This design comes from an exercise in tuning for small area, a short achievable clock period and few clock cycles per item on the open sky130 flow, not from production work. The RTL was checked by simulation tests, not by an equivalence proof against the original design. Some runs may be left out. An edit can pass the tests and still lose a function that they never use. Power is estimated from default activity; no workload was simulated.

==> run_1/layer_met4.png <==
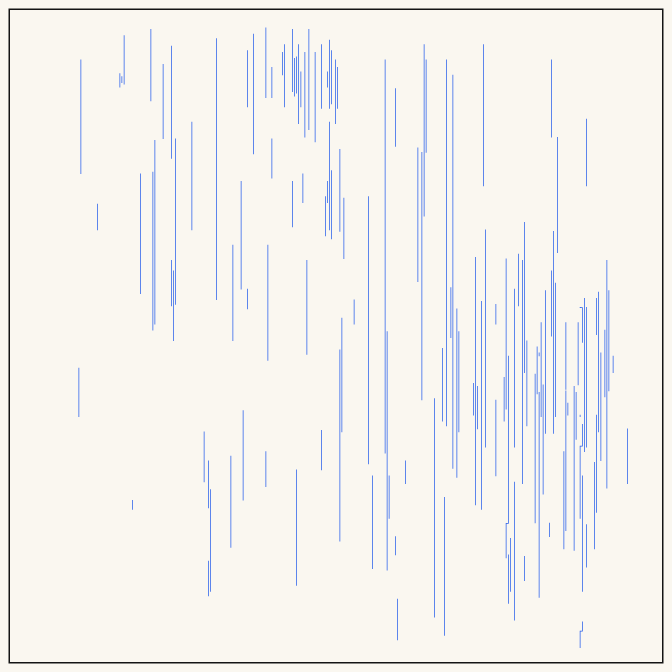
==> run_1/by_instance.png <==
Other sequential cells in the stronger gray, the rest of the logic in the fainter gray.
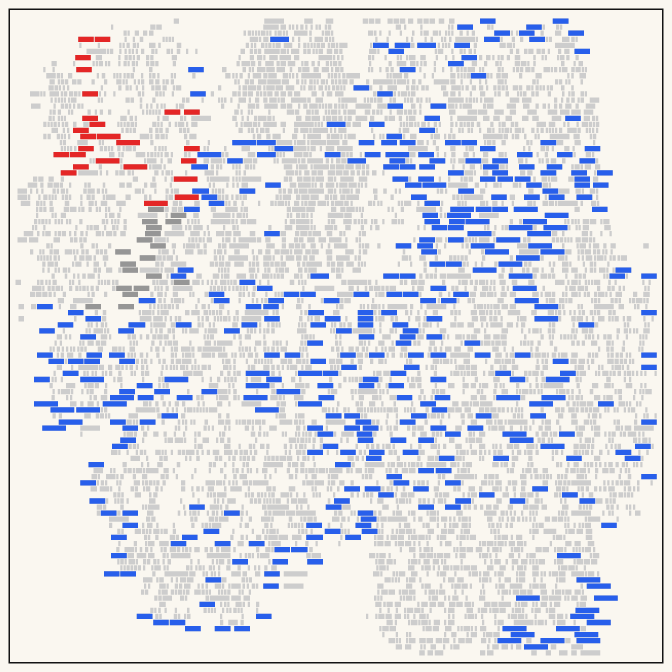
==> run_1/clock_tree.png <==
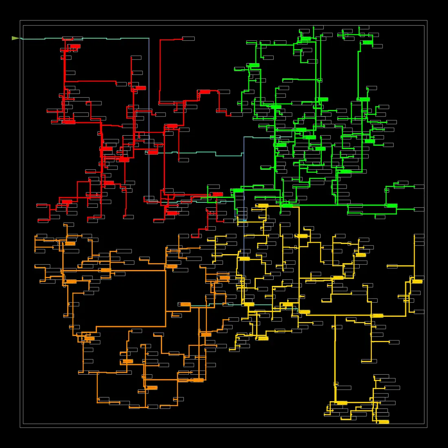
$ cat flow/config.mk
export PLATFORM = sky130hd
export DESIGN_NAME = ecsm_processor
export DESIGN_NICKNAME = ecsm_processor
export VERILOG_FILES = /design/flow/design.v
export SDC_FILE = /design/flow/constraint.sdc
export NUM_CORES = 4
export LEC_CHECK = 0
export ABC_AREA = 1
export CAP_MARGIN = 20
export CORE_MARGIN = 2
export CORE_UTILIZATION = 40
export SETUP_SLACK_MARGIN = 5
export SLEW_MARGIN = 20
$ cat flow/constraint.sdc
create_clock -name core_clock -period 10.0 [get_ports {clk}]
set_input_delay 2.0000 -clock core_clock [delete_from_list [all_inputs] [get_ports {clk}]]
set_output_delay 2.0000 -clock core_clock [all_outputs]
set_load 0.01 [all_outputs]
$ cat flow/design.v
module binary_adder(a, b, c);
input [15:0] a, b;
output [15:0] c;
assign c = a ^ b;
endmodule
module adder_subtracter(a, b, carry_in, add_sub, s, carry_out);
input [15:0] a, b;
input carry_in;
input add_sub; 			 
output [15:0] s;
output carry_out;
wire [15:0] w1;
assign w1 = (add_sub==0) ? b : ~b;
reg [16:0] G, P;
integer d, i;
always @* begin
  G[0] = carry_in ^ add_sub;
  P[0] = 1'b0;
  for (i = 0; i < 16; i = i + 1) begin
    G[i+1] = a[i] & w1[i];
    P[i+1] = a[i] ^ w1[i];
  end
  for (d = 1; d < 17; d = d * 2)
    for (i = 16; i >= 1; i = i - 1)
      if (i >= d) begin
        G[i] = G[i] | (P[i] & G[i-d]);
        P[i] = P[i] & P[i-d];
      end
end
assign s = a ^ w1 ^ G[15:0];
assign carry_out = G[16] ^ add_sub;
endmodule
module mux2(in1, in2, sel, out);
input [15:0] in1, in2;
input sel;
output [15:0] out;
assign out = (sel) ? in2 : in1;
endmodule
module sb16(a,b,c);
input wire [15:0]a;
input wire [15:0]b;
output wire [30:0]c;
assign c[0]=(a[0] & b[0]);
assign c[1]=(a[0] & b[1])^(a[1] & b[0]);
assign c[2]=(a[0] & b[2])^(a[1] & b[1])^(a[2] & b[0]);
assign c[3]=(a[0] & b[3])^(a[1] & b[2])^(a[2] & b[1])^(a[3] & b[0]);
assign c[4]=(a[0] & b[4])^(a[1] & b[3])^(a[2] & b[2])^(a[3] & b[1])^(a[4] & b[0]);
assign c[5]=(a[0] & b[5])^(a[1] & b[4])^(a[2] & b[3])^(a[3] & b[2])^(a[4] & b[1])^(a[5] & b[0]);
assign c[6]=(a[0] & b[6])^(a[1] & b[5])^(a[2] & b[4])^(a[3] & b[3])^(a[4] & b[2])^(a[5] & b[1])^(a[6] & b[0]);
assign c[7]=(a[0] & b[7])^(a[1] & b[6])^(a[2] & b[5])^(a[3] & b[4])^(a[4] & b[3])^(a[5] & b[2])^(a[6] & b[1])^(a[7] & b[0]);
assign c[8]=(a[0] & b[8])^(a[1] & b[7])^(a[2] & b[6])^(a[3] & b[5])^(a[4] & b[4])^(a[5] & b[3])^(a[6] & b[2])^(a[7] & b[1])^(a[8] & b[0]);
assign c[9]=(a[0] & b[9])^(a[1] & b[8])^(a[2] & b[7])^(a[3] & b[6])^(a[4] & b[5])^(a[5] & b[4])^(a[6] & b[3])^(a[7] & b[2])^(a[8] & b[1])^(a[9] & b[0]);
assign c[10]=(a[0] & b[10])^(a[1] & b[9])^(a[2] & b[8])^(a[3] & b[7])^(a[4] & b[6])^(a[5] & b[5])^(a[6] & b[4])^(a[7] & b[3])^(a[8] & b[2])^(a[9] & b[1])^(a[10] & b[0]);
assign c[11]=(a[0] & b[11])^(a[1] & b[10])^(a[2] & b[9])^(a[3] & b[8])^(a[4] & b[7])^(a[5] & b[6])^(a[6] & b[5])^(a[7] & b[4])^(a[8] & b[3])^(a[9] & b[2])^(a[10] & b[1])^(a[11] & b[0]);
assign c[12]=(a[0] & b[12])^(a[1] & b[11])^(a[2] & b[10])^(a[3] & b[9])^(a[4] & b[8])^(a[5] & b[7])^(a[6] & b[6])^(a[7] & b[5])^(a[8] & b[4])^(a[9] & b[3])^(a[10] & b[2])^(a[11] & b[1])^(a[12] & b[0]);
assign c[13]=(a[0] & b[13])^(a[1] & b[12])^(a[2] & b[11])^(a[3] & b[10])^(a[4] & b[9])^(a[5] & b[8])^(a[6] & b[7])^(a[7] & b[6])^(a[8] & b[5])^(a[9] & b[4])^(a[10] & b[3])^(a[11] & b[2])^(a[12] & b[1])^(a[13] & b[0]);
assign c[14]=(a[0] & b[14])^(a[1] & b[13])^(a[2] & b[12])^(a[3] & b[11])^(a[4] & b[10])^(a[5] & b[9])^(a[6] & b[8])^(a[7] & b[7])^(a[8] & b[6])^(a[9] & b[5])^(a[10] & b[4])^(a[11] & b[3])^(a[12] & b[2])^(a[13] & b[1])^(a[14] & b[0]);
assign c[15]=(a[0] & b[15])^(a[1] & b[14])^(a[2] & b[13])^(a[3] & b[12])^(a[4] & b[11])^(a[5] & b[10])^(a[6] & b[9])^(a[7] & b[8])^(a[8] & b[7])^(a[9] & b[6])^(a[10] & b[5])^(a[11] & b[4])^(a[12] & b[3])^(a[13] & b[2])^(a[14] & b[1])^(a[15] & b[0]);
assign c[16]=(a[1] & b[15])^(a[2] & b[14])^(a[3] & b[13])^(a[4] & b[12])^(a[5] & b[11])^(a[6] & b[10])^(a[7] & b[9])^(a[8] & b[8])^(a[9] & b[7])^(a[10] & b[6])^(a[11] & b[5])^(a[12] & b[4])^(a[13] & b[3])^(a[14] & b[2])^(a[15] & b[1]);
assign c[17]=(a[2] & b[15])^(a[3] & b[14])^(a[4] & b[13])^(a[5] & b[12])^(a[6] & b[11])^(a[7] & b[10])^(a[8] & b[9])^(a[9] & b[8])^(a[10] & b[7])^(a[11] & b[6])^(a[12] & b[5])^(a[13] & b[4])^(a[14] & b[3])^(a[15] & b[2]);
assign c[18]=(a[3] & b[15])^(a[4] & b[14])^(a[5] & b[13])^(a[6] & b[12])^(a[7] & b[11])^(a[8] & b[10])^(a[9] & b[9])^(a[10] & b[8])^(a[11] & b[7])^(a[12] & b[6])^(a[13] & b[5])^(a[14] & b[4])^(a[15] & b[3]);
assign c[19]=(a[4] & b[15])^(a[5] & b[14])^(a[6] & b[13])^(a[7] & b[12])^(a[8] & b[11])^(a[9] & b[10])^(a[10] & b[9])^(a[11] & b[8])^(a[12] & b[7])^(a[13] & b[6])^(a[14] & b[5])^(a[15] & b[4]);
assign c[20]=(a[5] & b[15])^(a[6] & b[14])^(a[7] & b[13])^(a[8] & b[12])^(a[9] & b[11])^(a[10] & b[10])^(a[11] & b[9])^(a[12] & b[8])^(a[13] & b[7])^(a[14] & b[6])^(a[15] & b[5]);
assign c[21]=(a[6] & b[15])^(a[7] & b[14])^(a[8] & b[13])^(a[9] & b[12])^(a[10] & b[11])^(a[11] & b[10])^(a[12] & b[9])^(a[13] & b[8])^(a[14] & b[7])^(a[15] & b[6]);
assign c[22]=(a[7] & b[15])^(a[8] & b[14])^(a[9] & b[13])^(a[10] & b[12])^(a[11] & b[11])^(a[12] & b[10])^(a[13] & b[9])^(a[14] & b[8])^(a[15] & b[7]);
assign c[23]=(a[8] & b[15])^(a[9] & b[14])^(a[10] & b[13])^(a[11] & b[12])^(a[12] & b[11])^(a[13] & b[10])^(a[14] & b[9])^(a[15] & b[8]);
assign c[24]=(a[9] & b[15])^(a[10] & b[14])^(a[11] & b[13])^(a[12] & b[12])^(a[13] & b[11])^(a[14] & b[10])^(a[15] & b[9]);
assign c[25]=(a[10] & b[15])^(a[11] & b[14])^(a[12] & b[13])^(a[13] & b[12])^(a[14] & b[11])^(a[15] & b[10]);
assign c[26]=(a[11] & b[15])^(a[12] & b[14])^(a[13] & b[13])^(a[14] & b[12])^(a[15] & b[11]);
assign c[27]=(a[12] & b[15])^(a[13] & b[14])^(a[14] & b[13])^(a[15] & b[12]);
assign c[28]=(a[13] & b[15])^(a[14] & b[14])^(a[15] & b[13]);
assign c[29]=(a[14] & b[15])^(a[15] & b[14]);
assign c[30]=(a[15] & b[15]);
endmodule
module ROM1(address, dout);
input [2:0] address;
output reg [15:0] dout;
always @*
begin
	case(address)
	3'd0 : dout <= 16'd0;
	3'd1 : dout <= 16'd1;
	3'd2 : dout <= 16'd32;
	3'd3 : dout <= 16'd128;		
	3'd4 : dout <= 16'd4096;
	default : dout <= 16'd0;
	endcase
end	
endmodule
module ROM2(address, dout);
input [3:0] address;
output reg [7:0] dout;
always @*
begin
	case(address)
	4'd0 : dout <= 8'd00;
	4'd1 : dout <= 8'd18;
	4'd2 : dout <= 8'd36;
	4'd3 : dout <= 8'd54;
	4'd4 : dout <= 8'd72;
	4'd5 : dout <= 8'd90;
	4'd6 : dout <= 8'd108;
	4'd7 : dout <= 8'd126;
	4'd8 : dout <= 8'd144;
	4'd9 : dout <= 8'd162;	
	4'd10 : dout <= 8'd180;
	4'd11 : dout <= 8'd198;
	4'd12 : dout <= 8'd216;
	4'd13 : dout <= 8'd234;	
	default : dout <= 8'd0;
	endcase
end	
endmodule
module mask_d(clk, rst, mask_d_en, R2_1, R1_0, dout_lsb, Tbit_sign, terminal_condition,
				  R2_1_masked, R1_0_masked, d_carry, Tbit, Tbit_no_sign, Tbit_no_sign_n);
input clk, rst;
input mask_d_en;
input R2_1, R1_0, dout_lsb, Tbit_sign, terminal_condition;
output R2_1_masked, R1_0_masked;
output reg d_carry;
output reg Tbit, Tbit_no_sign;
output Tbit_no_sign_n;
assign Tbit_no_sign_n = (mask_d_en & mask_d_en_delayed) ? Tbit_wire : Tbit_no_sign;
wire Tbit_wire;
wire d_carry_wire;
reg mask_d_en_delayed;
assign R2_1_masked = (mask_d_en & (!R2_1) & (!(dout_lsb^d_carry))) ? 1'b1 : R2_1;
assign d_carry_wire = (mask_d_en & R2_1 & (dout_lsb^d_carry));
assign R1_0_masked = (d_carry_wire) ? 1'b0 : R1_0;
assign Tbit_wire = (mask_d_en & (R2_1^dout_lsb^d_carry)) ? 1'b1 : 1'b0;
always @(posedge clk)
begin
	if(rst)
		d_carry <= 1'b0;
	else if(mask_d_en & mask_d_en_delayed)	 
		d_carry <= d_carry_wire;
	else 
		d_carry <= d_carry;
end
always @(posedge clk)
begin
	if(rst)
		Tbit<=1'b0;
	else if((mask_d_en & mask_d_en_delayed) | (mask_d_en & terminal_condition))	
		Tbit<=Tbit_wire^Tbit_sign;
	else
		Tbit<=Tbit;
end
always @(posedge clk)
begin
	if(mask_d_en & mask_d_en_delayed)
		Tbit_no_sign <= Tbit_wire;
	else 	
		Tbit_no_sign <= Tbit_no_sign;
end
always @(posedge clk)	
mask_d_en_delayed <= mask_d_en;
endmodule
module ACC(clk, rst, rst_d_carry, en1, en2, clr1, clr2, R1set, lsb_en, lsb_en_mode, carry_en, mode, sel1, sel2, add, 
			  sel3, sel4, sel5, sel6, sel7, Tbit_sign,  mask, mask_d_en, Cen, Cshift, 
			  terminal_condition, ROM_sel, enable_flag_adjustment,
			  LSB_store, Tbit_no_sign, doutb, dina, b0_one, b1_zero, Tbit_pair, M4_out0, flag_adjustment,
			  CL, R2, R1, Tbit_no_sign_n);
input clk, rst, rst_d_carry;
input en1, en2, clr1, clr2, R1set, lsb_en, lsb_en_mode;
input [1:0] sel2, carry_en, mode;
input sel1, sel3, sel4, sel5, sel6, sel7, Tbit_sign, mask, mask_d_en, add, Cen, Cshift, terminal_condition, enable_flag_adjustment;
input [2:0] ROM_sel;
output LSB_store;				 
output Tbit_no_sign; 				 
input [15:0] doutb;
output [15:0] dina;
output b0_one, b1_zero; 	 
output [1:0] Tbit_pair;		 
output M4_out0;				 
output reg [1:0] flag_adjustment;	 
output [15:0] CL, R2, R1;
output Tbit_no_sign_n;
reg [15:0] R1, R2, CL;
wire [15:0] CU = 16'd0;	 
reg [4:0] T;
reg LSB_store, LSB_store_delayed, carryout1, carryout2;
reg d0_even;
wire [15:0] M1_out, M2_out, M3_out, M4_out, M5_out, sum_out, badd_out1, badd_out2, ROM_out;
wire [30:0] mult_out;
wire carry_in, carry_out, R1_lsb, R2_1_masked, R1_0_masked, R_carry, Tbit, Tbit_R_carry, Tbit_R_carry_d0_even, M4_out_lsb, en_T;
wire [4:0] masked_CL;
always @(posedge clk)
begin
	if(clr1) R1<=16'd0;
	else if(en1) R1<=doutb;
	else R1<=R1;
end	
always @(posedge clk)
begin
	if(clr2) R2<=16'd0;
	else if(en2) R2<=doutb;
	else R2<=R2;
end
always @(posedge clk)
begin
	if(lsb_en)
		LSB_store <= (lsb_en_mode) ? doutb[15] : doutb[0];
	else
		LSB_store <= LSB_store;
end
always @(posedge clk)
begin
	if(lsb_en)
		LSB_store_delayed <= LSB_store;
	else
		LSB_store_delayed <= LSB_store_delayed;
end
always @(posedge clk)
begin
	if(carry_en[0]==1'b1) carryout1<=carry_out;
	else carryout1<=carryout1;
end
always @(posedge clk)
begin
	if(carry_en==2'd2) carryout2<=carry_out;
	else carryout2<=carryout2;
end
always @(posedge clk)
begin
	if(carry_en==2'd3) d0_even <= ~doutb[0];
	else d0_even<=d0_even;
end
mask_d	mskd(clk, rst_d_carry, mask_d_en, R2[1], R1[0], doutb[0], Tbit_sign, terminal_condition,
				  R2_1_masked, R1_0_masked, R_carry, Tbit, Tbit_no_sign, Tbit_no_sign_n);
wire x_in = doutb[0] ^ R_carry;
wire R2_1_m0 = (mask_d_en & !R2[1]) ? 1'b1 : R2[1];
wire R2_1_m1 = R2[1];
wire R1_0_m0 = R1[0];
wire R1_0_m1 = (mask_d_en & R2[1]) ? 1'b0 : R1[0];
wire [15:0] M1_out0, M1_out1, sum_out0, sum_out1;
wire carry_out0, carry_out1;
mux2 M1a({R2[15:2],R2_1_m0,R2[0]}, {LSB_store,R2[15:2],R2_1_m0}, sel1, M1_out0);
mux2 M1b({R2[15:2],R2_1_m1,R2[0]}, {LSB_store,R2[15:2],R2_1_m1}, sel1, M1_out1);
assign Tbit_R_carry = (sel7) ? Tbit : R_carry;
assign Tbit_R_carry_d0_even = ((sel7==1'b1) && (carry_en==2'd3)) ? d0_even : Tbit_R_carry;
assign carry_in = (sel2==2'd2) ? carryout2 
		 :(sel2==2'd1) ? carryout1
		 :(sel2==2'd0) ? 1'b0
		 :Tbit_R_carry_d0_even;
adder_subtracter	AS0(M1_out0, {R1[15:1], R1set | R1_0_m0}, carry_in, add, sum_out0, carry_out0);
adder_subtracter	AS1(M1_out1, {R1[15:1], R1set | R1_0_m1}, carry_in, add, sum_out1, carry_out1);
assign sum_out = x_in ? sum_out1 : sum_out0;
assign carry_out = x_in ? carry_out1 : carry_out0;
ROM1 RM(ROM_sel, ROM_out);
mux2 M2(R1, ROM_out, sel4, M2_out);
sb16 sb(R2, M2_out, mult_out);
mux2 M3(16'd0, CL, sel5, M3_out);
binary_adder badd1(mult_out[15:0], M3_out, badd_out1);
mux2 M4(sum_out, badd_out1, sel3, M4_out);
assign M4_out0 = M4_out[0];
assign M4_out_lsb = M4_out[0]^enable_flag_adjustment;
mux2 M5(16'd0, CU, sel5, M5_out);
binary_adder badd2({1'b0,mult_out[30:16]}, M5_out, badd_out2);
assign b0_one = (R2[7:0]==8'd1 || R2[7:0]==8'd255) ? 1'b1 : 1'b0;
assign b1_zero = ((R1[7:0]==8'd0)&(R_carry==1'b0))||((R1[7:0]==8'd255)&(R_carry==1'b1)) ? 1'b1 : 1'b0;
always @(posedge clk)
begin
	if(Cshift)
		CL <= CU;
	else if (Cen)	
		CL <= {M4_out[15:1], M4_out_lsb};
	else
		CL <= CL;
end	
assign en_T = ((mode==2'd1) & (Cshift|Cen)) | ((mode==2'd0) & (Cshift));
always @(posedge clk)
begin
	if(en_T)
		T <= CL[15:11];
	else
		T <= T;
end		
always @(posedge clk)
begin
	if(rst)
		flag_adjustment <= 2'd0;
	else if(enable_flag_adjustment)
		flag_adjustment <= {flag_adjustment[0],M4_out_lsb};
	else	
		flag_adjustment <= flag_adjustment;
end
assign masked_CL = (mask) ? 5'd0 : CL[15:11];
assign dina = (sel6) ? {CL[10:0],T} : {masked_CL,CL[10:0]};
assign Tbit_pair = {LSB_store, LSB_store_delayed};
endmodule
module top_ALU(clk, rst, rst_d_carry, control_group1, control_group2, mode, sel4, sel5, ROM_sel, 
	       LSB_store, Tbit_no_sign, doutb, dina, b0_one, b1_zero, Tbit_pair, M4_out0, flag_adjustment,
		CL, R2, R1, Tbit_no_sign_n);
input clk, rst, rst_d_carry;
input [8:0] control_group1;
input [13:0] control_group2;
input sel4, sel5;
input [1:0] mode;
input [2:0] ROM_sel;
output LSB_store;				 
output Tbit_no_sign;
input [15:0] doutb;
output [15:0] dina;
output b0_one, b1_zero; 	 
output [1:0] Tbit_pair;		 
output M4_out0;				 
output [1:0] flag_adjustment;	 
output [15:0] CL, R2, R1;
output Tbit_no_sign_n;
wire en1, en2, clr1, clr2, R1set, lsb_en, lsb_en_mode;
wire [1:0] sel2, carry_en;
wire sel1, sel3, sel4, sel5, sel6, sel7, Tbit_sign, mask, mask_d_en, add_sub, Cen, Cshift, terminal_condition, enable_flag_adjustment;
wire [2:0] ROM_sel;
assign {en1, en2, clr1, clr2, sel3, sel6, mask, Cen, Cshift}= control_group1; 
assign {sel1, sel2, sel7, Tbit_sign, mask_d_en, enable_flag_adjustment, add_sub, 
		  carry_en, lsb_en, lsb_en_mode, R1set, terminal_condition} = control_group2;
ACC		AL(clk, rst, rst_d_carry, en1, en2, clr1, clr2, R1set, lsb_en, lsb_en_mode, carry_en, mode, sel1, sel2, add_sub, 
			  sel3, sel4, sel5, sel6, sel7, Tbit_sign,  mask, mask_d_en, Cen, Cshift, 
			  terminal_condition, ROM_sel, enable_flag_adjustment,
			  LSB_store, Tbit_no_sign, doutb, dina, b0_one, b1_zero, Tbit_pair, M4_out0, flag_adjustment,
			  CL, R2, R1, Tbit_no_sign_n);
endmodule
module addressb(clk, rst, RdOffset, WtOffset, SCOffset, suspend,
					ROMBaseSel, BaseSel, OffsetSel, Baseen, address_carryin, 
					address, RdBase1, RdBase2, BasePointer, RdBase1_n, RdBase2_n, pvar);
input clk;
input rst;			 
input [4:0] RdOffset;
input [5:0] WtOffset;
input [4:0] SCOffset;
input suspend;
input [3:0] ROMBaseSel;
input [1:0] pvar;		 
input [2:0] BaseSel;
input OffsetSel;
input [1:0] Baseen;
input address_carryin;		 
output [7:0] address;
output reg [7:0] RdBase1, RdBase2;
output [7:0] BasePointer;
output [7:0] RdBase1_n, RdBase2_n;	 
assign RdBase1_n = (Baseen==2'd1) ? BasePointer : RdBase1;
assign RdBase2_n = (Baseen==2'd2) ? BasePointer : RdBase2;
wire [7:0] BaseAddress;
wire [5:0] Offset;
wire [3:0] RegSel = (ROMBaseSel==4'd14) ? (pvar[0] ? 4'd7 : 4'd6)
                   :(ROMBaseSel==4'd15) ? (pvar[1] ? (pvar[0] ? 4'd4 : 4'd3) : (pvar[0] ? 4'd9 : 4'd8))
                   :(ROMBaseSel==4'd13) ? (pvar[1] ? (pvar[0] ? 4'd9 : 4'd8) : (pvar[0] ? 4'd4 : 4'd3))
                   : ROMBaseSel;
ROM2 BASEPOINTER(RegSel, BasePointer);
always @(posedge clk)
begin
	if(rst)
		RdBase1 <= 8'd0;
	else if(Baseen==2'd1)
		RdBase1 <= BasePointer;
	else 	
		RdBase1 <= RdBase1;
end
always @(posedge clk)
begin
	if(rst)
		RdBase2 <= 8'd0;
	else if(Baseen==2'd2)
		RdBase2 <= BasePointer;
	else 	
		RdBase2 <= RdBase2;
end
assign BaseAddress = (BaseSel==3'd0) ? RdBase1
                    :(BaseSel==3'd1) ? RdBase2
                    :(BaseSel==3'd2) ? 8'd234
						  :(BaseSel==3'd3) ? BasePointer
                    :(BaseSel==3'd4) ? 8'd243
						  :(BaseSel==3'd5) ? 8'd63
						  :(BaseSel==3'd6) ? 8'd72
						  : 8'd81;						  
assign Offset = (suspend==1'b0) ? {1'b0,SCOffset} 
					:(OffsetSel) ? WtOffset 
					: {1'b0,RdOffset};						  
assign address = BaseAddress + Offset + address_carryin; 
endmodule
module fau(clk, rst, mode, baseA, baseB, baseD, doutb, addr, dina, wea, done, addr_n, wea_n, baseC, fz);
input clk, rst;
input [1:0] mode;
input [7:0] baseA, baseB, baseD;
input [7:0] baseC;       
input fz;                
input [15:0] doutb;
output [7:0] addr;
output reg [15:0] dina;
output [7:0] addr_n;     
output wea_n;
output wea;
output done;
localparam [7:0] TEMP = 8'd234;
localparam [3:0] S_IDLE = 4'd0, S_MUL = 4'd1, S_MULEND = 4'd2, S_SQP = 4'd3, S_SQR = 4'd4,
                 S_SQC = 4'd5, S_ADD = 4'd6, S_CPY = 4'd7, S_DONE = 4'd10;
localparam [4:0] T_NONE = 5'd0, T_RD = 5'd1, T_PE = 5'd2, T_PO = 5'd3, T_RDB = 5'd4,
                 T_RDC = 5'd5, T_L0 = 5'd6, T_L1 = 5'd7, T_FX0 = 5'd8, T_FX1 = 5'd9,
                 T_MW0 = 5'd10, T_MW1 = 5'd11, T_WH = 5'd12, T_SG = 5'd13, T_SQH = 5'd14,
                 T_WX = 5'd15, T_SQ8 = 5'd16, T_C0 = 5'd17, T_C1 = 5'd18;
localparam [2:0] B_A = 3'd0, B_B = 3'd1, B_D = 3'd2, B_T = 3'd3, B_C = 3'd4;
localparam [2:0] O_IA = 3'd0, O_JB = 3'd1, O_I = 3'd2, O_WC = 3'd3, O_X = 3'd4;
reg [3:0] state;
reg [4:0] i, ia, jb, p, wc;
reg whi;                 
reg sqd;                 
reg [2:0] slot;
reg nxtA, bnd, podd, firstel;
reg [2:0] wq;
reg qhi;                 
reg [3:0] ms;            
wire is_mul = (state == S_MUL) || (state == S_MULEND);
reg [7:0] addr_r, bD;
reg we_r;
reg [4:0] tag1, tag2;
reg [1:0] gs1, gs2;      
reg [2:0] n_bs;
reg [2:0] n_os;
reg [4:0] n_offx;         
reg n_we;
reg [4:0] n_tag;
reg [1:0] n_gs;
assign addr = addr_r;
assign wea = we_r;
assign done = (state == S_DONE);
wire is_bnd = nxtA ? (ia == 5'd17) : (jb == 5'd0);
wire [4:0] pn = p + 5'd1;
wire [5:0] cn = {pn, 1'b0} - 6'd17;    
wire wbs_hi = whi;
always @* begin
  n_bs = B_D;
  n_os = O_WC;
  n_we = 1'b0;
  n_tag = T_NONE;
  n_gs = 2'd0;
  n_offx = 5'd0;
  case (state)
    S_MUL: begin
      if (wq != 3'd0) begin
        if (!qhi) begin
          n_we = 1'b1; n_bs = B_T; n_os = O_WC;
          n_tag = (wq == 3'd2) ? T_MW0 : T_MW1;
        end else if (wq == (fz ? 3'd6 : 3'd4)) begin
          n_bs = B_T; n_os = O_I; n_tag = T_L0; n_gs = (i == 5'd0) ? 2'd1 : 2'd0;
        end else if (wq == (fz ? 3'd5 : 3'd3)) begin
          n_bs = B_T; n_os = O_I; n_tag = T_L1;
        end else if (fz && wq == 3'd4) begin
          n_bs = B_C; n_os = O_WC; n_tag = T_C0;
        end else if (fz && wq == 3'd3) begin
          n_bs = B_C; n_os = O_I; n_tag = T_C1;
        end else begin
          n_we = 1'b1; n_bs = B_D; n_os = O_WC; n_tag = (wq == 3'd2) ? T_WX : T_WH;
        end
      end else begin
        n_bs = nxtA ? B_A : B_B; n_os = nxtA ? O_IA : O_JB;
        n_tag = firstel ? T_RD : (podd ? T_PO : T_PE);
      end
    end
    S_MULEND: begin
      case (fz ? ((ms >= 4'd5) ? ms - 4'd2 : ms) : ms)
        4'd1: begin n_bs = B_T; n_os = O_I; n_tag = T_L0; end
        4'd2: begin n_bs = B_T; n_os = O_I; n_tag = T_L1; n_gs = 2'd3; end
        4'd3: if (fz && ms == 4'd3) begin n_bs = B_C; n_os = O_WC; n_tag = T_C0; end
              else begin n_we = 1'b1; n_tag = T_WX; end
        4'd4: if (fz && ms == 4'd4) begin n_bs = B_C; n_os = O_I; n_tag = T_C1; end
              else begin n_we = 1'b1; n_tag = T_WH; end
        4'd5: begin n_bs = B_D; n_os = O_I; n_tag = T_FX0; end
        4'd6: begin n_bs = B_D; n_os = O_I; n_tag = T_FX1; end
        4'd7: begin n_we = 1'b1; n_tag = T_WX; end
        4'd8: begin n_we = 1'b1; n_tag = T_WH; end
        default: ;
      endcase
    end
    S_SQP: begin
      n_bs = B_A;
      case (slot)
        2'd0: begin n_tag = T_RD;  n_os = O_IA; end    
        2'd1: begin n_tag = T_SG;  n_os = O_IA; end    
        2'd2: begin n_tag = T_SQ8; n_os = O_IA; end    
        default: begin n_tag = T_RD; n_os = O_JB; end  
      endcase
    end
    S_SQR: begin
      case (slot)
        3'd0: begin
          n_tag = T_SQH; n_bs = B_A; n_os = O_IA;
          n_gs = (i == 5'd0) ? 2'd1 : (i == 5'd8) ? 2'd3 : 2'd0;
        end
        3'd1: begin
          n_bs = B_A; n_os = O_JB;
          if (i != 5'd8) n_tag = T_RD;
        end
        3'd2: if (fz) begin n_tag = T_C0; n_bs = B_C; n_os = O_X; n_offx = {i[3:0], 1'b0}; end
              else begin n_we = 1'b1; n_tag = T_WX; n_bs = whi ? B_D : B_T; n_os = O_WC; end
        3'd3: if (fz) begin n_tag = T_C1; n_bs = B_C; n_os = O_X; n_offx = {i[3:0], 1'b1}; end
              else begin n_we = 1'b1; n_tag = T_WH; n_bs = whi ? B_D : B_T; n_os = O_WC; end
        3'd4: begin n_we = 1'b1; n_tag = T_WX; n_bs = whi ? B_D : B_T; n_os = O_WC; end
        default: begin n_we = 1'b1; n_tag = T_WH; n_bs = whi ? B_D : B_T; n_os = O_WC; end
      endcase
    end
    S_SQC: begin
      if (slot == 2'd0) begin
        n_bs = B_T; n_os = O_I;
        if (i != 5'd10) n_tag = T_RDC;
      end else begin
        if (i != 5'd0) begin n_we = 1'b1; n_tag = T_WX; end
      end
    end
    S_ADD: begin
      if (slot == 2'd0) begin
        n_bs = B_A; n_os = O_I;
        if (i != 5'd18) n_tag = T_RD;
      end else if (slot == 2'd1) begin
        n_bs = B_B; n_os = O_I;
        if (i != 5'd18) n_tag = T_RDB;
      end else begin
        if (i != 5'd0) begin n_we = 1'b1; n_tag = T_WX; end
      end
    end
    S_CPY: begin
      if (slot == 2'd0) begin
        n_bs = B_A; n_os = O_I;
        if (i != 5'd18) n_tag = T_RDC;
      end else begin
        if (i != 5'd0) begin n_we = 1'b1; n_tag = T_WX; end
      end
    end
    default: ;
  endcase
end
assign addr_n = n_base + {3'b000, n_off};
assign wea_n = n_we & ~rst;
wire [7:0] n_base = (n_bs == B_A) ? baseA : (n_bs == B_B) ? baseB : (n_bs == B_D) ? bD : (n_bs == B_C) ? baseC : TEMP;
wire [4:0] n_off = (n_os == O_IA) ? ia : (n_os == O_JB) ? jb : (n_os == O_I) ? i : (n_os == O_WC) ? wc : n_offx;
always @(posedge clk) begin
  if (rst) begin
    state <= S_IDLE;
    i <= 5'd0; slot <= 2'd0; p <= 5'd0; wc <= 5'd0; whi <= 1'b0;
    ia <= 5'd0; jb <= 5'd1; nxtA <= 1'b0; bnd <= 1'b0; podd <= 1'b1; firstel <= 1'b1;
    wq <= 3'd0; qhi <= 1'b0; ms <= 4'd0;
  end else begin
    if (n_we) wc <= wc + 5'd1;
    case (state)
      S_IDLE: begin
        bD <= baseD;
        case (mode)
          2'd0: begin state <= S_MUL; whi <= 1'b0; end
          2'd1: begin state <= S_SQP; whi <= (baseA != baseD); sqd <= (baseA != baseD); ia <= 5'd16; jb <= 5'd0; end
          2'd2: begin state <= S_ADD; whi <= 1'b1; end
          default: begin state <= S_CPY; whi <= 1'b1; end
        endcase
      end
      S_MUL: begin
        if (wq != 3'd0) begin
          wq <= wq - 3'd1;
          if (!qhi && wc == 5'd17) wc <= 5'd0;
          if (qhi && (wq == (fz ? 3'd6 : 3'd4) || wq == 3'd1)) i <= i + 5'd1;
        end else begin
          if (nxtA) ia <= ia + 5'd1; else jb <= jb - 5'd1;
          nxtA <= ~nxtA;
          if (!firstel) podd <= ~podd;
          firstel <= 1'b0;
          if (is_bnd) bnd <= 1'b1;
          if (bnd) begin
            bnd <= 1'b0;
            firstel <= 1'b1;
            if (p == 5'd17) begin
              state <= S_MULEND; ms <= 4'd0;
            end else begin
              p <= pn;
              if (pn <= 5'd8) begin
                nxtA <= 1'b0; ia <= 5'd0; jb <= {pn[3:0], 1'b1}; podd <= 1'b1;
              end else begin
                nxtA <= 1'b1; ia <= cn[4:0]; jb <= 5'd17; podd <= 1'b0;
              end
            end
          end else if (firstel && p != 5'd0) begin
            wq <= (p >= 5'd10) ? (fz ? 3'd6 : 3'd4) : 3'd2;
            qhi <= (p >= 5'd10);
          end
        end
      end
      S_MULEND: begin
        ms <= ms + 4'd1;
        if (ms == 4'd1) i <= i + 5'd1;
        if (ms == (fz ? 4'd4 : 4'd2)) i <= 5'd0;
        if (ms == (fz ? 4'd6 : 4'd4)) wc <= 5'd0;
        if (ms == (fz ? 4'd7 : 4'd5)) i <= i + 5'd1;
        if (ms == (fz ? 4'd10 : 4'd8)) state <= S_DONE;
      end
      S_SQP: begin
        slot <= slot + 2'd1;
        case (slot)
          2'd0: ia <= 5'd17;
          2'd1: ia <= 5'd8;
          2'd2: ia <= 5'd9;
          default: begin jb <= 5'd1; state <= S_SQR; i <= 5'd0; slot <= 3'd0; end
        endcase
      end
      S_SQR: begin
        slot <= slot + 3'd1;
        if (slot == 3'd0) ia <= ia + 5'd1;
        if (slot == 3'd1) jb <= jb + 5'd1;
        if (slot == (fz ? 3'd5 : 3'd3)) begin
          slot <= 3'd0;
          if (wc == 5'd9) whi <= 1'b1;
          if (i == 5'd8) begin state <= sqd ? S_DONE : S_SQC; i <= 5'd0; wc <= 5'd0; end
          else i <= i + 5'd1;
        end
      end
      S_SQC: begin
        if (slot == 2'd1) begin
          slot <= 2'd0;
          if (i == 5'd10) state <= S_DONE;
          else i <= i + 5'd1;
        end else slot <= slot + 2'd1;
      end
      S_ADD: begin
        if (slot == 2'd2) begin
          slot <= 2'd0;
          if (i == 5'd18) state <= S_DONE;
          else i <= i + 5'd1;
        end else slot <= slot + 2'd1;
      end
      S_CPY: begin
        if (slot == 2'd1) begin
          slot <= 2'd0;
          if (i == 5'd18) state <= S_DONE;
          else i <= i + 5'd1;
        end else slot <= slot + 2'd1;
      end
      default: ;
    endcase
  end
end
always @(posedge clk) begin
  if (rst) begin
    we_r <= 1'b0; tag1 <= T_NONE; tag2 <= T_NONE; gs1 <= 2'd0; gs2 <= 2'd0;
  end else begin
    we_r <= n_we; tag1 <= n_tag; tag2 <= tag1; gs1 <= n_gs; gs2 <= gs1;
  end
  addr_r <= addr_n;
end
reg [15:0] W, X, SQ, Hm;
reg [4:0] Pm2;          
wire [15:0] Pm1 = SQ;
reg [30:0] acc_e, acc_o;
reg [10:0] G;
wire [30:0] prod;
sb16 mul(W, doutb, prod);
function [15:0] fold;    
input [15:0] h, hp;
begin
  fold = h ^ {h[10:0], hp[15:11]} ^ {h[8:0], hp[15:9]} ^ {h[3:0], hp[15:4]};
end
endfunction
function [15:0] spread8;
input [7:0] a;
integer k;
begin
  spread8 = 16'd0;
  for (k = 0; k < 8; k = k + 1) spread8[2*k] = a[k];
end
endfunction
wire is_sq = (tag2 == T_SQH) || (tag2 == T_SG);
wire [15:0] lo_in = spread8(doutb[7:0]);
wire [15:0] hi_in = spread8(doutb[15:8]);
wire [15:0] loS = spread8(SQ[7:0]);
wire [15:0] hiS = spread8(SQ[15:8]);
wire [15:0] loW = spread8(W[7:0]);
wire [15:0] hiW = spread8(W[15:8]);
wire [15:0] Pw0 = acc_e[15:0];
wire [15:0] Pw1 = acc_o[15:0] ^ {1'b0, acc_e[30:16]};
wire [15:0] Hsq_m1 = (gs2 == 2'd1) ? 16'd0 : {hiS[10:0], loS[15:11]};    
wire [15:0] Hsq_0  = {lo_in[10:0], hiS[15:11]};                         
wire [15:0] Hsq_1  = {hi_in[10:0], lo_in[15:11]};                       
wire [15:0] Hm_m1 = (gs2 == 2'd1) ? 16'd0 : {Pm1[10:0], Pm2};           
wire [15:0] Hm_0  = {Pw0[10:0], Pm1[15:11]};                            
wire [15:0] Hm_1  = {Pw1[10:0], Pw0[15:11]};                            
wire [15:0] fa = is_sq ? fold(Hsq_0, Hsq_m1) : fold(Hm_0, Hm_m1);
wire [15:0] fb = is_sq ? fold(Hsq_1, Hsq_0) : fold(Hm_1, Hm_0);
wire [15:0] H16 = is_sq ? {lo_in[10:0], hiW[15:11]} : Hm_0;
wire [15:0] H17 = is_sq ? {hi_in[10:0], lo_in[15:11]} : Hm_1;
wire [15:0] F17 = fold(H17, H16);
wire [15:0] F18w = (H17 >> 11) ^ (H17 >> 9) ^ (H17 >> 4);
wire [5:0]  F18 = F18w[5:0];
wire [15:0] Gf0 = {5'd0, G} ^ {G, 5'd0} ^ {G[8:0], 7'd0} ^ {G[3:0], 12'd0};
wire [15:0] Gf1 = {14'd0, G[10:9]} ^ {9'd0, G[10:4]};
wire [15:0] Rm1a = doutb ^ fb;
wire [15:0] Rm1 = (gs2 == 2'd3) ? {5'd0, Rm1a[10:0]} : Rm1a;
wire [15:0] Rs0 = loW ^ fa ^ ((gs2 == 2'd1) ? Gf0 : 16'd0);
wire [15:0] Rs1a = hiW ^ fb ^ ((gs2 == 2'd1) ? Gf1 : 16'd0);
wire [15:0] Rs1 = (gs2 == 2'd3) ? {5'd0, Rs1a[10:0]} : Rs1a;
reg [30:0] acc_e_n, acc_o_n;
reg [15:0] X_n, Hm_n;
always @* begin
  acc_e_n = acc_e; acc_o_n = acc_o; X_n = X; Hm_n = Hm;
  case (tag2)
    T_PE: acc_e_n = acc_e ^ prod;
    T_PO: acc_o_n = acc_o ^ prod;
    T_RDB: X_n = W ^ doutb;
    T_RDC: X_n = doutb;
    T_L0: X_n = doutb ^ fa;
    T_L1: Hm_n = Rm1;
    T_FX0: X_n = doutb ^ Gf0;
    T_C0: X_n = X ^ doutb;
    T_C1: Hm_n = Hm ^ doutb;
    T_FX1: Hm_n = doutb ^ Gf1;
    T_SQH: begin X_n = Rs0; Hm_n = Rs1; end
    default: ;
  endcase
  if (tag1 == T_MW1 || (tag1 == T_WH && is_mul) || rst) begin
    acc_e_n = rst ? 31'd0 : {16'd0, acc_o[30:16]};
    acc_o_n = 31'd0;
  end
end
always @(posedge clk) begin
  acc_e <= acc_e_n; acc_o <= acc_o_n; X <= X_n; Hm <= Hm_n;
  case (tag2)
    T_RD, T_PE, T_PO: W <= doutb;
    T_L0, T_SG: G <= {F18, F17[15:11]};
    T_SQ8, T_SQH: SQ <= doutb;
    default: ;
  endcase
  if (tag1 == T_MW1 || (tag1 == T_WH && is_mul) || rst) begin
    Pm2 <= Pw0[15:11];
    SQ <= Pw1;
  end
end
always @(posedge clk)
  dina <= (n_tag == T_MW0) ? acc_e_n[15:0] :
          (n_tag == T_MW1) ? (acc_o_n[15:0] ^ {1'b0, acc_e_n[30:16]}) :
          (n_tag == T_WH) ? Hm_n : X_n;
endmodule
module inversion_rom(address, dout);
input [3:0] address;
output reg [7:0] dout;
always @*
begin
	case(address)
	4'd0 : dout <= 8'd1;
	4'd1 : dout <= 8'd2;
	4'd2 : dout <= 8'd4;
	4'd3 : dout <= 8'd8;
	4'd4 : dout <= 8'd1;
	4'd5 : dout <= 8'd17;
	4'd6 : dout <= 8'd1;
	4'd7 : dout <= 8'd35;
	4'd8 : dout <= 8'd70;
	4'd9 : dout <= 8'd1;
	4'd10 : dout <= 8'd141;	
	default : dout <= 8'd1;
	endcase
end
endmodule
module inversion_new(clk, rst, done_primitive, 
							control_group3, done_inversion, 
							state, inv_rom_dout, count);
input clk, rst;
input done_primitive;	 
output [8:0] control_group3;
output done_inversion;		
output [2:0] state;
output [7:0] inv_rom_dout;
output [7:0] count;
wire [3:0] BasePtSel;
reg [1:0] Base_en, mode;
reg en_primitive;
reg [3:0] inv_rom_address;
wire [7:0] inv_rom_dout;
reg [7:0] count;
wire count_one, chain_end, inv_rom_dout_one;
reg [2:0] BasePtSel1;
reg inc_rom_address, count_init, count_dec;
reg [2:0] state, nextstate;
reg first_run;
reg pp;		 
inversion_rom	inv_rom(inv_rom_address, inv_rom_dout);
assign BasePtSel = {1'b0, BasePtSel1};
assign control_group3 = {BasePtSel, Base_en, mode, en_primitive};
always @(posedge clk)
begin
	if(rst)
		inv_rom_address <= 4'd0;
	else if(inc_rom_address)
		inv_rom_address <= inv_rom_address + 1'b1;
	else
		inv_rom_address <= inv_rom_address;
end
always @(posedge clk)
begin
	if(count_init)
		count <= inv_rom_dout;
	else if(count_dec)
		count <= count - 1'b1;
	else
		count <= count;
end		
assign count_one = (count==8'd1) ? 1'b1 : 1'b0;
assign chain_end = (inv_rom_address==4'd11) ? 1'b1 : 1'b0;
assign inv_rom_dout_one = (inv_rom_dout==4'd1) ? 1'b1 : 1'b0;
always @(posedge clk)
begin
	if(rst)
		state<=3'd0;
	else
		state<=nextstate;
end		
always @(posedge clk)
begin
	if(rst)
		pp<=1'b0;
	else if(state==3'd3)
		pp<=~pp;
end
always @(posedge clk)
begin
	if(rst)
		first_run<=1'b1;
	else if(state==3'd5)
		first_run<=1'b0;
	else
		first_run<=first_run;
end		
always @*
begin
	case(state)
	3'd0: begin  
				BasePtSel1<=3'd0; Base_en<=2'd0; mode<=2'd0; en_primitive<=1'b0;
				inc_rom_address<=1'b0; count_init<=1'b0; count_dec<=1'b0;
			end
	3'd1: begin  
				Base_en<=2'd1; mode<=2'd0; en_primitive<=1'b0;
				inc_rom_address<=1'b0; count_init<=1'b1; count_dec<=1'b0;
				if(first_run) BasePtSel1<=3'd6; else BasePtSel1<=3'd7;  
			end
	3'd2: begin  
				BasePtSel1<=pp ? 3'd2 : 3'd1; Base_en<=2'd0; mode<=2'd1; en_primitive<=1'b1;
				inc_rom_address<=1'b0; count_init<=1'b0; count_dec<=1'b0;
			end			
	3'd3: begin  
				BasePtSel1<=pp ? 3'd2 : 3'd1; Base_en<=2'd1; mode<=2'd1; en_primitive<=1'b0;
				inc_rom_address<=1'b0; count_init<=1'b0; count_dec<=1'b1;
			end			
	3'd4: begin  
				Base_en<=2'd2; mode<=2'd0; en_primitive<=1'b0;
				inc_rom_address<=1'b1; count_init<=1'b0; count_dec<=1'b0;
				if(inv_rom_dout_one) BasePtSel1<=3'd6; else BasePtSel1<=3'd7;
			end
	3'd5: begin  
				BasePtSel1<=3'd7; Base_en<=2'd0; mode<=2'd0; en_primitive<=1'b1;
				inc_rom_address<=1'b0; count_init<=1'b0; count_dec<=1'b0;
			end
	3'd6: begin  
				BasePtSel1<=3'd7; Base_en<=2'd0; mode<=2'd1; en_primitive<=1'b1;
				inc_rom_address<=1'b0; count_init<=1'b0; count_dec<=1'b0;
			end			
	3'd7: begin  
				BasePtSel1<=3'd1; Base_en<=2'd0; mode<=2'd0; en_primitive<=1'b0;
				inc_rom_address<=1'b0; count_init<=1'b0; count_dec<=1'b0;
			end
	default: begin  
				BasePtSel1<=3'd1; Base_en<=2'd0; mode<=2'd0; en_primitive<=1'b0;
				inc_rom_address<=1'b0; count_init<=1'b0; count_dec<=1'b0;
			end	
	endcase
end
always @(state or done_primitive or count_one or chain_end)
begin
	case(state)
	3'd0: nextstate<=3'd1;
	3'd1: begin
				if(chain_end & done_primitive)
					nextstate<=3'd6;
				else
					nextstate<=3'd2;
			end
	3'd2: begin
				if(done_primitive)
					nextstate<=3'd3;
				else
					nextstate<=3'd2;
			end		
	3'd3: begin
				if(count_one)
					nextstate<=3'd4;
				else
					nextstate<=3'd2;
			end		
	3'd4: nextstate<=3'd5;
	3'd5: begin
				if(done_primitive)
					nextstate<=3'd1;
				else
					nextstate<=3'd5;
			end
	3'd6: begin
				if(done_primitive)
					nextstate<=3'd7;
				else
					nextstate<=3'd6;			
			end
	3'd7: nextstate<=3'd7;
	default: nextstate<=3'd1;	
	endcase
end	
assign done_inversion = (state==3'd7) ? 1'b1 : 1'b0;
endmodule
module instruction_decoder(clk, rst, instruction_ready, Tbit_ready, 
									instruction, op0, op1, op2, done_primitive, done_inversion,
									control_group3, en_invert, suspend,
									instruction_executed, suspend_n);
input clk, rst;
input instruction_ready, Tbit_ready;
input [2:0] instruction;
input [3:0] op0, op1, op2;
input done_primitive, done_inversion;
output [8:0] control_group3;	 
output en_invert, suspend;
output instruction_executed;
output suspend_n;		 
wire [3:0] BasePtSel;
reg [1:0] base_en;
wire [1:0] mode;
wire en_primitive;
reg [1:0] op_sel;
reg decode_enable;
wire move_to_done_state;
assign control_group3 = {BasePtSel, base_en, mode, en_primitive};
assign BasePtSel = (op_sel==2'd0) ? op0 : (op_sel==2'd1) ? op1 : op2;
assign en_primitive = ((instruction==3'd1||instruction==3'd2||instruction==3'd3||instruction==3'd5)&decode_enable) ? 1'b1 : 1'b0; 
assign en_invert = (instruction==3'd4 && decode_enable==1'b1) ? 1'b1 : 1'b0;
assign move_to_done_state = (en_primitive & done_primitive) | (en_invert & done_inversion) | (Tbit_ready & suspend==1'b0);
assign mode =   (instruction==3'd1) ? 2'd2	 
					:(instruction==3'd2) ? 2'd0    
					:(instruction==3'd3) ? 2'd1    
					: 2'd3;								 
assign suspend = ((instruction==3'd7) & decode_enable) ? 1'b0 : 1'b1;
reg [1:0] state, nextstate;
always @(posedge clk)
begin
	if(rst)
		state<=2'd0;
	else
		state<=nextstate;
end		
always @(state)
begin	
	case(state)
	2'd0: begin	op_sel<=2'd0; base_en<=2'd0; decode_enable<=1'b0; end
	2'd1: begin	op_sel<=2'd1; base_en<=2'd1; decode_enable<=1'b0; end	 
	2'd2: begin	op_sel<=2'd2; base_en<=2'd2; decode_enable<=1'b0; end	 
	2'd3: begin	op_sel<=2'd0; base_en<=2'd0; decode_enable<=1'b1; end	 
	default: begin	op_sel<=2'd0; base_en<=2'd0; decode_enable<=1'b0; end
	endcase
end
always @(state or instruction_ready or move_to_done_state)
begin
	case(state)
	2'd0: begin
				if(instruction_ready)
					nextstate <= 2'd1;
				else
					nextstate <= 2'd0;
			end			
	2'd1: nextstate <= 2'd2;
	2'd2: nextstate <= 2'd3;
	2'd3: begin
				if(move_to_done_state)
					nextstate <= 3'd0;
				else
					nextstate <= 2'd3;
			end	
	default: nextstate <= 2'd0;
	endcase
end
assign suspend_n = ~((instruction==3'd7) & (nextstate==2'd3));
assign instruction_executed = move_to_done_state;
endmodule
module scalarconv_tnaf(clk, rst, suspend, Tbit_no_sign, b0_one, b1_zero, M4_out0, flag_adjustment,
			rst_d_carry, en1, en2, clr1, clr2, sel1, sel2, sel3, sel6, sel7, Tbit_sign, mask, mask_d_en, enable_flag_adjustment,
			add_sub, carry_en, lsb_en, lsb_en_mode, address_carryin, R1set, Cen, Cshift, terminal_condition,
			BaseSel, SCOffset, wea, length_even, Tbit_ready, done, 
			state, length_counter, Tbit_no_sign_n, BaseSel_n, SCOffset_n, address_carryin_n, wea_n);
input clk, rst;
input suspend;		 
input Tbit_no_sign;	 
input b0_one, b1_zero;  
input M4_out0;				 
input [1:0] flag_adjustment;
input Tbit_no_sign_n;		 
output [2:0] BaseSel_n;		 
output [4:0] SCOffset_n;
output address_carryin_n;
output wea_n;			 
output reg rst_d_carry, en1, en2, clr1, clr2, sel1, sel7, R1set, Cen, Cshift;
output terminal_condition, enable_flag_adjustment;
output reg add_sub, lsb_en, address_carryin, wea, mask_d_en;
output reg [1:0] sel2, carry_en;
output reg [2:0] BaseSel; 
output reg [4:0] SCOffset;
output sel3, sel6, Tbit_sign, mask;
output reg lsb_en_mode;
output reg length_even;	 
output Tbit_ready;
output reg done;
output [5:0] state;
output [8:0] length_counter;
assign {sel3, sel6, mask} = 3'b000;
reg [4:0] word_counter;
reg [8:0] length_counter;
reg [5:0] state, nextstate;
reg clr_wc, inc_wc, dec_length;
wire wc_full, wc_half, wc_zero, lc_full;
wire length_counter_large, terminal_condition_wire;	 
reg terminal_condition;
wire done_wire;
wire rst_or_state_is30;
always @(posedge clk)
begin
	if(clr_wc)
		word_counter<=5'd0;
	else if(inc_wc)
		word_counter<=word_counter+1'b1;
	else
		word_counter<=word_counter;
end
always @(posedge clk)
begin
	if(rst_or_state_is30)
		length_counter <= 9'd0;
	else if(dec_length)
		length_counter <= length_counter - 1'b1;	
	else if((state==6'd22 || state==6'd35) & wc_half)
		length_counter <= length_counter + 1'b1;
	else
		length_counter <= length_counter;
end
assign wc_full = (word_counter==6'd17) ? 1'b1 : 1'b0;
assign wc_half = (word_counter==6'd8) ? 1'b1 : 1'b0;
assign wc_zero = (word_counter==6'd0) ? 1'b1 : 1'b0;
assign lc_full = (length_counter==9'd282) ? 1'b1 : 1'b0;
assign length_counter_large = (length_counter>9'd280) ? 1'b1 : 1'b0;
assign terminal_condition_wire = wc_zero & length_counter_large & b0_one & b1_zero & (state==6'd35);
assign Tbit_sign = length_counter[0];
assign enable_flag_adjustment = (((state==6'd26 && M4_out0==1'b0)|(state==6'd28 && flag_adjustment[0]==1'b1)) & wc_zero)? 1'b1 : 1'b0;
assign rst_or_state_is30 = (rst | (state==6'd30)) ? 1'b1 : 1'b0;
always @(posedge clk)
rst_d_carry <= rst_or_state_is30;
always @(posedge clk)	 
begin
	if(rst_or_state_is30)
		terminal_condition<=1'b0;
	else if(terminal_condition_wire)
		terminal_condition<=1'b1;
	else 
		terminal_condition<=terminal_condition;
end
always @(posedge clk)
begin
	if(clr_wc)	 
		length_even<=length_counter[0];
	else	
		length_even<=length_even;
end
always @(posedge clk)
begin
	if(rst)
		state<=6'd0;
	else if(suspend)
		state<=state;
	else
		state<=nextstate;
end		
wire [5:0] ns_eff = suspend ? state : nextstate;
wire [4:0] wc_n = clr_wc ? 5'd0 : (inc_wc ? word_counter + 1'b1 : word_counter);
wire nwc_full = (wc_n == 5'd17);
wire nwc_half = (wc_n == 5'd8);
wire nwc_zero = (wc_n == 5'd0);
wire [8:0] lc_n = (state==6'd30) ? 9'd0 :
                  dec_length ? length_counter - 1'b1 :
                  ((state==6'd22 || state==6'd35) & wc_half) ? length_counter + 1'b1 : length_counter;
reg n_en1, n_en2, n_clr1, n_clr2, n_clr_wc, n_inc_wc, n_dec_length, n_sel1, n_sel7, n_add_sub, n_lsb_en,
    n_R1set, n_Cen, n_Cshift, n_address_carryin, n_wea, n_mask_d_en;
reg [2:0] n_BaseSel;
reg [1:0] n_sel2, n_carry_en;
wire n_lsb_en_mode = (nwc_full & (ns_eff==6'd13)) | (nwc_half & (ns_eff==6'd32));
assign SCOffset_n = (ns_eff>6'd37) ? lc_n[8:4] : wc_n;
assign BaseSel_n = n_BaseSel;
assign address_carryin_n = n_address_carryin;
assign wea_n = n_wea & ~rst;
always @(posedge clk)
begin
	if(rst) begin	 
	{en1, en2, clr1, clr2, clr_wc, inc_wc, dec_length, sel1, sel7, add_sub, lsb_en,
	 R1set, Cen, Cshift, address_carryin, wea, mask_d_en} <= 17'b00111000000010000;
	BaseSel <= 3'd0;
	sel2 <= 2'd0;
	carry_en <= 2'd0;
	lsb_en_mode <= 1'b0;
	end else begin
	{en1, en2, clr1, clr2, clr_wc, inc_wc, dec_length, sel1, sel7, add_sub, lsb_en,
	 R1set, Cen, Cshift, address_carryin, wea, mask_d_en} <=
	{n_en1, n_en2, n_clr1, n_clr2, n_clr_wc, n_inc_wc, n_dec_length, n_sel1, n_sel7, n_add_sub, n_lsb_en,
	 n_R1set, n_Cen, n_Cshift, n_address_carryin, n_wea, n_mask_d_en};
	BaseSel <= n_BaseSel;
	sel2 <= n_sel2;
	carry_en <= n_carry_en;
	lsb_en_mode <= n_lsb_en_mode;
	end
	SCOffset <= SCOffset_n;
end
always @*
begin
	case(ns_eff)
	6'd0: begin		 
			n_en1<=1'b0; n_en2<=1'b0; n_clr1<=1'b1; n_clr2<=1'b1; n_clr_wc<=1'b1; n_inc_wc<=1'b0; n_dec_length<=1'b0;
			n_BaseSel<=3'd0; n_sel1<=1'b0; n_sel2<=2'd0; n_sel7<=1'b0; n_add_sub<=1'b0; n_carry_en<=2'd0; n_lsb_en<=1'b0;
			n_R1set<=1'b0; n_Cen<=1'b1; n_Cshift<=1'b0; n_address_carryin<=1'b0; n_wea<=1'b0; n_mask_d_en<=1'b0;
			end
	6'd1: begin		 
			n_en1<=1'b0; n_en2<=1'b0; n_clr1<=1'b0; n_clr2<=1'b0; n_inc_wc<=1'b1; n_dec_length<=1'b0;
			n_BaseSel<=3'd1; n_sel1<=1'b0; n_sel2<=2'd0; n_sel7<=1'b0; n_add_sub<=1'b0; n_carry_en<=2'd0; n_lsb_en<=1'b0;
			n_R1set<=1'b0; n_Cen<=1'b0; n_Cshift<=1'b0; n_address_carryin<=1'b0; n_wea<=1'b1; n_mask_d_en<=1'b0;
			if(nwc_full) n_clr_wc<=1'b1; else n_clr_wc<=1'b0;
			end
	6'd2: begin		 
			n_en1<=1'b0; n_en2<=1'b0; n_clr1<=1'b0; n_clr2<=1'b0; n_inc_wc<=1'b1; n_dec_length<=1'b0;
			n_BaseSel<=3'd2; n_sel1<=1'b0; n_sel2<=2'd0; n_sel7<=1'b0; n_add_sub<=1'b0; n_carry_en<=2'd0; n_lsb_en<=1'b0;
			n_R1set<=1'b0; n_Cen<=1'b1; n_Cshift<=1'b0; n_address_carryin<=1'b0; n_wea<=1'b1; n_mask_d_en<=1'b0;
			if(nwc_full) begin n_clr_wc<=1'b1; n_R1set<=1'b1; end
			else begin n_clr_wc<=1'b0; n_R1set<=1'b0; end
			end
	6'd3: begin		 
			n_en1<=1'b0; n_en2<=1'b0; n_clr1<=1'b0; n_clr2<=1'b0; n_inc_wc<=1'b1; n_clr_wc<=1'b0; n_dec_length<=1'b0;
			n_BaseSel<=3'd3; n_sel1<=1'b0; n_sel2<=2'd0; n_sel7<=1'b0; n_add_sub<=1'b0; n_carry_en<=2'd0; n_lsb_en<=1'b0;
			n_R1set<=1'b0; n_Cen<=1'b1; n_Cshift<=1'b0; n_address_carryin<=1'b0; n_wea<=1'b1; n_mask_d_en<=1'b0;
			if(nwc_full) n_clr_wc<=1'b1; else n_clr_wc<=1'b0;
			end
	6'd4: begin		 
			n_en1<=1'b0; n_en2<=1'b0; n_clr1<=1'b0; n_clr2<=1'b0; n_clr_wc<=1'b0; n_inc_wc<=1'b0; n_dec_length<=1'b0;
			n_BaseSel<=3'd0; n_sel1<=1'b0; n_sel2<=2'd0; n_sel7<=1'b0; n_add_sub<=1'b0; n_carry_en<=2'd0; n_lsb_en<=1'b0;
			n_R1set<=1'b0; n_Cen<=1'b0; n_Cshift<=1'b0; n_address_carryin<=1'b0; n_wea<=1'b0; n_mask_d_en<=1'b0;
			end
	6'd62: begin	 
			n_en1<=1'b0; n_en2<=1'b0; n_clr1<=1'b0; n_clr2<=1'b0; n_clr_wc<=1'b0; n_inc_wc<=1'b0; n_dec_length<=1'b0;
			n_BaseSel<=3'd0; n_sel1<=1'b0; n_sel2<=2'd0; n_sel7<=1'b0; n_add_sub<=1'b0; n_carry_en<=2'd3; n_lsb_en<=1'b0;
			n_R1set<=1'b0; n_Cen<=1'b0; n_Cshift<=1'b0; n_address_carryin<=1'b0; n_wea<=1'b0; n_mask_d_en<=1'b0;
			end
	6'd5: begin		 
			n_en1<=1'b0; n_en2<=1'b0; n_clr1<=1'b0; n_clr2<=1'b0; n_clr_wc<=1'b0; n_inc_wc<=1'b0; n_dec_length<=1'b0;
			n_BaseSel<=3'd2; n_sel1<=1'b0; n_sel2<=2'd0; n_sel7<=1'b0; n_add_sub<=1'b0; n_carry_en<=2'd0; n_lsb_en<=1'b0;
			n_R1set<=1'b0; n_Cen<=1'b0; n_Cshift<=1'b0; n_address_carryin<=1'b0; n_wea<=1'b0; n_mask_d_en<=1'b0;
			end
	6'd6: begin		 
			n_en1<=1'b0; n_en2<=1'b1; n_clr1<=1'b0; n_clr2<=1'b0; n_clr_wc<=1'b0; n_inc_wc<=1'b0; n_dec_length<=1'b0;
			n_BaseSel<=3'd3; n_sel1<=1'b0; n_sel2<=2'd0; n_sel7<=1'b0; n_add_sub<=1'b0; n_carry_en<=2'd0; n_lsb_en<=1'b0;
			n_R1set<=1'b0; n_Cen<=1'b0; n_Cshift<=1'b0; n_address_carryin<=1'b0; n_wea<=1'b0; n_mask_d_en<=1'b0;
			end
	6'd7: begin		 
			n_en1<=1'b1; n_en2<=1'b0; n_clr1<=1'b0; n_clr2<=1'b0; n_clr_wc<=1'b0; n_inc_wc<=1'b0; n_dec_length<=1'b0;
			n_BaseSel<=3'd4; n_sel1<=1'b0; n_sel2<=2'd0; n_sel7<=1'b0; n_add_sub<=1'b0; n_carry_en<=2'd0; n_lsb_en<=1'b0;
			n_R1set<=1'b0; n_Cen<=1'b0; n_Cshift<=1'b0; n_address_carryin<=1'b0; n_wea<=1'b0; n_mask_d_en<=1'b0;
			end
	6'd8: begin		 
			n_en1<=1'b0; n_en2<=1'b1; n_clr1<=1'b0; n_clr2<=1'b0; n_clr_wc<=1'b0; n_inc_wc<=1'b0; n_dec_length<=1'b0;
			n_BaseSel<=3'd5; n_sel1<=1'b0; n_sel7<=1'b0; n_carry_en<=2'd1; n_lsb_en<=1'b0;
			n_R1set<=1'b0; n_Cen<=1'b1; n_Cshift<=1'b0; n_address_carryin<=1'b0; n_wea<=1'b0; n_mask_d_en<=1'b0;
			if(nwc_zero) n_sel2<=2'd0; else n_sel2<=2'd1;
			if(Tbit_no_sign_n) n_add_sub<=1'b0; else n_add_sub<=1'b1;
			end
	6'd9: begin		 
			n_en1<=1'b1; n_en2<=1'b0; n_clr1<=1'b0; n_clr2<=1'b0; n_clr_wc<=1'b0; n_inc_wc<=1'b0; n_dec_length<=1'b0;
			n_BaseSel<=3'd2; n_sel1<=1'b0; n_sel2<=2'd0; n_sel7<=1'b0; n_add_sub<=1'b0; n_carry_en<=2'd0; n_lsb_en<=1'b0;
			n_R1set<=1'b0; n_Cen<=1'b0; n_Cshift<=1'b0; n_address_carryin<=1'b0; n_wea<=1'b1; n_mask_d_en<=1'b0;
			end
	6'd10:begin		 
			n_en1<=1'b0; n_en2<=1'b0; n_clr1<=1'b0; n_clr2<=1'b0; n_clr_wc<=1'b0; n_inc_wc<=1'b0; n_dec_length<=1'b0;
			n_BaseSel<=3'd5; n_sel1<=1'b0; n_sel7<=1'b0; n_carry_en<=2'd2; n_lsb_en<=1'b0;
			n_R1set<=1'b0; n_Cen<=1'b1; n_Cshift<=1'b0; n_address_carryin<=1'b0; n_wea<=1'b0; n_mask_d_en<=1'b0;
			if(nwc_zero) n_sel2<=2'd0; else n_sel2<=2'd2;
			if(Tbit_no_sign_n) n_add_sub<=1'b0; else n_add_sub<=1'b1;
			end
	6'd11:begin		 
			n_en1<=1'b0; n_en2<=1'b0; n_clr1<=1'b0; n_clr2<=1'b0; n_inc_wc<=1'b1; n_dec_length<=1'b0;
			n_BaseSel<=3'd4; n_sel1<=1'b0; n_sel2<=2'd0; n_sel7<=1'b0; n_add_sub<=1'b0; n_carry_en<=2'd0; n_lsb_en<=1'b0;
			n_R1set<=1'b0; n_Cen<=1'b0; n_Cshift<=1'b0; n_address_carryin<=1'b0; n_wea<=1'b1; n_mask_d_en<=1'b0;
			if(nwc_half) n_clr_wc<=1'b1; else n_clr_wc<=1'b0; 	
			end
	6'd12: begin		 
			n_en1<=1'b0; n_en2<=1'b0; n_clr1<=1'b0; n_clr2<=1'b0; n_clr_wc<=1'b0; n_inc_wc<=1'b0; n_dec_length<=1'b0;
			n_BaseSel<=3'd0; n_sel1<=1'b0; n_sel2<=2'd0; n_sel7<=1'b0; n_add_sub<=1'b0; n_carry_en<=2'd0; n_lsb_en<=1'b0;
			n_R1set<=1'b0; n_Cen<=1'b0; n_Cshift<=1'b0; n_address_carryin<=1'b0; n_wea<=1'b0; n_mask_d_en<=1'b0;
			end
	6'd13: begin		 
			n_en1<=1'b0; n_en2<=1'b1; n_clr1<=1'b0; n_clr2<=1'b0; n_clr_wc<=1'b0; n_inc_wc<=1'b0; n_dec_length<=1'b0;
			n_BaseSel<=3'd0; n_sel1<=1'b0; n_sel2<=2'd0; n_sel7<=1'b0; n_add_sub<=1'b0; n_carry_en<=2'd0; n_lsb_en<=1'b0^nwc_full;
			n_R1set<=1'b0; n_Cen<=1'b0; n_Cshift<=1'b0; n_address_carryin<=1'b1; n_wea<=1'b0; n_mask_d_en<=1'b0;
			end
	6'd14: begin		 
			n_en1<=1'b0; n_en2<=1'b0; n_clr1<=1'b1; n_clr2<=1'b0; n_clr_wc<=1'b0; n_inc_wc<=1'b0; n_dec_length<=1'b0;
			n_BaseSel<=3'd1; n_sel1<=1'b0; n_sel2<=2'd0; n_sel7<=1'b0; n_add_sub<=1'b0; n_carry_en<=2'd0; n_lsb_en<=1'b1^nwc_full;
			n_R1set<=1'b0; n_Cen<=1'b0; n_Cshift<=1'b0; n_address_carryin<=1'b0; n_wea<=1'b0; n_mask_d_en<=1'b0;
			end
	6'd15: begin		 
			n_en1<=1'b1; n_en2<=1'b0; n_clr1<=1'b0; n_clr2<=1'b0; n_clr_wc<=1'b0; n_inc_wc<=1'b0; n_dec_length<=1'b0;
			n_BaseSel<=3'd1; n_sel1<=1'b1; n_sel2<=2'd0; n_sel7<=1'b0; n_add_sub<=1'b0; n_carry_en<=2'd0; n_lsb_en<=1'b0;
			n_R1set<=1'b0; n_Cen<=1'b1; n_Cshift<=1'b0; n_address_carryin<=1'b0; n_wea<=1'b0;
				if(nwc_zero) n_mask_d_en<=1'b1; else n_mask_d_en<=1'b0;
			end
	6'd16: begin		 
			n_en1<=1'b0; n_en2<=1'b0; n_clr1<=1'b0; n_clr2<=1'b0; n_clr_wc<=1'b0; n_inc_wc<=1'b0; n_dec_length<=1'b0;
			n_BaseSel<=3'd1; n_sel1<=1'b1; n_sel7<=1'b0; n_add_sub<=1'b1; n_carry_en<=2'd1; n_lsb_en<=1'b0;
			n_R1set<=1'b0; n_Cen<=1'b1; n_Cshift<=1'b0; n_address_carryin<=1'b0; n_wea<=1'b1;
			if(nwc_zero) begin n_mask_d_en<=1'b1; n_sel2<=2'd3;	end
			else begin n_mask_d_en<=1'b0; n_sel2<=2'd1;	end
			end
	6'd17: begin		 
			n_en1<=1'b0; n_en2<=1'b0; n_clr1<=1'b0; n_clr2<=1'b0; n_inc_wc<=1'b1; n_dec_length<=1'b0;
			n_BaseSel<=3'd0; n_sel1<=1'b1; n_sel7<=1'b0; n_add_sub<=1'b1; n_carry_en<=2'd0; n_lsb_en<=1'b0;
			n_R1set<=1'b0; n_Cen<=1'b0; n_Cshift<=1'b0; n_address_carryin<=1'b0; n_wea<=1'b1; n_mask_d_en<=1'b0;
			if(nwc_full) n_clr_wc<=1'b1; else n_clr_wc<=1'b0;
			if(nwc_zero) n_sel2<=2'd0;	else n_sel2<=2'd1;
			end
	6'd18:begin		 
			n_en1<=1'b0; n_en2<=1'b0; n_clr1<=1'b0; n_clr2<=1'b0; n_clr_wc<=1'b0; n_inc_wc<=1'b0; n_dec_length<=1'b0;
			n_BaseSel<=3'd5; n_sel1<=1'b0; n_sel2<=2'd0; n_sel7<=1'b0; n_add_sub<=1'b0; n_carry_en<=2'd0; n_lsb_en<=1'b0;
			n_R1set<=1'b0; n_Cen<=1'b0; n_Cshift<=1'b0; n_address_carryin<=1'b0; n_wea<=1'b0; n_mask_d_en<=1'b0;
			end
	6'd19:begin		 
			n_en1<=1'b1; n_en2<=1'b1; n_clr1<=1'b0; n_clr2<=1'b0; n_clr_wc<=1'b0; n_inc_wc<=1'b0; n_dec_length<=1'b0;
			n_BaseSel<=3'd3; n_sel1<=1'b0; n_sel2<=2'd0; n_sel7<=1'b0; n_add_sub<=1'b0; n_carry_en<=2'd0; n_lsb_en<=1'b0;
			n_R1set<=1'b0; n_Cen<=1'b0; n_Cshift<=1'b0; n_address_carryin<=1'b0; n_wea<=1'b0; n_mask_d_en<=1'b0;
			end
	6'd20:begin		 
			n_en1<=1'b1; n_en2<=1'b0; n_clr1<=1'b0; n_clr2<=1'b0; n_clr_wc<=1'b0; n_inc_wc<=1'b0; n_dec_length<=1'b0;
			n_BaseSel<=3'd3; n_sel1<=1'b0; n_sel7<=1'b0; n_add_sub<=1'b0; n_carry_en<=2'd1; n_lsb_en<=1'b0;
			n_R1set<=1'b0; n_Cen<=1'b1; n_Cshift<=1'b0; n_address_carryin<=1'b0; n_wea<=1'b0; n_mask_d_en<=1'b0;
			if(nwc_zero) n_sel2<=2'd0; else n_sel2<=2'd1;
			end
	6'd21:begin		 
			n_en1<=1'b0; n_en2<=1'b0; n_clr1<=1'b0; n_clr2<=1'b0; n_clr_wc<=1'b0; n_inc_wc<=1'b0; n_dec_length<=1'b0;
			n_BaseSel<=3'd3; n_sel1<=1'b0; n_sel7<=1'b0; n_add_sub<=1'b1; n_carry_en<=2'd2; n_lsb_en<=1'b0;
			n_R1set<=1'b0; n_Cen<=1'b1; n_Cshift<=1'b0; n_address_carryin<=1'b0; n_wea<=1'b1; n_mask_d_en<=1'b0;
			if(nwc_zero) n_sel2<=2'd0; else n_sel2<=2'd2;
			end
	6'd22:begin		 
			n_en1<=1'b0; n_en2<=1'b0; n_clr1<=1'b0; n_clr2<=1'b0; n_inc_wc<=1'b1; n_dec_length<=1'b0;
			n_BaseSel<=3'd5; n_sel1<=1'b0; n_sel2<=2'd0; n_sel7<=1'b0; n_add_sub<=1'b1; n_carry_en<=2'd0; n_lsb_en<=1'b0;
			n_R1set<=1'b0; n_Cen<=1'b0; n_Cshift<=1'b0; n_address_carryin<=1'b0; n_wea<=1'b1; n_mask_d_en<=1'b0;
			if(nwc_half) n_clr_wc<=1'b1; else n_clr_wc<=1'b0;
			end			
	6'd23:begin		 
			n_en1<=1'b0; n_en2<=1'b0; n_clr1<=1'b0; n_clr2<=1'b0; n_clr_wc<=1'b0; n_inc_wc<=1'b0; n_dec_length<=1'b0;
			n_BaseSel<=3'd2; n_sel1<=1'b0; n_sel2<=2'd0; n_sel7<=1'b0; n_add_sub<=1'b0; n_carry_en<=2'd0; n_lsb_en<=1'b0;
			n_R1set<=1'b0; n_Cen<=1'b0; n_Cshift<=1'b0; n_address_carryin<=1'b0; n_wea<=1'b0; n_mask_d_en<=1'b0;
			end
	6'd24:begin		 
			n_en1<=1'b0; n_en2<=1'b1; n_clr1<=1'b0; n_clr2<=1'b0; n_clr_wc<=1'b0; n_inc_wc<=1'b0; n_dec_length<=1'b0;
			n_BaseSel<=3'd0; n_sel1<=1'b0; n_sel2<=2'd0; n_sel7<=1'b0; n_add_sub<=1'b0; n_carry_en<=2'd0; n_lsb_en<=1'b0;
			n_R1set<=1'b0; n_Cen<=1'b0; n_Cshift<=1'b0; n_address_carryin<=1'b0; n_wea<=1'b0; n_mask_d_en<=1'b0;
			end
	6'd25:begin		 
			n_en1<=1'b1; n_en2<=1'b0; n_clr1<=1'b0; n_clr2<=1'b0; n_clr_wc<=1'b0; n_inc_wc<=1'b0; n_dec_length<=1'b0;
			n_BaseSel<=3'd4; n_sel1<=1'b0; n_sel2<=2'd0; n_sel7<=1'b0; n_add_sub<=1'b0; n_carry_en<=2'd0; n_lsb_en<=1'b0; 
			n_R1set<=1'b0; n_Cen<=1'b0; n_Cshift<=1'b0; n_address_carryin<=1'b0; n_wea<=1'b0; n_mask_d_en<=1'b0;
			end
	6'd26:begin		 
			n_en1<=1'b0; n_en2<=1'b1; n_clr1<=1'b0; n_clr2<=1'b0; n_clr_wc<=1'b0; n_inc_wc<=1'b0; n_dec_length<=1'b0;
			n_BaseSel<=3'd1; n_sel1<=1'b0; n_sel7<=1'b1; n_add_sub<=1'b1; n_lsb_en<=1'b0;
			n_R1set<=1'b0; n_Cen<=1'b1; n_Cshift<=1'b0; n_address_carryin<=1'b0; n_wea<=1'b0; n_mask_d_en<=1'b0;
			if(nwc_zero) begin n_sel2<=2'd3; n_carry_en<=2'd3; end
			else begin n_sel2<=2'd1; n_carry_en<=2'd1; end
			end
	6'd27:begin		 
			n_en1<=1'b1; n_en2<=1'b0; n_clr1<=1'b0; n_clr2<=1'b0; n_clr_wc<=1'b0; n_inc_wc<=1'b0; n_dec_length<=1'b0;
			n_BaseSel<=3'd2; n_sel1<=1'b0; n_sel2<=2'd0; n_sel7<=1'b0; n_add_sub<=1'b0; n_carry_en<=2'd0; n_lsb_en<=1'b0;
			n_R1set<=1'b0; n_Cen<=1'b0; n_Cshift<=1'b0; n_address_carryin<=1'b0; n_wea<=1'b1; n_mask_d_en<=1'b0;
			end
	6'd28:begin		 
			n_en1<=1'b0; n_en2<=1'b0; n_clr1<=1'b0; n_clr2<=1'b0; n_clr_wc<=1'b0; n_inc_wc<=1'b0; n_dec_length<=1'b0;
			n_BaseSel<=3'd5; n_sel1<=1'b0; n_sel7<=1'b0; n_add_sub<=1'b1; n_carry_en<=2'd2; n_lsb_en<=1'b0;
			n_R1set<=1'b0; n_Cen<=1'b1; n_Cshift<=1'b0; n_address_carryin<=1'b0; n_wea<=1'b0; n_mask_d_en<=1'b0;
			if(nwc_zero) n_sel2<=2'd0; else n_sel2<=2'd2;
			end
	6'd29:begin		 
			n_en1<=1'b0; n_en2<=1'b0; n_clr1<=1'b0; n_clr2<=1'b0; n_inc_wc<=1'b1; n_dec_length<=1'b0;
			n_BaseSel<=3'd4; n_sel1<=1'b0; n_sel2<=2'd0; n_sel7<=1'b0; n_add_sub<=1'b0; n_carry_en<=2'd0; n_lsb_en<=1'b0;
			n_R1set<=1'b0; n_Cen<=1'b0; n_Cshift<=1'b0; n_address_carryin<=1'b0; n_wea<=1'b1; n_mask_d_en<=1'b0;
			if(nwc_half) n_clr_wc<=1'b1; else n_clr_wc<=1'b0; 	
			end
	6'd30:begin		 
			n_en1<=1'b0; n_en2<=1'b0; n_clr1<=1'b1; n_clr2<=1'b1; n_clr_wc<=1'b1; n_inc_wc<=1'b0; n_dec_length<=1'b0;
			n_BaseSel<=3'd2; n_sel1<=1'b0; n_sel2<=2'd0; n_sel7<=1'b0; n_add_sub<=1'b0; n_carry_en<=2'd0; n_lsb_en<=1'b0;
			n_R1set<=1'b0; n_Cen<=1'b0; n_Cshift<=1'b1; n_address_carryin<=1'b0; n_wea<=1'b0; n_mask_d_en<=1'b0;
			end
	6'd31:begin		 
			n_en1<=1'b0; n_en2<=1'b0; n_clr1<=1'b0; n_clr2<=1'b0; n_clr_wc<=1'b0; n_inc_wc<=1'b0; n_dec_length<=1'b0;
			n_BaseSel<=3'd2; n_sel1<=1'b0; n_sel2<=2'd0; n_sel7<=1'b0; n_add_sub<=1'b0; n_carry_en<=2'd0; n_lsb_en<=1'b0;
			n_R1set<=1'b0; n_Cen<=1'b0; n_Cshift<=1'b0; n_address_carryin<=1'b0; n_wea<=1'b0; n_mask_d_en<=1'b0;
			end
	6'd32:begin		 
			n_en1<=1'b0; n_en2<=1'b1; n_clr1<=1'b0; n_clr2<=1'b0; n_clr_wc<=1'b0; n_inc_wc<=1'b0; n_dec_length<=1'b0;
			n_BaseSel<=3'd2; n_sel1<=1'b0; n_sel2<=2'd0; n_sel7<=1'b0; n_add_sub<=1'b0; n_carry_en<=2'd0; n_lsb_en<=1'b0^nwc_half;
			n_R1set<=1'b0; n_Cen<=1'b0; n_Cshift<=1'b0; n_address_carryin<=1'b1; n_wea<=1'b0; n_mask_d_en<=1'b0;
			end
	6'd33:begin		 
			n_en1<=1'b0; n_en2<=1'b0; n_clr1<=1'b1; n_clr2<=1'b0; n_clr_wc<=1'b0; n_inc_wc<=1'b0; n_dec_length<=1'b0;
			n_BaseSel<=3'd4; n_sel1<=1'b0; n_sel2<=2'd0; n_sel7<=1'b0; n_add_sub<=1'b0; n_carry_en<=2'd0; n_lsb_en<=1'b1^nwc_half;
			n_R1set<=1'b0; n_Cen<=1'b0; n_Cshift<=1'b0; n_address_carryin<=1'b0; n_wea<=1'b0; n_mask_d_en<=1'b0;
			end
	6'd34:begin		 
			n_en1<=1'b1; n_en2<=1'b0; n_clr1<=1'b0; n_clr2<=1'b0; n_clr_wc<=1'b0; n_inc_wc<=1'b0; n_dec_length<=1'b0;
			n_BaseSel<=3'd4; n_sel1<=1'b1; n_sel2<=2'd0; n_sel7<=1'b0; n_add_sub<=1'b0; n_carry_en<=2'd0; n_lsb_en<=1'b0;
			n_R1set<=1'b0; n_Cen<=1'b1; n_Cshift<=1'b0; n_address_carryin<=1'b0; n_wea<=1'b0;
				if(nwc_zero) n_mask_d_en<=1'b1; else n_mask_d_en<=1'b0; 
			end
	6'd35:begin		 
			n_en1<=1'b0; n_en2<=1'b0; n_clr1<=1'b0; n_clr2<=1'b0; n_clr_wc<=1'b0; n_inc_wc<=1'b0; n_dec_length<=1'b0;
			n_BaseSel<=3'd4; n_sel1<=1'b1; n_sel7<=1'b0; n_add_sub<=1'b1; n_carry_en<=2'd1; n_lsb_en<=1'b0;
			n_R1set<=1'b0; n_Cen<=1'b1; n_Cshift<=1'b0; n_address_carryin<=1'b0; n_wea<=1'b1;
				if(nwc_zero) begin n_mask_d_en<=1'b1; n_sel2<=2'd3; end
				else begin n_mask_d_en<=1'b0; n_sel2<=2'd1; end
			end
	6'd36:begin		 
			n_en1<=1'b0; n_en2<=1'b0; n_clr1<=1'b0; n_clr2<=1'b0; n_dec_length<=1'b0;
			n_BaseSel<=3'd2; n_sel1<=1'b1; n_sel7<=1'b0; n_add_sub<=1'b1; n_carry_en<=2'd0; n_lsb_en<=1'b0;
			n_R1set<=1'b0; n_Cen<=1'b0; n_Cshift<=1'b0; n_address_carryin<=1'b0; n_wea<=1'b1; n_mask_d_en<=1'b0;
			if(nwc_half) n_clr_wc<=1'b1; else n_clr_wc<=1'b0;
			if(nwc_zero) begin n_sel2<=2'd0; n_inc_wc<=1'b0; end 
			else begin n_sel2<=2'd1; n_inc_wc<=1'b1; end
			end
	6'd37:begin		 
			n_en1<=1'b0; n_en2<=1'b0; n_clr1<=1'b0; n_clr2<=1'b0; n_clr_wc<=1'b1; n_inc_wc<=1'b0; n_dec_length<=1'b0;
			n_BaseSel<=3'd2; n_sel1<=1'b1; n_sel2<=2'd0; n_sel7<=1'b0; n_add_sub<=1'b1; n_carry_en<=2'd0; n_lsb_en<=1'b0;
			n_R1set<=1'b0; n_Cen<=1'b0; n_Cshift<=1'b0; n_address_carryin<=1'b0; n_wea<=1'b0; n_mask_d_en<=1'b1;
			end
	6'd38: begin		 
			n_en1<=1'b0; n_en2<=1'b0; n_clr1<=1'b0; n_clr2<=1'b0; n_clr_wc<=1'b0; n_inc_wc<=1'b0; n_dec_length<=1'b0;
			n_BaseSel<=3'd0; n_sel1<=1'b0; n_sel2<=2'd0; n_sel7<=1'b0; n_add_sub<=1'b0; n_carry_en<=2'd0; n_lsb_en<=1'b0;
			n_R1set<=1'b0; n_Cen<=1'b0; n_Cshift<=1'b0; n_address_carryin<=1'b0; n_wea<=1'b0; n_mask_d_en<=1'b0;
			end
	6'd39: begin		 
			n_en1<=1'b1; n_en2<=1'b1; n_clr1<=1'b0; n_clr2<=1'b0; n_clr_wc<=1'b0; n_inc_wc<=1'b0; n_dec_length<=1'b0;
			n_BaseSel<=3'd0; n_sel1<=1'b0; n_sel2<=2'd0; n_sel7<=1'b0; n_add_sub<=1'b0; n_carry_en<=2'd0; n_lsb_en<=1'b0;
			n_R1set<=1'b0; n_Cen<=1'b0; n_Cshift<=1'b0; n_address_carryin<=1'b0; n_wea<=1'b0; n_mask_d_en<=1'b0;
			end
	6'd40: begin		 
			n_en1<=1'b0; n_en2<=1'b0; n_clr1<=1'b0; n_clr2<=1'b0; n_clr_wc<=1'b0; n_inc_wc<=1'b0; n_dec_length<=1'b0;
			n_BaseSel<=3'd0; n_sel1<=1'b0; n_sel2<=2'd3; n_sel7<=1'b1; n_add_sub<=1'b0; n_carry_en<=2'd0; n_lsb_en<=1'b0;
			n_R1set<=1'b0; n_Cen<=1'b1; n_Cshift<=1'b0; n_address_carryin<=1'b0; n_wea<=1'b0; n_mask_d_en<=1'b0;
			end
	6'd41: begin		 
			n_en1<=1'b0; n_en2<=1'b0; n_clr1<=1'b0; n_clr2<=1'b0; n_clr_wc<=1'b0; n_inc_wc<=1'b1; n_dec_length<=1'b0;
			n_BaseSel<=3'd0; n_sel1<=1'b1; n_sel2<=2'd0; n_sel7<=1'b0; n_add_sub<=1'b0; n_carry_en<=2'd0; n_lsb_en<=1'b0;
			n_R1set<=1'b0; n_Cen<=1'b1; n_Cshift<=1'b0; n_address_carryin<=1'b0; n_wea<=1'b1; n_mask_d_en<=1'b0;
			end
	6'd42: begin		 
			n_en1<=1'b0; n_en2<=1'b0; n_clr1<=1'b0; n_clr2<=1'b0; n_clr_wc<=1'b1; n_inc_wc<=1'b0; n_dec_length<=1'b0;
			n_BaseSel<=3'd0; n_sel1<=1'b0; n_sel2<=2'd0; n_sel7<=1'b0; n_add_sub<=1'b0; n_carry_en<=2'd0; n_lsb_en<=1'b0;
			n_R1set<=1'b0; n_Cen<=1'b0; n_Cshift<=1'b0; n_address_carryin<=1'b0; n_wea<=1'b0; n_mask_d_en<=1'b0;
			end
	6'd47:begin		 
			n_en1<=1'b0; n_en2<=1'b0; n_clr1<=1'b1; n_clr2<=1'b0; n_clr_wc<=1'b0; n_inc_wc<=1'b0; n_dec_length<=1'b0;
			n_BaseSel<=3'd0; n_sel1<=1'b0; n_sel2<=2'd0; n_sel7<=1'b0; n_add_sub<=1'b0; n_carry_en<=2'd0; n_lsb_en<=1'b0;
			n_R1set<=1'b0; n_Cen<=1'b0; n_Cshift<=1'b0; n_address_carryin<=1'b0; n_wea<=1'b0; n_mask_d_en<=1'b0;
			end
	6'd48:begin		 
			n_en1<=1'b0; n_en2<=1'b1; n_clr1<=1'b0; n_clr2<=1'b0; n_clr_wc<=1'b0; n_inc_wc<=1'b0; n_dec_length<=1'b0;
			n_BaseSel<=3'd0; n_sel1<=1'b0; n_sel2<=2'd0; n_sel7<=1'b0; n_add_sub<=1'b0; n_carry_en<=2'd0; n_lsb_en<=1'b1;
			n_R1set<=1'b0; n_Cen<=1'b0; n_Cshift<=1'b0; n_address_carryin<=1'b0; n_wea<=1'b0; n_mask_d_en<=1'b0;
			end
	6'd49:begin		 
			n_en1<=1'b0; n_en2<=1'b0; n_clr1<=1'b0; n_clr2<=1'b0; n_clr_wc<=1'b0; n_inc_wc<=1'b0; n_dec_length<=1'b0;
			n_BaseSel<=3'd0; n_sel1<=1'b1; n_sel2<=2'd0; n_sel7<=1'b1; n_add_sub<=1'b0; n_carry_en<=2'd0; n_lsb_en<=1'b0;
			n_R1set<=1'b0; n_Cen<=1'b1; n_Cshift<=1'b0; n_address_carryin<=1'b0; n_wea<=1'b0; n_mask_d_en<=1'b0;
			end
	6'd50:begin		 
			n_en1<=1'b0; n_en2<=1'b0; n_clr1<=1'b0; n_clr2<=1'b0; n_clr_wc<=1'b0; n_inc_wc<=1'b0; n_dec_length<=1'b1;
			n_BaseSel<=3'd0; n_sel1<=1'b1; n_sel2<=2'd0; n_sel7<=1'b0; n_add_sub<=1'b0; n_carry_en<=2'd0; n_lsb_en<=1'b0;
			n_R1set<=1'b0; n_Cen<=1'b1; n_Cshift<=1'b0; n_address_carryin<=1'b0; n_wea<=1'b1; n_mask_d_en<=1'b0;
			end	
	6'd51:begin		 
			n_en1<=1'b0; n_en2<=1'b0; n_clr1<=1'b0; n_clr2<=1'b0; n_clr_wc<=1'b0; n_inc_wc<=1'b0; n_dec_length<=1'b0;
			n_BaseSel<=3'd0; n_sel1<=1'b0; n_sel2<=2'd0; n_sel7<=1'b0; n_add_sub<=1'b0; n_carry_en<=2'd0; n_lsb_en<=1'b0;
			n_R1set<=1'b0; n_Cen<=1'b0; n_Cshift<=1'b0; n_address_carryin<=1'b0; n_wea<=1'b0; n_mask_d_en<=1'b0;
			end
	6'd52:begin		 
			n_en1<=1'b0; n_en2<=1'b1; n_clr1<=1'b0; n_clr2<=1'b0; n_clr_wc<=1'b0; n_inc_wc<=1'b0; n_dec_length<=1'b0;
			n_BaseSel<=3'd0; n_sel1<=1'b0; n_sel2<=2'd0; n_sel7<=1'b0; n_add_sub<=1'b0; n_carry_en<=2'd0; n_lsb_en<=1'b1;
			n_R1set<=1'b0; n_Cen<=1'b0; n_Cshift<=1'b0; n_address_carryin<=1'b0; n_wea<=1'b0; n_mask_d_en<=1'b0;
			end
	6'd53:begin		 
			n_en1<=1'b0; n_en2<=1'b0; n_clr1<=1'b0; n_clr2<=1'b0; n_clr_wc<=1'b0; n_inc_wc<=1'b0; n_dec_length<=1'b0;
			n_BaseSel<=3'd0; n_sel1<=1'b1; n_sel2<=2'd0; n_sel7<=1'b1; n_add_sub<=1'b0; n_carry_en<=2'd0; n_lsb_en<=1'b0;
			n_R1set<=1'b0; n_Cen<=1'b1; n_Cshift<=1'b0; n_address_carryin<=1'b0; n_wea<=1'b0; n_mask_d_en<=1'b0;
			end
	6'd54:begin		 
			n_en1<=1'b0; n_en2<=1'b0; n_clr1<=1'b0; n_clr2<=1'b0; n_clr_wc<=1'b0; n_inc_wc<=1'b0; n_dec_length<=1'b1;
			n_BaseSel<=3'd0; n_sel1<=1'b1; n_sel2<=2'd0; n_sel7<=1'b0; n_add_sub<=1'b0; n_carry_en<=2'd0; n_lsb_en<=1'b0;
			n_R1set<=1'b0; n_Cen<=1'b1; n_Cshift<=1'b0; n_address_carryin<=1'b0; n_wea<=1'b1; n_mask_d_en<=1'b0;
			end
	6'd55:begin		 
			n_en1<=1'b0; n_en2<=1'b0; n_clr1<=1'b0; n_clr2<=1'b0; n_clr_wc<=1'b0; n_inc_wc<=1'b0; n_dec_length<=1'b0;
			n_BaseSel<=3'd0; n_sel1<=1'b1; n_sel2<=2'd0; n_sel7<=1'b0; n_add_sub<=1'b0; n_carry_en<=2'd0; n_lsb_en<=1'b0;
			n_R1set<=1'b0; n_Cen<=1'b0; n_Cshift<=1'b0; n_address_carryin<=1'b0; n_wea<=1'b0; n_mask_d_en<=1'b0;
			end
	6'd63:begin		 
			n_en1<=1'b0; n_en2<=1'b0; n_clr1<=1'b0; n_clr2<=1'b0; n_clr_wc<=1'b0; n_inc_wc<=1'b0; n_dec_length<=1'b0;
			n_BaseSel<=3'd0; n_sel1<=1'b0; n_sel2<=2'd0; n_sel7<=1'b0; n_add_sub<=1'b0; n_carry_en<=2'd0; n_lsb_en<=1'b0;
			n_R1set<=1'b0; n_Cen<=1'b0; n_Cshift<=1'b0; n_address_carryin<=1'b0; n_wea<=1'b0; n_mask_d_en<=1'b0;
			end
	default: begin		 
			n_en1<=1'b0; n_en2<=1'b0; n_clr1<=1'b0; n_clr2<=1'b0; n_clr_wc<=1'b0; n_inc_wc<=1'b0; n_dec_length<=1'b0;
			n_BaseSel<=3'd0; n_sel1<=1'b0; n_sel2<=2'd0; n_sel7<=1'b0; n_add_sub<=1'b0; n_carry_en<=2'd0; n_lsb_en<=1'b0;
			n_R1set<=1'b0; n_Cen<=1'b0; n_Cshift<=1'b0; n_address_carryin<=1'b0; n_wea<=1'b0; n_mask_d_en<=1'b0;
			end
	endcase
end	
always @(state or wc_zero or wc_full or wc_half or lc_full or terminal_condition
			or length_even or length_counter[0])
begin
	case(state)
	6'd0: nextstate<=6'd1;
	6'd1: begin	 
				if(wc_full)
					nextstate<=6'd2;
				else	
					nextstate<=6'd1;
			end	
	6'd2: begin  
				if(wc_full)
					nextstate<=6'd3;
				else
					nextstate<=6'd2;
			end
	6'd3: begin  
				if(wc_full)
					nextstate<=6'd4;
				else
					nextstate<=6'd3;
			end	
	6'd4: nextstate<=6'd62;
	6'd62: nextstate<=6'd12;
	6'd5: nextstate<=6'd6;
	6'd6: nextstate<=6'd7;
	6'd7: nextstate<=6'd8;
	6'd8: nextstate<=6'd9;
	6'd9: nextstate<=6'd10;
	6'd10: nextstate<=6'd11;
	6'd11: begin
				if(wc_half)
					nextstate<=6'd18;
				else
					nextstate<=6'd5;
			end
	6'd12: nextstate<=6'd13;
	6'd13: nextstate<=6'd14;
	6'd14: nextstate<=6'd15;
	6'd15: nextstate<=6'd16;
	6'd16: nextstate<=6'd17;
	6'd17: begin
				if(wc_full)
					nextstate<=6'd5;
				else	
					nextstate<=6'd12;
			end	
	6'd18: nextstate<=6'd19;
	6'd19: nextstate<=6'd20;
	6'd20: nextstate<=6'd21;
	6'd21: nextstate<=6'd22;	
	6'd22: begin
				if(lc_full & wc_half)
					nextstate<=6'd23;
				else if(wc_half)
					nextstate<=6'd12;
				else	
					nextstate<=6'd18;
			end
	6'd23: nextstate<=6'd24;
	6'd24: nextstate<=6'd25;
	6'd25: nextstate<=6'd26;
	6'd26: nextstate<=6'd27;
	6'd27: nextstate<=6'd28;
	6'd28: nextstate<=6'd29;
	6'd29: begin
				if(wc_half)
					nextstate<=6'd30;
				else
					nextstate<=6'd23;
			end
	6'd30: nextstate<=6'd31;
	6'd31: nextstate<=6'd32;
	6'd32: nextstate<=6'd33;
	6'd33: nextstate<=6'd34;
	6'd34: nextstate<=6'd35;
	6'd35: nextstate<=6'd36;
	6'd36: begin
				if(terminal_condition)
					nextstate<=6'd37;
				else if(wc_zero)
					nextstate<=6'd38;
				else
					nextstate<=6'd31;
			end
	6'd37: nextstate<=6'd38;
	6'd38: nextstate<=6'd39;
	6'd39: nextstate<=6'd40;
	6'd40: nextstate<=6'd41;
	6'd41: begin
				if(terminal_condition)
					nextstate<=6'd42;
				else
					nextstate<=6'd31;
			end
	6'd42: nextstate<=6'd47;			
	6'd47: begin
				if(length_even)
					nextstate<=6'd51;	
				else			
					nextstate<=6'd48;
			end			
	6'd48: nextstate<=6'd49;
	6'd49: nextstate<=6'd50;
	6'd50: nextstate<=6'd63;			 
	6'd51: nextstate<=6'd52;
	6'd52: nextstate<=6'd53;
	6'd53: nextstate<=6'd54;
	6'd54: nextstate<=6'd55;
	6'd55: begin
				if(length_counter[0])
					nextstate<=6'd63;		 
				else			
					nextstate<=6'd51;
			end
	6'd63: nextstate<=6'd51;
	default: nextstate<=6'd63;
	endcase
end
assign Tbit_ready = (state==6'd63) ? 1'b1 : 1'b0;
assign done_wire = (Tbit_ready & (length_counter==9'd511)) ? 1'b1 : 1'b0;
always @(posedge clk)
begin
	if(rst)
		done<=1'b0;
	else
		done<= done_wire | done;
end		
endmodule
module scalarconv_top(clk, rst, suspend, Tbit_no_sign, b0_one, b1_zero, M4_out0, flag_adjustment,
         		rst_d_carry, control_group1, control_group2, wea, address_carryin, BaseSel, SCOffset,
			length_even, Tbit_ready, done,
			state, length_counter, Tbit_no_sign_n, BaseSel_n, SCOffset_n, address_carryin_n, wea_n);
input clk, rst;
input suspend;		 
input Tbit_no_sign;
input b0_one, b1_zero;  
input M4_out0;				 
input [1:0] flag_adjustment;
output rst_d_carry;
output [8:0] control_group1;
output [13:0] control_group2;
output wea, address_carryin;
output [2:0] BaseSel;
output [4:0] SCOffset;
output length_even;
output Tbit_ready, done;
output [5:0] state;
output [8:0] length_counter;
input Tbit_no_sign_n;
output [2:0] BaseSel_n;
output [4:0] SCOffset_n;
output address_carryin_n;
output wea_n;
wire en1, en2, clr1, clr2, sel1, sel7, R1set, Cen, Cshift;
wire terminal_condition, enable_flag_adjustment;
wire add_sub, lsb_en, address_carryin, wea, mask_d_en;
wire [1:0] sel2, carry_en;
wire [2:0] BaseSel; 
wire sel3, sel6, Tbit_sign, mask, lsb_en_mode;
wire length_even;	 
wire Tbit_ready, done;
scalarconv_tnaf	SC(clk, rst, suspend, Tbit_no_sign, b0_one, b1_zero, M4_out0, flag_adjustment,
			rst_d_carry, en1, en2, clr1, clr2, sel1, sel2, sel3, sel6, sel7, Tbit_sign, mask, mask_d_en, enable_flag_adjustment,
			add_sub, carry_en, lsb_en, lsb_en_mode, address_carryin, R1set, Cen, Cshift, terminal_condition,
			BaseSel, SCOffset, wea, length_even, Tbit_ready, done,
			state, length_counter, Tbit_no_sign_n, BaseSel_n, SCOffset_n, address_carryin_n, wea_n);
assign control_group1 = {en1, en2, clr1, clr2, sel3, sel6, mask, Cen, Cshift}; 
assign control_group2 = {sel1, sel2, sel7, Tbit_sign, mask_d_en, enable_flag_adjustment, add_sub, 
									  carry_en, lsb_en, lsb_en_mode, R1set, terminal_condition};
endmodule
module 	processor(clk, rst, instruction_ready, instruction, op0, op1, op2,
			address, doutb, dina, wea, length_even, done_SC, Tbit_pair, flag_adjustment, instruction_executed,
			state_SC, fuse, op3, pvar);
input clk, rst;
input instruction_ready;
input [2:0] instruction;
input [3:0] op0, op1, op2;
output [7:0] address;
input [15:0] doutb;
output [15:0] dina;
output wea;
output length_even, done_SC;
output [1:0] Tbit_pair, flag_adjustment;
output instruction_executed;
output [5:0] state_SC;
input fuse;		 
input [3:0] op3;
input [1:0] pvar;	 
wire [5:0] state_SC;
wire [8:0] length_counter;
wire [15:0] CL, R2, R1;
wire [2:0] state_inv;
wire [7:0] inv_rom_dout;
wire [7:0] count;
wire done_primitive, done_inversion;
wire [8:0] control_group3, control_group3_ins, control_group3_inv;
wire [3:0] BasePtSel;
wire [1:0] Base_en, mode;
wire en_primitive, en_invert, suspend;
wire [4:0] SCOffset;
wire [2:0] BaseSel_SC;
wire [8:0] control_group1, control_group1_SC;
wire [13:0] control_group2, control_group2_SC;
wire b0_one, b1_zero, M4_out0;
wire [1:0] Tbit_pair, flag_adjustment;
wire wea_SC, address_carryin;
wire Tbit_no_sign, rst_d_carry, LSB_store;
wire [7:0] address_SC, RdBase1, RdBase2, BasePointer, RdBase1_n, RdBase2_n;
wire suspend_n, Tbit_no_sign_n, address_carryin_n;
wire [2:0] BaseSel_n;
wire [4:0] SCOffset_n;
wire [7:0] op0_base, op3_base;
reg suspend_r;
reg [7:0] address_SC_r;
wire [15:0] dina_ALU;
wire [7:0] address_F, address_F_n;
wire [15:0] dina_F;
wire wea_F, wea_F_n, wea_SC_n;
reg [7:0] address_r;
reg wea_r;
instruction_decoder  INS_DEC(clk, rst, instruction_ready, Tbit_ready,
				  instruction, op0, op1, op2, done_primitive, done_inversion,
				  control_group3_ins, en_invert, suspend,
				  instruction_executed, suspend_n);
always @(posedge clk)
	suspend_r <= rst | suspend_n;
scalarconv_top	 SC(clk, rst, suspend_r, Tbit_no_sign, b0_one, b1_zero, M4_out0, flag_adjustment,
	  	 rst_d_carry, control_group1_SC, control_group2_SC, wea_SC, address_carryin, BaseSel_SC, SCOffset,
		 length_even, Tbit_ready, done_SC,
		 state_SC, length_counter, Tbit_no_sign_n, BaseSel_n, SCOffset_n, address_carryin_n, wea_SC_n);
inversion_new	IN(clk, ~en_invert, done_primitive,
				control_group3_inv, done_inversion,
				state_inv, inv_rom_dout, count);
fau		FU(clk, rst | ~en_primitive, mode, RdBase1, RdBase2, BasePointer,
		   doutb, address_F, dina_F, wea_F, done_primitive, address_F_n, wea_F_n, op3_base, fuse);
top_ALU			ALU(clk, rst, rst_d_carry, control_group1, control_group2, mode, 1'b1, 1'b0, 3'd0,
			    LSB_store, Tbit_no_sign, doutb, dina_ALU, b0_one, b1_zero, Tbit_pair, M4_out0, flag_adjustment,
       			    CL, R2, R1, Tbit_no_sign_n);
addressb		ADDR(clk, rst, 5'd0, 6'd0, SCOffset, suspend_r,
			     BasePtSel, (suspend_r==1'b0) ? BaseSel_SC : 3'd0, 1'b0, Base_en, address_carryin, address_SC,
			     RdBase1, RdBase2, BasePointer, RdBase1_n, RdBase2_n, pvar);
ROM2 OP0BASE(op0, op0_base);
ROM2 OP3BASE(op3, op3_base);
wire [7:0] base_SC_n = (BaseSel_n==3'd0) ? RdBase1_n
                      :(BaseSel_n==3'd1) ? RdBase2_n
                      :(BaseSel_n==3'd2) ? 8'd234
                      :(BaseSel_n==3'd3) ? op0_base
                      :(BaseSel_n==3'd4) ? 8'd243
                      :(BaseSel_n==3'd5) ? 8'd63
                      :(BaseSel_n==3'd6) ? 8'd72
                      : 8'd81;
wire [7:0] address_SC_n = base_SC_n + {3'b000, SCOffset_n} + address_carryin_n;
always @(posedge clk)
	address_SC_r <= address_SC_n;
wire suspend_nx = rst | suspend_n;
always @(posedge clk) begin
	address_r <= suspend_nx ? address_F_n : address_SC_n;
	wea_r <= suspend_nx ? wea_F_n : wea_SC_n;
end
assign control_group1 = (suspend_r==1'b0) ? control_group1_SC : 9'b001110010;
assign control_group2 = control_group2_SC;
assign control_group3 = (en_invert) ? control_group3_inv : control_group3_ins;
assign {BasePtSel, Base_en, mode, en_primitive} = control_group3;
assign address = address_r;
assign dina = (suspend_r==1'b0) ? dina_ALU : dina_F;
assign wea = wea_r;
endmodule
module program_rom(prog_addr, inst, addr_opa, addr_opb, addr_res, fuse, addr_opc);
input  [6:0] prog_addr;
output [2:0] inst;
output [3:0] addr_opa, addr_opb, addr_res;
output fuse;
output [3:0] addr_opc;
reg [19:0] word;
always @*
begin
  case(prog_addr)
    7'd0: word = {1'b0, 4'd0, 3'b111, 4'd3, 4'd0, 4'd1};  
    7'd1: word = {1'b0, 4'd0, 3'b011, 4'd6, 4'd10, 4'd0};  
    7'd2: word = {1'b0, 4'd0, 3'b011, 4'd8, 4'd11, 4'd0};  
    7'd3: word = {1'b0, 4'd0, 3'b001, 4'd6, 4'd10, 4'd6};  
    7'd4: word = {1'b0, 4'd0, 3'b100, 4'd7, 4'd6, 4'd0};  
    7'd5: word = {1'b0, 4'd0, 3'b001, 4'd1, 4'd11, 4'd8};  
    7'd6: word = {1'b0, 4'd0, 3'b010, 4'd9, 4'd1, 4'd7};  
    7'd7: word = {1'b0, 4'd0, 3'b011, 4'd1, 4'd9, 4'd0};  
    7'd8: word = {1'b0, 4'd0, 3'b001, 4'd1, 4'd1, 4'd9};  
    7'd9: word = {1'b0, 4'd0, 3'b001, 4'd6, 4'd6, 4'd1};  
    7'd10: word = {1'b0, 4'd0, 3'b001, 4'd1, 4'd6, 4'd10};  
    7'd11: word = {1'b0, 4'd0, 3'b010, 4'd8, 4'd9, 4'd1};  
    7'd12: word = {1'b0, 4'd0, 3'b001, 4'd8, 4'd8, 4'd6};  
    7'd13: word = {1'b0, 4'd0, 3'b001, 4'd8, 4'd8, 4'd11};  
    7'd14: word = {1'b0, 4'd0, 3'b010, 4'd7, 4'd7, 4'd10};  
    7'd15: word = {1'b0, 4'd0, 3'b001, 4'd9, 4'd9, 4'd7};  
    7'd16: word = {1'b0, 4'd0, 3'b011, 4'd1, 4'd7, 4'd0};  
    7'd17: word = {1'b0, 4'd0, 3'b001, 4'd7, 4'd7, 4'd1};  
    7'd18: word = {1'b0, 4'd0, 3'b001, 4'd7, 4'd7, 4'd6};  
    7'd19: word = {1'b0, 4'd0, 3'b001, 4'd1, 4'd7, 4'd10};  
    7'd20: word = {1'b0, 4'd0, 3'b010, 4'd9, 4'd9, 4'd1};  
    7'd21: word = {1'b0, 4'd0, 3'b001, 4'd9, 4'd9, 4'd7};  
    7'd22: word = {1'b0, 4'd0, 3'b001, 4'd9, 4'd9, 4'd11};  
    7'd23: word = {1'b0, 4'd0, 3'b001, 4'd9, 4'd9, 4'd10};  
    7'd24: word = {1'b0, 4'd0, 3'b001, 4'd3, 4'd6, 4'd8};  
    7'd25: word = {1'b0, 4'd0, 3'b001, 4'd4, 4'd7, 4'd9};  
    7'd26: word = {1'b0, 4'd0, 3'b001, 4'd11, 4'd10, 4'd11};  
    7'd27: word = {1'b0, 4'd0, 3'b001, 4'd1, 4'd10, 4'd11};  
    7'd28: word = {1'b0, 4'd0, 3'b010, 4'd10, 4'd10, 4'd12};  
    7'd29: word = {1'b0, 4'd0, 3'b011, 4'd1, 4'd12, 4'd0};  
    7'd30: word = {1'b0, 4'd0, 3'b010, 4'd11, 4'd11, 4'd1};  
    7'd31: word = {1'b0, 4'd0, 3'b011, 4'd1, 4'd11, 4'd0};  
    7'd32: word = {1'b0, 4'd0, 3'b011, 4'd11, 4'd1, 4'd0};  
    7'd33: word = {1'b0, 4'd0, 3'b011, 4'd1, 4'd10, 4'd0};  
    7'd34: word = {1'b0, 4'd0, 3'b011, 4'd10, 4'd1, 4'd0};  
    7'd35: word = {1'b0, 4'd0, 3'b011, 4'd1, 4'd12, 4'd0};  
    7'd36: word = {1'b0, 4'd0, 3'b011, 4'd12, 4'd1, 4'd0};  
    7'd37: word = {1'b0, 4'd0, 3'b011, 4'd1, 4'd12, 4'd0};  
    7'd38: word = {1'b1, 4'd11, 3'b010, 4'd1, 4'd1, 4'd15};  
    7'd39: word = {1'b1, 4'd10, 3'b010, 4'd2, 4'd12, 4'd14};  
    7'd40: word = {1'b1, 4'd1, 3'b011, 4'd10, 4'd2, 4'd0};  
    7'd41: word = {1'b0, 4'd0, 3'b010, 4'd2, 4'd2, 4'd12};  
    7'd42: word = {1'b0, 4'd0, 3'b010, 4'd10, 4'd10, 4'd2};  
    7'd43: word = {1'b0, 4'd0, 3'b010, 4'd11, 4'd1, 4'd2};  
    7'd44: word = {1'b1, 4'd10, 3'b011, 4'd10, 4'd1, 4'd0};  
    7'd45: word = {1'b0, 4'd0, 3'b011, 4'd12, 4'd2, 4'd0};  
    7'd46: word = {1'b1, 4'd10, 3'b010, 4'd2, 4'd14, 4'd12};  
    7'd47: word = {1'b0, 4'd0, 3'b001, 4'd11, 4'd11, 4'd12};  
    7'd48: word = {1'b0, 4'd0, 3'b010, 4'd11, 4'd11, 4'd2};  
    7'd49: word = {1'b0, 4'd0, 3'b011, 4'd1, 4'd12, 4'd0};  
    7'd50: word = {1'b1, 4'd11, 3'b010, 4'd11, 4'd1, 4'd13};  
    7'd51: word = {1'b0, 4'd0, 3'b101, 4'd6, 4'd12, 4'd0};  
    7'd52: word = {1'b0, 4'd0, 3'b100, 4'd7, 4'd6, 4'd0};  
    7'd53: word = {1'b0, 4'd0, 3'b010, 4'd10, 4'd10, 4'd7};  
    7'd54: word = {1'b0, 4'd0, 3'b011, 4'd7, 4'd7, 4'd0};  
    7'd55: word = {1'b0, 4'd0, 3'b010, 4'd11, 4'd11, 4'd7};  
    7'd56: word = {1'b0, 4'd0, 3'b101, 4'd10, 4'd6, 4'd0};  
    7'd57: word = {1'b0, 4'd0, 3'b101, 4'd11, 4'd8, 4'd0};  
    7'd58: word = {1'b0, 4'd0, 3'b101, 4'd10, 4'd7, 4'd0};  
    7'd59: word = {1'b0, 4'd0, 3'b101, 4'd11, 4'd9, 4'd0};  
    7'd60: word = {1'b0, 4'd0, 3'b101, 4'd1, 4'd6, 4'd0};  
    7'd61: word = {1'b0, 4'd0, 3'b101, 4'd2, 4'd8, 4'd0};  
    default: word = 20'd0;
  endcase
end
assign fuse     = word[19];
assign addr_opc = word[18:15];
assign inst     = word[14:12];
assign addr_res = word[11:8];
assign addr_opa = word[7:4];
assign addr_opb = word[3:0];
endmodule
module ecsm_fsm(clk, rst, en_ecsm, en_primitive, done_primitive, done_ecsm,
                k_even, done_k, k_bits, k_end, prog_addr, pvar);
input clk, rst;
input en_ecsm;
output reg en_primitive;
input done_primitive;
output done_ecsm;
input k_even, done_k;
input [1:0] k_bits, k_end;
output [6:0] prog_addr;
output reg [1:0] pvar;
localparam [6:0] PNTR_GET_K         = 7'd0;
localparam [6:0] PNTR_PRECOMP_B     = 7'd1;
localparam [6:0] PNTR_PRECOMP_E     = 7'd25;
localparam [6:0] PNTR_FLIP_R_B      = 7'd26;
localparam [6:0] PNTR_FLIP_D_B      = 7'd27;
localparam [6:0] PNTR_RANDBASE_B    = 7'd28;
localparam [6:0] PNTR_RANDBASE_E    = 7'd30;
localparam [6:0] PNTR_FROBMAP_B     = 7'd31;
localparam [6:0] PNTR_FROBMAP_E     = 7'd36;
localparam [6:0] PNTR_ADDSUB_B      = 7'd37;
localparam [6:0] PNTR_ADDSUB_E      = 7'd50;
localparam [6:0] PNTR_AFFINE_B      = 7'd51;
localparam [6:0] PNTR_AFFINE_E      = 7'd55;
localparam [6:0] PNTR_CHGBASE_P_R_B = 7'd56;
localparam [6:0] PNTR_CHGBASE_P_R_E = 7'd57;
localparam [6:0] PNTR_CHGBASE_M_R_B = 7'd58;
localparam [6:0] PNTR_CHGBASE_M_R_E = 7'd59;
localparam [6:0] PNTR_CHGBASE_D_B   = 7'd60;
localparam [6:0] PNTR_CHGBASE_D_E   = 7'd61;
localparam [5:0] ST_IDLE = 6'd0, ST_GET_MSB_E = 6'd1,
  ST_PRECOMP_B = 6'd2, ST_PRECOMP_C = 6'd3, ST_PRECOMP_E = 6'd4,
  ST_CHGBASE_P_R_B = 6'd5, ST_CHGBASE_P_R_C = 6'd6, ST_CHGBASE_P_R_E = 6'd7,
  ST_CHGBASE_M_R_B = 6'd8, ST_CHGBASE_M_R_C = 6'd9, ST_CHGBASE_M_R_E = 6'd10,
  ST_CHGBASE_D_B = 6'd11, ST_CHGBASE_D_C = 6'd12, ST_CHGBASE_D_E = 6'd13,
  ST_FLIP_R_B = 6'd14, ST_FLIP_R_E = 6'd15,
  ST_FLIP_D_B = 6'd16, ST_FLIP_D_E = 6'd17,
  ST_RANDBASE_B = 6'd18, ST_RANDBASE_C = 6'd19, ST_RANDBASE_E = 6'd20,
  ST_GET_K_B = 6'd21, ST_GET_K_E = 6'd22,
  ST_FROB_B = 6'd23, ST_FROB_C = 6'd24, ST_FROB_E = 6'd25,
  ST_PADDSUB_B = 6'd38, ST_PADDSUB_C = 6'd39, ST_PADDSUB_E = 6'd40,
  ST_END = 6'd41,
  ST_AFFINE_B = 6'd42, ST_AFFINE_C = 6'd43, ST_AFFINE_E = 6'd44;
reg [5:0] state;
reg [6:0] cntr, cntr_value;
reg cntr_set, cntr_up;
reg final_proc;
always @(posedge clk)
begin
  if(cntr_set)
    cntr <= cntr_value;
  else if(cntr_up)
    cntr <= cntr + 1'b1;
end
always @(posedge clk)
begin
  if(rst)
    final_proc <= 1'b1;
  else if(state == ST_IDLE)
    final_proc <= 1'b0;
  else if(state == ST_END)
    final_proc <= 1'b1;
end
always @*
begin
  en_primitive = 1'b0;
  cntr_value = PNTR_GET_K;
  cntr_set = 1'b0;
  cntr_up = 1'b0;
  case(state)
    ST_IDLE:          begin cntr_value = PNTR_GET_K; cntr_set = 1'b1; end
    ST_GET_MSB_E:     en_primitive = 1'b1;
    ST_PRECOMP_B:     begin cntr_value = PNTR_PRECOMP_B; cntr_set = 1'b1; end
    ST_CHGBASE_P_R_B: begin cntr_value = PNTR_CHGBASE_P_R_B; cntr_set = 1'b1; end
    ST_CHGBASE_M_R_B: begin cntr_value = PNTR_CHGBASE_M_R_B; cntr_set = 1'b1; end
    ST_CHGBASE_D_B:   begin cntr_value = PNTR_CHGBASE_D_B; cntr_set = 1'b1; end
    ST_FLIP_R_B:      begin cntr_value = PNTR_FLIP_R_B; cntr_set = 1'b1; end
    ST_FLIP_D_B:      begin cntr_value = PNTR_FLIP_D_B; cntr_set = 1'b1; end
    ST_RANDBASE_B:    begin cntr_value = PNTR_RANDBASE_B; cntr_set = 1'b1; end
    ST_FROB_B:        begin cntr_value = PNTR_FROBMAP_B; cntr_set = 1'b1; end
    ST_GET_K_B:       begin cntr_value = PNTR_GET_K; cntr_set = 1'b1; end
    ST_PADDSUB_B:     begin cntr_value = PNTR_ADDSUB_B; cntr_set = 1'b1; end
    ST_AFFINE_B:      begin cntr_value = PNTR_AFFINE_B; cntr_set = 1'b1; end
    ST_PRECOMP_C, ST_CHGBASE_P_R_C, ST_CHGBASE_M_R_C, ST_CHGBASE_D_C, ST_RANDBASE_C,
    ST_FROB_C, ST_PADDSUB_C,
    ST_AFFINE_C:      cntr_up = 1'b1;
    ST_PRECOMP_E, ST_CHGBASE_P_R_E, ST_CHGBASE_M_R_E, ST_CHGBASE_D_E, ST_FLIP_R_E,
    ST_FLIP_D_E, ST_RANDBASE_E, ST_GET_K_E, ST_FROB_E, ST_PADDSUB_E,
    ST_AFFINE_E:      en_primitive = 1'b1;
    default: ;
  endcase
end
always @(posedge clk)
begin
  if(rst) begin
    state <= ST_IDLE;
    pvar <= 2'd0;
  end else
    case(state)
      ST_IDLE:      if(en_ecsm) state <= ST_GET_MSB_E;
      ST_GET_MSB_E: if(done_primitive) state <= ST_PRECOMP_B;
      ST_PRECOMP_B, ST_PRECOMP_C: state <= ST_PRECOMP_E;
      ST_PRECOMP_E:
        if(done_primitive) begin
          if(cntr == PNTR_PRECOMP_E) begin
            if(k_even) begin
              if(k_bits[0] ^ k_bits[1]) state <= ST_CHGBASE_M_R_B;
              else state <= ST_CHGBASE_P_R_B;
            end else
              state <= ST_CHGBASE_D_B;
          end else
            state <= ST_PRECOMP_C;
        end
      ST_CHGBASE_P_R_B, ST_CHGBASE_P_R_C: state <= ST_CHGBASE_P_R_E;
      ST_CHGBASE_P_R_E:
        if(done_primitive) begin
          if(cntr == PNTR_CHGBASE_P_R_E) state <= k_bits[0] ? ST_FLIP_D_B : ST_FLIP_R_B;
          else state <= ST_CHGBASE_P_R_C;
        end
      ST_CHGBASE_M_R_B, ST_CHGBASE_M_R_C: state <= ST_CHGBASE_M_R_E;
      ST_CHGBASE_M_R_E:
        if(done_primitive) begin
          if(cntr == PNTR_CHGBASE_M_R_E) state <= k_bits[0] ? ST_FLIP_D_B : ST_FLIP_R_B;
          else state <= ST_CHGBASE_M_R_C;
        end
      ST_CHGBASE_D_B, ST_CHGBASE_D_C: state <= ST_CHGBASE_D_E;
      ST_CHGBASE_D_E:
        if(done_primitive) begin
          if(cntr == PNTR_CHGBASE_D_E) state <= k_bits[1] ? ST_FLIP_D_B : ST_FLIP_R_B;
          else state <= ST_CHGBASE_D_C;
        end
      ST_FLIP_R_B: state <= ST_FLIP_R_E;
      ST_FLIP_R_E: if(done_primitive) state <= ST_RANDBASE_B;
      ST_FLIP_D_B: state <= ST_FLIP_D_E;
      ST_FLIP_D_E: if(done_primitive) state <= ST_RANDBASE_B;
      ST_RANDBASE_B, ST_RANDBASE_C: state <= ST_RANDBASE_E;
      ST_RANDBASE_E:
        if(done_primitive) begin
          if(cntr == PNTR_RANDBASE_E) state <= ST_FROB_B;
          else state <= ST_RANDBASE_C;
        end
      ST_GET_K_B: state <= ST_GET_K_E;
      ST_GET_K_E:
        if(done_primitive) begin
          state <= ST_PADDSUB_B;
          pvar <= {~k_bits[0], k_bits[0] ^ k_bits[1]};
        end
      ST_FROB_B, ST_FROB_C: state <= ST_FROB_E;
      ST_FROB_E:
        if(done_primitive) begin
          if(cntr == PNTR_FROBMAP_E) state <= ST_GET_K_B;
          else state <= ST_FROB_C;
        end
      ST_PADDSUB_B, ST_PADDSUB_C: state <= ST_PADDSUB_E;
      ST_PADDSUB_E:
        if(done_primitive) begin
          if(cntr == PNTR_ADDSUB_E) state <= done_k ? ST_END : ST_FROB_B;
          else state <= ST_PADDSUB_C;
        end
      ST_END:
        if(!final_proc && k_end[1]) begin
          state <= ST_PADDSUB_B;
          pvar <= k_end[0] ? 2'd2 : 2'd1;
        end
        else state <= ST_AFFINE_B;
      ST_AFFINE_B, ST_AFFINE_C: state <= ST_AFFINE_E;
      ST_AFFINE_E:
        if(done_primitive) begin
          if(cntr == PNTR_AFFINE_E) state <= ST_IDLE;
          else state <= ST_AFFINE_C;
        end
      default: state <= ST_IDLE;
    endcase
end
reg idle_r;
always @(posedge clk)
begin
  if(rst)
    idle_r <= 1'b1;
  else
    idle_r <= (state == ST_IDLE && !en_ecsm) ||
              (state == ST_AFFINE_E && done_primitive && cntr == PNTR_AFFINE_E);
end
assign done_ecsm = idle_r;
assign prog_addr = cntr;
endmodule
module ecsm_processor(clk, rst, en_ecsm, done_ecsm, addr, doutb, dina, wea);
input clk, rst;
input en_ecsm;
output done_ecsm;
output [7:0] addr;
input [15:0] doutb;
output [15:0] dina;
output wea;
wire [6:0] prog_addr;
wire [2:0] inst;
wire [3:0] addr_opa, addr_opb, addr_res, addr_opc;
wire fuse;
wire [1:0] pvar;
wire en_primitive, done_primitive;
wire done_k, k_even;
wire [1:0] k_bits, k_end;
wire [5:0] state_SC;
wire proc_rst = done_ecsm;	 
ecsm_fsm i_ecsm_fsm(.clk(clk), .rst(rst), .en_ecsm(en_ecsm), .en_primitive(en_primitive),
                    .done_primitive(done_primitive), .done_ecsm(done_ecsm), .k_even(k_even),
                    .done_k(done_k), .k_bits(k_bits), .k_end(k_end), .prog_addr(prog_addr), .pvar(pvar));
program_rom i_program_rom(.prog_addr(prog_addr), .inst(inst), .addr_opa(addr_opa),
                          .addr_opb(addr_opb), .addr_res(addr_res), .fuse(fuse), .addr_opc(addr_opc));
processor i_processor(clk, proc_rst, en_primitive, inst, addr_res, addr_opa, addr_opb, addr, doutb, dina, wea,
                      k_even, done_k, k_bits, k_end, done_primitive, state_SC, fuse, addr_opc, pvar);
endmodule
$ cat flow/flow/run.sh
#!/bin/bash
set -euo pipefail
sed -e 's/SETUP_SLACK_MARGIN=5/SETUP_SLACK_MARGIN=6 BUFFER_PORTS_ARGS="-buffer_cell sky130_fd_sc_hd__buf_4"/' standard.sh > standard_mod.sh
grep -q 'SETUP_SLACK_MARGIN=6' standard_mod.sh
bash standard_mod.sh > standard.log 2>&1
$ cat flow/standard.sh
#!/bin/bash
# synth_recipe.tcl (not shown) runs the flow's synth.tcl, then flattens the netlist and writes it again
# the make line also repeats each setting of config.mk as NAME=value (left out here)
make -C /OpenROAD-flow-scripts/flow DESIGN_CONFIG=/design/flow/config.mk WORK_HOME=/design/flow/orfs CLKGATE_MAP_FILE= SYNTH_SCRIPT=/design/flow/synth_recipe.tcl "${@:-finish}"
==> impl_metrics.env, run 1 <==
export IMPL_register_area_sq_mm=0.009199
export IMPL_area_delta_synth_final_pct=16.94
export IMPL_fin_nets=5302
export IMPL_hold_end="i_processor.FU.gs2[0]"
export IMPL_min_period_ps=4382
export IMPL_fmax_ghz=0.2282
export IMPL_ioPinCount=45
export IMPL_p_sw_share_pct=40.16
export IMPL_initial_core_util_pct=40.38
export IMPL_clockPowerShare_pct=32.3
export IMPL_first_pass_iters=5
export IMPL_tightest_slew_ps=1042
export IMPL_grt_busiest_layer="met2"
export IMPL_final_cell_area_sq_mm=0.03878
export IMPL_wl_met1_microns=52210
export IMPL_nFillCells=8338
export IMPL_synth_most_common_cell="nand2_1"
export IMPL_period_share_pct=43.82
export IMPL_hold_slack_ps=392.5
export IMPL_ys_ff_latch=421
export IMPL_synth_edf_count=73
export IMPL_pwr_share_comb_pct=36.8
export IMPL_power_density_mw_per_mm2=159.9
export IMPL_switching_power_mw=2.491
export IMPL_crit_path_start_kind="flip-flop"
export IMPL_ctsResizeCount=236
export IMPL_clkCellAreaFrac_pct=4.585
export IMPL_r2r_cells=33
export IMPL_met2_usage_pct=45.39
export IMPL_wl_met3_microns=8251
export IMPL_crit_type="reg2reg"
export IMPL_cts_setup_buffers=59
export IMPL_dp_cells=6064
export IMPL_cts_buffers=52
export IMPL_power_group_top="combinational logic"
export IMPL_rsz0062_at_grt="yes"
export IMPL_worst_path_max_fanout=7
export IMPL_cts_tree="yes"
export IMPL_path_delay_family="simple AND/OR/NAND/NOR gates"
export IMPL_worstPathArrival_ps=4890
export IMPL_drcViolationCount=0
export IMPL_avgSynthCellArea_sq_um=6.487
export IMPL_synth_compound_area_share_pct=16.49
export IMPL_multi_input_area_sq_mm=0.02225
export IMPL_gr_usage_met3_pct=3.707
export IMPL_yosysWarnings=15
export IMPL_synth_top_area_share_pct=21.01
export IMPL_syn_inst=5112
export IMPL_cp_endpoint="i_processor.address_r[4]"
export IMPL_topRoutingLayerUsed="met4"
export IMPL_r2r_setup_slack_ps=5620
export IMPL_synth_nets=5238
export IMPL_drt_iter0_drc=3147
export IMPL_cp_num_cells=33
export IMPL_outcome="timing/DRC/antenna clean"
export IMPL_cts_num_sinks=421
export IMPL_clock_skew_ps=25.74
export IMPL_cap_violations=0
export IMPL_clk_pin_slew_worst_paths_ps=70
export IMPL_postCtsHoldBufs=0
export IMPL_ir_drop_mv=0.2485
export IMPL_grt_met1_usage_pct=35.57
export IMPL_antennaDiodeCount=0
export IMPL_reg2reg_to="i_processor.address_r[4]"
export IMPL_clk_latency_ps=640
export IMPL_antenna_found_initial=0
export IMPL_multi_input_gates=3876
export IMPL_dp_slack_ps=4727
export IMPL_slew_headroom_pct=30.55
export IMPL_die_h_microns=291.9
export IMPL_p_clk_mw=2.00
export IMPL_io_buffers=44
export IMPL_viasPerCell=5.483
export IMPL_power_mw=6.202
export IMPL_drive_gt1_share_pct=13.00
export IMPL_ys_seq_area_share_pct=27.62
export IMPL_fp_dieW_microns=291.9
export IMPL_post_dp_cell_area_sq_mm=0.03435
export IMPL_synth_simple_area_share_pct=30.11
export IMPL_grt_pass1_wl_microns=185600
export IMPL_synth_distinct_cells=70
export IMPL_synth_top_family_by_area="simple AND/OR/NAND/NOR gates"
export IMPL_synth_xor_area_share_pct=12.12
export IMPL_p_leak_nw=16.40
export IMPL_coreArea_sq_mm=0.08211
export IMPL_largest_class="multi-input gates"
export IMPL_setup_violations_final=0
export IMPL_route_met2_wl_microns=55930
export IMPL_seq_share_pct=23.72
export IMPL_synth_area_leader_cell="dfxtp_1"
export IMPL_holdPathStages=2
export IMPL_syn_cell_area_sq_mm=0.03316
export IMPL_track_usage_pct=27.43
export IMPL_num_nonclk_buffers=205
export IMPL_place_congestion=0.9817
export IMPL_dp_hpwl_microns=87920
export IMPL_grt_overflow=0
export IMPL_cts_root_buf="clkbuf_16"
export IMPL_multi_input_area_share_pct=57.37
export IMPL_final_cell_mix="nand2_1 (1,119), nor2_1 (563), inv_1 (556)"
export IMPL_clkbuf_count=66
export IMPL_ys_flop_type="dfxtp_1"
export IMPL_final_common_cell="nand2_1"
export IMPL_top_regs="i_processor.FU.acc_e (31), i_processor.FU.acc_o (31)"
export IMPL_yosys_top_cells_count="nand2_1 (1,176), nor2_1 (623), inv_1 (586)"
export IMPL_yosys_area_share_adder_pct=4.151
export IMPL_fin_tns_setup_ps=0
export IMPL_clock_path_buffers=3
export IMPL_hp_start="i_processor.FU.gs1[0]"
export IMPL_muxShareOfSynthArea_pct=0.09056
export IMPL_routedWlPerCell_microns=19.50
export IMPL_slowest_stage="dfxtp_4"
export IMPL_ant_nets=0
export IMPL_finalMaxSlewViolations=0
export IMPL_worstSetupStartpoint="i_processor.SC.SC.state[1]"
export IMPL_rows=105
export IMPL_intPower_mw=3.711
export IMPL_end_kind="flip-flop"
export IMPL_bufAreaShareNonClock_pct=4.569
export IMPL_critical_path_buf_inv_count=7
export IMPL_seq_power_share_pct=31.0
export IMPL_powerComb_mw=2.28
export IMPL_p_seq_mw=1.92
export IMPL_inv_count=620
export IMPL_yosys_top_cells_area="dfxtp_1 (21%), nand2_1 (13%), nor2_1 (7.1%)"
export IMPL_synthArstFlopShare_pct=0
export IMPL_max_stage_delay_ps=460
export IMPL_grt_max_degree=54
Testbench counts for the RTL of run 1, summed over its fixed seeds: cycles 8,085,985, items 12.
Back to the opening pictures, layer_met4.png:
nets with wire on the layer: 118
main direction: vertical
share of all routed wire: 5.1%
longest straight run: 176 microns
wire length on this layer: 6,220 microns
final wirelength: 122,600 microns
Via Count: 34,470

Back to the opening pictures, by_instance.png:
legend:
  `i_processor`:
    color: blue
    flops: 377
    where: all over the die
  `i_ecsm_fsm`:
    color: red
    flops: 25
    where: top left
not colored: 19
Die ar.: 0.08522 sq mm
final cell count without fillers: 6,287
Util after Layout: 47.22%

Back to the opening pictures, clock_tree.png:
htree depth: 2
sequential cell count: 421

==> run 2: changes to the inputs <==
--- a/flow/config.mk
+++ b/flow/config.mk
@@ -9,5 +9,6 @@
 export CAP_MARGIN = 20
 export CORE_MARGIN = 2
 export CORE_UTILIZATION = 40
+export CTS_BUF_LIST = sky130_fd_sc_hd__clkbuf_4 sky130_fd_sc_hd__clkbuf_8
 export SETUP_SLACK_MARGIN = 5
 export SLEW_MARGIN = 20
==> run_2/io_placement.png <==
Scale bar: 100 microns. Pins as bars across the die edge, other pins in gray.
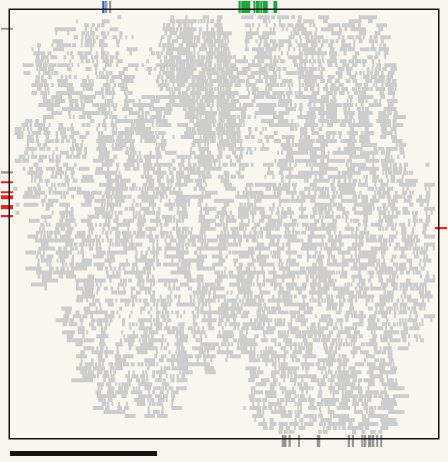
legend:
  `en_ecsm`:
    color: blue
    pins: 1
    direction: input
    edge: top
  `dina`:
    color: green
    pins: 16
    direction: output
    edge: top
  `addr`:
    color: red
    pins: 8
    direction: output
    edge: 7 left, 1 right
all pins by edge: 19 top, 16 bottom, 9 left, 1 right
input/output buffers: 44
Die W: 291.9 microns
Vert. Die Dim: 291.9 microns

==> run_2/layer_met4.png <==
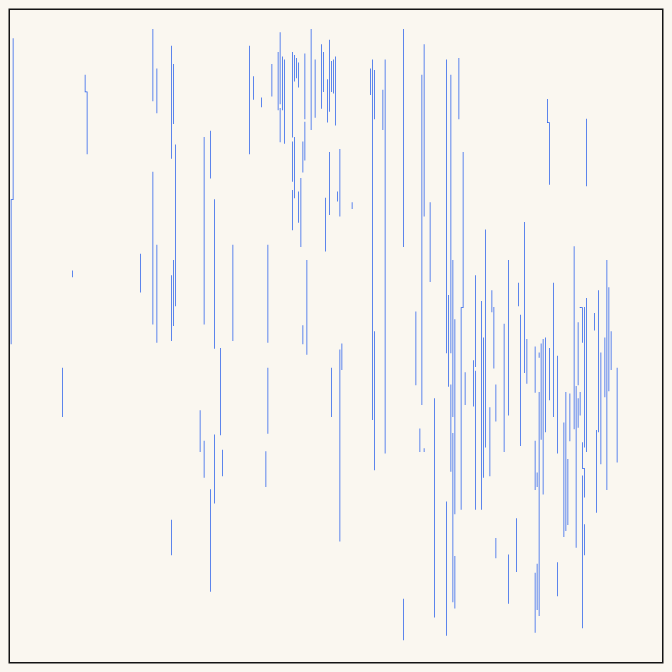
Via Count: 34,800
final wirelength: 123,000 microns

==> run_2/clock_tree.png <==
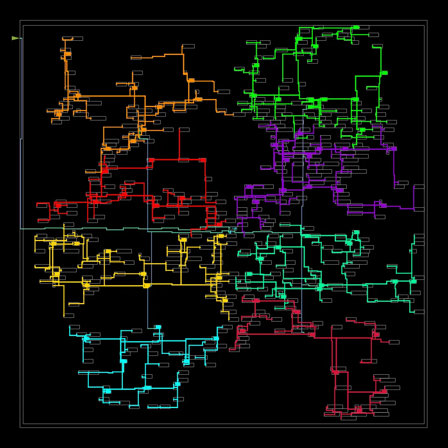
clock tree sinks: 421
clk root buf: clkbuf_8
htree depth: 3

==> run_2/logic_types.png <==
Scale bar: 100 microns.
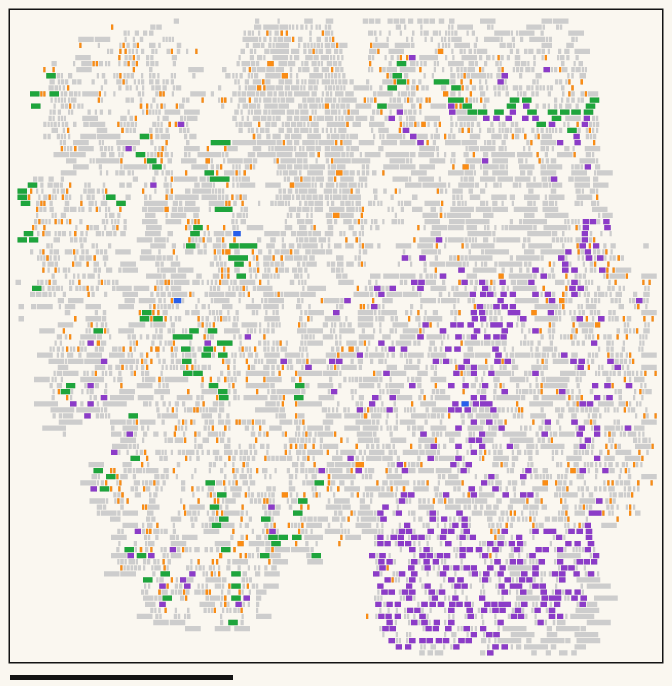
legend:
  xor and xnor cells:
    color: purple
    cells: 459
  mux cells:
    color: blue
    cells: 3
  inv cells:
    color: orange
    cells: 620
    where: all over the die
  fa/ha/maj cells:
    color: green
    cells: 107
    where: all over the die
final cell count without fillers: 6,342
multi-input gate share of total cell area: 57.38%
commonest non-fill, non-tap cell in the layout: nand2_1

==> run 2 against run 1 <==
Final cell count rose by 0.87%. Critical endpoint is now i_processor.address_r[7]. Critical path type unchanged. Core utilization down 0.052 points. Critical path depth grew 4.
==> impl_metrics.env, run 2 <==
export IMPL_route_met2_wl_microns=55970
export IMPL_switching_power_mw=2.478
export IMPL_muxShareOfSynthArea_pct=0.09056
export IMPL_rsz0062_at_grt="yes"
export IMPL_reg2reg_to="i_processor.address_r[7]"
export IMPL_ys_seq_area_share_pct=27.62
export IMPL_ys_ff_latch=421
export IMPL_grt_busiest_layer="met2"
export IMPL_cts_setup_buffers=84
export IMPL_worst_path_max_fanout=7
export IMPL_inv_count=620
export IMPL_multi_input_gates=3877
export IMPL_critical_path_buf_inv_count=7
export IMPL_holdPathStages=2
export IMPL_worstSetupStartpoint="i_processor.SC.SC.state[1]"
export IMPL_post_route_util_pct=47.17
export IMPL_clock_path_buffers=3
export IMPL_hold_slack_ps=410.9
export IMPL_seq_cells=421
export IMPL_nFillCells=8366
export IMPL_synth_edf_count=73
export IMPL_track_usage_pct=27.86
export IMPL_power_mw=6.139
export IMPL_grt_met1_usage_pct=35.30
export IMPL_p_leak_nw=16.48
export IMPL_yosys_top_cells_area="dfxtp_1 (21%), nand2_1 (13%), nor2_1 (7.1%)"
export IMPL_finalMaxSlewViolations=0
export IMPL_ir_drop_mv=0.2497
export IMPL_drive_gt1_share_pct=13.98
export IMPL_ys_flop_type="dfxtp_1"
export IMPL_postCtsHoldBufs=0
export IMPL_topRoutingLayerUsed="met4"
export IMPL_slew_headroom_pct=29.75
export IMPL_cap_violations=0
export IMPL_dieArea_sq_mm=0.08522
export IMPL_end_kind="flip-flop"
export IMPL_cts_buffers=83
export IMPL_worstPathArrival_ps=4910
export IMPL_seq_power_share_pct=31.3
export IMPL_synth_top_area_share_pct=21.01
export IMPL_ioPinCount=45
export IMPL_wl_met3_microns=9268
export IMPL_ant_nets=0
export IMPL_dp_cells=6064
export IMPL_drcViolationCount=0
export IMPL_seq_share_pct=23.77
export IMPL_register_area_sq_mm=0.009206
export IMPL_gr_usage_met3_pct=4.849
export IMPL_fin_tns_setup_ps=0
export IMPL_clockPowerShare_pct=31.8
export IMPL_hold_end="i_processor.FU.gs2[0]"
export IMPL_clk_pin_slew_worst_paths_ps=60
export IMPL_synth_area_leader_cell="dfxtp_1"
export IMPL_period_share_pct=42.89
export IMPL_viasPerCell=5.487
export IMPL_yosys_area_share_adder_pct=4.151
export IMPL_place_congestion=0.9817
export IMPL_top_regs="i_processor.FU.acc_e (31), i_processor.FU.acc_o (31)"
export IMPL_intPower_mw=3.660
export IMPL_p_seq_mw=1.92
export IMPL_avgSynthCellArea_sq_um=6.487
export IMPL_powerComb_mw=2.26
export IMPL_synth_simple_area_share_pct=30.11
export IMPL_power_group_top="combinational logic"
export IMPL_yosys_top_cells_count="nand2_1 (1,176), nor2_1 (623), inv_1 (586)"
export IMPL_post_dp_cell_area_sq_mm=0.03435
export IMPL_outcome="timing/DRC/antenna clean"
export IMPL_synth_xor_area_share_pct=12.12
==> run 3: changes to the inputs <==
==> flow/flow/run.sh (replaced) <==
#!/bin/bash
set -euo pipefail
sed -e 's/SETUP_SLACK_MARGIN=5/SETUP_SLACK_MARGIN=5 BUFFER_PORTS_ARGS="-buffer_cell sky130_fd_sc_hd__buf_4"/' standard.sh > standard_mod.sh
grep -q 'BUFFER_PORTS_ARGS' standard_mod.sh
bash standard_mod.sh > standard.log 2>&1
--- a/flow/config.mk
+++ b/flow/config.mk
@@ -9,6 +9,5 @@
 export CAP_MARGIN = 20
 export CORE_MARGIN = 2
 export CORE_UTILIZATION = 40
-export CTS_BUF_LIST = sky130_fd_sc_hd__clkbuf_4 sky130_fd_sc_hd__clkbuf_8
 export SETUP_SLACK_MARGIN = 5
 export SLEW_MARGIN = 20
==> run_3/io_placement.png <==
Scale bar: 100 microns. Pins as bars across the die edge, other pins in gray.
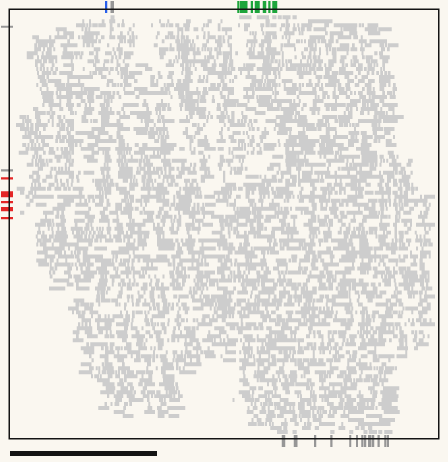

==> run_3/layer_met4.png <==
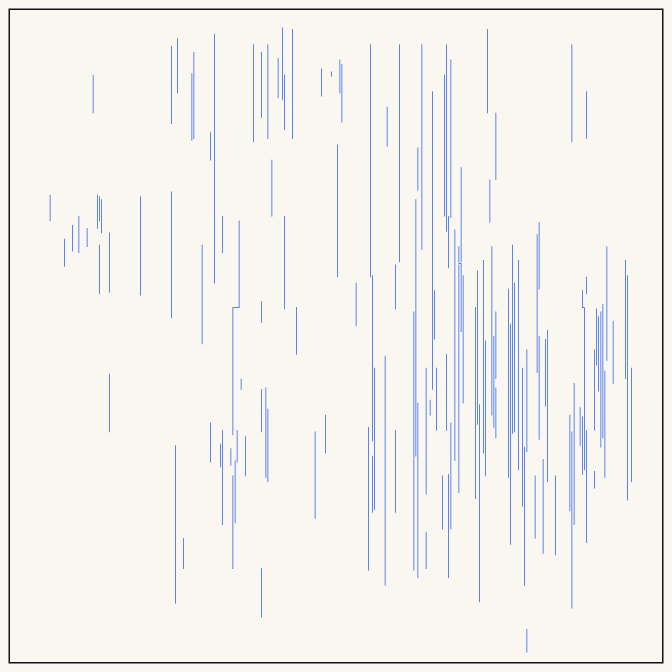
nets with wire on the layer: 109
main direction: vertical
final wirelength: 118,300 microns
Via Count: 33,910

==> run_3/by_instance.png <==
Other sequential cells in the stronger gray, the rest of the logic in the fainter gray.
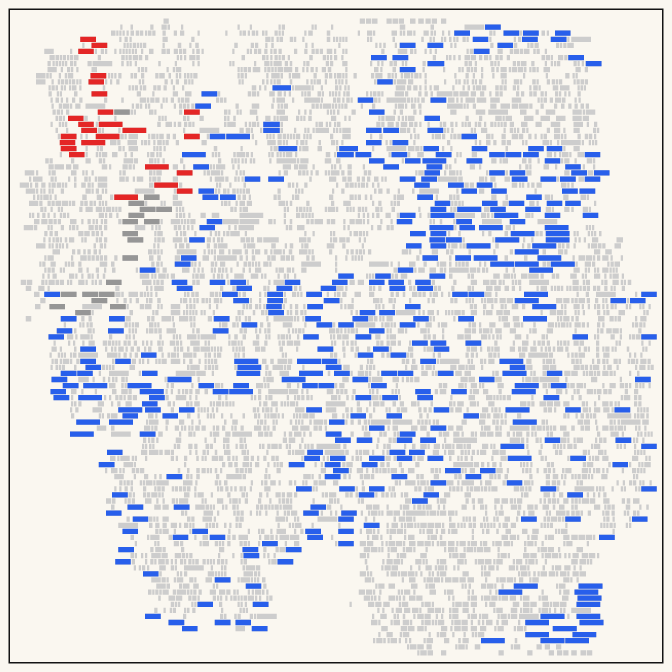
legend:
  `i_ecsm_fsm`:
    color: red
    flops: 25
    where: top left
  `i_processor`:
    color: blue
    flops: 377
final cell count without fillers: 6,173
Util after Layout: 44.32%

==> run_3/clock_tree.png <==
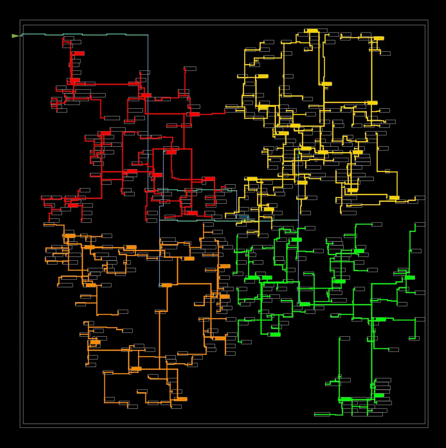
htree depth: 2
Num CTS Buffers: 51

==> run 3 against run 2 <==
Clock power hardly changed. Sequential share of layout area is 1.4 points higher. Clock skew is 24 ps lower. Sequential cell count stayed put. Via count is 2.6% lower. First-iteration DRC count is 2.3% higher. Hold slack worse by 4.4 ps. Fmax is 7.3% lower. Critical endpoint unchanged. Largest cell class unchanged. Highest routed layer is now met5.
==> impl_metrics.env, run 3 <==
export IMPL_grt_pass1_wl_microns=182300
export IMPL_drcViolationCount=0
export IMPL_final_common_cell="nand2_1"
export IMPL_yosys_top_cells_count="nand2_1 (1,176), nor2_1 (623), inv_1 (586)"
export IMPL_multi_input_gates=3875
export IMPL_fin_nets=5187
export IMPL_nFillCells=8531
export IMPL_drive_gt1_share_pct=6.722
export IMPL_worstPathArrival_ps=5200
export IMPL_topRoutingLayerUsed="met5"
export IMPL_critical_path_buf_inv_count=5
export IMPL_ant_nets=0
export IMPL_post_dp_cell_area_sq_mm=0.03433
export IMPL_setup_slack_ps=5375
export IMPL_switching_power_mw=2.425
export IMPL_synth_area_leader_cell="dfxtp_1"
export IMPL_rows=105
export IMPL_ys_seq_area_share_pct=27.62
export IMPL_fin_tns_setup_ps=0
export IMPL_first_pass_iters=6
export IMPL_clockPowerShare_pct=32.1
export IMPL_route_met2_wl_microns=53430
export IMPL_worst_path_max_fanout=11
export IMPL_slew_headroom_pct=29.25
export IMPL_intPower_mw=3.602
export IMPL_powerComb_mw=2.17
export IMPL_muxShareOfSynthArea_pct=0.09056
export IMPL_seq_power_share_pct=31.9
export IMPL_inv_count=619
export IMPL_clock_path_buffers=3
export IMPL_cts_root_buf="clkbuf_16"
export IMPL_coreArea_sq_mm=0.08211
export IMPL_synth_simple_area_share_pct=30.11
export IMPL_p_leak_nw=15.60
export IMPL_wl_met3_microns=8030
export IMPL_synth_top_area_share_pct=21.01
export IMPL_period_share_pct=46.25
export IMPL_io_buffers=44
export IMPL_cap_violations=0
export IMPL_end_kind="flip-flop"
export IMPL_seq_cells=421
export IMPL_power_density_mw_per_mm2=165.6
export IMPL_power_group_top="combinational logic"
export IMPL_track_usage_pct=26.92
export IMPL_ys_ff_latch=421
export IMPL_dp_cells=6063
export IMPL_fp_dieW_microns=291.9
export IMPL_grt_busiest_layer="met2"
export IMPL_grt_met1_usage_pct=35.10
export IMPL_postCtsHoldBufs=0
export IMPL_seq_share_pct=25.21
export IMPL_yosys_top_cells_area="dfxtp_1 (21%), nand2_1 (13%), nor2_1 (7.1%)"
export IMPL_cts_num_sinks=421
export IMPL_power_mw=6.028
export IMPL_cts_setup_buffers=0
export IMPL_multi_input_area_share_pct=57.89
export IMPL_worstSetupStartpoint="i_processor.SC.SC.state[3]"
export IMPL_place_congestion=0.9714
export IMPL_hold_slack_ps=406.5
export IMPL_multi_input_area_sq_mm=0.02106
export IMPL_yosys_area_share_adder_pct=4.151
export IMPL_dp_slack_ps=4842
export IMPL_synth_edf_count=73
export IMPL_viasPerCell=5.492
export IMPL_holdPathStages=2
export IMPL_register_area_sq_mm=0.009175
export IMPL_rsz0062_at_grt="yes"
export IMPL_clk_pin_slew_worst_paths_ps=60
export IMPL_ir_drop_mv=0.2957
export IMPL_hold_end="i_processor.FU.gs2[0]"
export IMPL_reg2reg_to="i_processor.address_r[7]"
export IMPL_ys_flop_type="dfxtp_1"
export IMPL_die_h_microns=291.9
export IMPL_avgSynthCellArea_sq_um=6.487
export IMPL_synth_xor_area_share_pct=12.12
export IMPL_gr_usage_met3_pct=3.159
export IMPL_finalMaxSlewViolations=0
export IMPL_top_regs="i_processor.FU.acc_e (31), i_processor.FU.acc_o (31)"
export IMPL_yosysWarnings=15
export IMPL_outcome="timing/DRC/antenna clean"
export IMPL_ioPinCount=45
export IMPL_dieArea_sq_mm=0.08522
export IMPL_p_seq_mw=1.92
==> run 4: changes to the inputs <==
--- a/flow/config.mk
+++ b/flow/config.mk
@@ -9,5 +9,6 @@
 export CAP_MARGIN = 20
 export CORE_MARGIN = 2
 export CORE_UTILIZATION = 40
+export CTS_BUF_LIST = sky130_fd_sc_hd__clkbuf_4 sky130_fd_sc_hd__clkbuf_8
 export SETUP_SLACK_MARGIN = 5
 export SLEW_MARGIN = 20
==> run_4/logic_types.png <==
Scale bar: 100 microns.
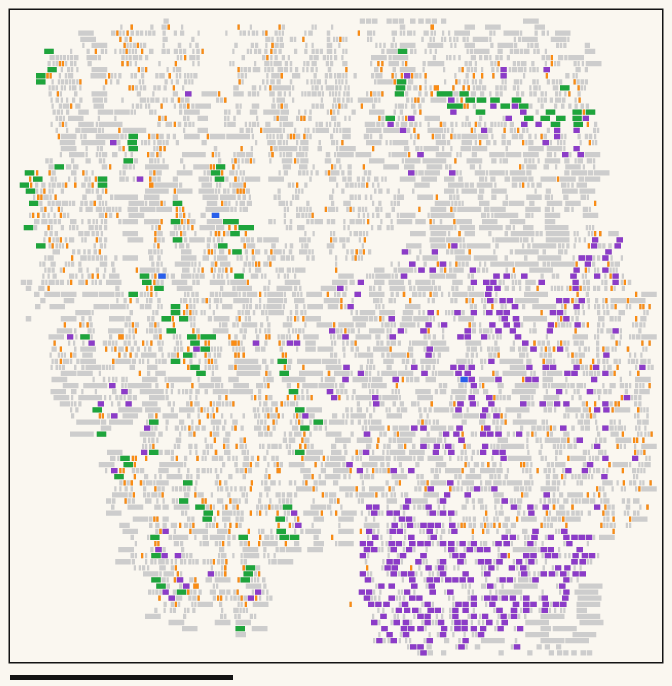
legend:
  xor and xnor cells:
    color: purple
    cells: 459
  inv cells:
    color: orange
    cells: 619
    where: all over the die
  fa/ha/maj cells:
    color: green
    cells: 107
    where: all over the die
  mux cells:
    color: blue
    cells: 3
final cell count without fillers: 6,230
multi-input gate share of total cell area: 57.83%

==> run_4/layer_met4.png <==
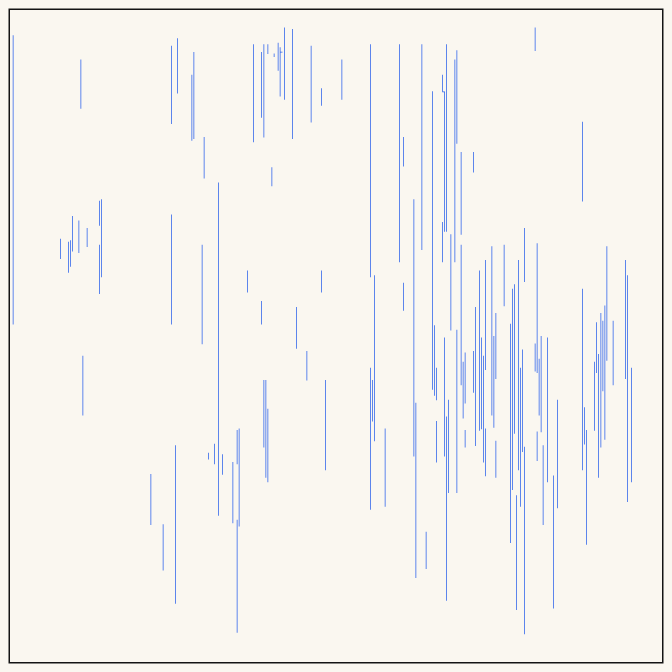
Via Count: 34,050
final wirelength: 118,600 microns

==> run_4/clock_tree.png <==
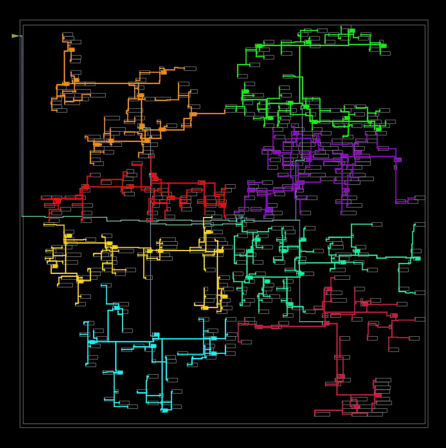
Num CTS Buffers: 81
htree depth: 3

==> run_4/by_instance.png <==
Other sequential cells in the stronger gray, the rest of the logic in the fainter gray.
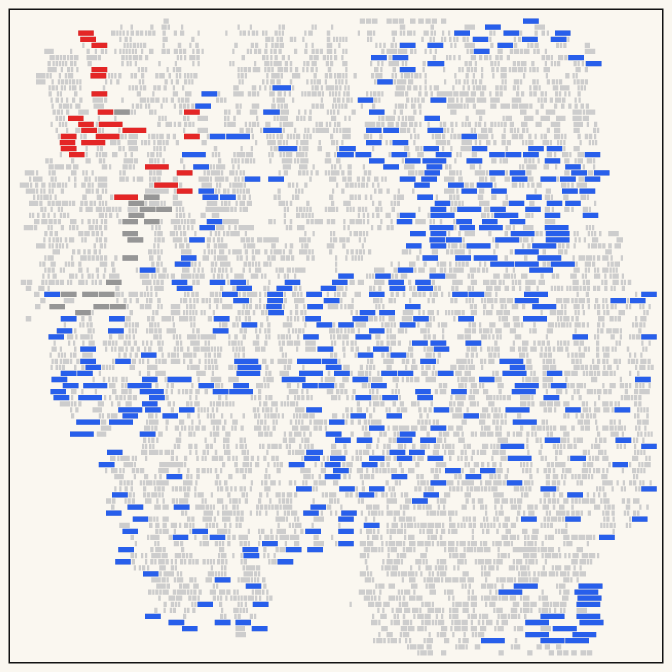
legend:
  `i_processor`:
    color: blue
    flops: 377
  `i_ecsm_fsm`:
    color: red
    flops: 25
    where: top left
not colored: 19
Util after Layout: 44.41%

==> run 4 against run 3 <==
Still clean on timing, DRC and antenna. Power is 0.55% lower. Die area is the same. Critical path depth shrank 3. First-iteration DRC count decreased by 1.7%. Hold slack got worse by 2.8 ps. Final area rose by 0.21%. Sequential power about the same. Fmax rose by 0.66%. Synthesized area unchanged. Sequential cell count unchanged. Via count is 0.41% higher. Combinational power barely moved.
==> impl_metrics.env, run 4 <==
export IMPL_outcome="timing/DRC/antenna clean"
export IMPL_grt_pass1_wl_microns=182500
export IMPL_clock_path_buffers=3
export IMPL_seq_share_pct=25.16
export IMPL_switching_power_mw=2.399
export IMPL_cap_violations=0
export IMPL_ys_ff_latch=421
export IMPL_coreArea_sq_mm=0.08211
export IMPL_ys_seq_area_share_pct=27.62
export IMPL_synth_nets=5238
export IMPL_pwr_share_comb_pct=36.4
export IMPL_crit_path_start_kind="flip-flop"
export IMPL_inv_count=619
export IMPL_place_congestion=0.9714
export IMPL_dieArea_sq_mm=0.08522
export IMPL_clk_latency_ps=680
export IMPL_power_group_top="combinational logic"
export IMPL_rsz0062_at_grt="no"
export IMPL_synth_area_leader_cell="dfxtp_1"
export IMPL_post_dp_cell_area_sq_mm=0.03433
export IMPL_track_usage_pct=27.00
export IMPL_first_pass_iters=7
export IMPL_cp_endpoint="i_processor.address_r[6]"
export IMPL_dp_hpwl_microns=87170
export IMPL_ys_flop_type="dfxtp_1"
export IMPL_r2r_start="i_processor.SC.SC.state[5]"
export IMPL_finalMaxSlewViolations=0
export IMPL_p_clk_mw=1.89
export IMPL_viasPerCell=5.465
export IMPL_synth_distinct_cells=70
export IMPL_grt_met1_usage_pct=35.07
export IMPL_route_met2_wl_microns=54140
export IMPL_met2_usage_pct=44.47
export IMPL_power_mw=5.994
export IMPL_nWellTaps=1070
export IMPL_wl_met3_microns=8278
export IMPL_fin_tns_setup_ps=0
export IMPL_worst_path_max_fanout=11
export IMPL_fmax_ghz=0.2176
export IMPL_finalHoldViolCount=0
export IMPL_hold_class="reg2reg"
export IMPL_synth_simple_area_share_pct=30.11
export IMPL_grt_pass1_vias=31720
export IMPL_cts_num_sinks=421
export IMPL_cts_setup_buffers=0
export IMPL_timing_critical_path_mode_cell="nand2_1"
export IMPL_r2r_setup_slack_ps=5410
export IMPL_syn_inst=5112
export IMPL_r2r_cells=31
export IMPL_final_common_cell="nand2_1"
export IMPL_multi_input_area_sq_mm=0.02109
export IMPL_setup_slack_ps=5405
export IMPL_intPower_mw=3.595
export IMPL_yosys_top_cells_area="dfxtp_1 (21%), nand2_1 (13%), nor2_1 (7.1%)"
export IMPL_hold_end="i_processor.FU.gs2[0]"
export IMPL_synth_xor_area_share_pct=12.12
export IMPL_max_stage_delay_ps=470
export IMPL_bufAreaShareNonClock_pct=1.980
export IMPL_slew_headroom_pct=28.56
export IMPL_yosysWarnings=15
export IMPL_synth_top_area_share_pct=21.01
export IMPL_die_h_microns=291.9
export IMPL_ir_drop_mv=0.2986
export IMPL_grt_overflow=0
export IMPL_grt_busiest_layer="met2"
export IMPL_nFillCells=8556
export IMPL_clock_skew_ps=32.24
export IMPL_yosys_top_cells_count="nand2_1 (1,176), nor2_1 (623), inv_1 (586)"
export IMPL_routedWlPerCell_microns=19.04
export IMPL_num_nonclk_buffers=96
export IMPL_antennaDiodeCount=1
export IMPL_top_regs="i_processor.FU.acc_e (31), i_processor.FU.acc_o (31)"
export IMPL_clk_pin_slew_worst_paths_ps=70
export IMPL_p_sw_share_pct=40.02
export IMPL_p_seq_mw=1.92
export IMPL_power_density_mw_per_mm2=164.4
export IMPL_cts_root_buf="clkbuf_8"
export IMPL_dp_cells=6063
export IMPL_drt_iter0_drc=3199
export IMPL_clkCellAreaFrac_pct=4.917
export IMPL_gr_usage_met3_pct=3.524
export IMPL_hold_slack_ps=403.7
export IMPL_p_leak_nw=15.71
export IMPL_initial_core_util_pct=40.38
export IMPL_path_delay_family="simple AND/OR/NAND/NOR gates"
export IMPL_clkbuf_count=122
export IMPL_worstPathArrival_ps=5140
export IMPL_ioPinCount=45
export IMPL_fp_dieW_microns=291.9
export IMPL_cp_num_cells=31
export IMPL_topRoutingLayerUsed="met4"
export IMPL_hp_start="i_processor.FU.gs1[0]"
export IMPL_drcViolationCount=0
export IMPL_synth_compound_area_share_pct=16.49
export IMPL_period_share_pct=45.95
export IMPL_rows=105
export IMPL_register_area_sq_mm=0.009176
export IMPL_final_cell_mix="nand2_1 (1,167), nor2_1 (606), inv_1 (584)"
export IMPL_ant_nets=0
export IMPL_worstSetupStartpoint="i_processor.SC.SC.state[5]"
export IMPL_tightest_slew_ps=1072
export IMPL_ctsResizeCount=2
export IMPL_synth_edf_count=73
export IMPL_slowest_stage="a21oi_2"
export IMPL_clockPowerShare_pct=31.5
export IMPL_setup_violations_final=0
export IMPL_min_period_ps=4595
export IMPL_syn_cell_area_sq_mm=0.03316
export IMPL_critical_path_buf_inv_count=5
export IMPL_io_buffers=44
export IMPL_crit_type="reg2reg"
export IMPL_antenna_found_initial=1
export IMPL_synthArstFlopShare_pct=0
export IMPL_multi_input_gates=3875
export IMPL_muxShareOfSynthArea_pct=0.09056
export IMPL_avgSynthCellArea_sq_um=6.487
export IMPL_dp_slack_ps=4842
export IMPL_synth_top_family_by_area="simple AND/OR/NAND/NOR gates"
export IMPL_wl_met1_microns=50850
export IMPL_yosys_area_share_adder_pct=4.151
export IMPL_grt_max_degree=53
export IMPL_fin_nets=5220
export IMPL_cp_required_ps=10540
export IMPL_largest_class="multi-input gates"
export IMPL_powerComb_mw=2.18
export IMPL_reg2reg_to="i_processor.address_r[6]"
export IMPL_seq_power_share_pct=32.1
export IMPL_synth_most_common_cell="nand2_1"
export IMPL_drive_gt1_share_pct=7.986
export IMPL_cts_tree="yes"
export IMPL_seq_cells=421
export IMPL_end_kind="flip-flop"
export IMPL_postCtsHoldBufs=0
export IMPL_holdPathStages=2
export IMPL_final_cell_area_sq_mm=0.03647
export IMPL_area_delta_synth_final_pct=9.973
==> run 5: changes to the inputs <==
--- a/flow/design.v
+++ b/flow/design.v
@@ -983,7 +983,8 @@
 			rst_d_carry, en1, en2, clr1, clr2, sel1, sel2, sel3, sel6, sel7, Tbit_sign, mask, mask_d_en, enable_flag_adjustment,
 			add_sub, carry_en, lsb_en, lsb_en_mode, address_carryin, R1set, Cen, Cshift, terminal_condition,
 			BaseSel, SCOffset, wea, length_even, Tbit_ready, done, 
-			state, length_counter, Tbit_no_sign_n, BaseSel_n, SCOffset_n, address_carryin_n, wea_n);
+			state, length_counter, Tbit_no_sign_n, BaseSel_n, SCOffset_n, address_carryin_n, wea_n,
+			wc_n, lc_hi_n, ns_hi);
 input clk, rst;
 input suspend;		 
 input Tbit_no_sign;	 
@@ -995,6 +996,8 @@
 output [4:0] SCOffset_n;
 output address_carryin_n;
 output wea_n;			 
+output [4:0] wc_n, lc_hi_n;	 
+output ns_hi;			 
 output reg rst_d_carry, en1, en2, clr1, clr2, sel1, sel7, R1set, Cen, Cshift;
 output terminal_condition, enable_flag_adjustment;
 output reg add_sub, lsb_en, address_carryin, wea, mask_d_en;
@@ -1075,7 +1078,7 @@
 		state<=nextstate;
 end		
 wire [5:0] ns_eff = suspend ? state : nextstate;
-wire [4:0] wc_n = clr_wc ? 5'd0 : (inc_wc ? word_counter + 1'b1 : word_counter);
+assign wc_n = clr_wc ? 5'd0 : (inc_wc ? word_counter + 1'b1 : word_counter);
 wire nwc_full = (wc_n == 5'd17);
 wire nwc_half = (wc_n == 5'd8);
 wire nwc_zero = (wc_n == 5'd0);
@@ -1087,7 +1090,9 @@
 reg [2:0] n_BaseSel;
 reg [1:0] n_sel2, n_carry_en;
 wire n_lsb_en_mode = (nwc_full & (ns_eff==6'd13)) | (nwc_half & (ns_eff==6'd32));
-assign SCOffset_n = (ns_eff>6'd37) ? lc_n[8:4] : wc_n;
+assign ns_hi = (ns_eff>6'd37);
+assign lc_hi_n = lc_n[8:4];
+assign SCOffset_n = ns_hi ? lc_hi_n : wc_n;
 assign BaseSel_n = n_BaseSel;
 assign address_carryin_n = n_address_carryin;
 assign wea_n = n_wea & ~rst;
@@ -1552,7 +1557,8 @@
 module scalarconv_top(clk, rst, suspend, Tbit_no_sign, b0_one, b1_zero, M4_out0, flag_adjustment,
          		rst_d_carry, control_group1, control_group2, wea, address_carryin, BaseSel, SCOffset,
 			length_even, Tbit_ready, done,
-			state, length_counter, Tbit_no_sign_n, BaseSel_n, SCOffset_n, address_carryin_n, wea_n);
+			state, length_counter, Tbit_no_sign_n, BaseSel_n, SCOffset_n, address_carryin_n, wea_n,
+			wc_n, lc_hi_n, ns_hi);
 input clk, rst;
 input suspend;		 
 input Tbit_no_sign;
@@ -1574,6 +1580,8 @@
 output [4:0] SCOffset_n;
 output address_carryin_n;
 output wea_n;
+output [4:0] wc_n, lc_hi_n;
+output ns_hi;
 wire en1, en2, clr1, clr2, sel1, sel7, R1set, Cen, Cshift;
 wire terminal_condition, enable_flag_adjustment;
 wire add_sub, lsb_en, address_carryin, wea, mask_d_en;
@@ -1586,7 +1594,8 @@
 			rst_d_carry, en1, en2, clr1, clr2, sel1, sel2, sel3, sel6, sel7, Tbit_sign, mask, mask_d_en, enable_flag_adjustment,
 			add_sub, carry_en, lsb_en, lsb_en_mode, address_carryin, R1set, Cen, Cshift, terminal_condition,
 			BaseSel, SCOffset, wea, length_even, Tbit_ready, done,
-			state, length_counter, Tbit_no_sign_n, BaseSel_n, SCOffset_n, address_carryin_n, wea_n);
+			state, length_counter, Tbit_no_sign_n, BaseSel_n, SCOffset_n, address_carryin_n, wea_n,
+			wc_n, lc_hi_n, ns_hi);
 assign control_group1 = {en1, en2, clr1, clr2, sel3, sel6, mask, Cen, Cshift}; 
 assign control_group2 = {sel1, sel2, sel7, Tbit_sign, mask_d_en, enable_flag_adjustment, add_sub, 
 									  carry_en, lsb_en, lsb_en_mode, R1set, terminal_condition};
@@ -1633,6 +1642,8 @@
 wire [2:0] BaseSel_n;
 wire [4:0] SCOffset_n;
 wire [7:0] op0_base, op3_base;
+wire [4:0] wc_SC_n, lc_hi_SC_n;
+wire ns_hi_SC;
 reg suspend_r;
 reg [7:0] address_SC_r;
 wire [15:0] dina_ALU;
@@ -1650,7 +1661,8 @@
 scalarconv_top	 SC(clk, rst, suspend_r, Tbit_no_sign, b0_one, b1_zero, M4_out0, flag_adjustment,
 	  	 rst_d_carry, control_group1_SC, control_group2_SC, wea_SC, address_carryin, BaseSel_SC, SCOffset,
 		 length_even, Tbit_ready, done_SC,
-		 state_SC, length_counter, Tbit_no_sign_n, BaseSel_n, SCOffset_n, address_carryin_n, wea_SC_n);
+		 state_SC, length_counter, Tbit_no_sign_n, BaseSel_n, SCOffset_n, address_carryin_n, wea_SC_n,
+		 wc_SC_n, lc_hi_SC_n, ns_hi_SC);
 inversion_new	IN(clk, ~en_invert, done_primitive,
 				control_group3_inv, done_inversion,
 				state_inv, inv_rom_dout, count);
@@ -1664,15 +1676,32 @@
 			     RdBase1, RdBase2, BasePointer, RdBase1_n, RdBase2_n, pvar);
 ROM2 OP0BASE(op0, op0_base);
 ROM2 OP3BASE(op3, op3_base);
-wire [7:0] base_SC_n = (BaseSel_n==3'd0) ? RdBase1_n
-                      :(BaseSel_n==3'd1) ? RdBase2_n
-                      :(BaseSel_n==3'd2) ? 8'd234
-                      :(BaseSel_n==3'd3) ? op0_base
-                      :(BaseSel_n==3'd4) ? 8'd243
-                      :(BaseSel_n==3'd5) ? 8'd63
-                      :(BaseSel_n==3'd6) ? 8'd72
-                      : 8'd81;
-wire [7:0] address_SC_n = base_SC_n + {3'b000, SCOffset_n} + address_carryin_n;
+wire [7:0] wc8 = {3'b000, wc_SC_n};
+wire [7:0] s_b0 = RdBase1_n + wc8;
+wire [7:0] s_b0c = RdBase1_n + wc8 + 8'd1;
+wire [7:0] s_b1 = RdBase2_n + wc8;
+wire [7:0] s_b2 = 8'd234 + wc8;
+wire [7:0] s_b2c = 8'd235 + wc8;
+wire [7:0] s_b3 = op0_base + wc8;
+wire [7:0] s_b4 = 8'd243 + wc8;
+wire [7:0] s_b5 = 8'd63 + wc8;
+wire [7:0] s_b6 = 8'd72 + wc8;
+wire [7:0] s_b7 = 8'd81 + wc8;
+wire [7:0] s_hi = RdBase1_n + {3'b000, lc_hi_SC_n};
+reg [7:0] address_SC_n;
+always @* begin
+	if (ns_hi_SC) address_SC_n = s_hi;
+	else case (BaseSel_n)
+		3'd0: address_SC_n = address_carryin_n ? s_b0c : s_b0;
+		3'd1: address_SC_n = s_b1;
+		3'd2: address_SC_n = address_carryin_n ? s_b2c : s_b2;
+		3'd3: address_SC_n = s_b3;
+		3'd4: address_SC_n = s_b4;
+		3'd5: address_SC_n = s_b5;
+		3'd6: address_SC_n = s_b6;
+		default: address_SC_n = s_b7;
+	endcase
+end
 always @(posedge clk)
 	address_SC_r <= address_SC_n;
 wire suspend_nx = rst | suspend_n;
==> flow/flow/run.sh (replaced) <==
#!/bin/bash
set -euo pipefail
sed -e 's/SETUP_SLACK_MARGIN=5/SETUP_SLACK_MARGIN=6 BUFFER_PORTS_ARGS="-buffer_cell sky130_fd_sc_hd__buf_4"/' standard.sh > standard_mod.sh
grep -q 'SETUP_SLACK_MARGIN=6' standard_mod.sh
bash standard_mod.sh > standard.log 2>&1
==> run_5/logic_types.png <==
Scale bar: 100 microns.
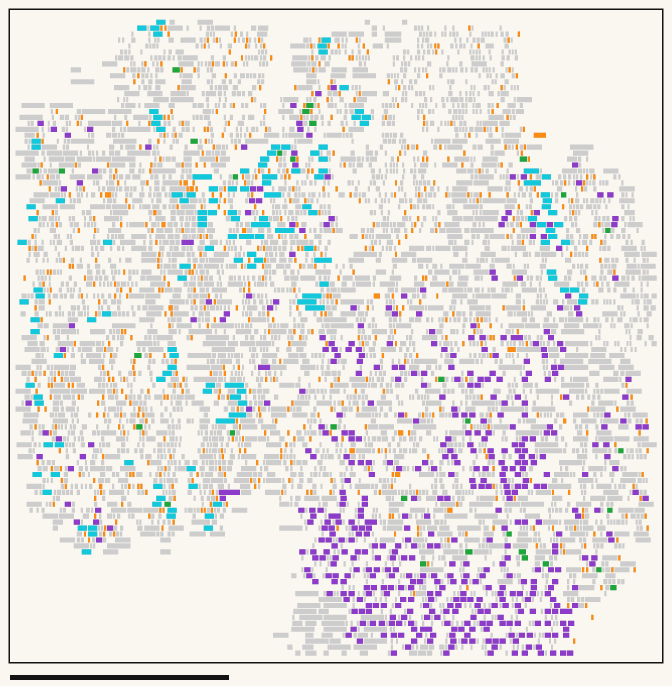
legend:
  xor and xnor cells:
    color: purple
    cells: 501
  fa/ha/maj cells:
    color: cyan
    cells: 137
  inv cells:
    color: orange
    cells: 644
  non-inverting ao/oa cells:
    color: green
    cells: 31
    where: all over the die
final cell count without fillers: 6,638
multi-input gate share of total cell area: 58.62%

==> run_5/by_instance.png <==
Other sequential cells in the stronger gray, the rest of the logic in the fainter gray.
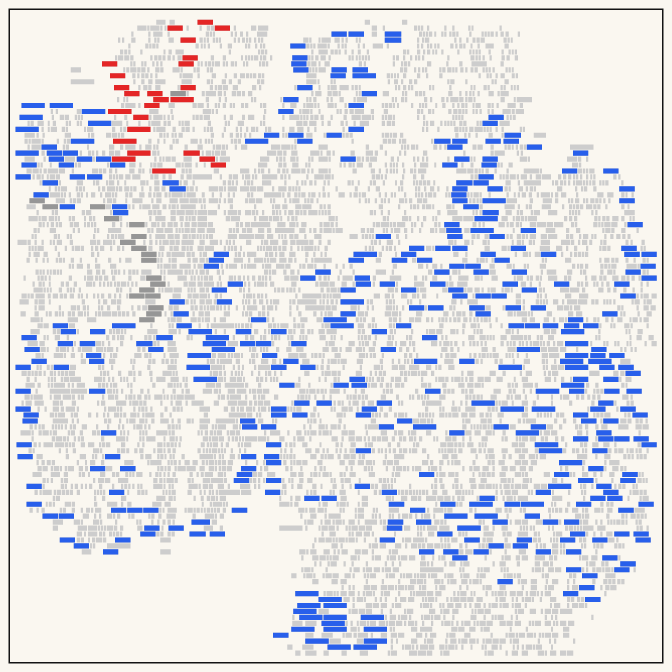
Die ar.: 0.08879 sq mm
Util after Layout: 46.36%

==> run_5/io_placement.png <==
Scale bar: 100 microns. Pins as bars across the die edge, other pins in gray.
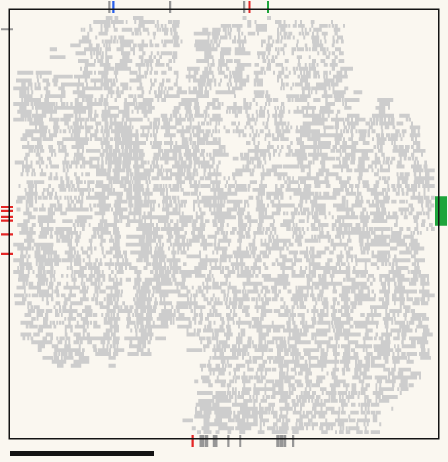
legend:
  `en_ecsm`:
    color: blue
    pins: 1
    direction: input
    edge: top
  `addr`:
    color: red
    pins: 8
    direction: output
    edge: 6 left, 1 bottom, 1 top
  `dina`:
    color: green
    pins: 16
    direction: output
    edge: 15 right, 1 top
all pins by edge: 17 bottom, 15 right, 7 left, 6 top
Vert. Die Dim: 298.0 microns
Die W: 298.0 microns

==> run_5/clock_tree.png <==
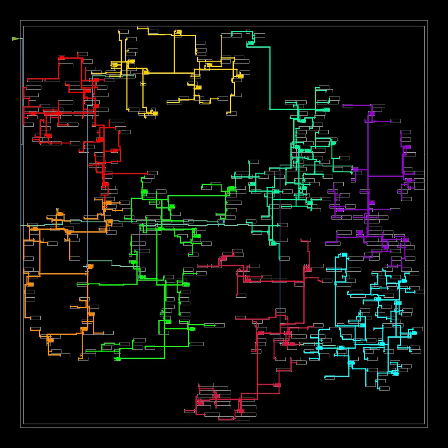
Num CTS Buffers: 83

==> run 5 against run 4 <==
Count of clock-buffer cells in the layout rose by 4. Die area grew 4.2%. Combinational power down 7%. Non-clock buffer count rose by 75. Final area is 8.6% higher.
==> impl_metrics.env, run 5 <==
export IMPL_grt_met1_usage_pct=36.75
export IMPL_seq_share_pct=23.18
export IMPL_io_buffers=44
export IMPL_power_density_mw_per_mm2=149.2
export IMPL_nWellTaps=1144
export IMPL_yosys_top_cells_area="dfxtp_1 (20%), nand2_1 (15%), xor2_1 (6.6%)"
export IMPL_wl_met3_microns=10780
export IMPL_grt_max_degree=64
export IMPL_multi_input_area_sq_mm=0.02321
export IMPL_synth_xor_area_share_pct=12.69
export IMPL_period_share_pct=41.16
export IMPL_holdPathStages=2
export IMPL_power_group_top="combinational logic"
export IMPL_synth_area_leader_cell="dfxtp_1"
export IMPL_outcome="timing/DRC/antenna clean"
export IMPL_p_clk_mw=1.99
export IMPL_cp_required_ps=10630
export IMPL_cap_violations=0
export IMPL_finalMaxSlewViolations=0
export IMPL_intPower_mw=3.650
export IMPL_dp_hpwl_microns=90980
export IMPL_postCtsHoldBufs=0
export IMPL_clock_path_buffers=3
export IMPL_powerComb_mw=2.03
export IMPL_crit_type="reg2reg"
export IMPL_reg2reg_to="i_processor.address_r[6]"
export IMPL_grt_pass1_wl_microns=193300
export IMPL_final_common_cell="nand2_1"
export IMPL_slew_headroom_pct=17.26
export IMPL_antennaDiodeCount=2
export IMPL_routedWlPerCell_microns=18.92
export IMPL_synth_simple_area_share_pct=30.34
export IMPL_avgSynthCellArea_sq_um=6.442
export IMPL_slowest_stage="edfxtp_1"
export IMPL_r2r_cells=24
export IMPL_multi_input_gates=4102
export IMPL_yosys_area_share_adder_pct=5.111
export IMPL_end_kind="flip-flop"
export IMPL_place_congestion=1.021
export IMPL_register_area_sq_mm=0.009179
export IMPL_ys_ff_latch=421
export IMPL_ys_flop_type="dfxtp_1"
export IMPL_cp_num_cells=24
export IMPL_synth_distinct_cells=68
export IMPL_drt_iter0_drc=3999
export IMPL_largest_class="multi-input gates"
export IMPL_cts_root_buf="clkbuf_8"
export IMPL_synth_top_family_by_area="simple AND/OR/NAND/NOR gates"
export IMPL_clk_pin_slew_worst_paths_ps=60
export IMPL_dp_cells=6387
export IMPL_cts_num_sinks=421
export IMPL_seq_power_share_pct=32.0
export IMPL_synth_top_area_share_pct=20.15
export IMPL_tightest_slew_ps=1230
export IMPL_muxShareOfSynthArea_pct=0.06153
export IMPL_final_cell_area_sq_mm=0.03960
export IMPL_wl_microns=125600
export IMPL_r2r_setup_slack_ps=5880
export IMPL_num_nonclk_buffers=171
export IMPL_drive_gt1_share_pct=12.58
export IMPL_ant_nets=0
export IMPL_yosys_top_cells_count="nand2_1 (1,363), inv_1 (604), nor2_1 (599)"
export IMPL_final_cell_mix="nand2_1 (1,311), inv_1 (567), nor2_1 (554)"
export IMPL_timing_critical_path_mode_cell="nand2_1"
export IMPL_clock_skew_ps=51.42
export IMPL_bufAreaShareNonClock_pct=3.589
export IMPL_track_usage_pct=27.20
export IMPL_hold_class="reg2reg"
export IMPL_dp_slack_ps=4810
export IMPL_first_pass_iters=8
export IMPL_gr_usage_met3_pct=4.696
export IMPL_max_stage_delay_ps=510
export IMPL_ioPinCount=45
export IMPL_clockPowerShare_pct=33.6
export IMPL_hold_slack_ps=407.7
export IMPL_synth_nets=5522
export IMPL_cts_tree="yes"
export IMPL_rsz0062_at_grt="yes"
export IMPL_nFillCells=8914
export IMPL_worstSetupStartpoint="i_ecsm_fsm.cntr[6]"
export IMPL_p_leak_nw=17.31
export IMPL_syn_inst=5366
export IMPL_cts_htree_levels=3
export IMPL_syn_cell_area_sq_mm=0.03457
export IMPL_grt_pass1_vias=34060
export IMPL_synth_most_common_cell="nand2_1"
export IMPL_pwr_share_comb_pct=34.4
export IMPL_hold_end="i_processor.FU.gs2[1]"
export IMPL_topRoutingLayerUsed="met5"
export IMPL_synth_compound_area_share_pct=15.91
export IMPL_clkCellAreaFrac_pct=4.724
export IMPL_setup_slack_ps=5884
export IMPL_worst_path_max_fanout=5
export IMPL_critical_path_buf_inv_count=6
export IMPL_grt_overflow=0
export IMPL_switching_power_mw=2.259
export IMPL_route_met2_wl_microns=55240
export IMPL_coreArea_sq_mm=0.08541
export IMPL_min_period_ps=4116
export IMPL_worstPathArrival_ps=4740
export IMPL_fmax_ghz=0.2429
export IMPL_inv_count=644
export IMPL_power_mw=5.909
export IMPL_ctsResizeCount=192
export IMPL_hp_start="i_processor.FU.gs1[1]"
export IMPL_met2_usage_pct=43.27
export IMPL_fin_tns_setup_ps=0
export IMPL_area_delta_synth_final_pct=14.55
export IMPL_setup_violations_final=0
export IMPL_seq_cells=421
export IMPL_cp_endpoint="i_processor.address_r[6]"
export IMPL_grt_busiest_layer="met2"
export IMPL_synth_edf_count=73
export IMPL_antenna_found_initial=3
Testbench counts for the RTL of run 5, summed over its fixed seeds: cycles 8,085,985, items 12.
==> run 6: changes to the inputs <==
==> flow/flow/run.sh (replaced) <==
#!/bin/bash
set -euo pipefail
sed -e 's/SETUP_SLACK_MARGIN=5/SETUP_SLACK_MARGIN=7 BUFFER_PORTS_ARGS="-buffer_cell sky130_fd_sc_hd__buf_4"/' standard.sh > standard_mod.sh
grep -q 'SETUP_SLACK_MARGIN=7' standard_mod.sh
bash standard_mod.sh > standard.log 2>&1
==> run_6/by_instance.png <==
Other sequential cells in the stronger gray, the rest of the logic in the fainter gray.
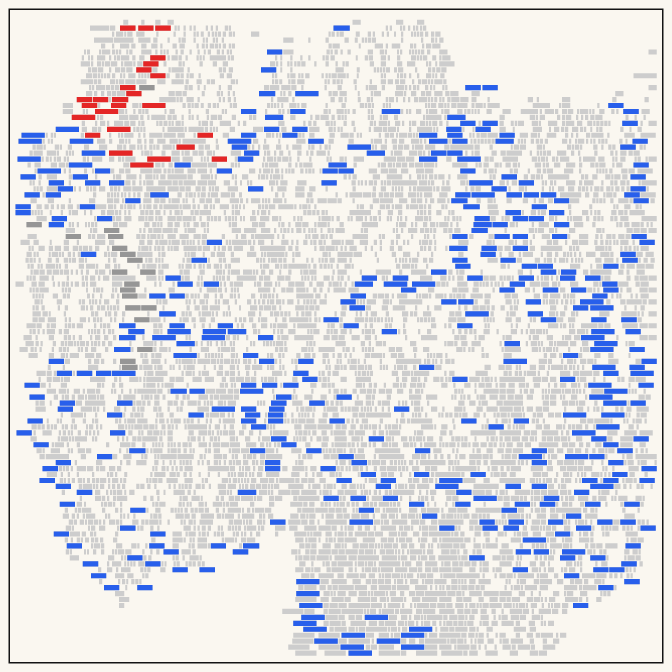
legend:
  `i_ecsm_fsm`:
    color: red
    flops: 25
    where: top left
  `i_processor`:
    color: blue
    flops: 377
    where: all over the die
Util after Layout: 55.37%
final cell count without fillers: 6,948

==> run_6/io_placement.png <==
Scale bar: 100 microns. Pins as bars across the die edge, other pins in gray.
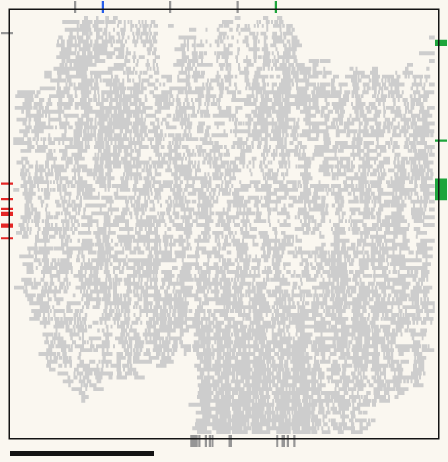

==> run_6/layer_met4.png <==
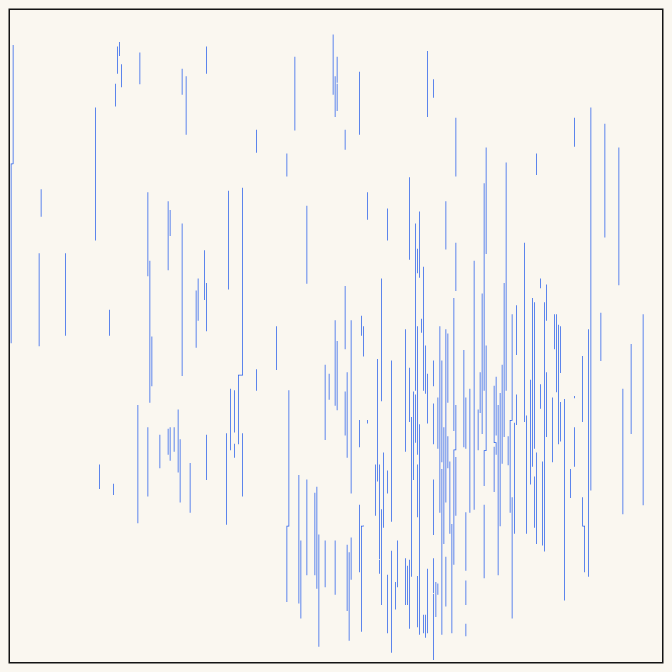
main direction: vertical
nets with wire on the layer: 162
share of all routed wire: 5.2%
wire length on this layer: 7,470 microns
longest straight run: 175 microns
Via Count: 38,960
final wirelength: 144,600 microns

==> run_6/logic_types.png <==
Scale bar: 100 microns.
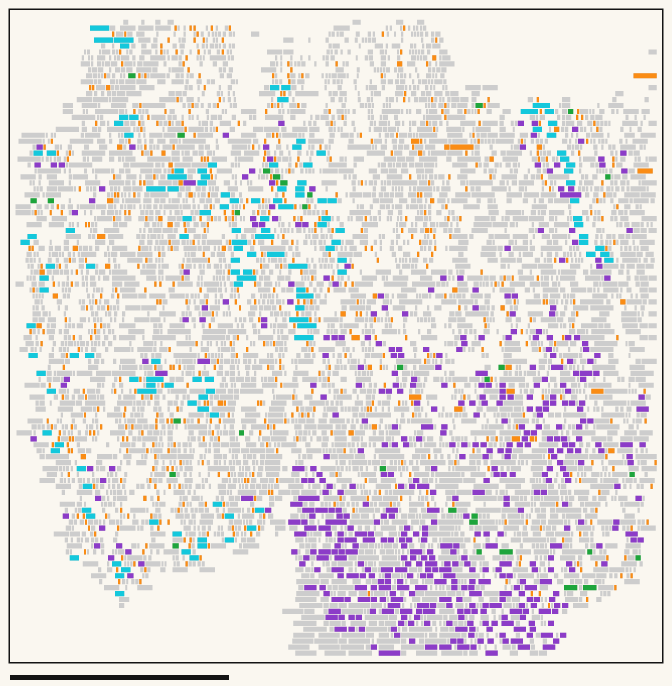
multi-input gate share of total cell area: 56.36%

==> run 6 against run 5 <==
Count of clock-buffer cells in the layout grew 1. Final area grew 19%. Highest routed layer unchanged. Sequential power is essentially flat. Via count grew 7.1%. Power grew 8.0%. Synthesized area is the same. Non-clock buffer count grew 311. Sequential share of layout area shrank 3.6 points. Critical path depth grew 6. Fmax shrank 4.7%.
==> impl_metrics.env, run 6 <==
export IMPL_cp_endpoint="i_processor.address_r[7]"
export IMPL_nWellTaps=1144
export IMPL_ys_flop_type="dfxtp_1"
export IMPL_cts_setup_buffers=235
export IMPL_register_area_sq_mm=0.009243
export IMPL_crit_type="reg2reg"
export IMPL_rsz0062_at_grt="yes"
export IMPL_inv_count=646
export IMPL_clk_pin_slew_worst_paths_ps=70
export IMPL_cts_tree="yes"
export IMPL_power_mw=6.381
export IMPL_synth_distinct_cells=68
export IMPL_max_stage_delay_ps=460
export IMPL_yosys_area_share_adder_pct=5.111
export IMPL_dp_slack_ps=5041
export IMPL_worst_path_max_fanout=5
export IMPL_drt_iter0_drc=4501
export IMPL_reg2reg_to="i_processor.address_r[7]"
export IMPL_p_clk_mw=1.99
export IMPL_post_dp_cell_area_sq_mm=0.03712
export IMPL_synth_edf_count=73
export IMPL_topRoutingLayerUsed="met5"
export IMPL_wl_met3_microns=13670
export IMPL_avgSynthCellArea_sq_um=6.442
export IMPL_yosys_top_cells_count="nand2_1 (1,363), inv_1 (604), nor2_1 (599)"
export IMPL_r2r_cells=30
export IMPL_syn_inst=5366
export IMPL_grt_max_degree=39
export IMPL_fin_tns_setup_ps=0
export IMPL_power_group_top="combinational logic"
export IMPL_holdPathStages=2
export IMPL_intPower_mw=3.918
export IMPL_clk_latency_ps=730
export IMPL_clockPowerShare_pct=31.1
export IMPL_switching_power_mw=2.463
export IMPL_grt_pass1_wl_microns=215300
export IMPL_nFillCells=8103
export IMPL_antenna_found_initial=3
export IMPL_end_kind="flip-flop"
export IMPL_final_cell_area_sq_mm=0.04730
export IMPL_finalMaxSlewViolations=0
export IMPL_pwr_share_comb_pct=39.2
export IMPL_cp_required_ps=10590
export IMPL_tightest_slew_ps=1311
export IMPL_dp_hpwl_microns=93200
export IMPL_area_delta_synth_final_pct=36.82
export IMPL_cp_num_cells=30
export IMPL_viasPerCell=5.607
export IMPL_period_share_pct=43.18
export IMPL_fmax_ghz=0.2316
export IMPL_num_nonclk_buffers=482
export IMPL_ctsResizeCount=690
export IMPL_multi_input_area_sq_mm=0.02666
export IMPL_yosys_top_cells_area="dfxtp_1 (20%), nand2_1 (15%), xor2_1 (6.6%)"
export IMPL_initial_core_util_pct=40.47
export IMPL_worstPathArrival_ps=4910
export IMPL_cts_num_sinks=421
export IMPL_bufAreaShareNonClock_pct=11.47
export IMPL_final_cell_mix="nand2_1 (1,104), inv_1 (515), nor2_1 (489)"
export IMPL_ioPinCount=45
export IMPL_rows=107
export IMPL_coreArea_sq_mm=0.08541
export IMPL_dp_cells=6399
export IMPL_outcome="timing/DRC/antenna clean"
export IMPL_antennaDiodeCount=2
export IMPL_clkbuf_count=127
export IMPL_dieArea_sq_mm=0.08879
export IMPL_place_congestion=0.9979
export IMPL_route_met2_wl_microns=64360
export IMPL_worstSetupStartpoint="i_ecsm_fsm.cntr[6]"
export IMPL_synthArstFlopShare_pct=0
export IMPL_clock_skew_ps=40.82
export IMPL_synth_nets=5522
export IMPL_hp_start="i_processor.FU.gs1[1]"
export IMPL_grt_overflow=0
export IMPL_clock_path_buffers=3
export IMPL_synth_compound_area_share_pct=15.91
export IMPL_cap_violations=0
export IMPL_seq_cells=421
export IMPL_first_pass_iters=7
export IMPL_r2r_setup_slack_ps=5680
export IMPL_fp_dieW_microns=298.0
export IMPL_drive_gt1_share_pct=27.68
export IMPL_hold_class="reg2reg"
export IMPL_grt_met1_usage_pct=41.03
export IMPL_track_usage_pct=30.79
export IMPL_gr_usage_met3_pct=5.710
export IMPL_synth_most_common_cell="nand2_1"
export IMPL_setup_violations_final=0
export IMPL_wl_met1_microns=59100
export IMPL_grt_pass1_vias=36110
export IMPL_muxShareOfSynthArea_pct=0.06153
export IMPL_hold_slack_ps=400.0
export IMPL_cts_htree_levels=3
export IMPL_postCtsHoldBufs=0
export IMPL_yosysWarnings=15
export IMPL_critical_path_buf_inv_count=5
export IMPL_p_sw_share_pct=38.60
export IMPL_drcViolationCount=0
export IMPL_synth_area_leader_cell="dfxtp_1"
export IMPL_synth_xor_area_share_pct=12.69
export IMPL_grt_busiest_layer="met2"
export IMPL_setup_slack_ps=5682
export IMPL_largest_class="multi-input gates"
export IMPL_cts_root_buf="clkbuf_8"
export IMPL_seq_power_share_pct=29.7
export IMPL_syn_cell_area_sq_mm=0.03457
export IMPL_p_leak_nw=20.80
export IMPL_clkCellAreaFrac_pct=3.915
export IMPL_synth_simple_area_share_pct=30.34
export IMPL_synth_top_area_share_pct=20.15
export IMPL_cts_buffers=81
export IMPL_met2_usage_pct=48.68
export IMPL_power_density_mw_per_mm2=134.9
export IMPL_slowest_stage="edfxtp_1"
export IMPL_routedWlPerCell_microns=20.82
export IMPL_top_regs="i_processor.FU.acc_e (31), i_processor.FU.acc_o (31)"
export IMPL_powerComb_mw=2.50
export IMPL_slew_headroom_pct=12.62
export IMPL_synth_top_family_by_area="simple AND/OR/NAND/NOR gates"
export IMPL_min_period_ps=4318
export IMPL_ant_nets=0
export IMPL_final_common_cell="nand2_1"
export IMPL_seq_share_pct=19.54
export IMPL_ys_ff_latch=421
export IMPL_multi_input_gates=4102
export IMPL_p_seq_mw=1.89
export IMPL_die_h_microns=298.0
export IMPL_io_buffers=44
export IMPL_hold_end="i_processor.FU.gs2[1]"
==> run 7: changes to the inputs <==
--- a/flow/design.v
+++ b/flow/design.v
@@ -380,12 +380,13 @@
 					: {1'b0,RdOffset};						  
 assign address = BaseAddress + Offset + address_carryin; 
 endmodule
-module fau(clk, rst, mode, baseA, baseB, baseD, doutb, addr, dina, wea, done, addr_n, wea_n, baseC, fz);
+module fau(clk, rst, mode, baseA, baseB, baseD, doutb, addr, dina, wea, done, addr_n, wea_n, baseC, fz_in);
 input clk, rst;
 input [1:0] mode;
 input [7:0] baseA, baseB, baseD;
 input [7:0] baseC;       
-input fz;                
+input fz_in;             
+reg fz;                  
 input [15:0] doutb;
 output [7:0] addr;
 output reg [15:0] dina;
@@ -412,7 +413,7 @@
 reg qhi;                 
 reg [3:0] ms;            
 wire is_mul = (state == S_MUL) || (state == S_MULEND);
-reg [7:0] addr_r, bD;
+reg [7:0] addr_r, bD, bC;    
 reg we_r;
 reg [4:0] tag1, tag2;
 reg [1:0] gs1, gs2;      
@@ -532,7 +533,7 @@
 end
 assign addr_n = n_base + {3'b000, n_off};
 assign wea_n = n_we & ~rst;
-wire [7:0] n_base = (n_bs == B_A) ? baseA : (n_bs == B_B) ? baseB : (n_bs == B_D) ? bD : (n_bs == B_C) ? baseC : TEMP;
+wire [7:0] n_base = (n_bs == B_A) ? baseA : (n_bs == B_B) ? baseB : (n_bs == B_D) ? bD : (n_bs == B_C) ? bC : TEMP;
 wire [4:0] n_off = (n_os == O_IA) ? ia : (n_os == O_JB) ? jb : (n_os == O_I) ? i : (n_os == O_WC) ? wc : n_offx;
 always @(posedge clk) begin
   if (rst) begin
@@ -545,6 +546,8 @@
     case (state)
       S_IDLE: begin
         bD <= baseD;
+        bC <= baseC;
+        fz <= fz_in;
         case (mode)
           2'd0: begin state <= S_MUL; whi <= 1'b0; end
           2'd1: begin state <= S_SQP; whi <= (baseA != baseD); sqd <= (baseA != baseD); ia <= 5'd16; jb <= 5'd0; end
==> flow/flow/run.sh (replaced) <==
#!/bin/bash
set -euo pipefail
sed -e 's/SETUP_SLACK_MARGIN=5/SETUP_SLACK_MARGIN=6 BUFFER_PORTS_ARGS="-buffer_cell sky130_fd_sc_hd__buf_4"/' standard.sh > standard_mod.sh
grep -q 'SETUP_SLACK_MARGIN=6' standard_mod.sh
bash standard_mod.sh > standard.log 2>&1
==> run_7/clock_tree.png <==
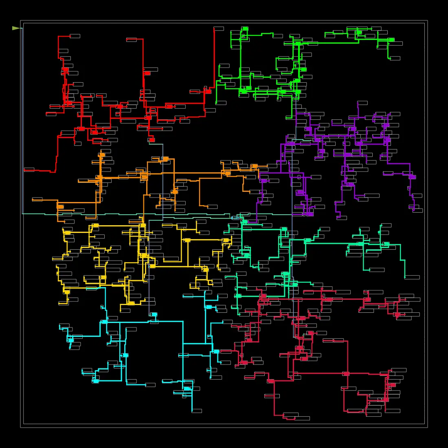
clock tree sinks: 427
sequential cell count: 427
Num CTS Buffers: 85

==> run_7/io_placement.png <==
Scale bar: 100 microns. Pins as bars across the die edge, other pins in gray.
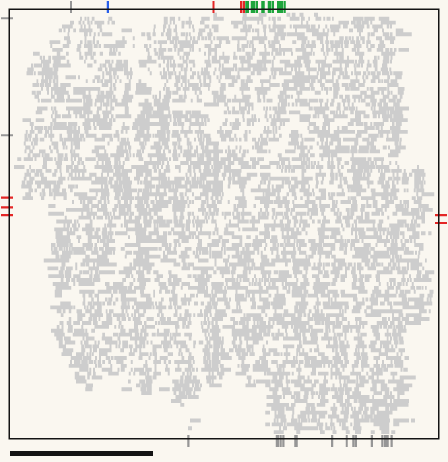
Vert. Die Dim: 298.5 microns
Die W: 298.5 microns

==> run_7/layer_met4.png <==
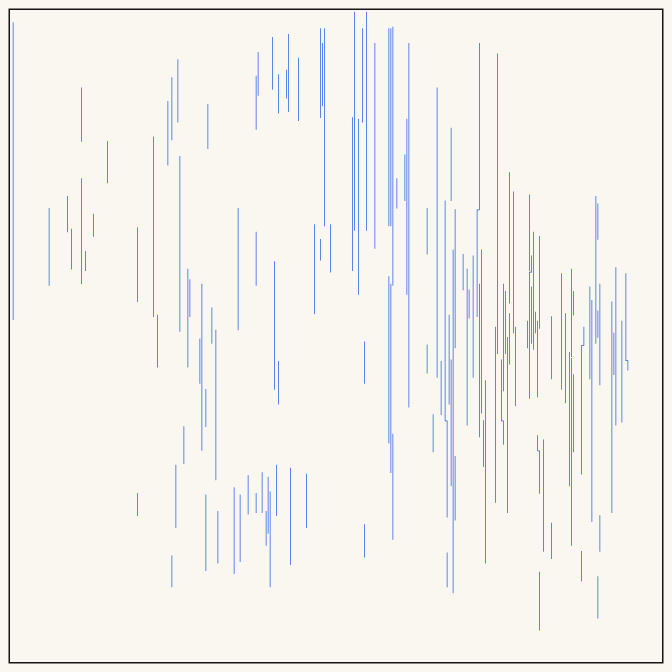
final wirelength: 124,000 microns
Via Count: 35,910

==> run_7/logic_types.png <==
Scale bar: 100 microns.
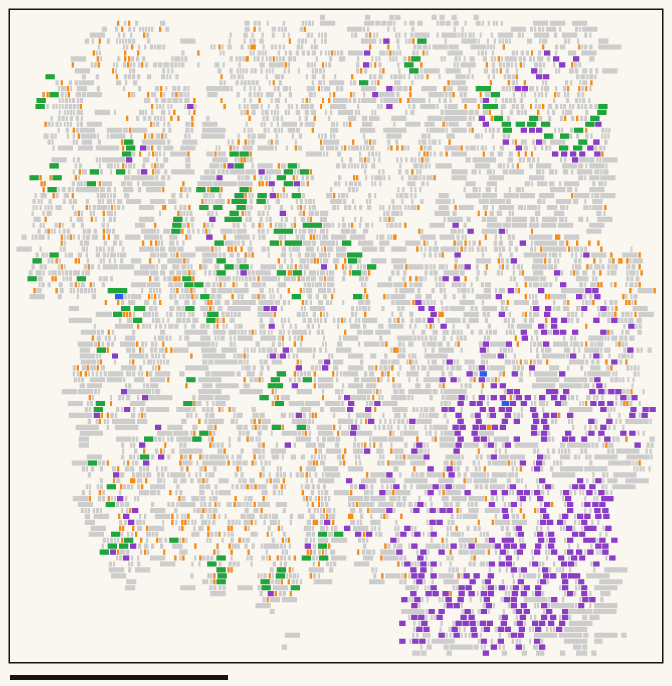
final cell count without fillers: 6,634
multi-input gate share of total cell area: 57.76%

==> run 7 against run 6 <==
Critical path depth stayed put. Sequential share of layout area up 4.3 points. Final area is 17% lower. Register-to-register slack got worse by 40 ps. Clock power up 5%. Non-clock buffer count down 324. Synthesized cell count barely moved. Fmax down 0.81%. Largest power group unchanged.
==> impl_metrics.env, run 7 <==
export IMPL_outcome="timing/DRC/antenna clean"
export IMPL_p_clk_mw=2.09
export IMPL_tightest_slew_ps=1107
export IMPL_clk_latency_ps=730
export IMPL_gr_usage_met3_pct=4.166
export IMPL_multi_input_area_sq_mm=0.02268
export IMPL_worst_path_max_fanout=5
export IMPL_syn_inst=5362
export IMPL_max_stage_delay_ps=470
export IMPL_drive_gt1_share_pct=10.17
export IMPL_cp_endpoint="i_processor.address_r[4]"
export IMPL_top_regs="i_processor.FU.acc_e (31), i_processor.FU.acc_o (31)"
export IMPL_seq_power_share_pct=29.2
export IMPL_cp_num_cells=30
export IMPL_finalMaxSlewViolations=0
export IMPL_slowest_stage="edfxtp_1"
export IMPL_clkCellAreaFrac_pct=5.015
export IMPL_end_kind="flip-flop"
export IMPL_place_congestion=1.024
export IMPL_setup_violations_final=0
export IMPL_clock_path_buffers=3
export IMPL_synth_area_leader_cell="dfxtp_1"
export IMPL_power_mw=6.727
export IMPL_post_dp_cell_area_sq_mm=0.03606
export IMPL_register_area_sq_mm=0.009360
export IMPL_synth_compound_area_share_pct=16.11
export IMPL_slew_headroom_pct=26.22
export IMPL_p_seq_mw=1.96
export IMPL_powerComb_mw=2.67
export IMPL_viasPerCell=5.413
export IMPL_switching_power_mw=2.730
export IMPL_ys_ff_latch=427
export IMPL_avgSynthCellArea_sq_um=6.469
export IMPL_antenna_found_initial=2
export IMPL_crit_type="reg2reg"
export IMPL_synth_nets=5519
export IMPL_reg2reg_to="i_processor.address_r[4]"
export IMPL_clk_pin_slew_worst_paths_ps=60
export IMPL_clockPowerShare_pct=31.1
export IMPL_synth_top_area_share_pct=20.08
export IMPL_holdPathStages=2
export IMPL_routedWlPerCell_microns=18.68
export IMPL_grt_pass1_wl_microns=190900
export IMPL_postCtsHoldBufs=0
export IMPL_ant_nets=0
export IMPL_hold_class="reg2reg"
export IMPL_multi_input_gates=4072
export IMPL_p_sw_share_pct=40.58
export IMPL_track_usage_pct=26.88
export IMPL_intPower_mw=3.997
export IMPL_clkbuf_count=122
export IMPL_nFillCells=8911
export IMPL_yosysWarnings=15
export IMPL_r2r_setup_slack_ps=5650
export IMPL_first_pass_iters=6
export IMPL_post_route_util_pct=45.48
export IMPL_antennaDiodeCount=2
export IMPL_power_density_mw_per_mm2=171.3
export IMPL_grt_pass1_vias=33720
export IMPL_cts_tree="yes"
export IMPL_period_share_pct=43.53
export IMPL_hold_end="i_processor.FU.gs2[1]"
export IMPL_route_met2_wl_microns=55720
export IMPL_dp_cells=6400
export IMPL_grt_max_degree=82
export IMPL_setup_slack_ps=5647
export IMPL_io_buffers=44
export IMPL_wl_met1_microns=52270
export IMPL_fmax_ghz=0.2297
export IMPL_grt_busiest_layer="met2"
export IMPL_fin_tns_setup_ps=0
export IMPL_clock_skew_ps=51.68
export IMPL_muxShareOfSynthArea_pct=0.09018
export IMPL_met2_usage_pct=43.66
export IMPL_hold_slack_ps=409.4
export IMPL_cap_violations=0
Testbench counts for the RTL of run 7, summed over its fixed seeds: cycles 8,085,985, items 12.
==> run 8: changes to the inputs <==
==> flow/flow/run.sh (replaced) <==
#!/bin/bash
set -euo pipefail
sed -e 's/SETUP_SLACK_MARGIN=5/SETUP_SLACK_MARGIN=5.5 BUFFER_PORTS_ARGS="-buffer_cell sky130_fd_sc_hd__buf_4"/' standard.sh > standard_mod.sh
grep -q 'SETUP_SLACK_MARGIN=5.5' standard_mod.sh
bash standard_mod.sh > standard.log 2>&1
==> run_8/clock_tree.png <==
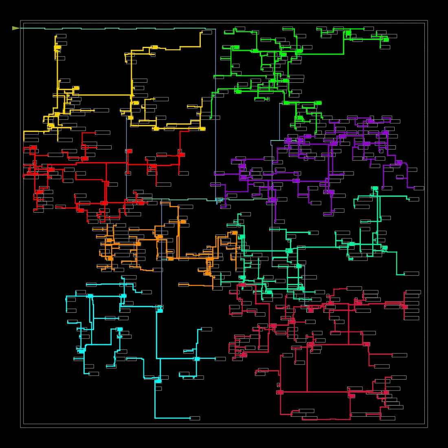
Num CTS Buffers: 84

==> run_8/io_placement.png <==
Scale bar: 100 microns. Pins as bars across the die edge, other pins in gray.
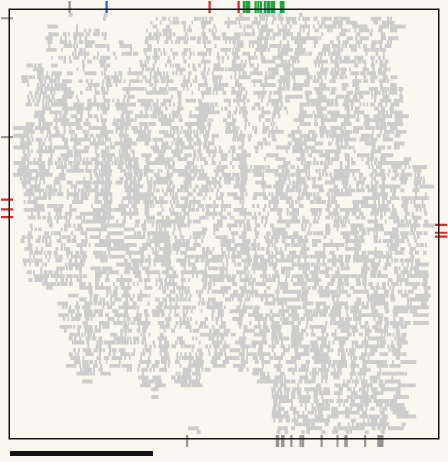
legend:
  `dina`:
    color: green
    pins: 16
    direction: output
    edge: top
  `en_ecsm`:
    color: blue
    pins: 1
    direction: input
    edge: top
  `addr`:
    color: red
    pins: 8
    direction: output
    edge: 3 left, 3 right, 2 top

==> run_8/layer_met4.png <==
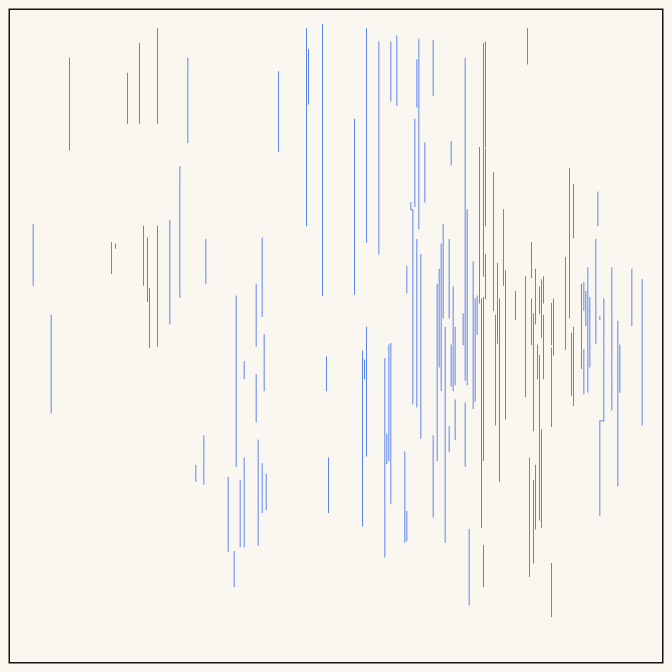
nets with wire on the layer: 106
longest straight run: 148 microns
Via Count: 35,660
final wirelength: 124,400 microns

==> run_8/by_instance.png <==
Other sequential cells in the stronger gray, the rest of the logic in the fainter gray.
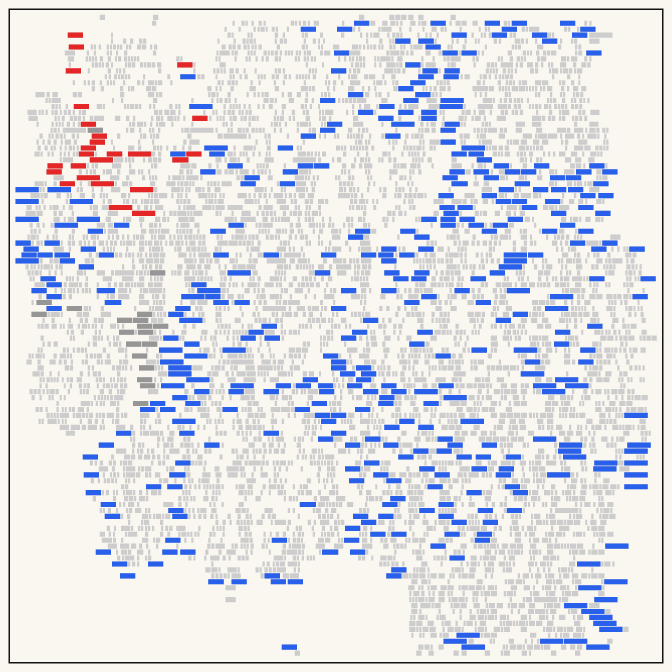
Util after Layout: 44.70%
final cell count without fillers: 6,587
Die ar.: 0.08909 sq mm

==> run 8 against run 7 <==
Hold slack better by 1.9 ps. Via count is 0.69% lower. Global-route usage is 0.081 points higher. Final area is 1.7% lower. Routed wire length is 0.34% higher. Clock skew is 25 ps higher. Setup slack better by 29 ps. First-iteration DRC count is 1.3% lower. Critical path depth is 26 lower. Synthesized area stayed put. Critical path type is now reg2out. Largest power group unchanged.
==> impl_metrics.env, run 8 <==
export IMPL_ant_nets=0
export IMPL_final_common_cell="nand2_1"
export IMPL_synth_area_leader_cell="dfxtp_1"
export IMPL_viasPerCell=5.414
export IMPL_fmax_ghz=0.2312
export IMPL_syn_inst=5362
export IMPL_routedWlPerCell_microns=18.88
export IMPL_synthArstFlopShare_pct=0
export IMPL_wl_met3_microns=9118
export IMPL_io_buffers=44
export IMPL_dp_cells=6398
export IMPL_cp_num_cells=4
export IMPL_worst_path_max_fanout=28
export IMPL_powerComb_mw=2.55
export IMPL_yosys_top_cells_area="dfxtp_1 (20%), nand2_1 (15%), inv_1 (6.9%)"
export IMPL_intPower_mw=3.914
export IMPL_seq_power_share_pct=29.7
export IMPL_finalMaxSlewViolations=0
export IMPL_outcome="timing/DRC/antenna clean"
export IMPL_place_congestion=0.9883
export IMPL_met2_usage_pct=44.30
export IMPL_clk_latency_ps=740
export IMPL_slew_headroom_pct=22.29
export IMPL_nFillCells=9063
export IMPL_clkCellAreaFrac_pct=5.096
export IMPL_top_regs="i_processor.FU.acc_e (31), i_processor.FU.acc_o (31)"
export IMPL_grt_met1_usage_pct=35.00
export IMPL_period_share_pct=43.24
export IMPL_crit_type="reg2out"
export IMPL_clkbuf_count=121
export IMPL_p_leak_nw=16.86
export IMPL_seq_share_pct=24.23
export IMPL_muxShareOfSynthArea_pct=0.09018
export IMPL_grt_busiest_layer="met2"
export IMPL_postCtsHoldBufs=0
export IMPL_dp_slack_ps=4542
export IMPL_synth_edf_count=79
export IMPL_cts_num_sinks=427
export IMPL_hp_start="i_processor.FU.gs1[1]"
export IMPL_reg2reg_to="i_processor.FU.dina[13]"
export IMPL_track_usage_pct=26.97
export IMPL_setup_slack_ps=5676
export IMPL_wl_met1_microns=53250
export IMPL_slowest_stage="clkinv_1"
export IMPL_cap_violations=0
export IMPL_grt_pass1_vias=33420
export IMPL_synth_compound_area_share_pct=16.11
export IMPL_grt_max_degree=82
export IMPL_end_kind="primary output"
export IMPL_fp_dieW_microns=298.5
export IMPL_multi_input_area_sq_mm=0.02246
export IMPL_hold_slack_ps=411.3
export IMPL_yosysWarnings=15
export IMPL_setup_violations_final=0
export IMPL_first_pass_iters=6
export IMPL_cp_required_ps=8000
export IMPL_ys_flop_type="dfxtp_1"
export IMPL_worstSetupStartpoint="i_processor.suspend_r"
export IMPL_grt_overflow=0
export IMPL_drive_gt1_share_pct=8.453
export IMPL_antenna_found_initial=2
export IMPL_grt_pass1_wl_microns=191000
export IMPL_multi_input_area_share_pct=58.19
export IMPL_route_met2_wl_microns=56220
export IMPL_topRoutingLayerUsed="met5"
export IMPL_p_clk_mw=2.10
export IMPL_post_dp_cell_area_sq_mm=0.03600
export IMPL_p_sw_share_pct=40.84
export IMPL_inv_count=662
export IMPL_clockPowerShare_pct=31.7
export IMPL_fin_nets=5518
export IMPL_r2r_setup_slack_ps=5730
export IMPL_multi_input_gates=4072
export IMPL_cts_root_buf="clkbuf_8"
export IMPL_gr_usage_met3_pct=3.911
export IMPL_worstPathArrival_ps=2320
export IMPL_syn_cell_area_sq_mm=0.03469
export IMPL_seq_cells=427
export IMPL_register_area_sq_mm=0.009350
export IMPL_cp_endpoint="dina[5]"
export IMPL_cts_setup_buffers=8
export IMPL_clock_path_buffers=3
export IMPL_die_h_microns=298.5
export IMPL_avgSynthCellArea_sq_um=6.469
export IMPL_synth_top_area_share_pct=20.08
export IMPL_ys_ff_latch=427
export IMPL_r2r_start="i_processor.FU.tag2[0]"
export IMPL_switching_power_mw=2.702
export IMPL_holdPathStages=2
export IMPL_p_seq_mw=1.97
export IMPL_max_stage_delay_ps=700
export IMPL_cts_tree="yes"
export IMPL_synth_nets=5519
export IMPL_tightest_slew_ps=1161
export IMPL_power_mw=6.616
export IMPL_power_group_top="combinational logic"
export IMPL_hold_end="i_processor.FU.gs2[1]"
export IMPL_rows=108
export IMPL_antennaDiodeCount=2
export IMPL_clk_pin_slew_worst_paths_ps=60
export IMPL_clock_skew_ps=76.21
export IMPL_fin_tns_setup_ps=0
export IMPL_coreArea_sq_mm=0.08635
export IMPL_ir_drop_mv=0.2116
export IMPL_final_cell_area_sq_mm=0.03859
export IMPL_nWellTaps=1155
export IMPL_hold_class="reg2reg"
export IMPL_power_density_mw_per_mm2=171.4
==> run 9: changes to the inputs <==
--- a/flow/design.v
+++ b/flow/design.v
@@ -1679,18 +1679,19 @@
 			     RdBase1, RdBase2, BasePointer, RdBase1_n, RdBase2_n, pvar);
 ROM2 OP0BASE(op0, op0_base);
 ROM2 OP3BASE(op3, op3_base);
+localparam [7:0] SC_RDBASE1 = 8'd0, SC_RDBASE2 = 8'd18, SC_WTBASE = 8'd54;
 wire [7:0] wc8 = {3'b000, wc_SC_n};
-wire [7:0] s_b0 = RdBase1_n + wc8;
-wire [7:0] s_b0c = RdBase1_n + wc8 + 8'd1;
-wire [7:0] s_b1 = RdBase2_n + wc8;
+wire [7:0] s_b0 = SC_RDBASE1 + wc8;
+wire [7:0] s_b0c = SC_RDBASE1 + wc8 + 8'd1;
+wire [7:0] s_b1 = SC_RDBASE2 + wc8;
 wire [7:0] s_b2 = 8'd234 + wc8;
 wire [7:0] s_b2c = 8'd235 + wc8;
-wire [7:0] s_b3 = op0_base + wc8;
+wire [7:0] s_b3 = SC_WTBASE + wc8;
 wire [7:0] s_b4 = 8'd243 + wc8;
 wire [7:0] s_b5 = 8'd63 + wc8;
 wire [7:0] s_b6 = 8'd72 + wc8;
 wire [7:0] s_b7 = 8'd81 + wc8;
-wire [7:0] s_hi = RdBase1_n + {3'b000, lc_hi_SC_n};
+wire [7:0] s_hi = SC_RDBASE1 + {3'b000, lc_hi_SC_n};
 reg [7:0] address_SC_n;
 always @* begin
 	if (ns_hi_SC) address_SC_n = s_hi;
==> flow/flow/run.sh (replaced) <==
#!/bin/bash
set -euo pipefail
sed -e 's/SETUP_SLACK_MARGIN=5/SETUP_SLACK_MARGIN=6 BUFFER_PORTS_ARGS="-buffer_cell sky130_fd_sc_hd__buf_4"/' standard.sh > standard_mod.sh
grep -q 'SETUP_SLACK_MARGIN=6' standard_mod.sh
bash standard_mod.sh > standard.log 2>&1
==> run_9/logic_types.png <==
Scale bar: 100 microns.
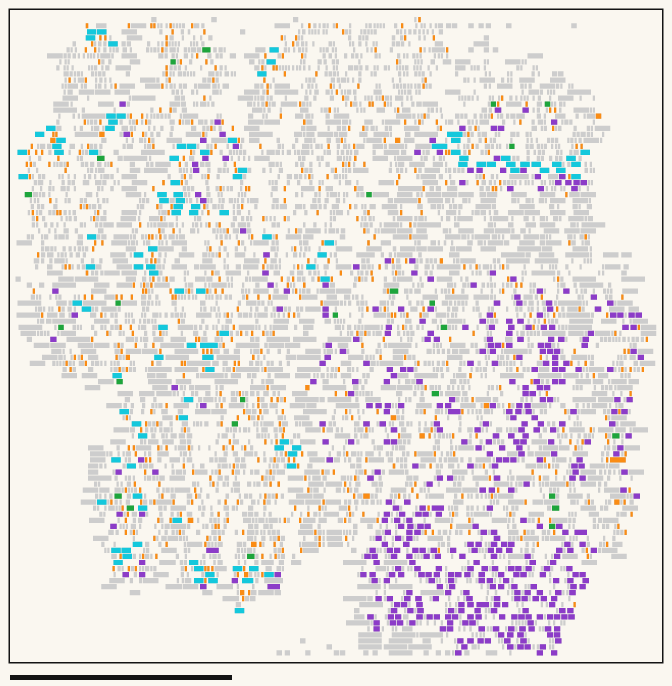
multi-input gate share of total cell area: 57.42%
final cell count without fillers: 6,314

==> run_9/clock_tree.png <==
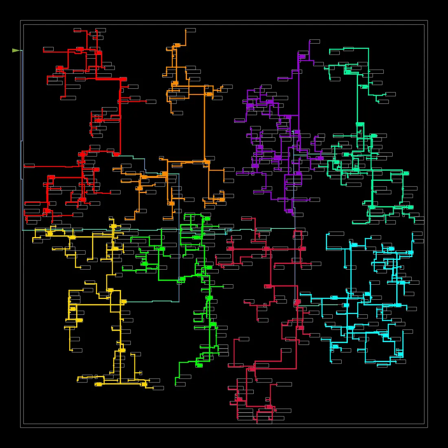
sequential cell count: 425
clock tree sinks: 425
Num CTS Buffers: 83

==> run_9/layer_met4.png <==
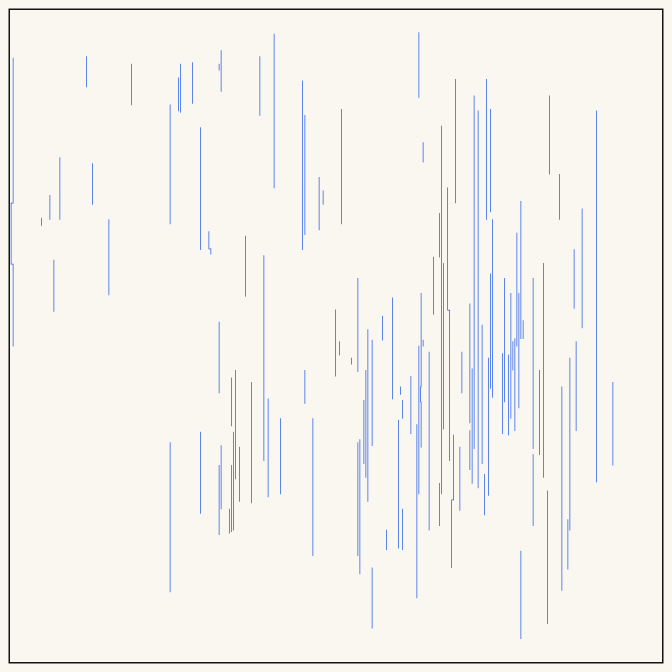
Via Count: 34,500
final wirelength: 118,000 microns

==> run_9/io_placement.png <==
Scale bar: 100 microns. Pins as bars across the die edge, other pins in gray.
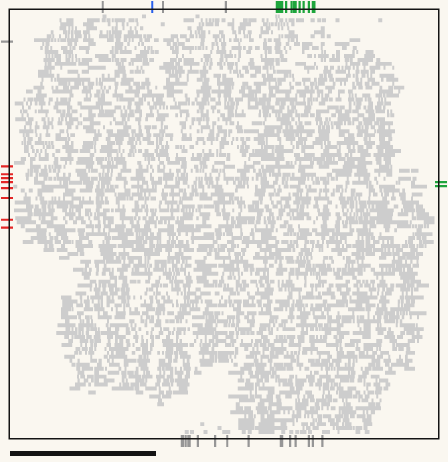
legend:
  `dina`:
    color: green
    pins: 16
    direction: output
    edge: 14 top, 2 right
  `addr`:
    color: red
    pins: 8
    direction: output
    edge: left
  `en_ecsm`:
    color: blue
    pins: 1
    direction: input
    edge: top
all pins by edge: 18 top, 16 bottom, 9 left, 2 right
Vert. Die Dim: 294.1 microns
Die W: 294.1 microns

==> run 9 against run 8 <==
Still clean on timing, DRC and antenna. Combinational power down 18%. Final cell count down 4.1%. Die area down 2.9%. Global-route usage down 0.33 points. Non-clock buffer count up 3. Critical path depth up 11. Critical path type is now in2reg. Largest power group unchanged.
==> impl_metrics.env, run 9 <==
export IMPL_r2r_setup_slack_ps=6160
export IMPL_hold_slack_ps=407.4
export IMPL_cp_num_cells=15
export IMPL_cp_endpoint="i_processor.FU.dina[14]"
export IMPL_p_seq_mw=1.95
export IMPL_reg2reg_to="i_processor.address_r[7]"
export IMPL_fmax_ghz=0.2531
export IMPL_final_common_cell="nand2_1"
export IMPL_muxShareOfSynthArea_pct=0.02974
export IMPL_clk_pin_slew_worst_paths_ps=60
export IMPL_p_sw_share_pct=39.02
export IMPL_clockPowerShare_pct=33.1
export IMPL_num_nonclk_buffers=117
export IMPL_multi_input_area_sq_mm=0.02150
export IMPL_synth_area_leader_cell="dfxtp_1"
export IMPL_clk_latency_ps=700
export IMPL_synth_top_area_share_pct=20.58
export IMPL_post_dp_cell_area_sq_mm=0.03480
export IMPL_power_mw=6.050
export IMPL_cts_setup_buffers=3
export IMPL_wl_met3_microns=8606
export IMPL_grt_pass1_vias=31820
export IMPL_rows=106
export IMPL_nWellTaps=1080
export IMPL_viasPerCell=5.464
export IMPL_finalMaxSlewViolations=0
export IMPL_worstPathArrival_ps=4580
export IMPL_grt_pass1_wl_microns=182500
export IMPL_routedWlPerCell_microns=18.69
export IMPL_drive_gt1_share_pct=9.899
export IMPL_seq_power_share_pct=32.2
export IMPL_synth_simple_area_share_pct=29.99
export IMPL_synth_most_common_cell="nand2_1"
export IMPL_hold_class="reg2reg"
export IMPL_rsz0062_at_grt="yes"
export IMPL_hp_start="i_processor.FU.gs1[0]"
export IMPL_antenna_found_initial=3
export IMPL_worstPathCellList="buf_4 > nand2_1 > o21ai_0 > xor2_1 > xor2_2 > inv_1 > nand2_1 > nand3_1 > nand3_1 > o21ai_0 > o21ai_0 > nand2_1 > nand2_1 > nand2_1 > nand2_1"
export IMPL_nFillCells=8653
export IMPL_p_clk_mw=2.00
export IMPL_fin_tns_setup_ps=0
export IMPL_topRoutingLayerUsed="met5"
export IMPL_cap_violations=0
export IMPL_fin_nets=5297
export IMPL_synthArstFlopShare_pct=0
export IMPL_dp_slack_ps=5074
export IMPL_synth_nets=5297
export IMPL_yosysWarnings=15
export IMPL_final_cell_mix="nand2_1 (1,265), inv_1 (573), nor2_1 (515)"
export IMPL_inv_count=632
export IMPL_switching_power_mw=2.360
export IMPL_r2r_start="i_processor.FU.fz"
export IMPL_cts_htree_levels=3
export IMPL_path_delay_family="simple AND/OR/NAND/NOR gates"
export IMPL_slew_headroom_pct=31.57
export IMPL_area_delta_synth_final_pct=11.26
export IMPL_grt_max_degree=52
export IMPL_coreArea_sq_mm=0.08342
export IMPL_p_leak_nw=16.34
export IMPL_clock_path_buffers=3
export IMPL_tightest_slew_ps=1026
export IMPL_outcome="timing/DRC/antenna clean"
export IMPL_top_regs="i_processor.FU.acc_e (31), i_processor.FU.acc_o (31)"
export IMPL_crit_path_start_kind="primary input"
export IMPL_grt_busiest_layer="met2"
export IMPL_synth_distinct_cells=69
export IMPL_clock_skew_ps=38.23
export IMPL_min_period_ps=3951
export IMPL_period_share_pct=39.51
export IMPL_end_kind="flip-flop"
export IMPL_avgSynthCellArea_sq_um=6.513
export IMPL_setup_slack_ps=6049
export IMPL_timing_critical_path_mode_cell="nand2_1"
export IMPL_initial_core_util_pct=40.34
export IMPL_clkCellAreaFrac_pct=5.039
export IMPL_ys_ff_latch=425
export IMPL_cp_required_ps=10620
export IMPL_drt_iter0_drc=3530
export IMPL_synth_top_family_by_area="simple AND/OR/NAND/NOR gates"
export IMPL_setup_violations_final=0
export IMPL_ys_flop_type="dfxtp_1"
export IMPL_syn_inst=5167
export IMPL_dp_cells=6129
export IMPL_power_density_mw_per_mm2=161.6
export IMPL_post_route_util_pct=44.88
export IMPL_crit_type="in2reg"
export IMPL_antennaDiodeCount=1
export IMPL_place_congestion=0.9880
export IMPL_postCtsHoldBufs=0
export IMPL_intPower_mw=3.689
export IMPL_hold_end="i_processor.FU.gs2[0]"
export IMPL_grt_overflow=0
export IMPL_met2_usage_pct=42.44
export IMPL_ctsResizeCount=44
export IMPL_multi_input_gates=3908
export IMPL_register_area_sq_mm=0.009315
export IMPL_route_met2_wl_microns=52860
export IMPL_synth_edf_count=79
export IMPL_track_usage_pct=26.64
export IMPL_yosys_top_cells_area="dfxtp_1 (21%), nand2_1 (14%), edfxtp_1 (7.0%)"
export IMPL_synth_compound_area_share_pct=16.39
export IMPL_powerComb_mw=2.10
export IMPL_wl_met1_microns=51350
export IMPL_slowest_stage="o21ai_0"
export IMPL_grt_met1_usage_pct=35.79
export IMPL_dieArea_sq_mm=0.08647
export IMPL_io_buffers=44
export IMPL_ioPinCount=45
export IMPL_worstSetupStartpoint="doutb[10]"
export IMPL_gr_usage_met3_pct=3.754
export IMPL_syn_cell_area_sq_mm=0.03365
export IMPL_ant_nets=0
export IMPL_seq_share_pct=24.88
export IMPL_ir_drop_mv=0.3359
export IMPL_clkbuf_count=125
export IMPL_holdPathStages=2
export IMPL_worst_path_max_fanout=24
export IMPL_critical_path_buf_inv_count=2
export IMPL_power_group_top="combinational logic"
export IMPL_cts_tree="yes"
export IMPL_final_cell_area_sq_mm=0.03744
export IMPL_first_pass_iters=6
export IMPL_cts_root_buf="clkbuf_8"
export IMPL_max_stage_delay_ps=350
Testbench counts for the RTL of run 9, summed over its fixed seeds: cycles 8,085,985, items 12.
==> run 10: changes to the inputs <==
--- a/flow/design.v
+++ b/flow/design.v
@@ -441,8 +441,10 @@
     S_MUL: begin
       if (wq != 3'd0) begin
         if (!qhi) begin
-          n_we = 1'b1; n_bs = B_T; n_os = O_WC;
-          n_tag = (wq == 3'd2) ? T_MW0 : T_MW1;
+          if (wq != 3'd3) begin
+            n_we = 1'b1; n_bs = B_T; n_os = O_WC;
+            n_tag = (wq == 3'd2) ? T_MW0 : T_MW1;
+          end
         end else if (wq == (fz ? 3'd6 : 3'd4)) begin
           n_bs = B_T; n_os = O_I; n_tag = T_L0; n_gs = (i == 5'd0) ? 2'd1 : 2'd0;
         end else if (wq == (fz ? 3'd5 : 3'd3)) begin
@@ -580,7 +582,7 @@
               end
             end
           end else if (firstel && p != 5'd0) begin
-            wq <= (p >= 5'd10) ? (fz ? 3'd6 : 3'd4) : 3'd2;
+            wq <= (p >= 5'd10) ? (fz ? 3'd6 : 3'd4) : 3'd3;
             qhi <= (p >= 5'd10);
           end
         end
@@ -733,8 +735,8 @@
   end
 end
 always @(posedge clk)
-  dina <= (n_tag == T_MW0) ? acc_e_n[15:0] :
-          (n_tag == T_MW1) ? (acc_o_n[15:0] ^ {1'b0, acc_e_n[30:16]}) :
+  dina <= (n_tag == T_MW0) ? acc_e[15:0] :
+          (n_tag == T_MW1) ? (acc_o[15:0] ^ {1'b0, acc_e[30:16]}) :
           (n_tag == T_WH) ? Hm_n : X_n;
 endmodule
 module inversion_rom(address, dout);
==> run_10/by_instance.png <==
Other sequential cells in the stronger gray, the rest of the logic in the fainter gray.
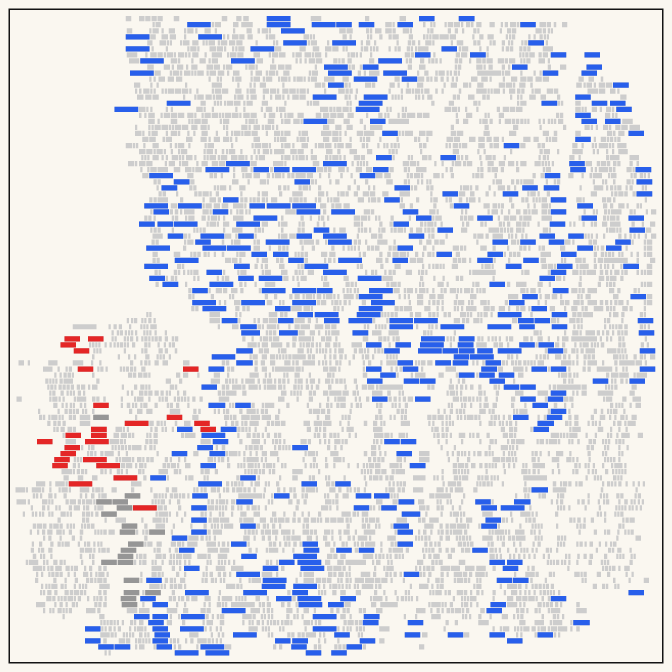
Util after Layout: 45.05%
Die ar.: 0.08620 sq mm

==> run_10/io_placement.png <==
Scale bar: 100 microns. Pins as bars across the die edge, other pins in gray.
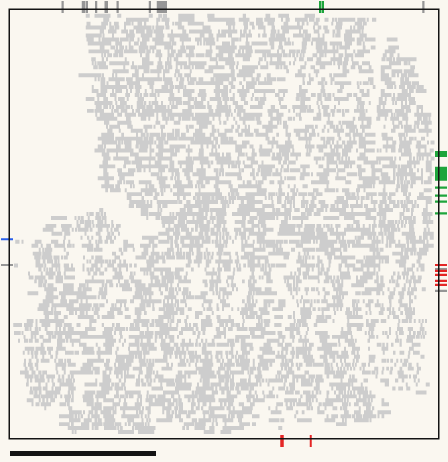
legend:
  `addr`:
    color: red
    pins: 8
    direction: output
    edge: 5 right, 3 bottom
  `en_ecsm`:
    color: blue
    pins: 1
    direction: input
    edge: left
  `dina`:
    color: green
    pins: 16
    direction: output
    edge: 14 right, 2 top
all pins by edge: 21 right, 19 top, 3 bottom, 2 left
Vert. Die Dim: 293.6 microns
Die W: 293.6 microns

==> run_10/logic_types.png <==
Scale bar: 100 microns.
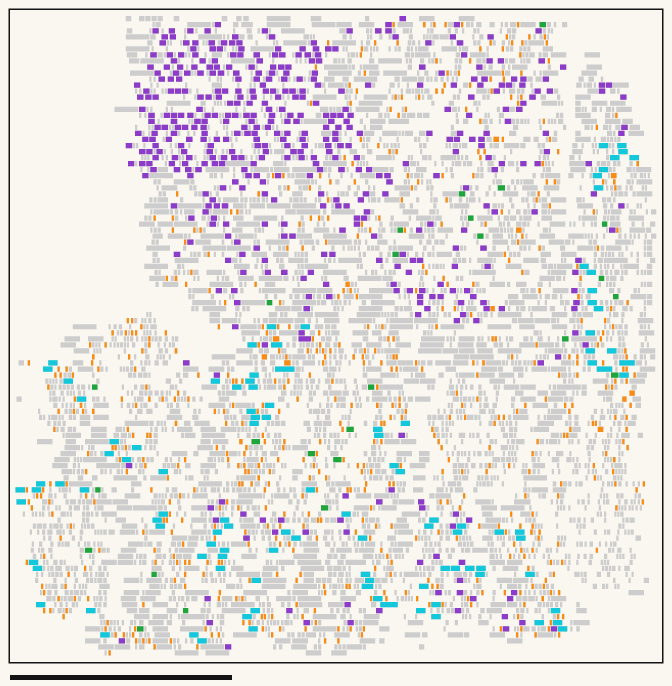
legend:
  non-inverting ao/oa cells:
    color: green
    cells: 25
  xor and xnor cells:
    color: purple
    cells: 466
  inv cells:
    color: orange
    cells: 612
    where: all over the die
  fa/ha/maj cells:
    color: cyan
    cells: 109
multi-input gate share of total cell area: 56.47%
final cell count without fillers: 6,272

==> run_10/layer_met4.png <==
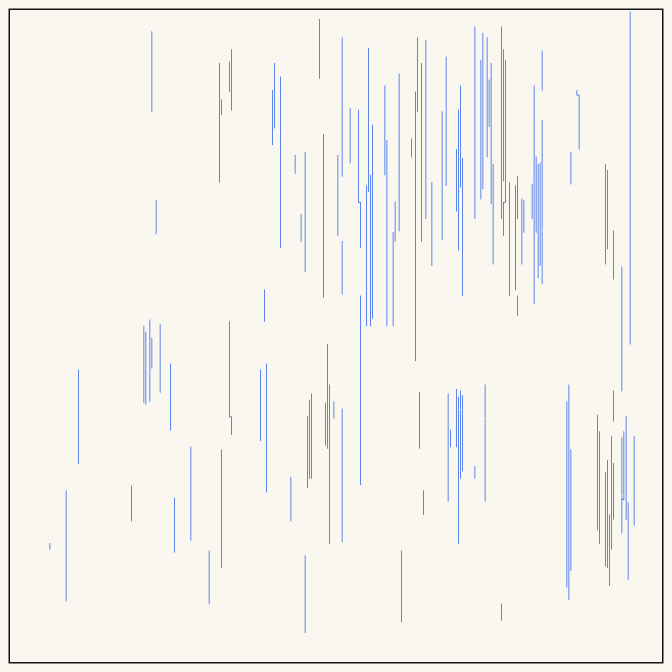
final wirelength: 121,800 microns
Via Count: 34,280

==> run 10 against run 9 <==
Largest power group is now clock. Final cell count decreased by 0.67%. Fmax grew 0.91%. Die area down 0.32%. Still clean. Non-clock buffer count up 12. Combinational power down 24%. Critical endpoint is now dina[13].
==> impl_metrics.env, run 10 <==
export IMPL_seq_cells=425
export IMPL_cts_buffers=82
export IMPL_worstPathCellList="buf_12 > clkinvlp_4 > buf_4 > nand2_1 > nand2_1 > buf_4"
export IMPL_route_met2_wl_microns=54080
export IMPL_drt_iter0_drc=3213
export IMPL_hold_slack_ps=391.3
export IMPL_syn_inst=5110
export IMPL_slew_headroom_pct=22.31
export IMPL_synth_top_family_by_area="simple AND/OR/NAND/NOR gates"
export IMPL_grt_max_degree=62
export IMPL_r2r_setup_slack_ps=6110
export IMPL_fmax_ghz=0.2554
export IMPL_outcome="timing/DRC/antenna clean"
export IMPL_reg2reg_to="i_processor.address_r[7]"
export IMPL_intPower_mw=3.586
export IMPL_hold_end="i_processor.FU.gs2[0]"
export IMPL_clock_path_buffers=3
export IMPL_cp_required_ps=8000
export IMPL_tightest_slew_ps=1165
export IMPL_synth_distinct_cells=73
export IMPL_synth_top_area_share_pct=18.80
export IMPL_power_density_mw_per_mm2=149.3
export IMPL_holdPathStages=2
export IMPL_switching_power_mw=2.015
export IMPL_p_clk_mw=2.08
export IMPL_synth_area_leader_cell="dfxtp_1"
export IMPL_wl_met3_microns=9266
export IMPL_antennaDiodeCount=1
export IMPL_io_buffers=44
export IMPL_register_area_sq_mm=0.009632
export IMPL_ctsResizeCount=44
export IMPL_synth_most_common_cell="nand2_1"
export IMPL_area_delta_synth_final_pct=11.86
export IMPL_slowest_stage="dfxtp_4"
export IMPL_clkbuf_count=119
export IMPL_grt_pass1_wl_microns=186000
export IMPL_worstPathArrival_ps=1920
export IMPL_worst_path_max_fanout=13
export IMPL_cp_num_cells=6
export IMPL_cap_violations=0
export IMPL_nFillCells=8670
export IMPL_postCtsHoldBufs=0
export IMPL_fin_tns_setup_ps=0
export IMPL_period_share_pct=39.15
export IMPL_muxShareOfSynthArea_pct=0.02984
export IMPL_syn_cell_area_sq_mm=0.03354
export IMPL_worstSetupStartpoint="i_processor.suspend_r"
export IMPL_setup_slack_ps=6085
export IMPL_initial_core_util_pct=40.27
export IMPL_final_common_cell="nand2_1"
export IMPL_cts_num_sinks=425
export IMPL_yosys_top_cells_area="dfxtp_1 (19%), nand2_1 (14%), edfxtp_1 (9.8%)"
export IMPL_ioPinCount=45
export IMPL_post_dp_cell_area_sq_mm=0.03478
export IMPL_ant_nets=0
export IMPL_power_group_top="clock"
export IMPL_rows=106
export IMPL_num_nonclk_buffers=129
export IMPL_top_regs="i_processor.FU.acc_e (31), i_processor.FU.acc_o (31)"
export IMPL_first_pass_iters=7
export IMPL_routedWlPerCell_microns=19.42
Testbench counts for the RTL of run 10, summed over its fixed seeds: cycles 8,211,409, items 12.

==> screenshots <==
Selected gate families.
Scale bar: 100 microns.
image #1
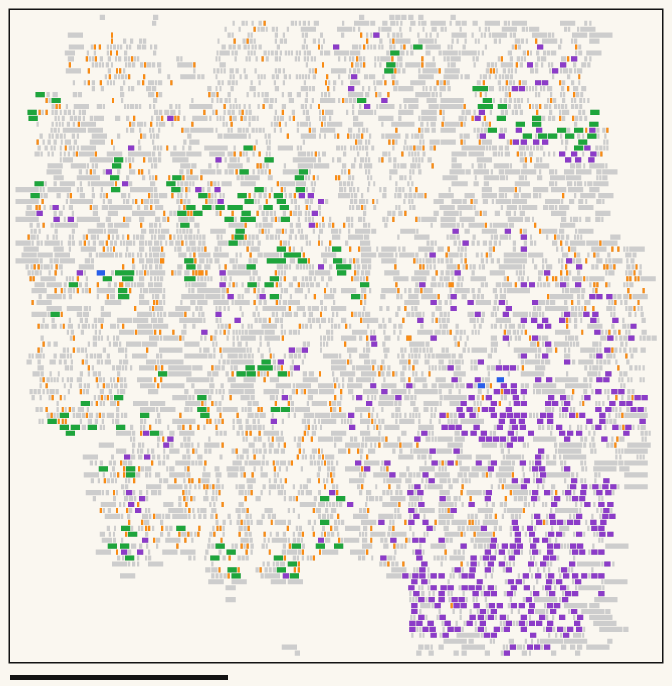
image #2
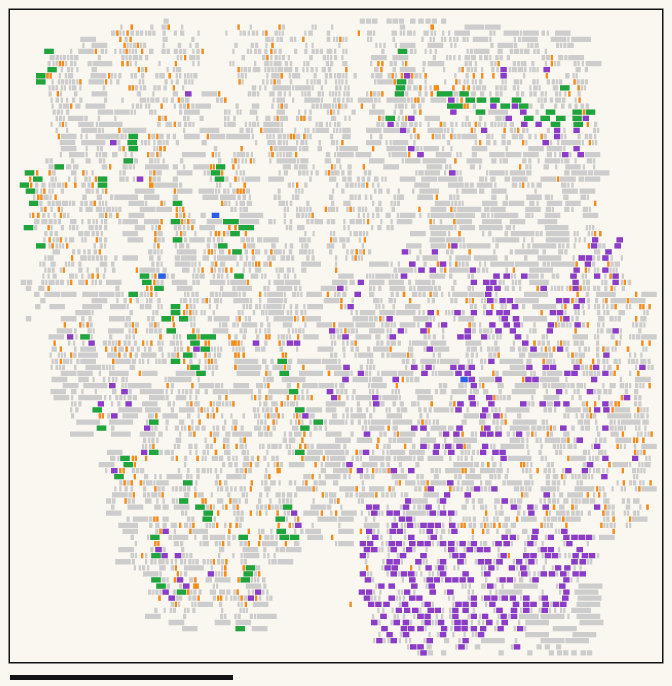
image #1 -> run 8
image #2 -> run 3

Key to image #2:
legend:
  xor and xnor cells:
    color: purple
    cells: 459
  inv cells:
    color: orange
    cells: 619
    where: all over the die
  fa/ha/maj cells:
    color: green
    cells: 107
    where: all over the die
  mux cells:
    color: blue
    cells: 3

## what the ideal ports hide
Ports are ideal in the flow. The routed layouts listed here were re-timed in OpenROAD. Step 1 assumes that a clkbuf_16 drives the clock port and a buf_2 every other input. Step 2 adds t to the input delays and takes it off the output delays; t is the mean of the earliest and latest rising clock arrival at the registers after step 1. Input paths then give back, and output paths get back, about the clock's delay inside the block. a / b / c = no drivers / after step 1 / after step 2; a / b = the first two.
| run | t, ns | setup slack, ns | worst setup path at the end | slew at the worst register clock pin (ns) | worst data-port slew with drivers (ns) |
|---|---|---|---|---|---|
| run 1 | 0.699 | 5.618 / 5.618 / 5.412 | input to register | 0.07 / 0.07 | 0.05 |
| run 2 | 0.741 | 5.711 / 5.711 / 5.354 | input to register | 0.07 / 0.07 | 0.05 |
| run 3 | 0.695 | 5.375 / 5.375 / 5.039 | input to register | 0.07 / 0.07 | 0.04 |
| run 4 | 0.728 | 5.405 / 5.405 / 5.060 | input to register | 0.07 / 0.07 | 0.04 |
| run 5 | 0.779 | 5.884 / 5.884 / 5.334 | input to register | 0.07 / 0.07 | 0.06 |
| run 6 | 0.772 | 5.682 / 5.682 / 5.553 | input to register | 0.07 / 0.07 | 0.36 |
| run 7 | 0.755 | 5.647 / 5.647 / 5.299 | input to register | 0.08 / 0.08 | 0.05 |
| run 8 | 0.768 | 5.676 / 5.609 / 5.082 | input to register | 0.07 / 0.07 | 0.04 |
| run 9 | 0.741 | 6.049 / 6.050 / 5.344 | input to register | 0.07 / 0.07 | 0.05 |
| run 10 | 0.760 | 6.084 / 6.019 / 5.433 | input to register | 0.07 / 0.07 | 0.05 |
After both steps every run listed still meets setup and hold. For run 9, which loses most, drivers alone change the setup slack by +0.001 ns; drivers and shift together by -0.705 ns.
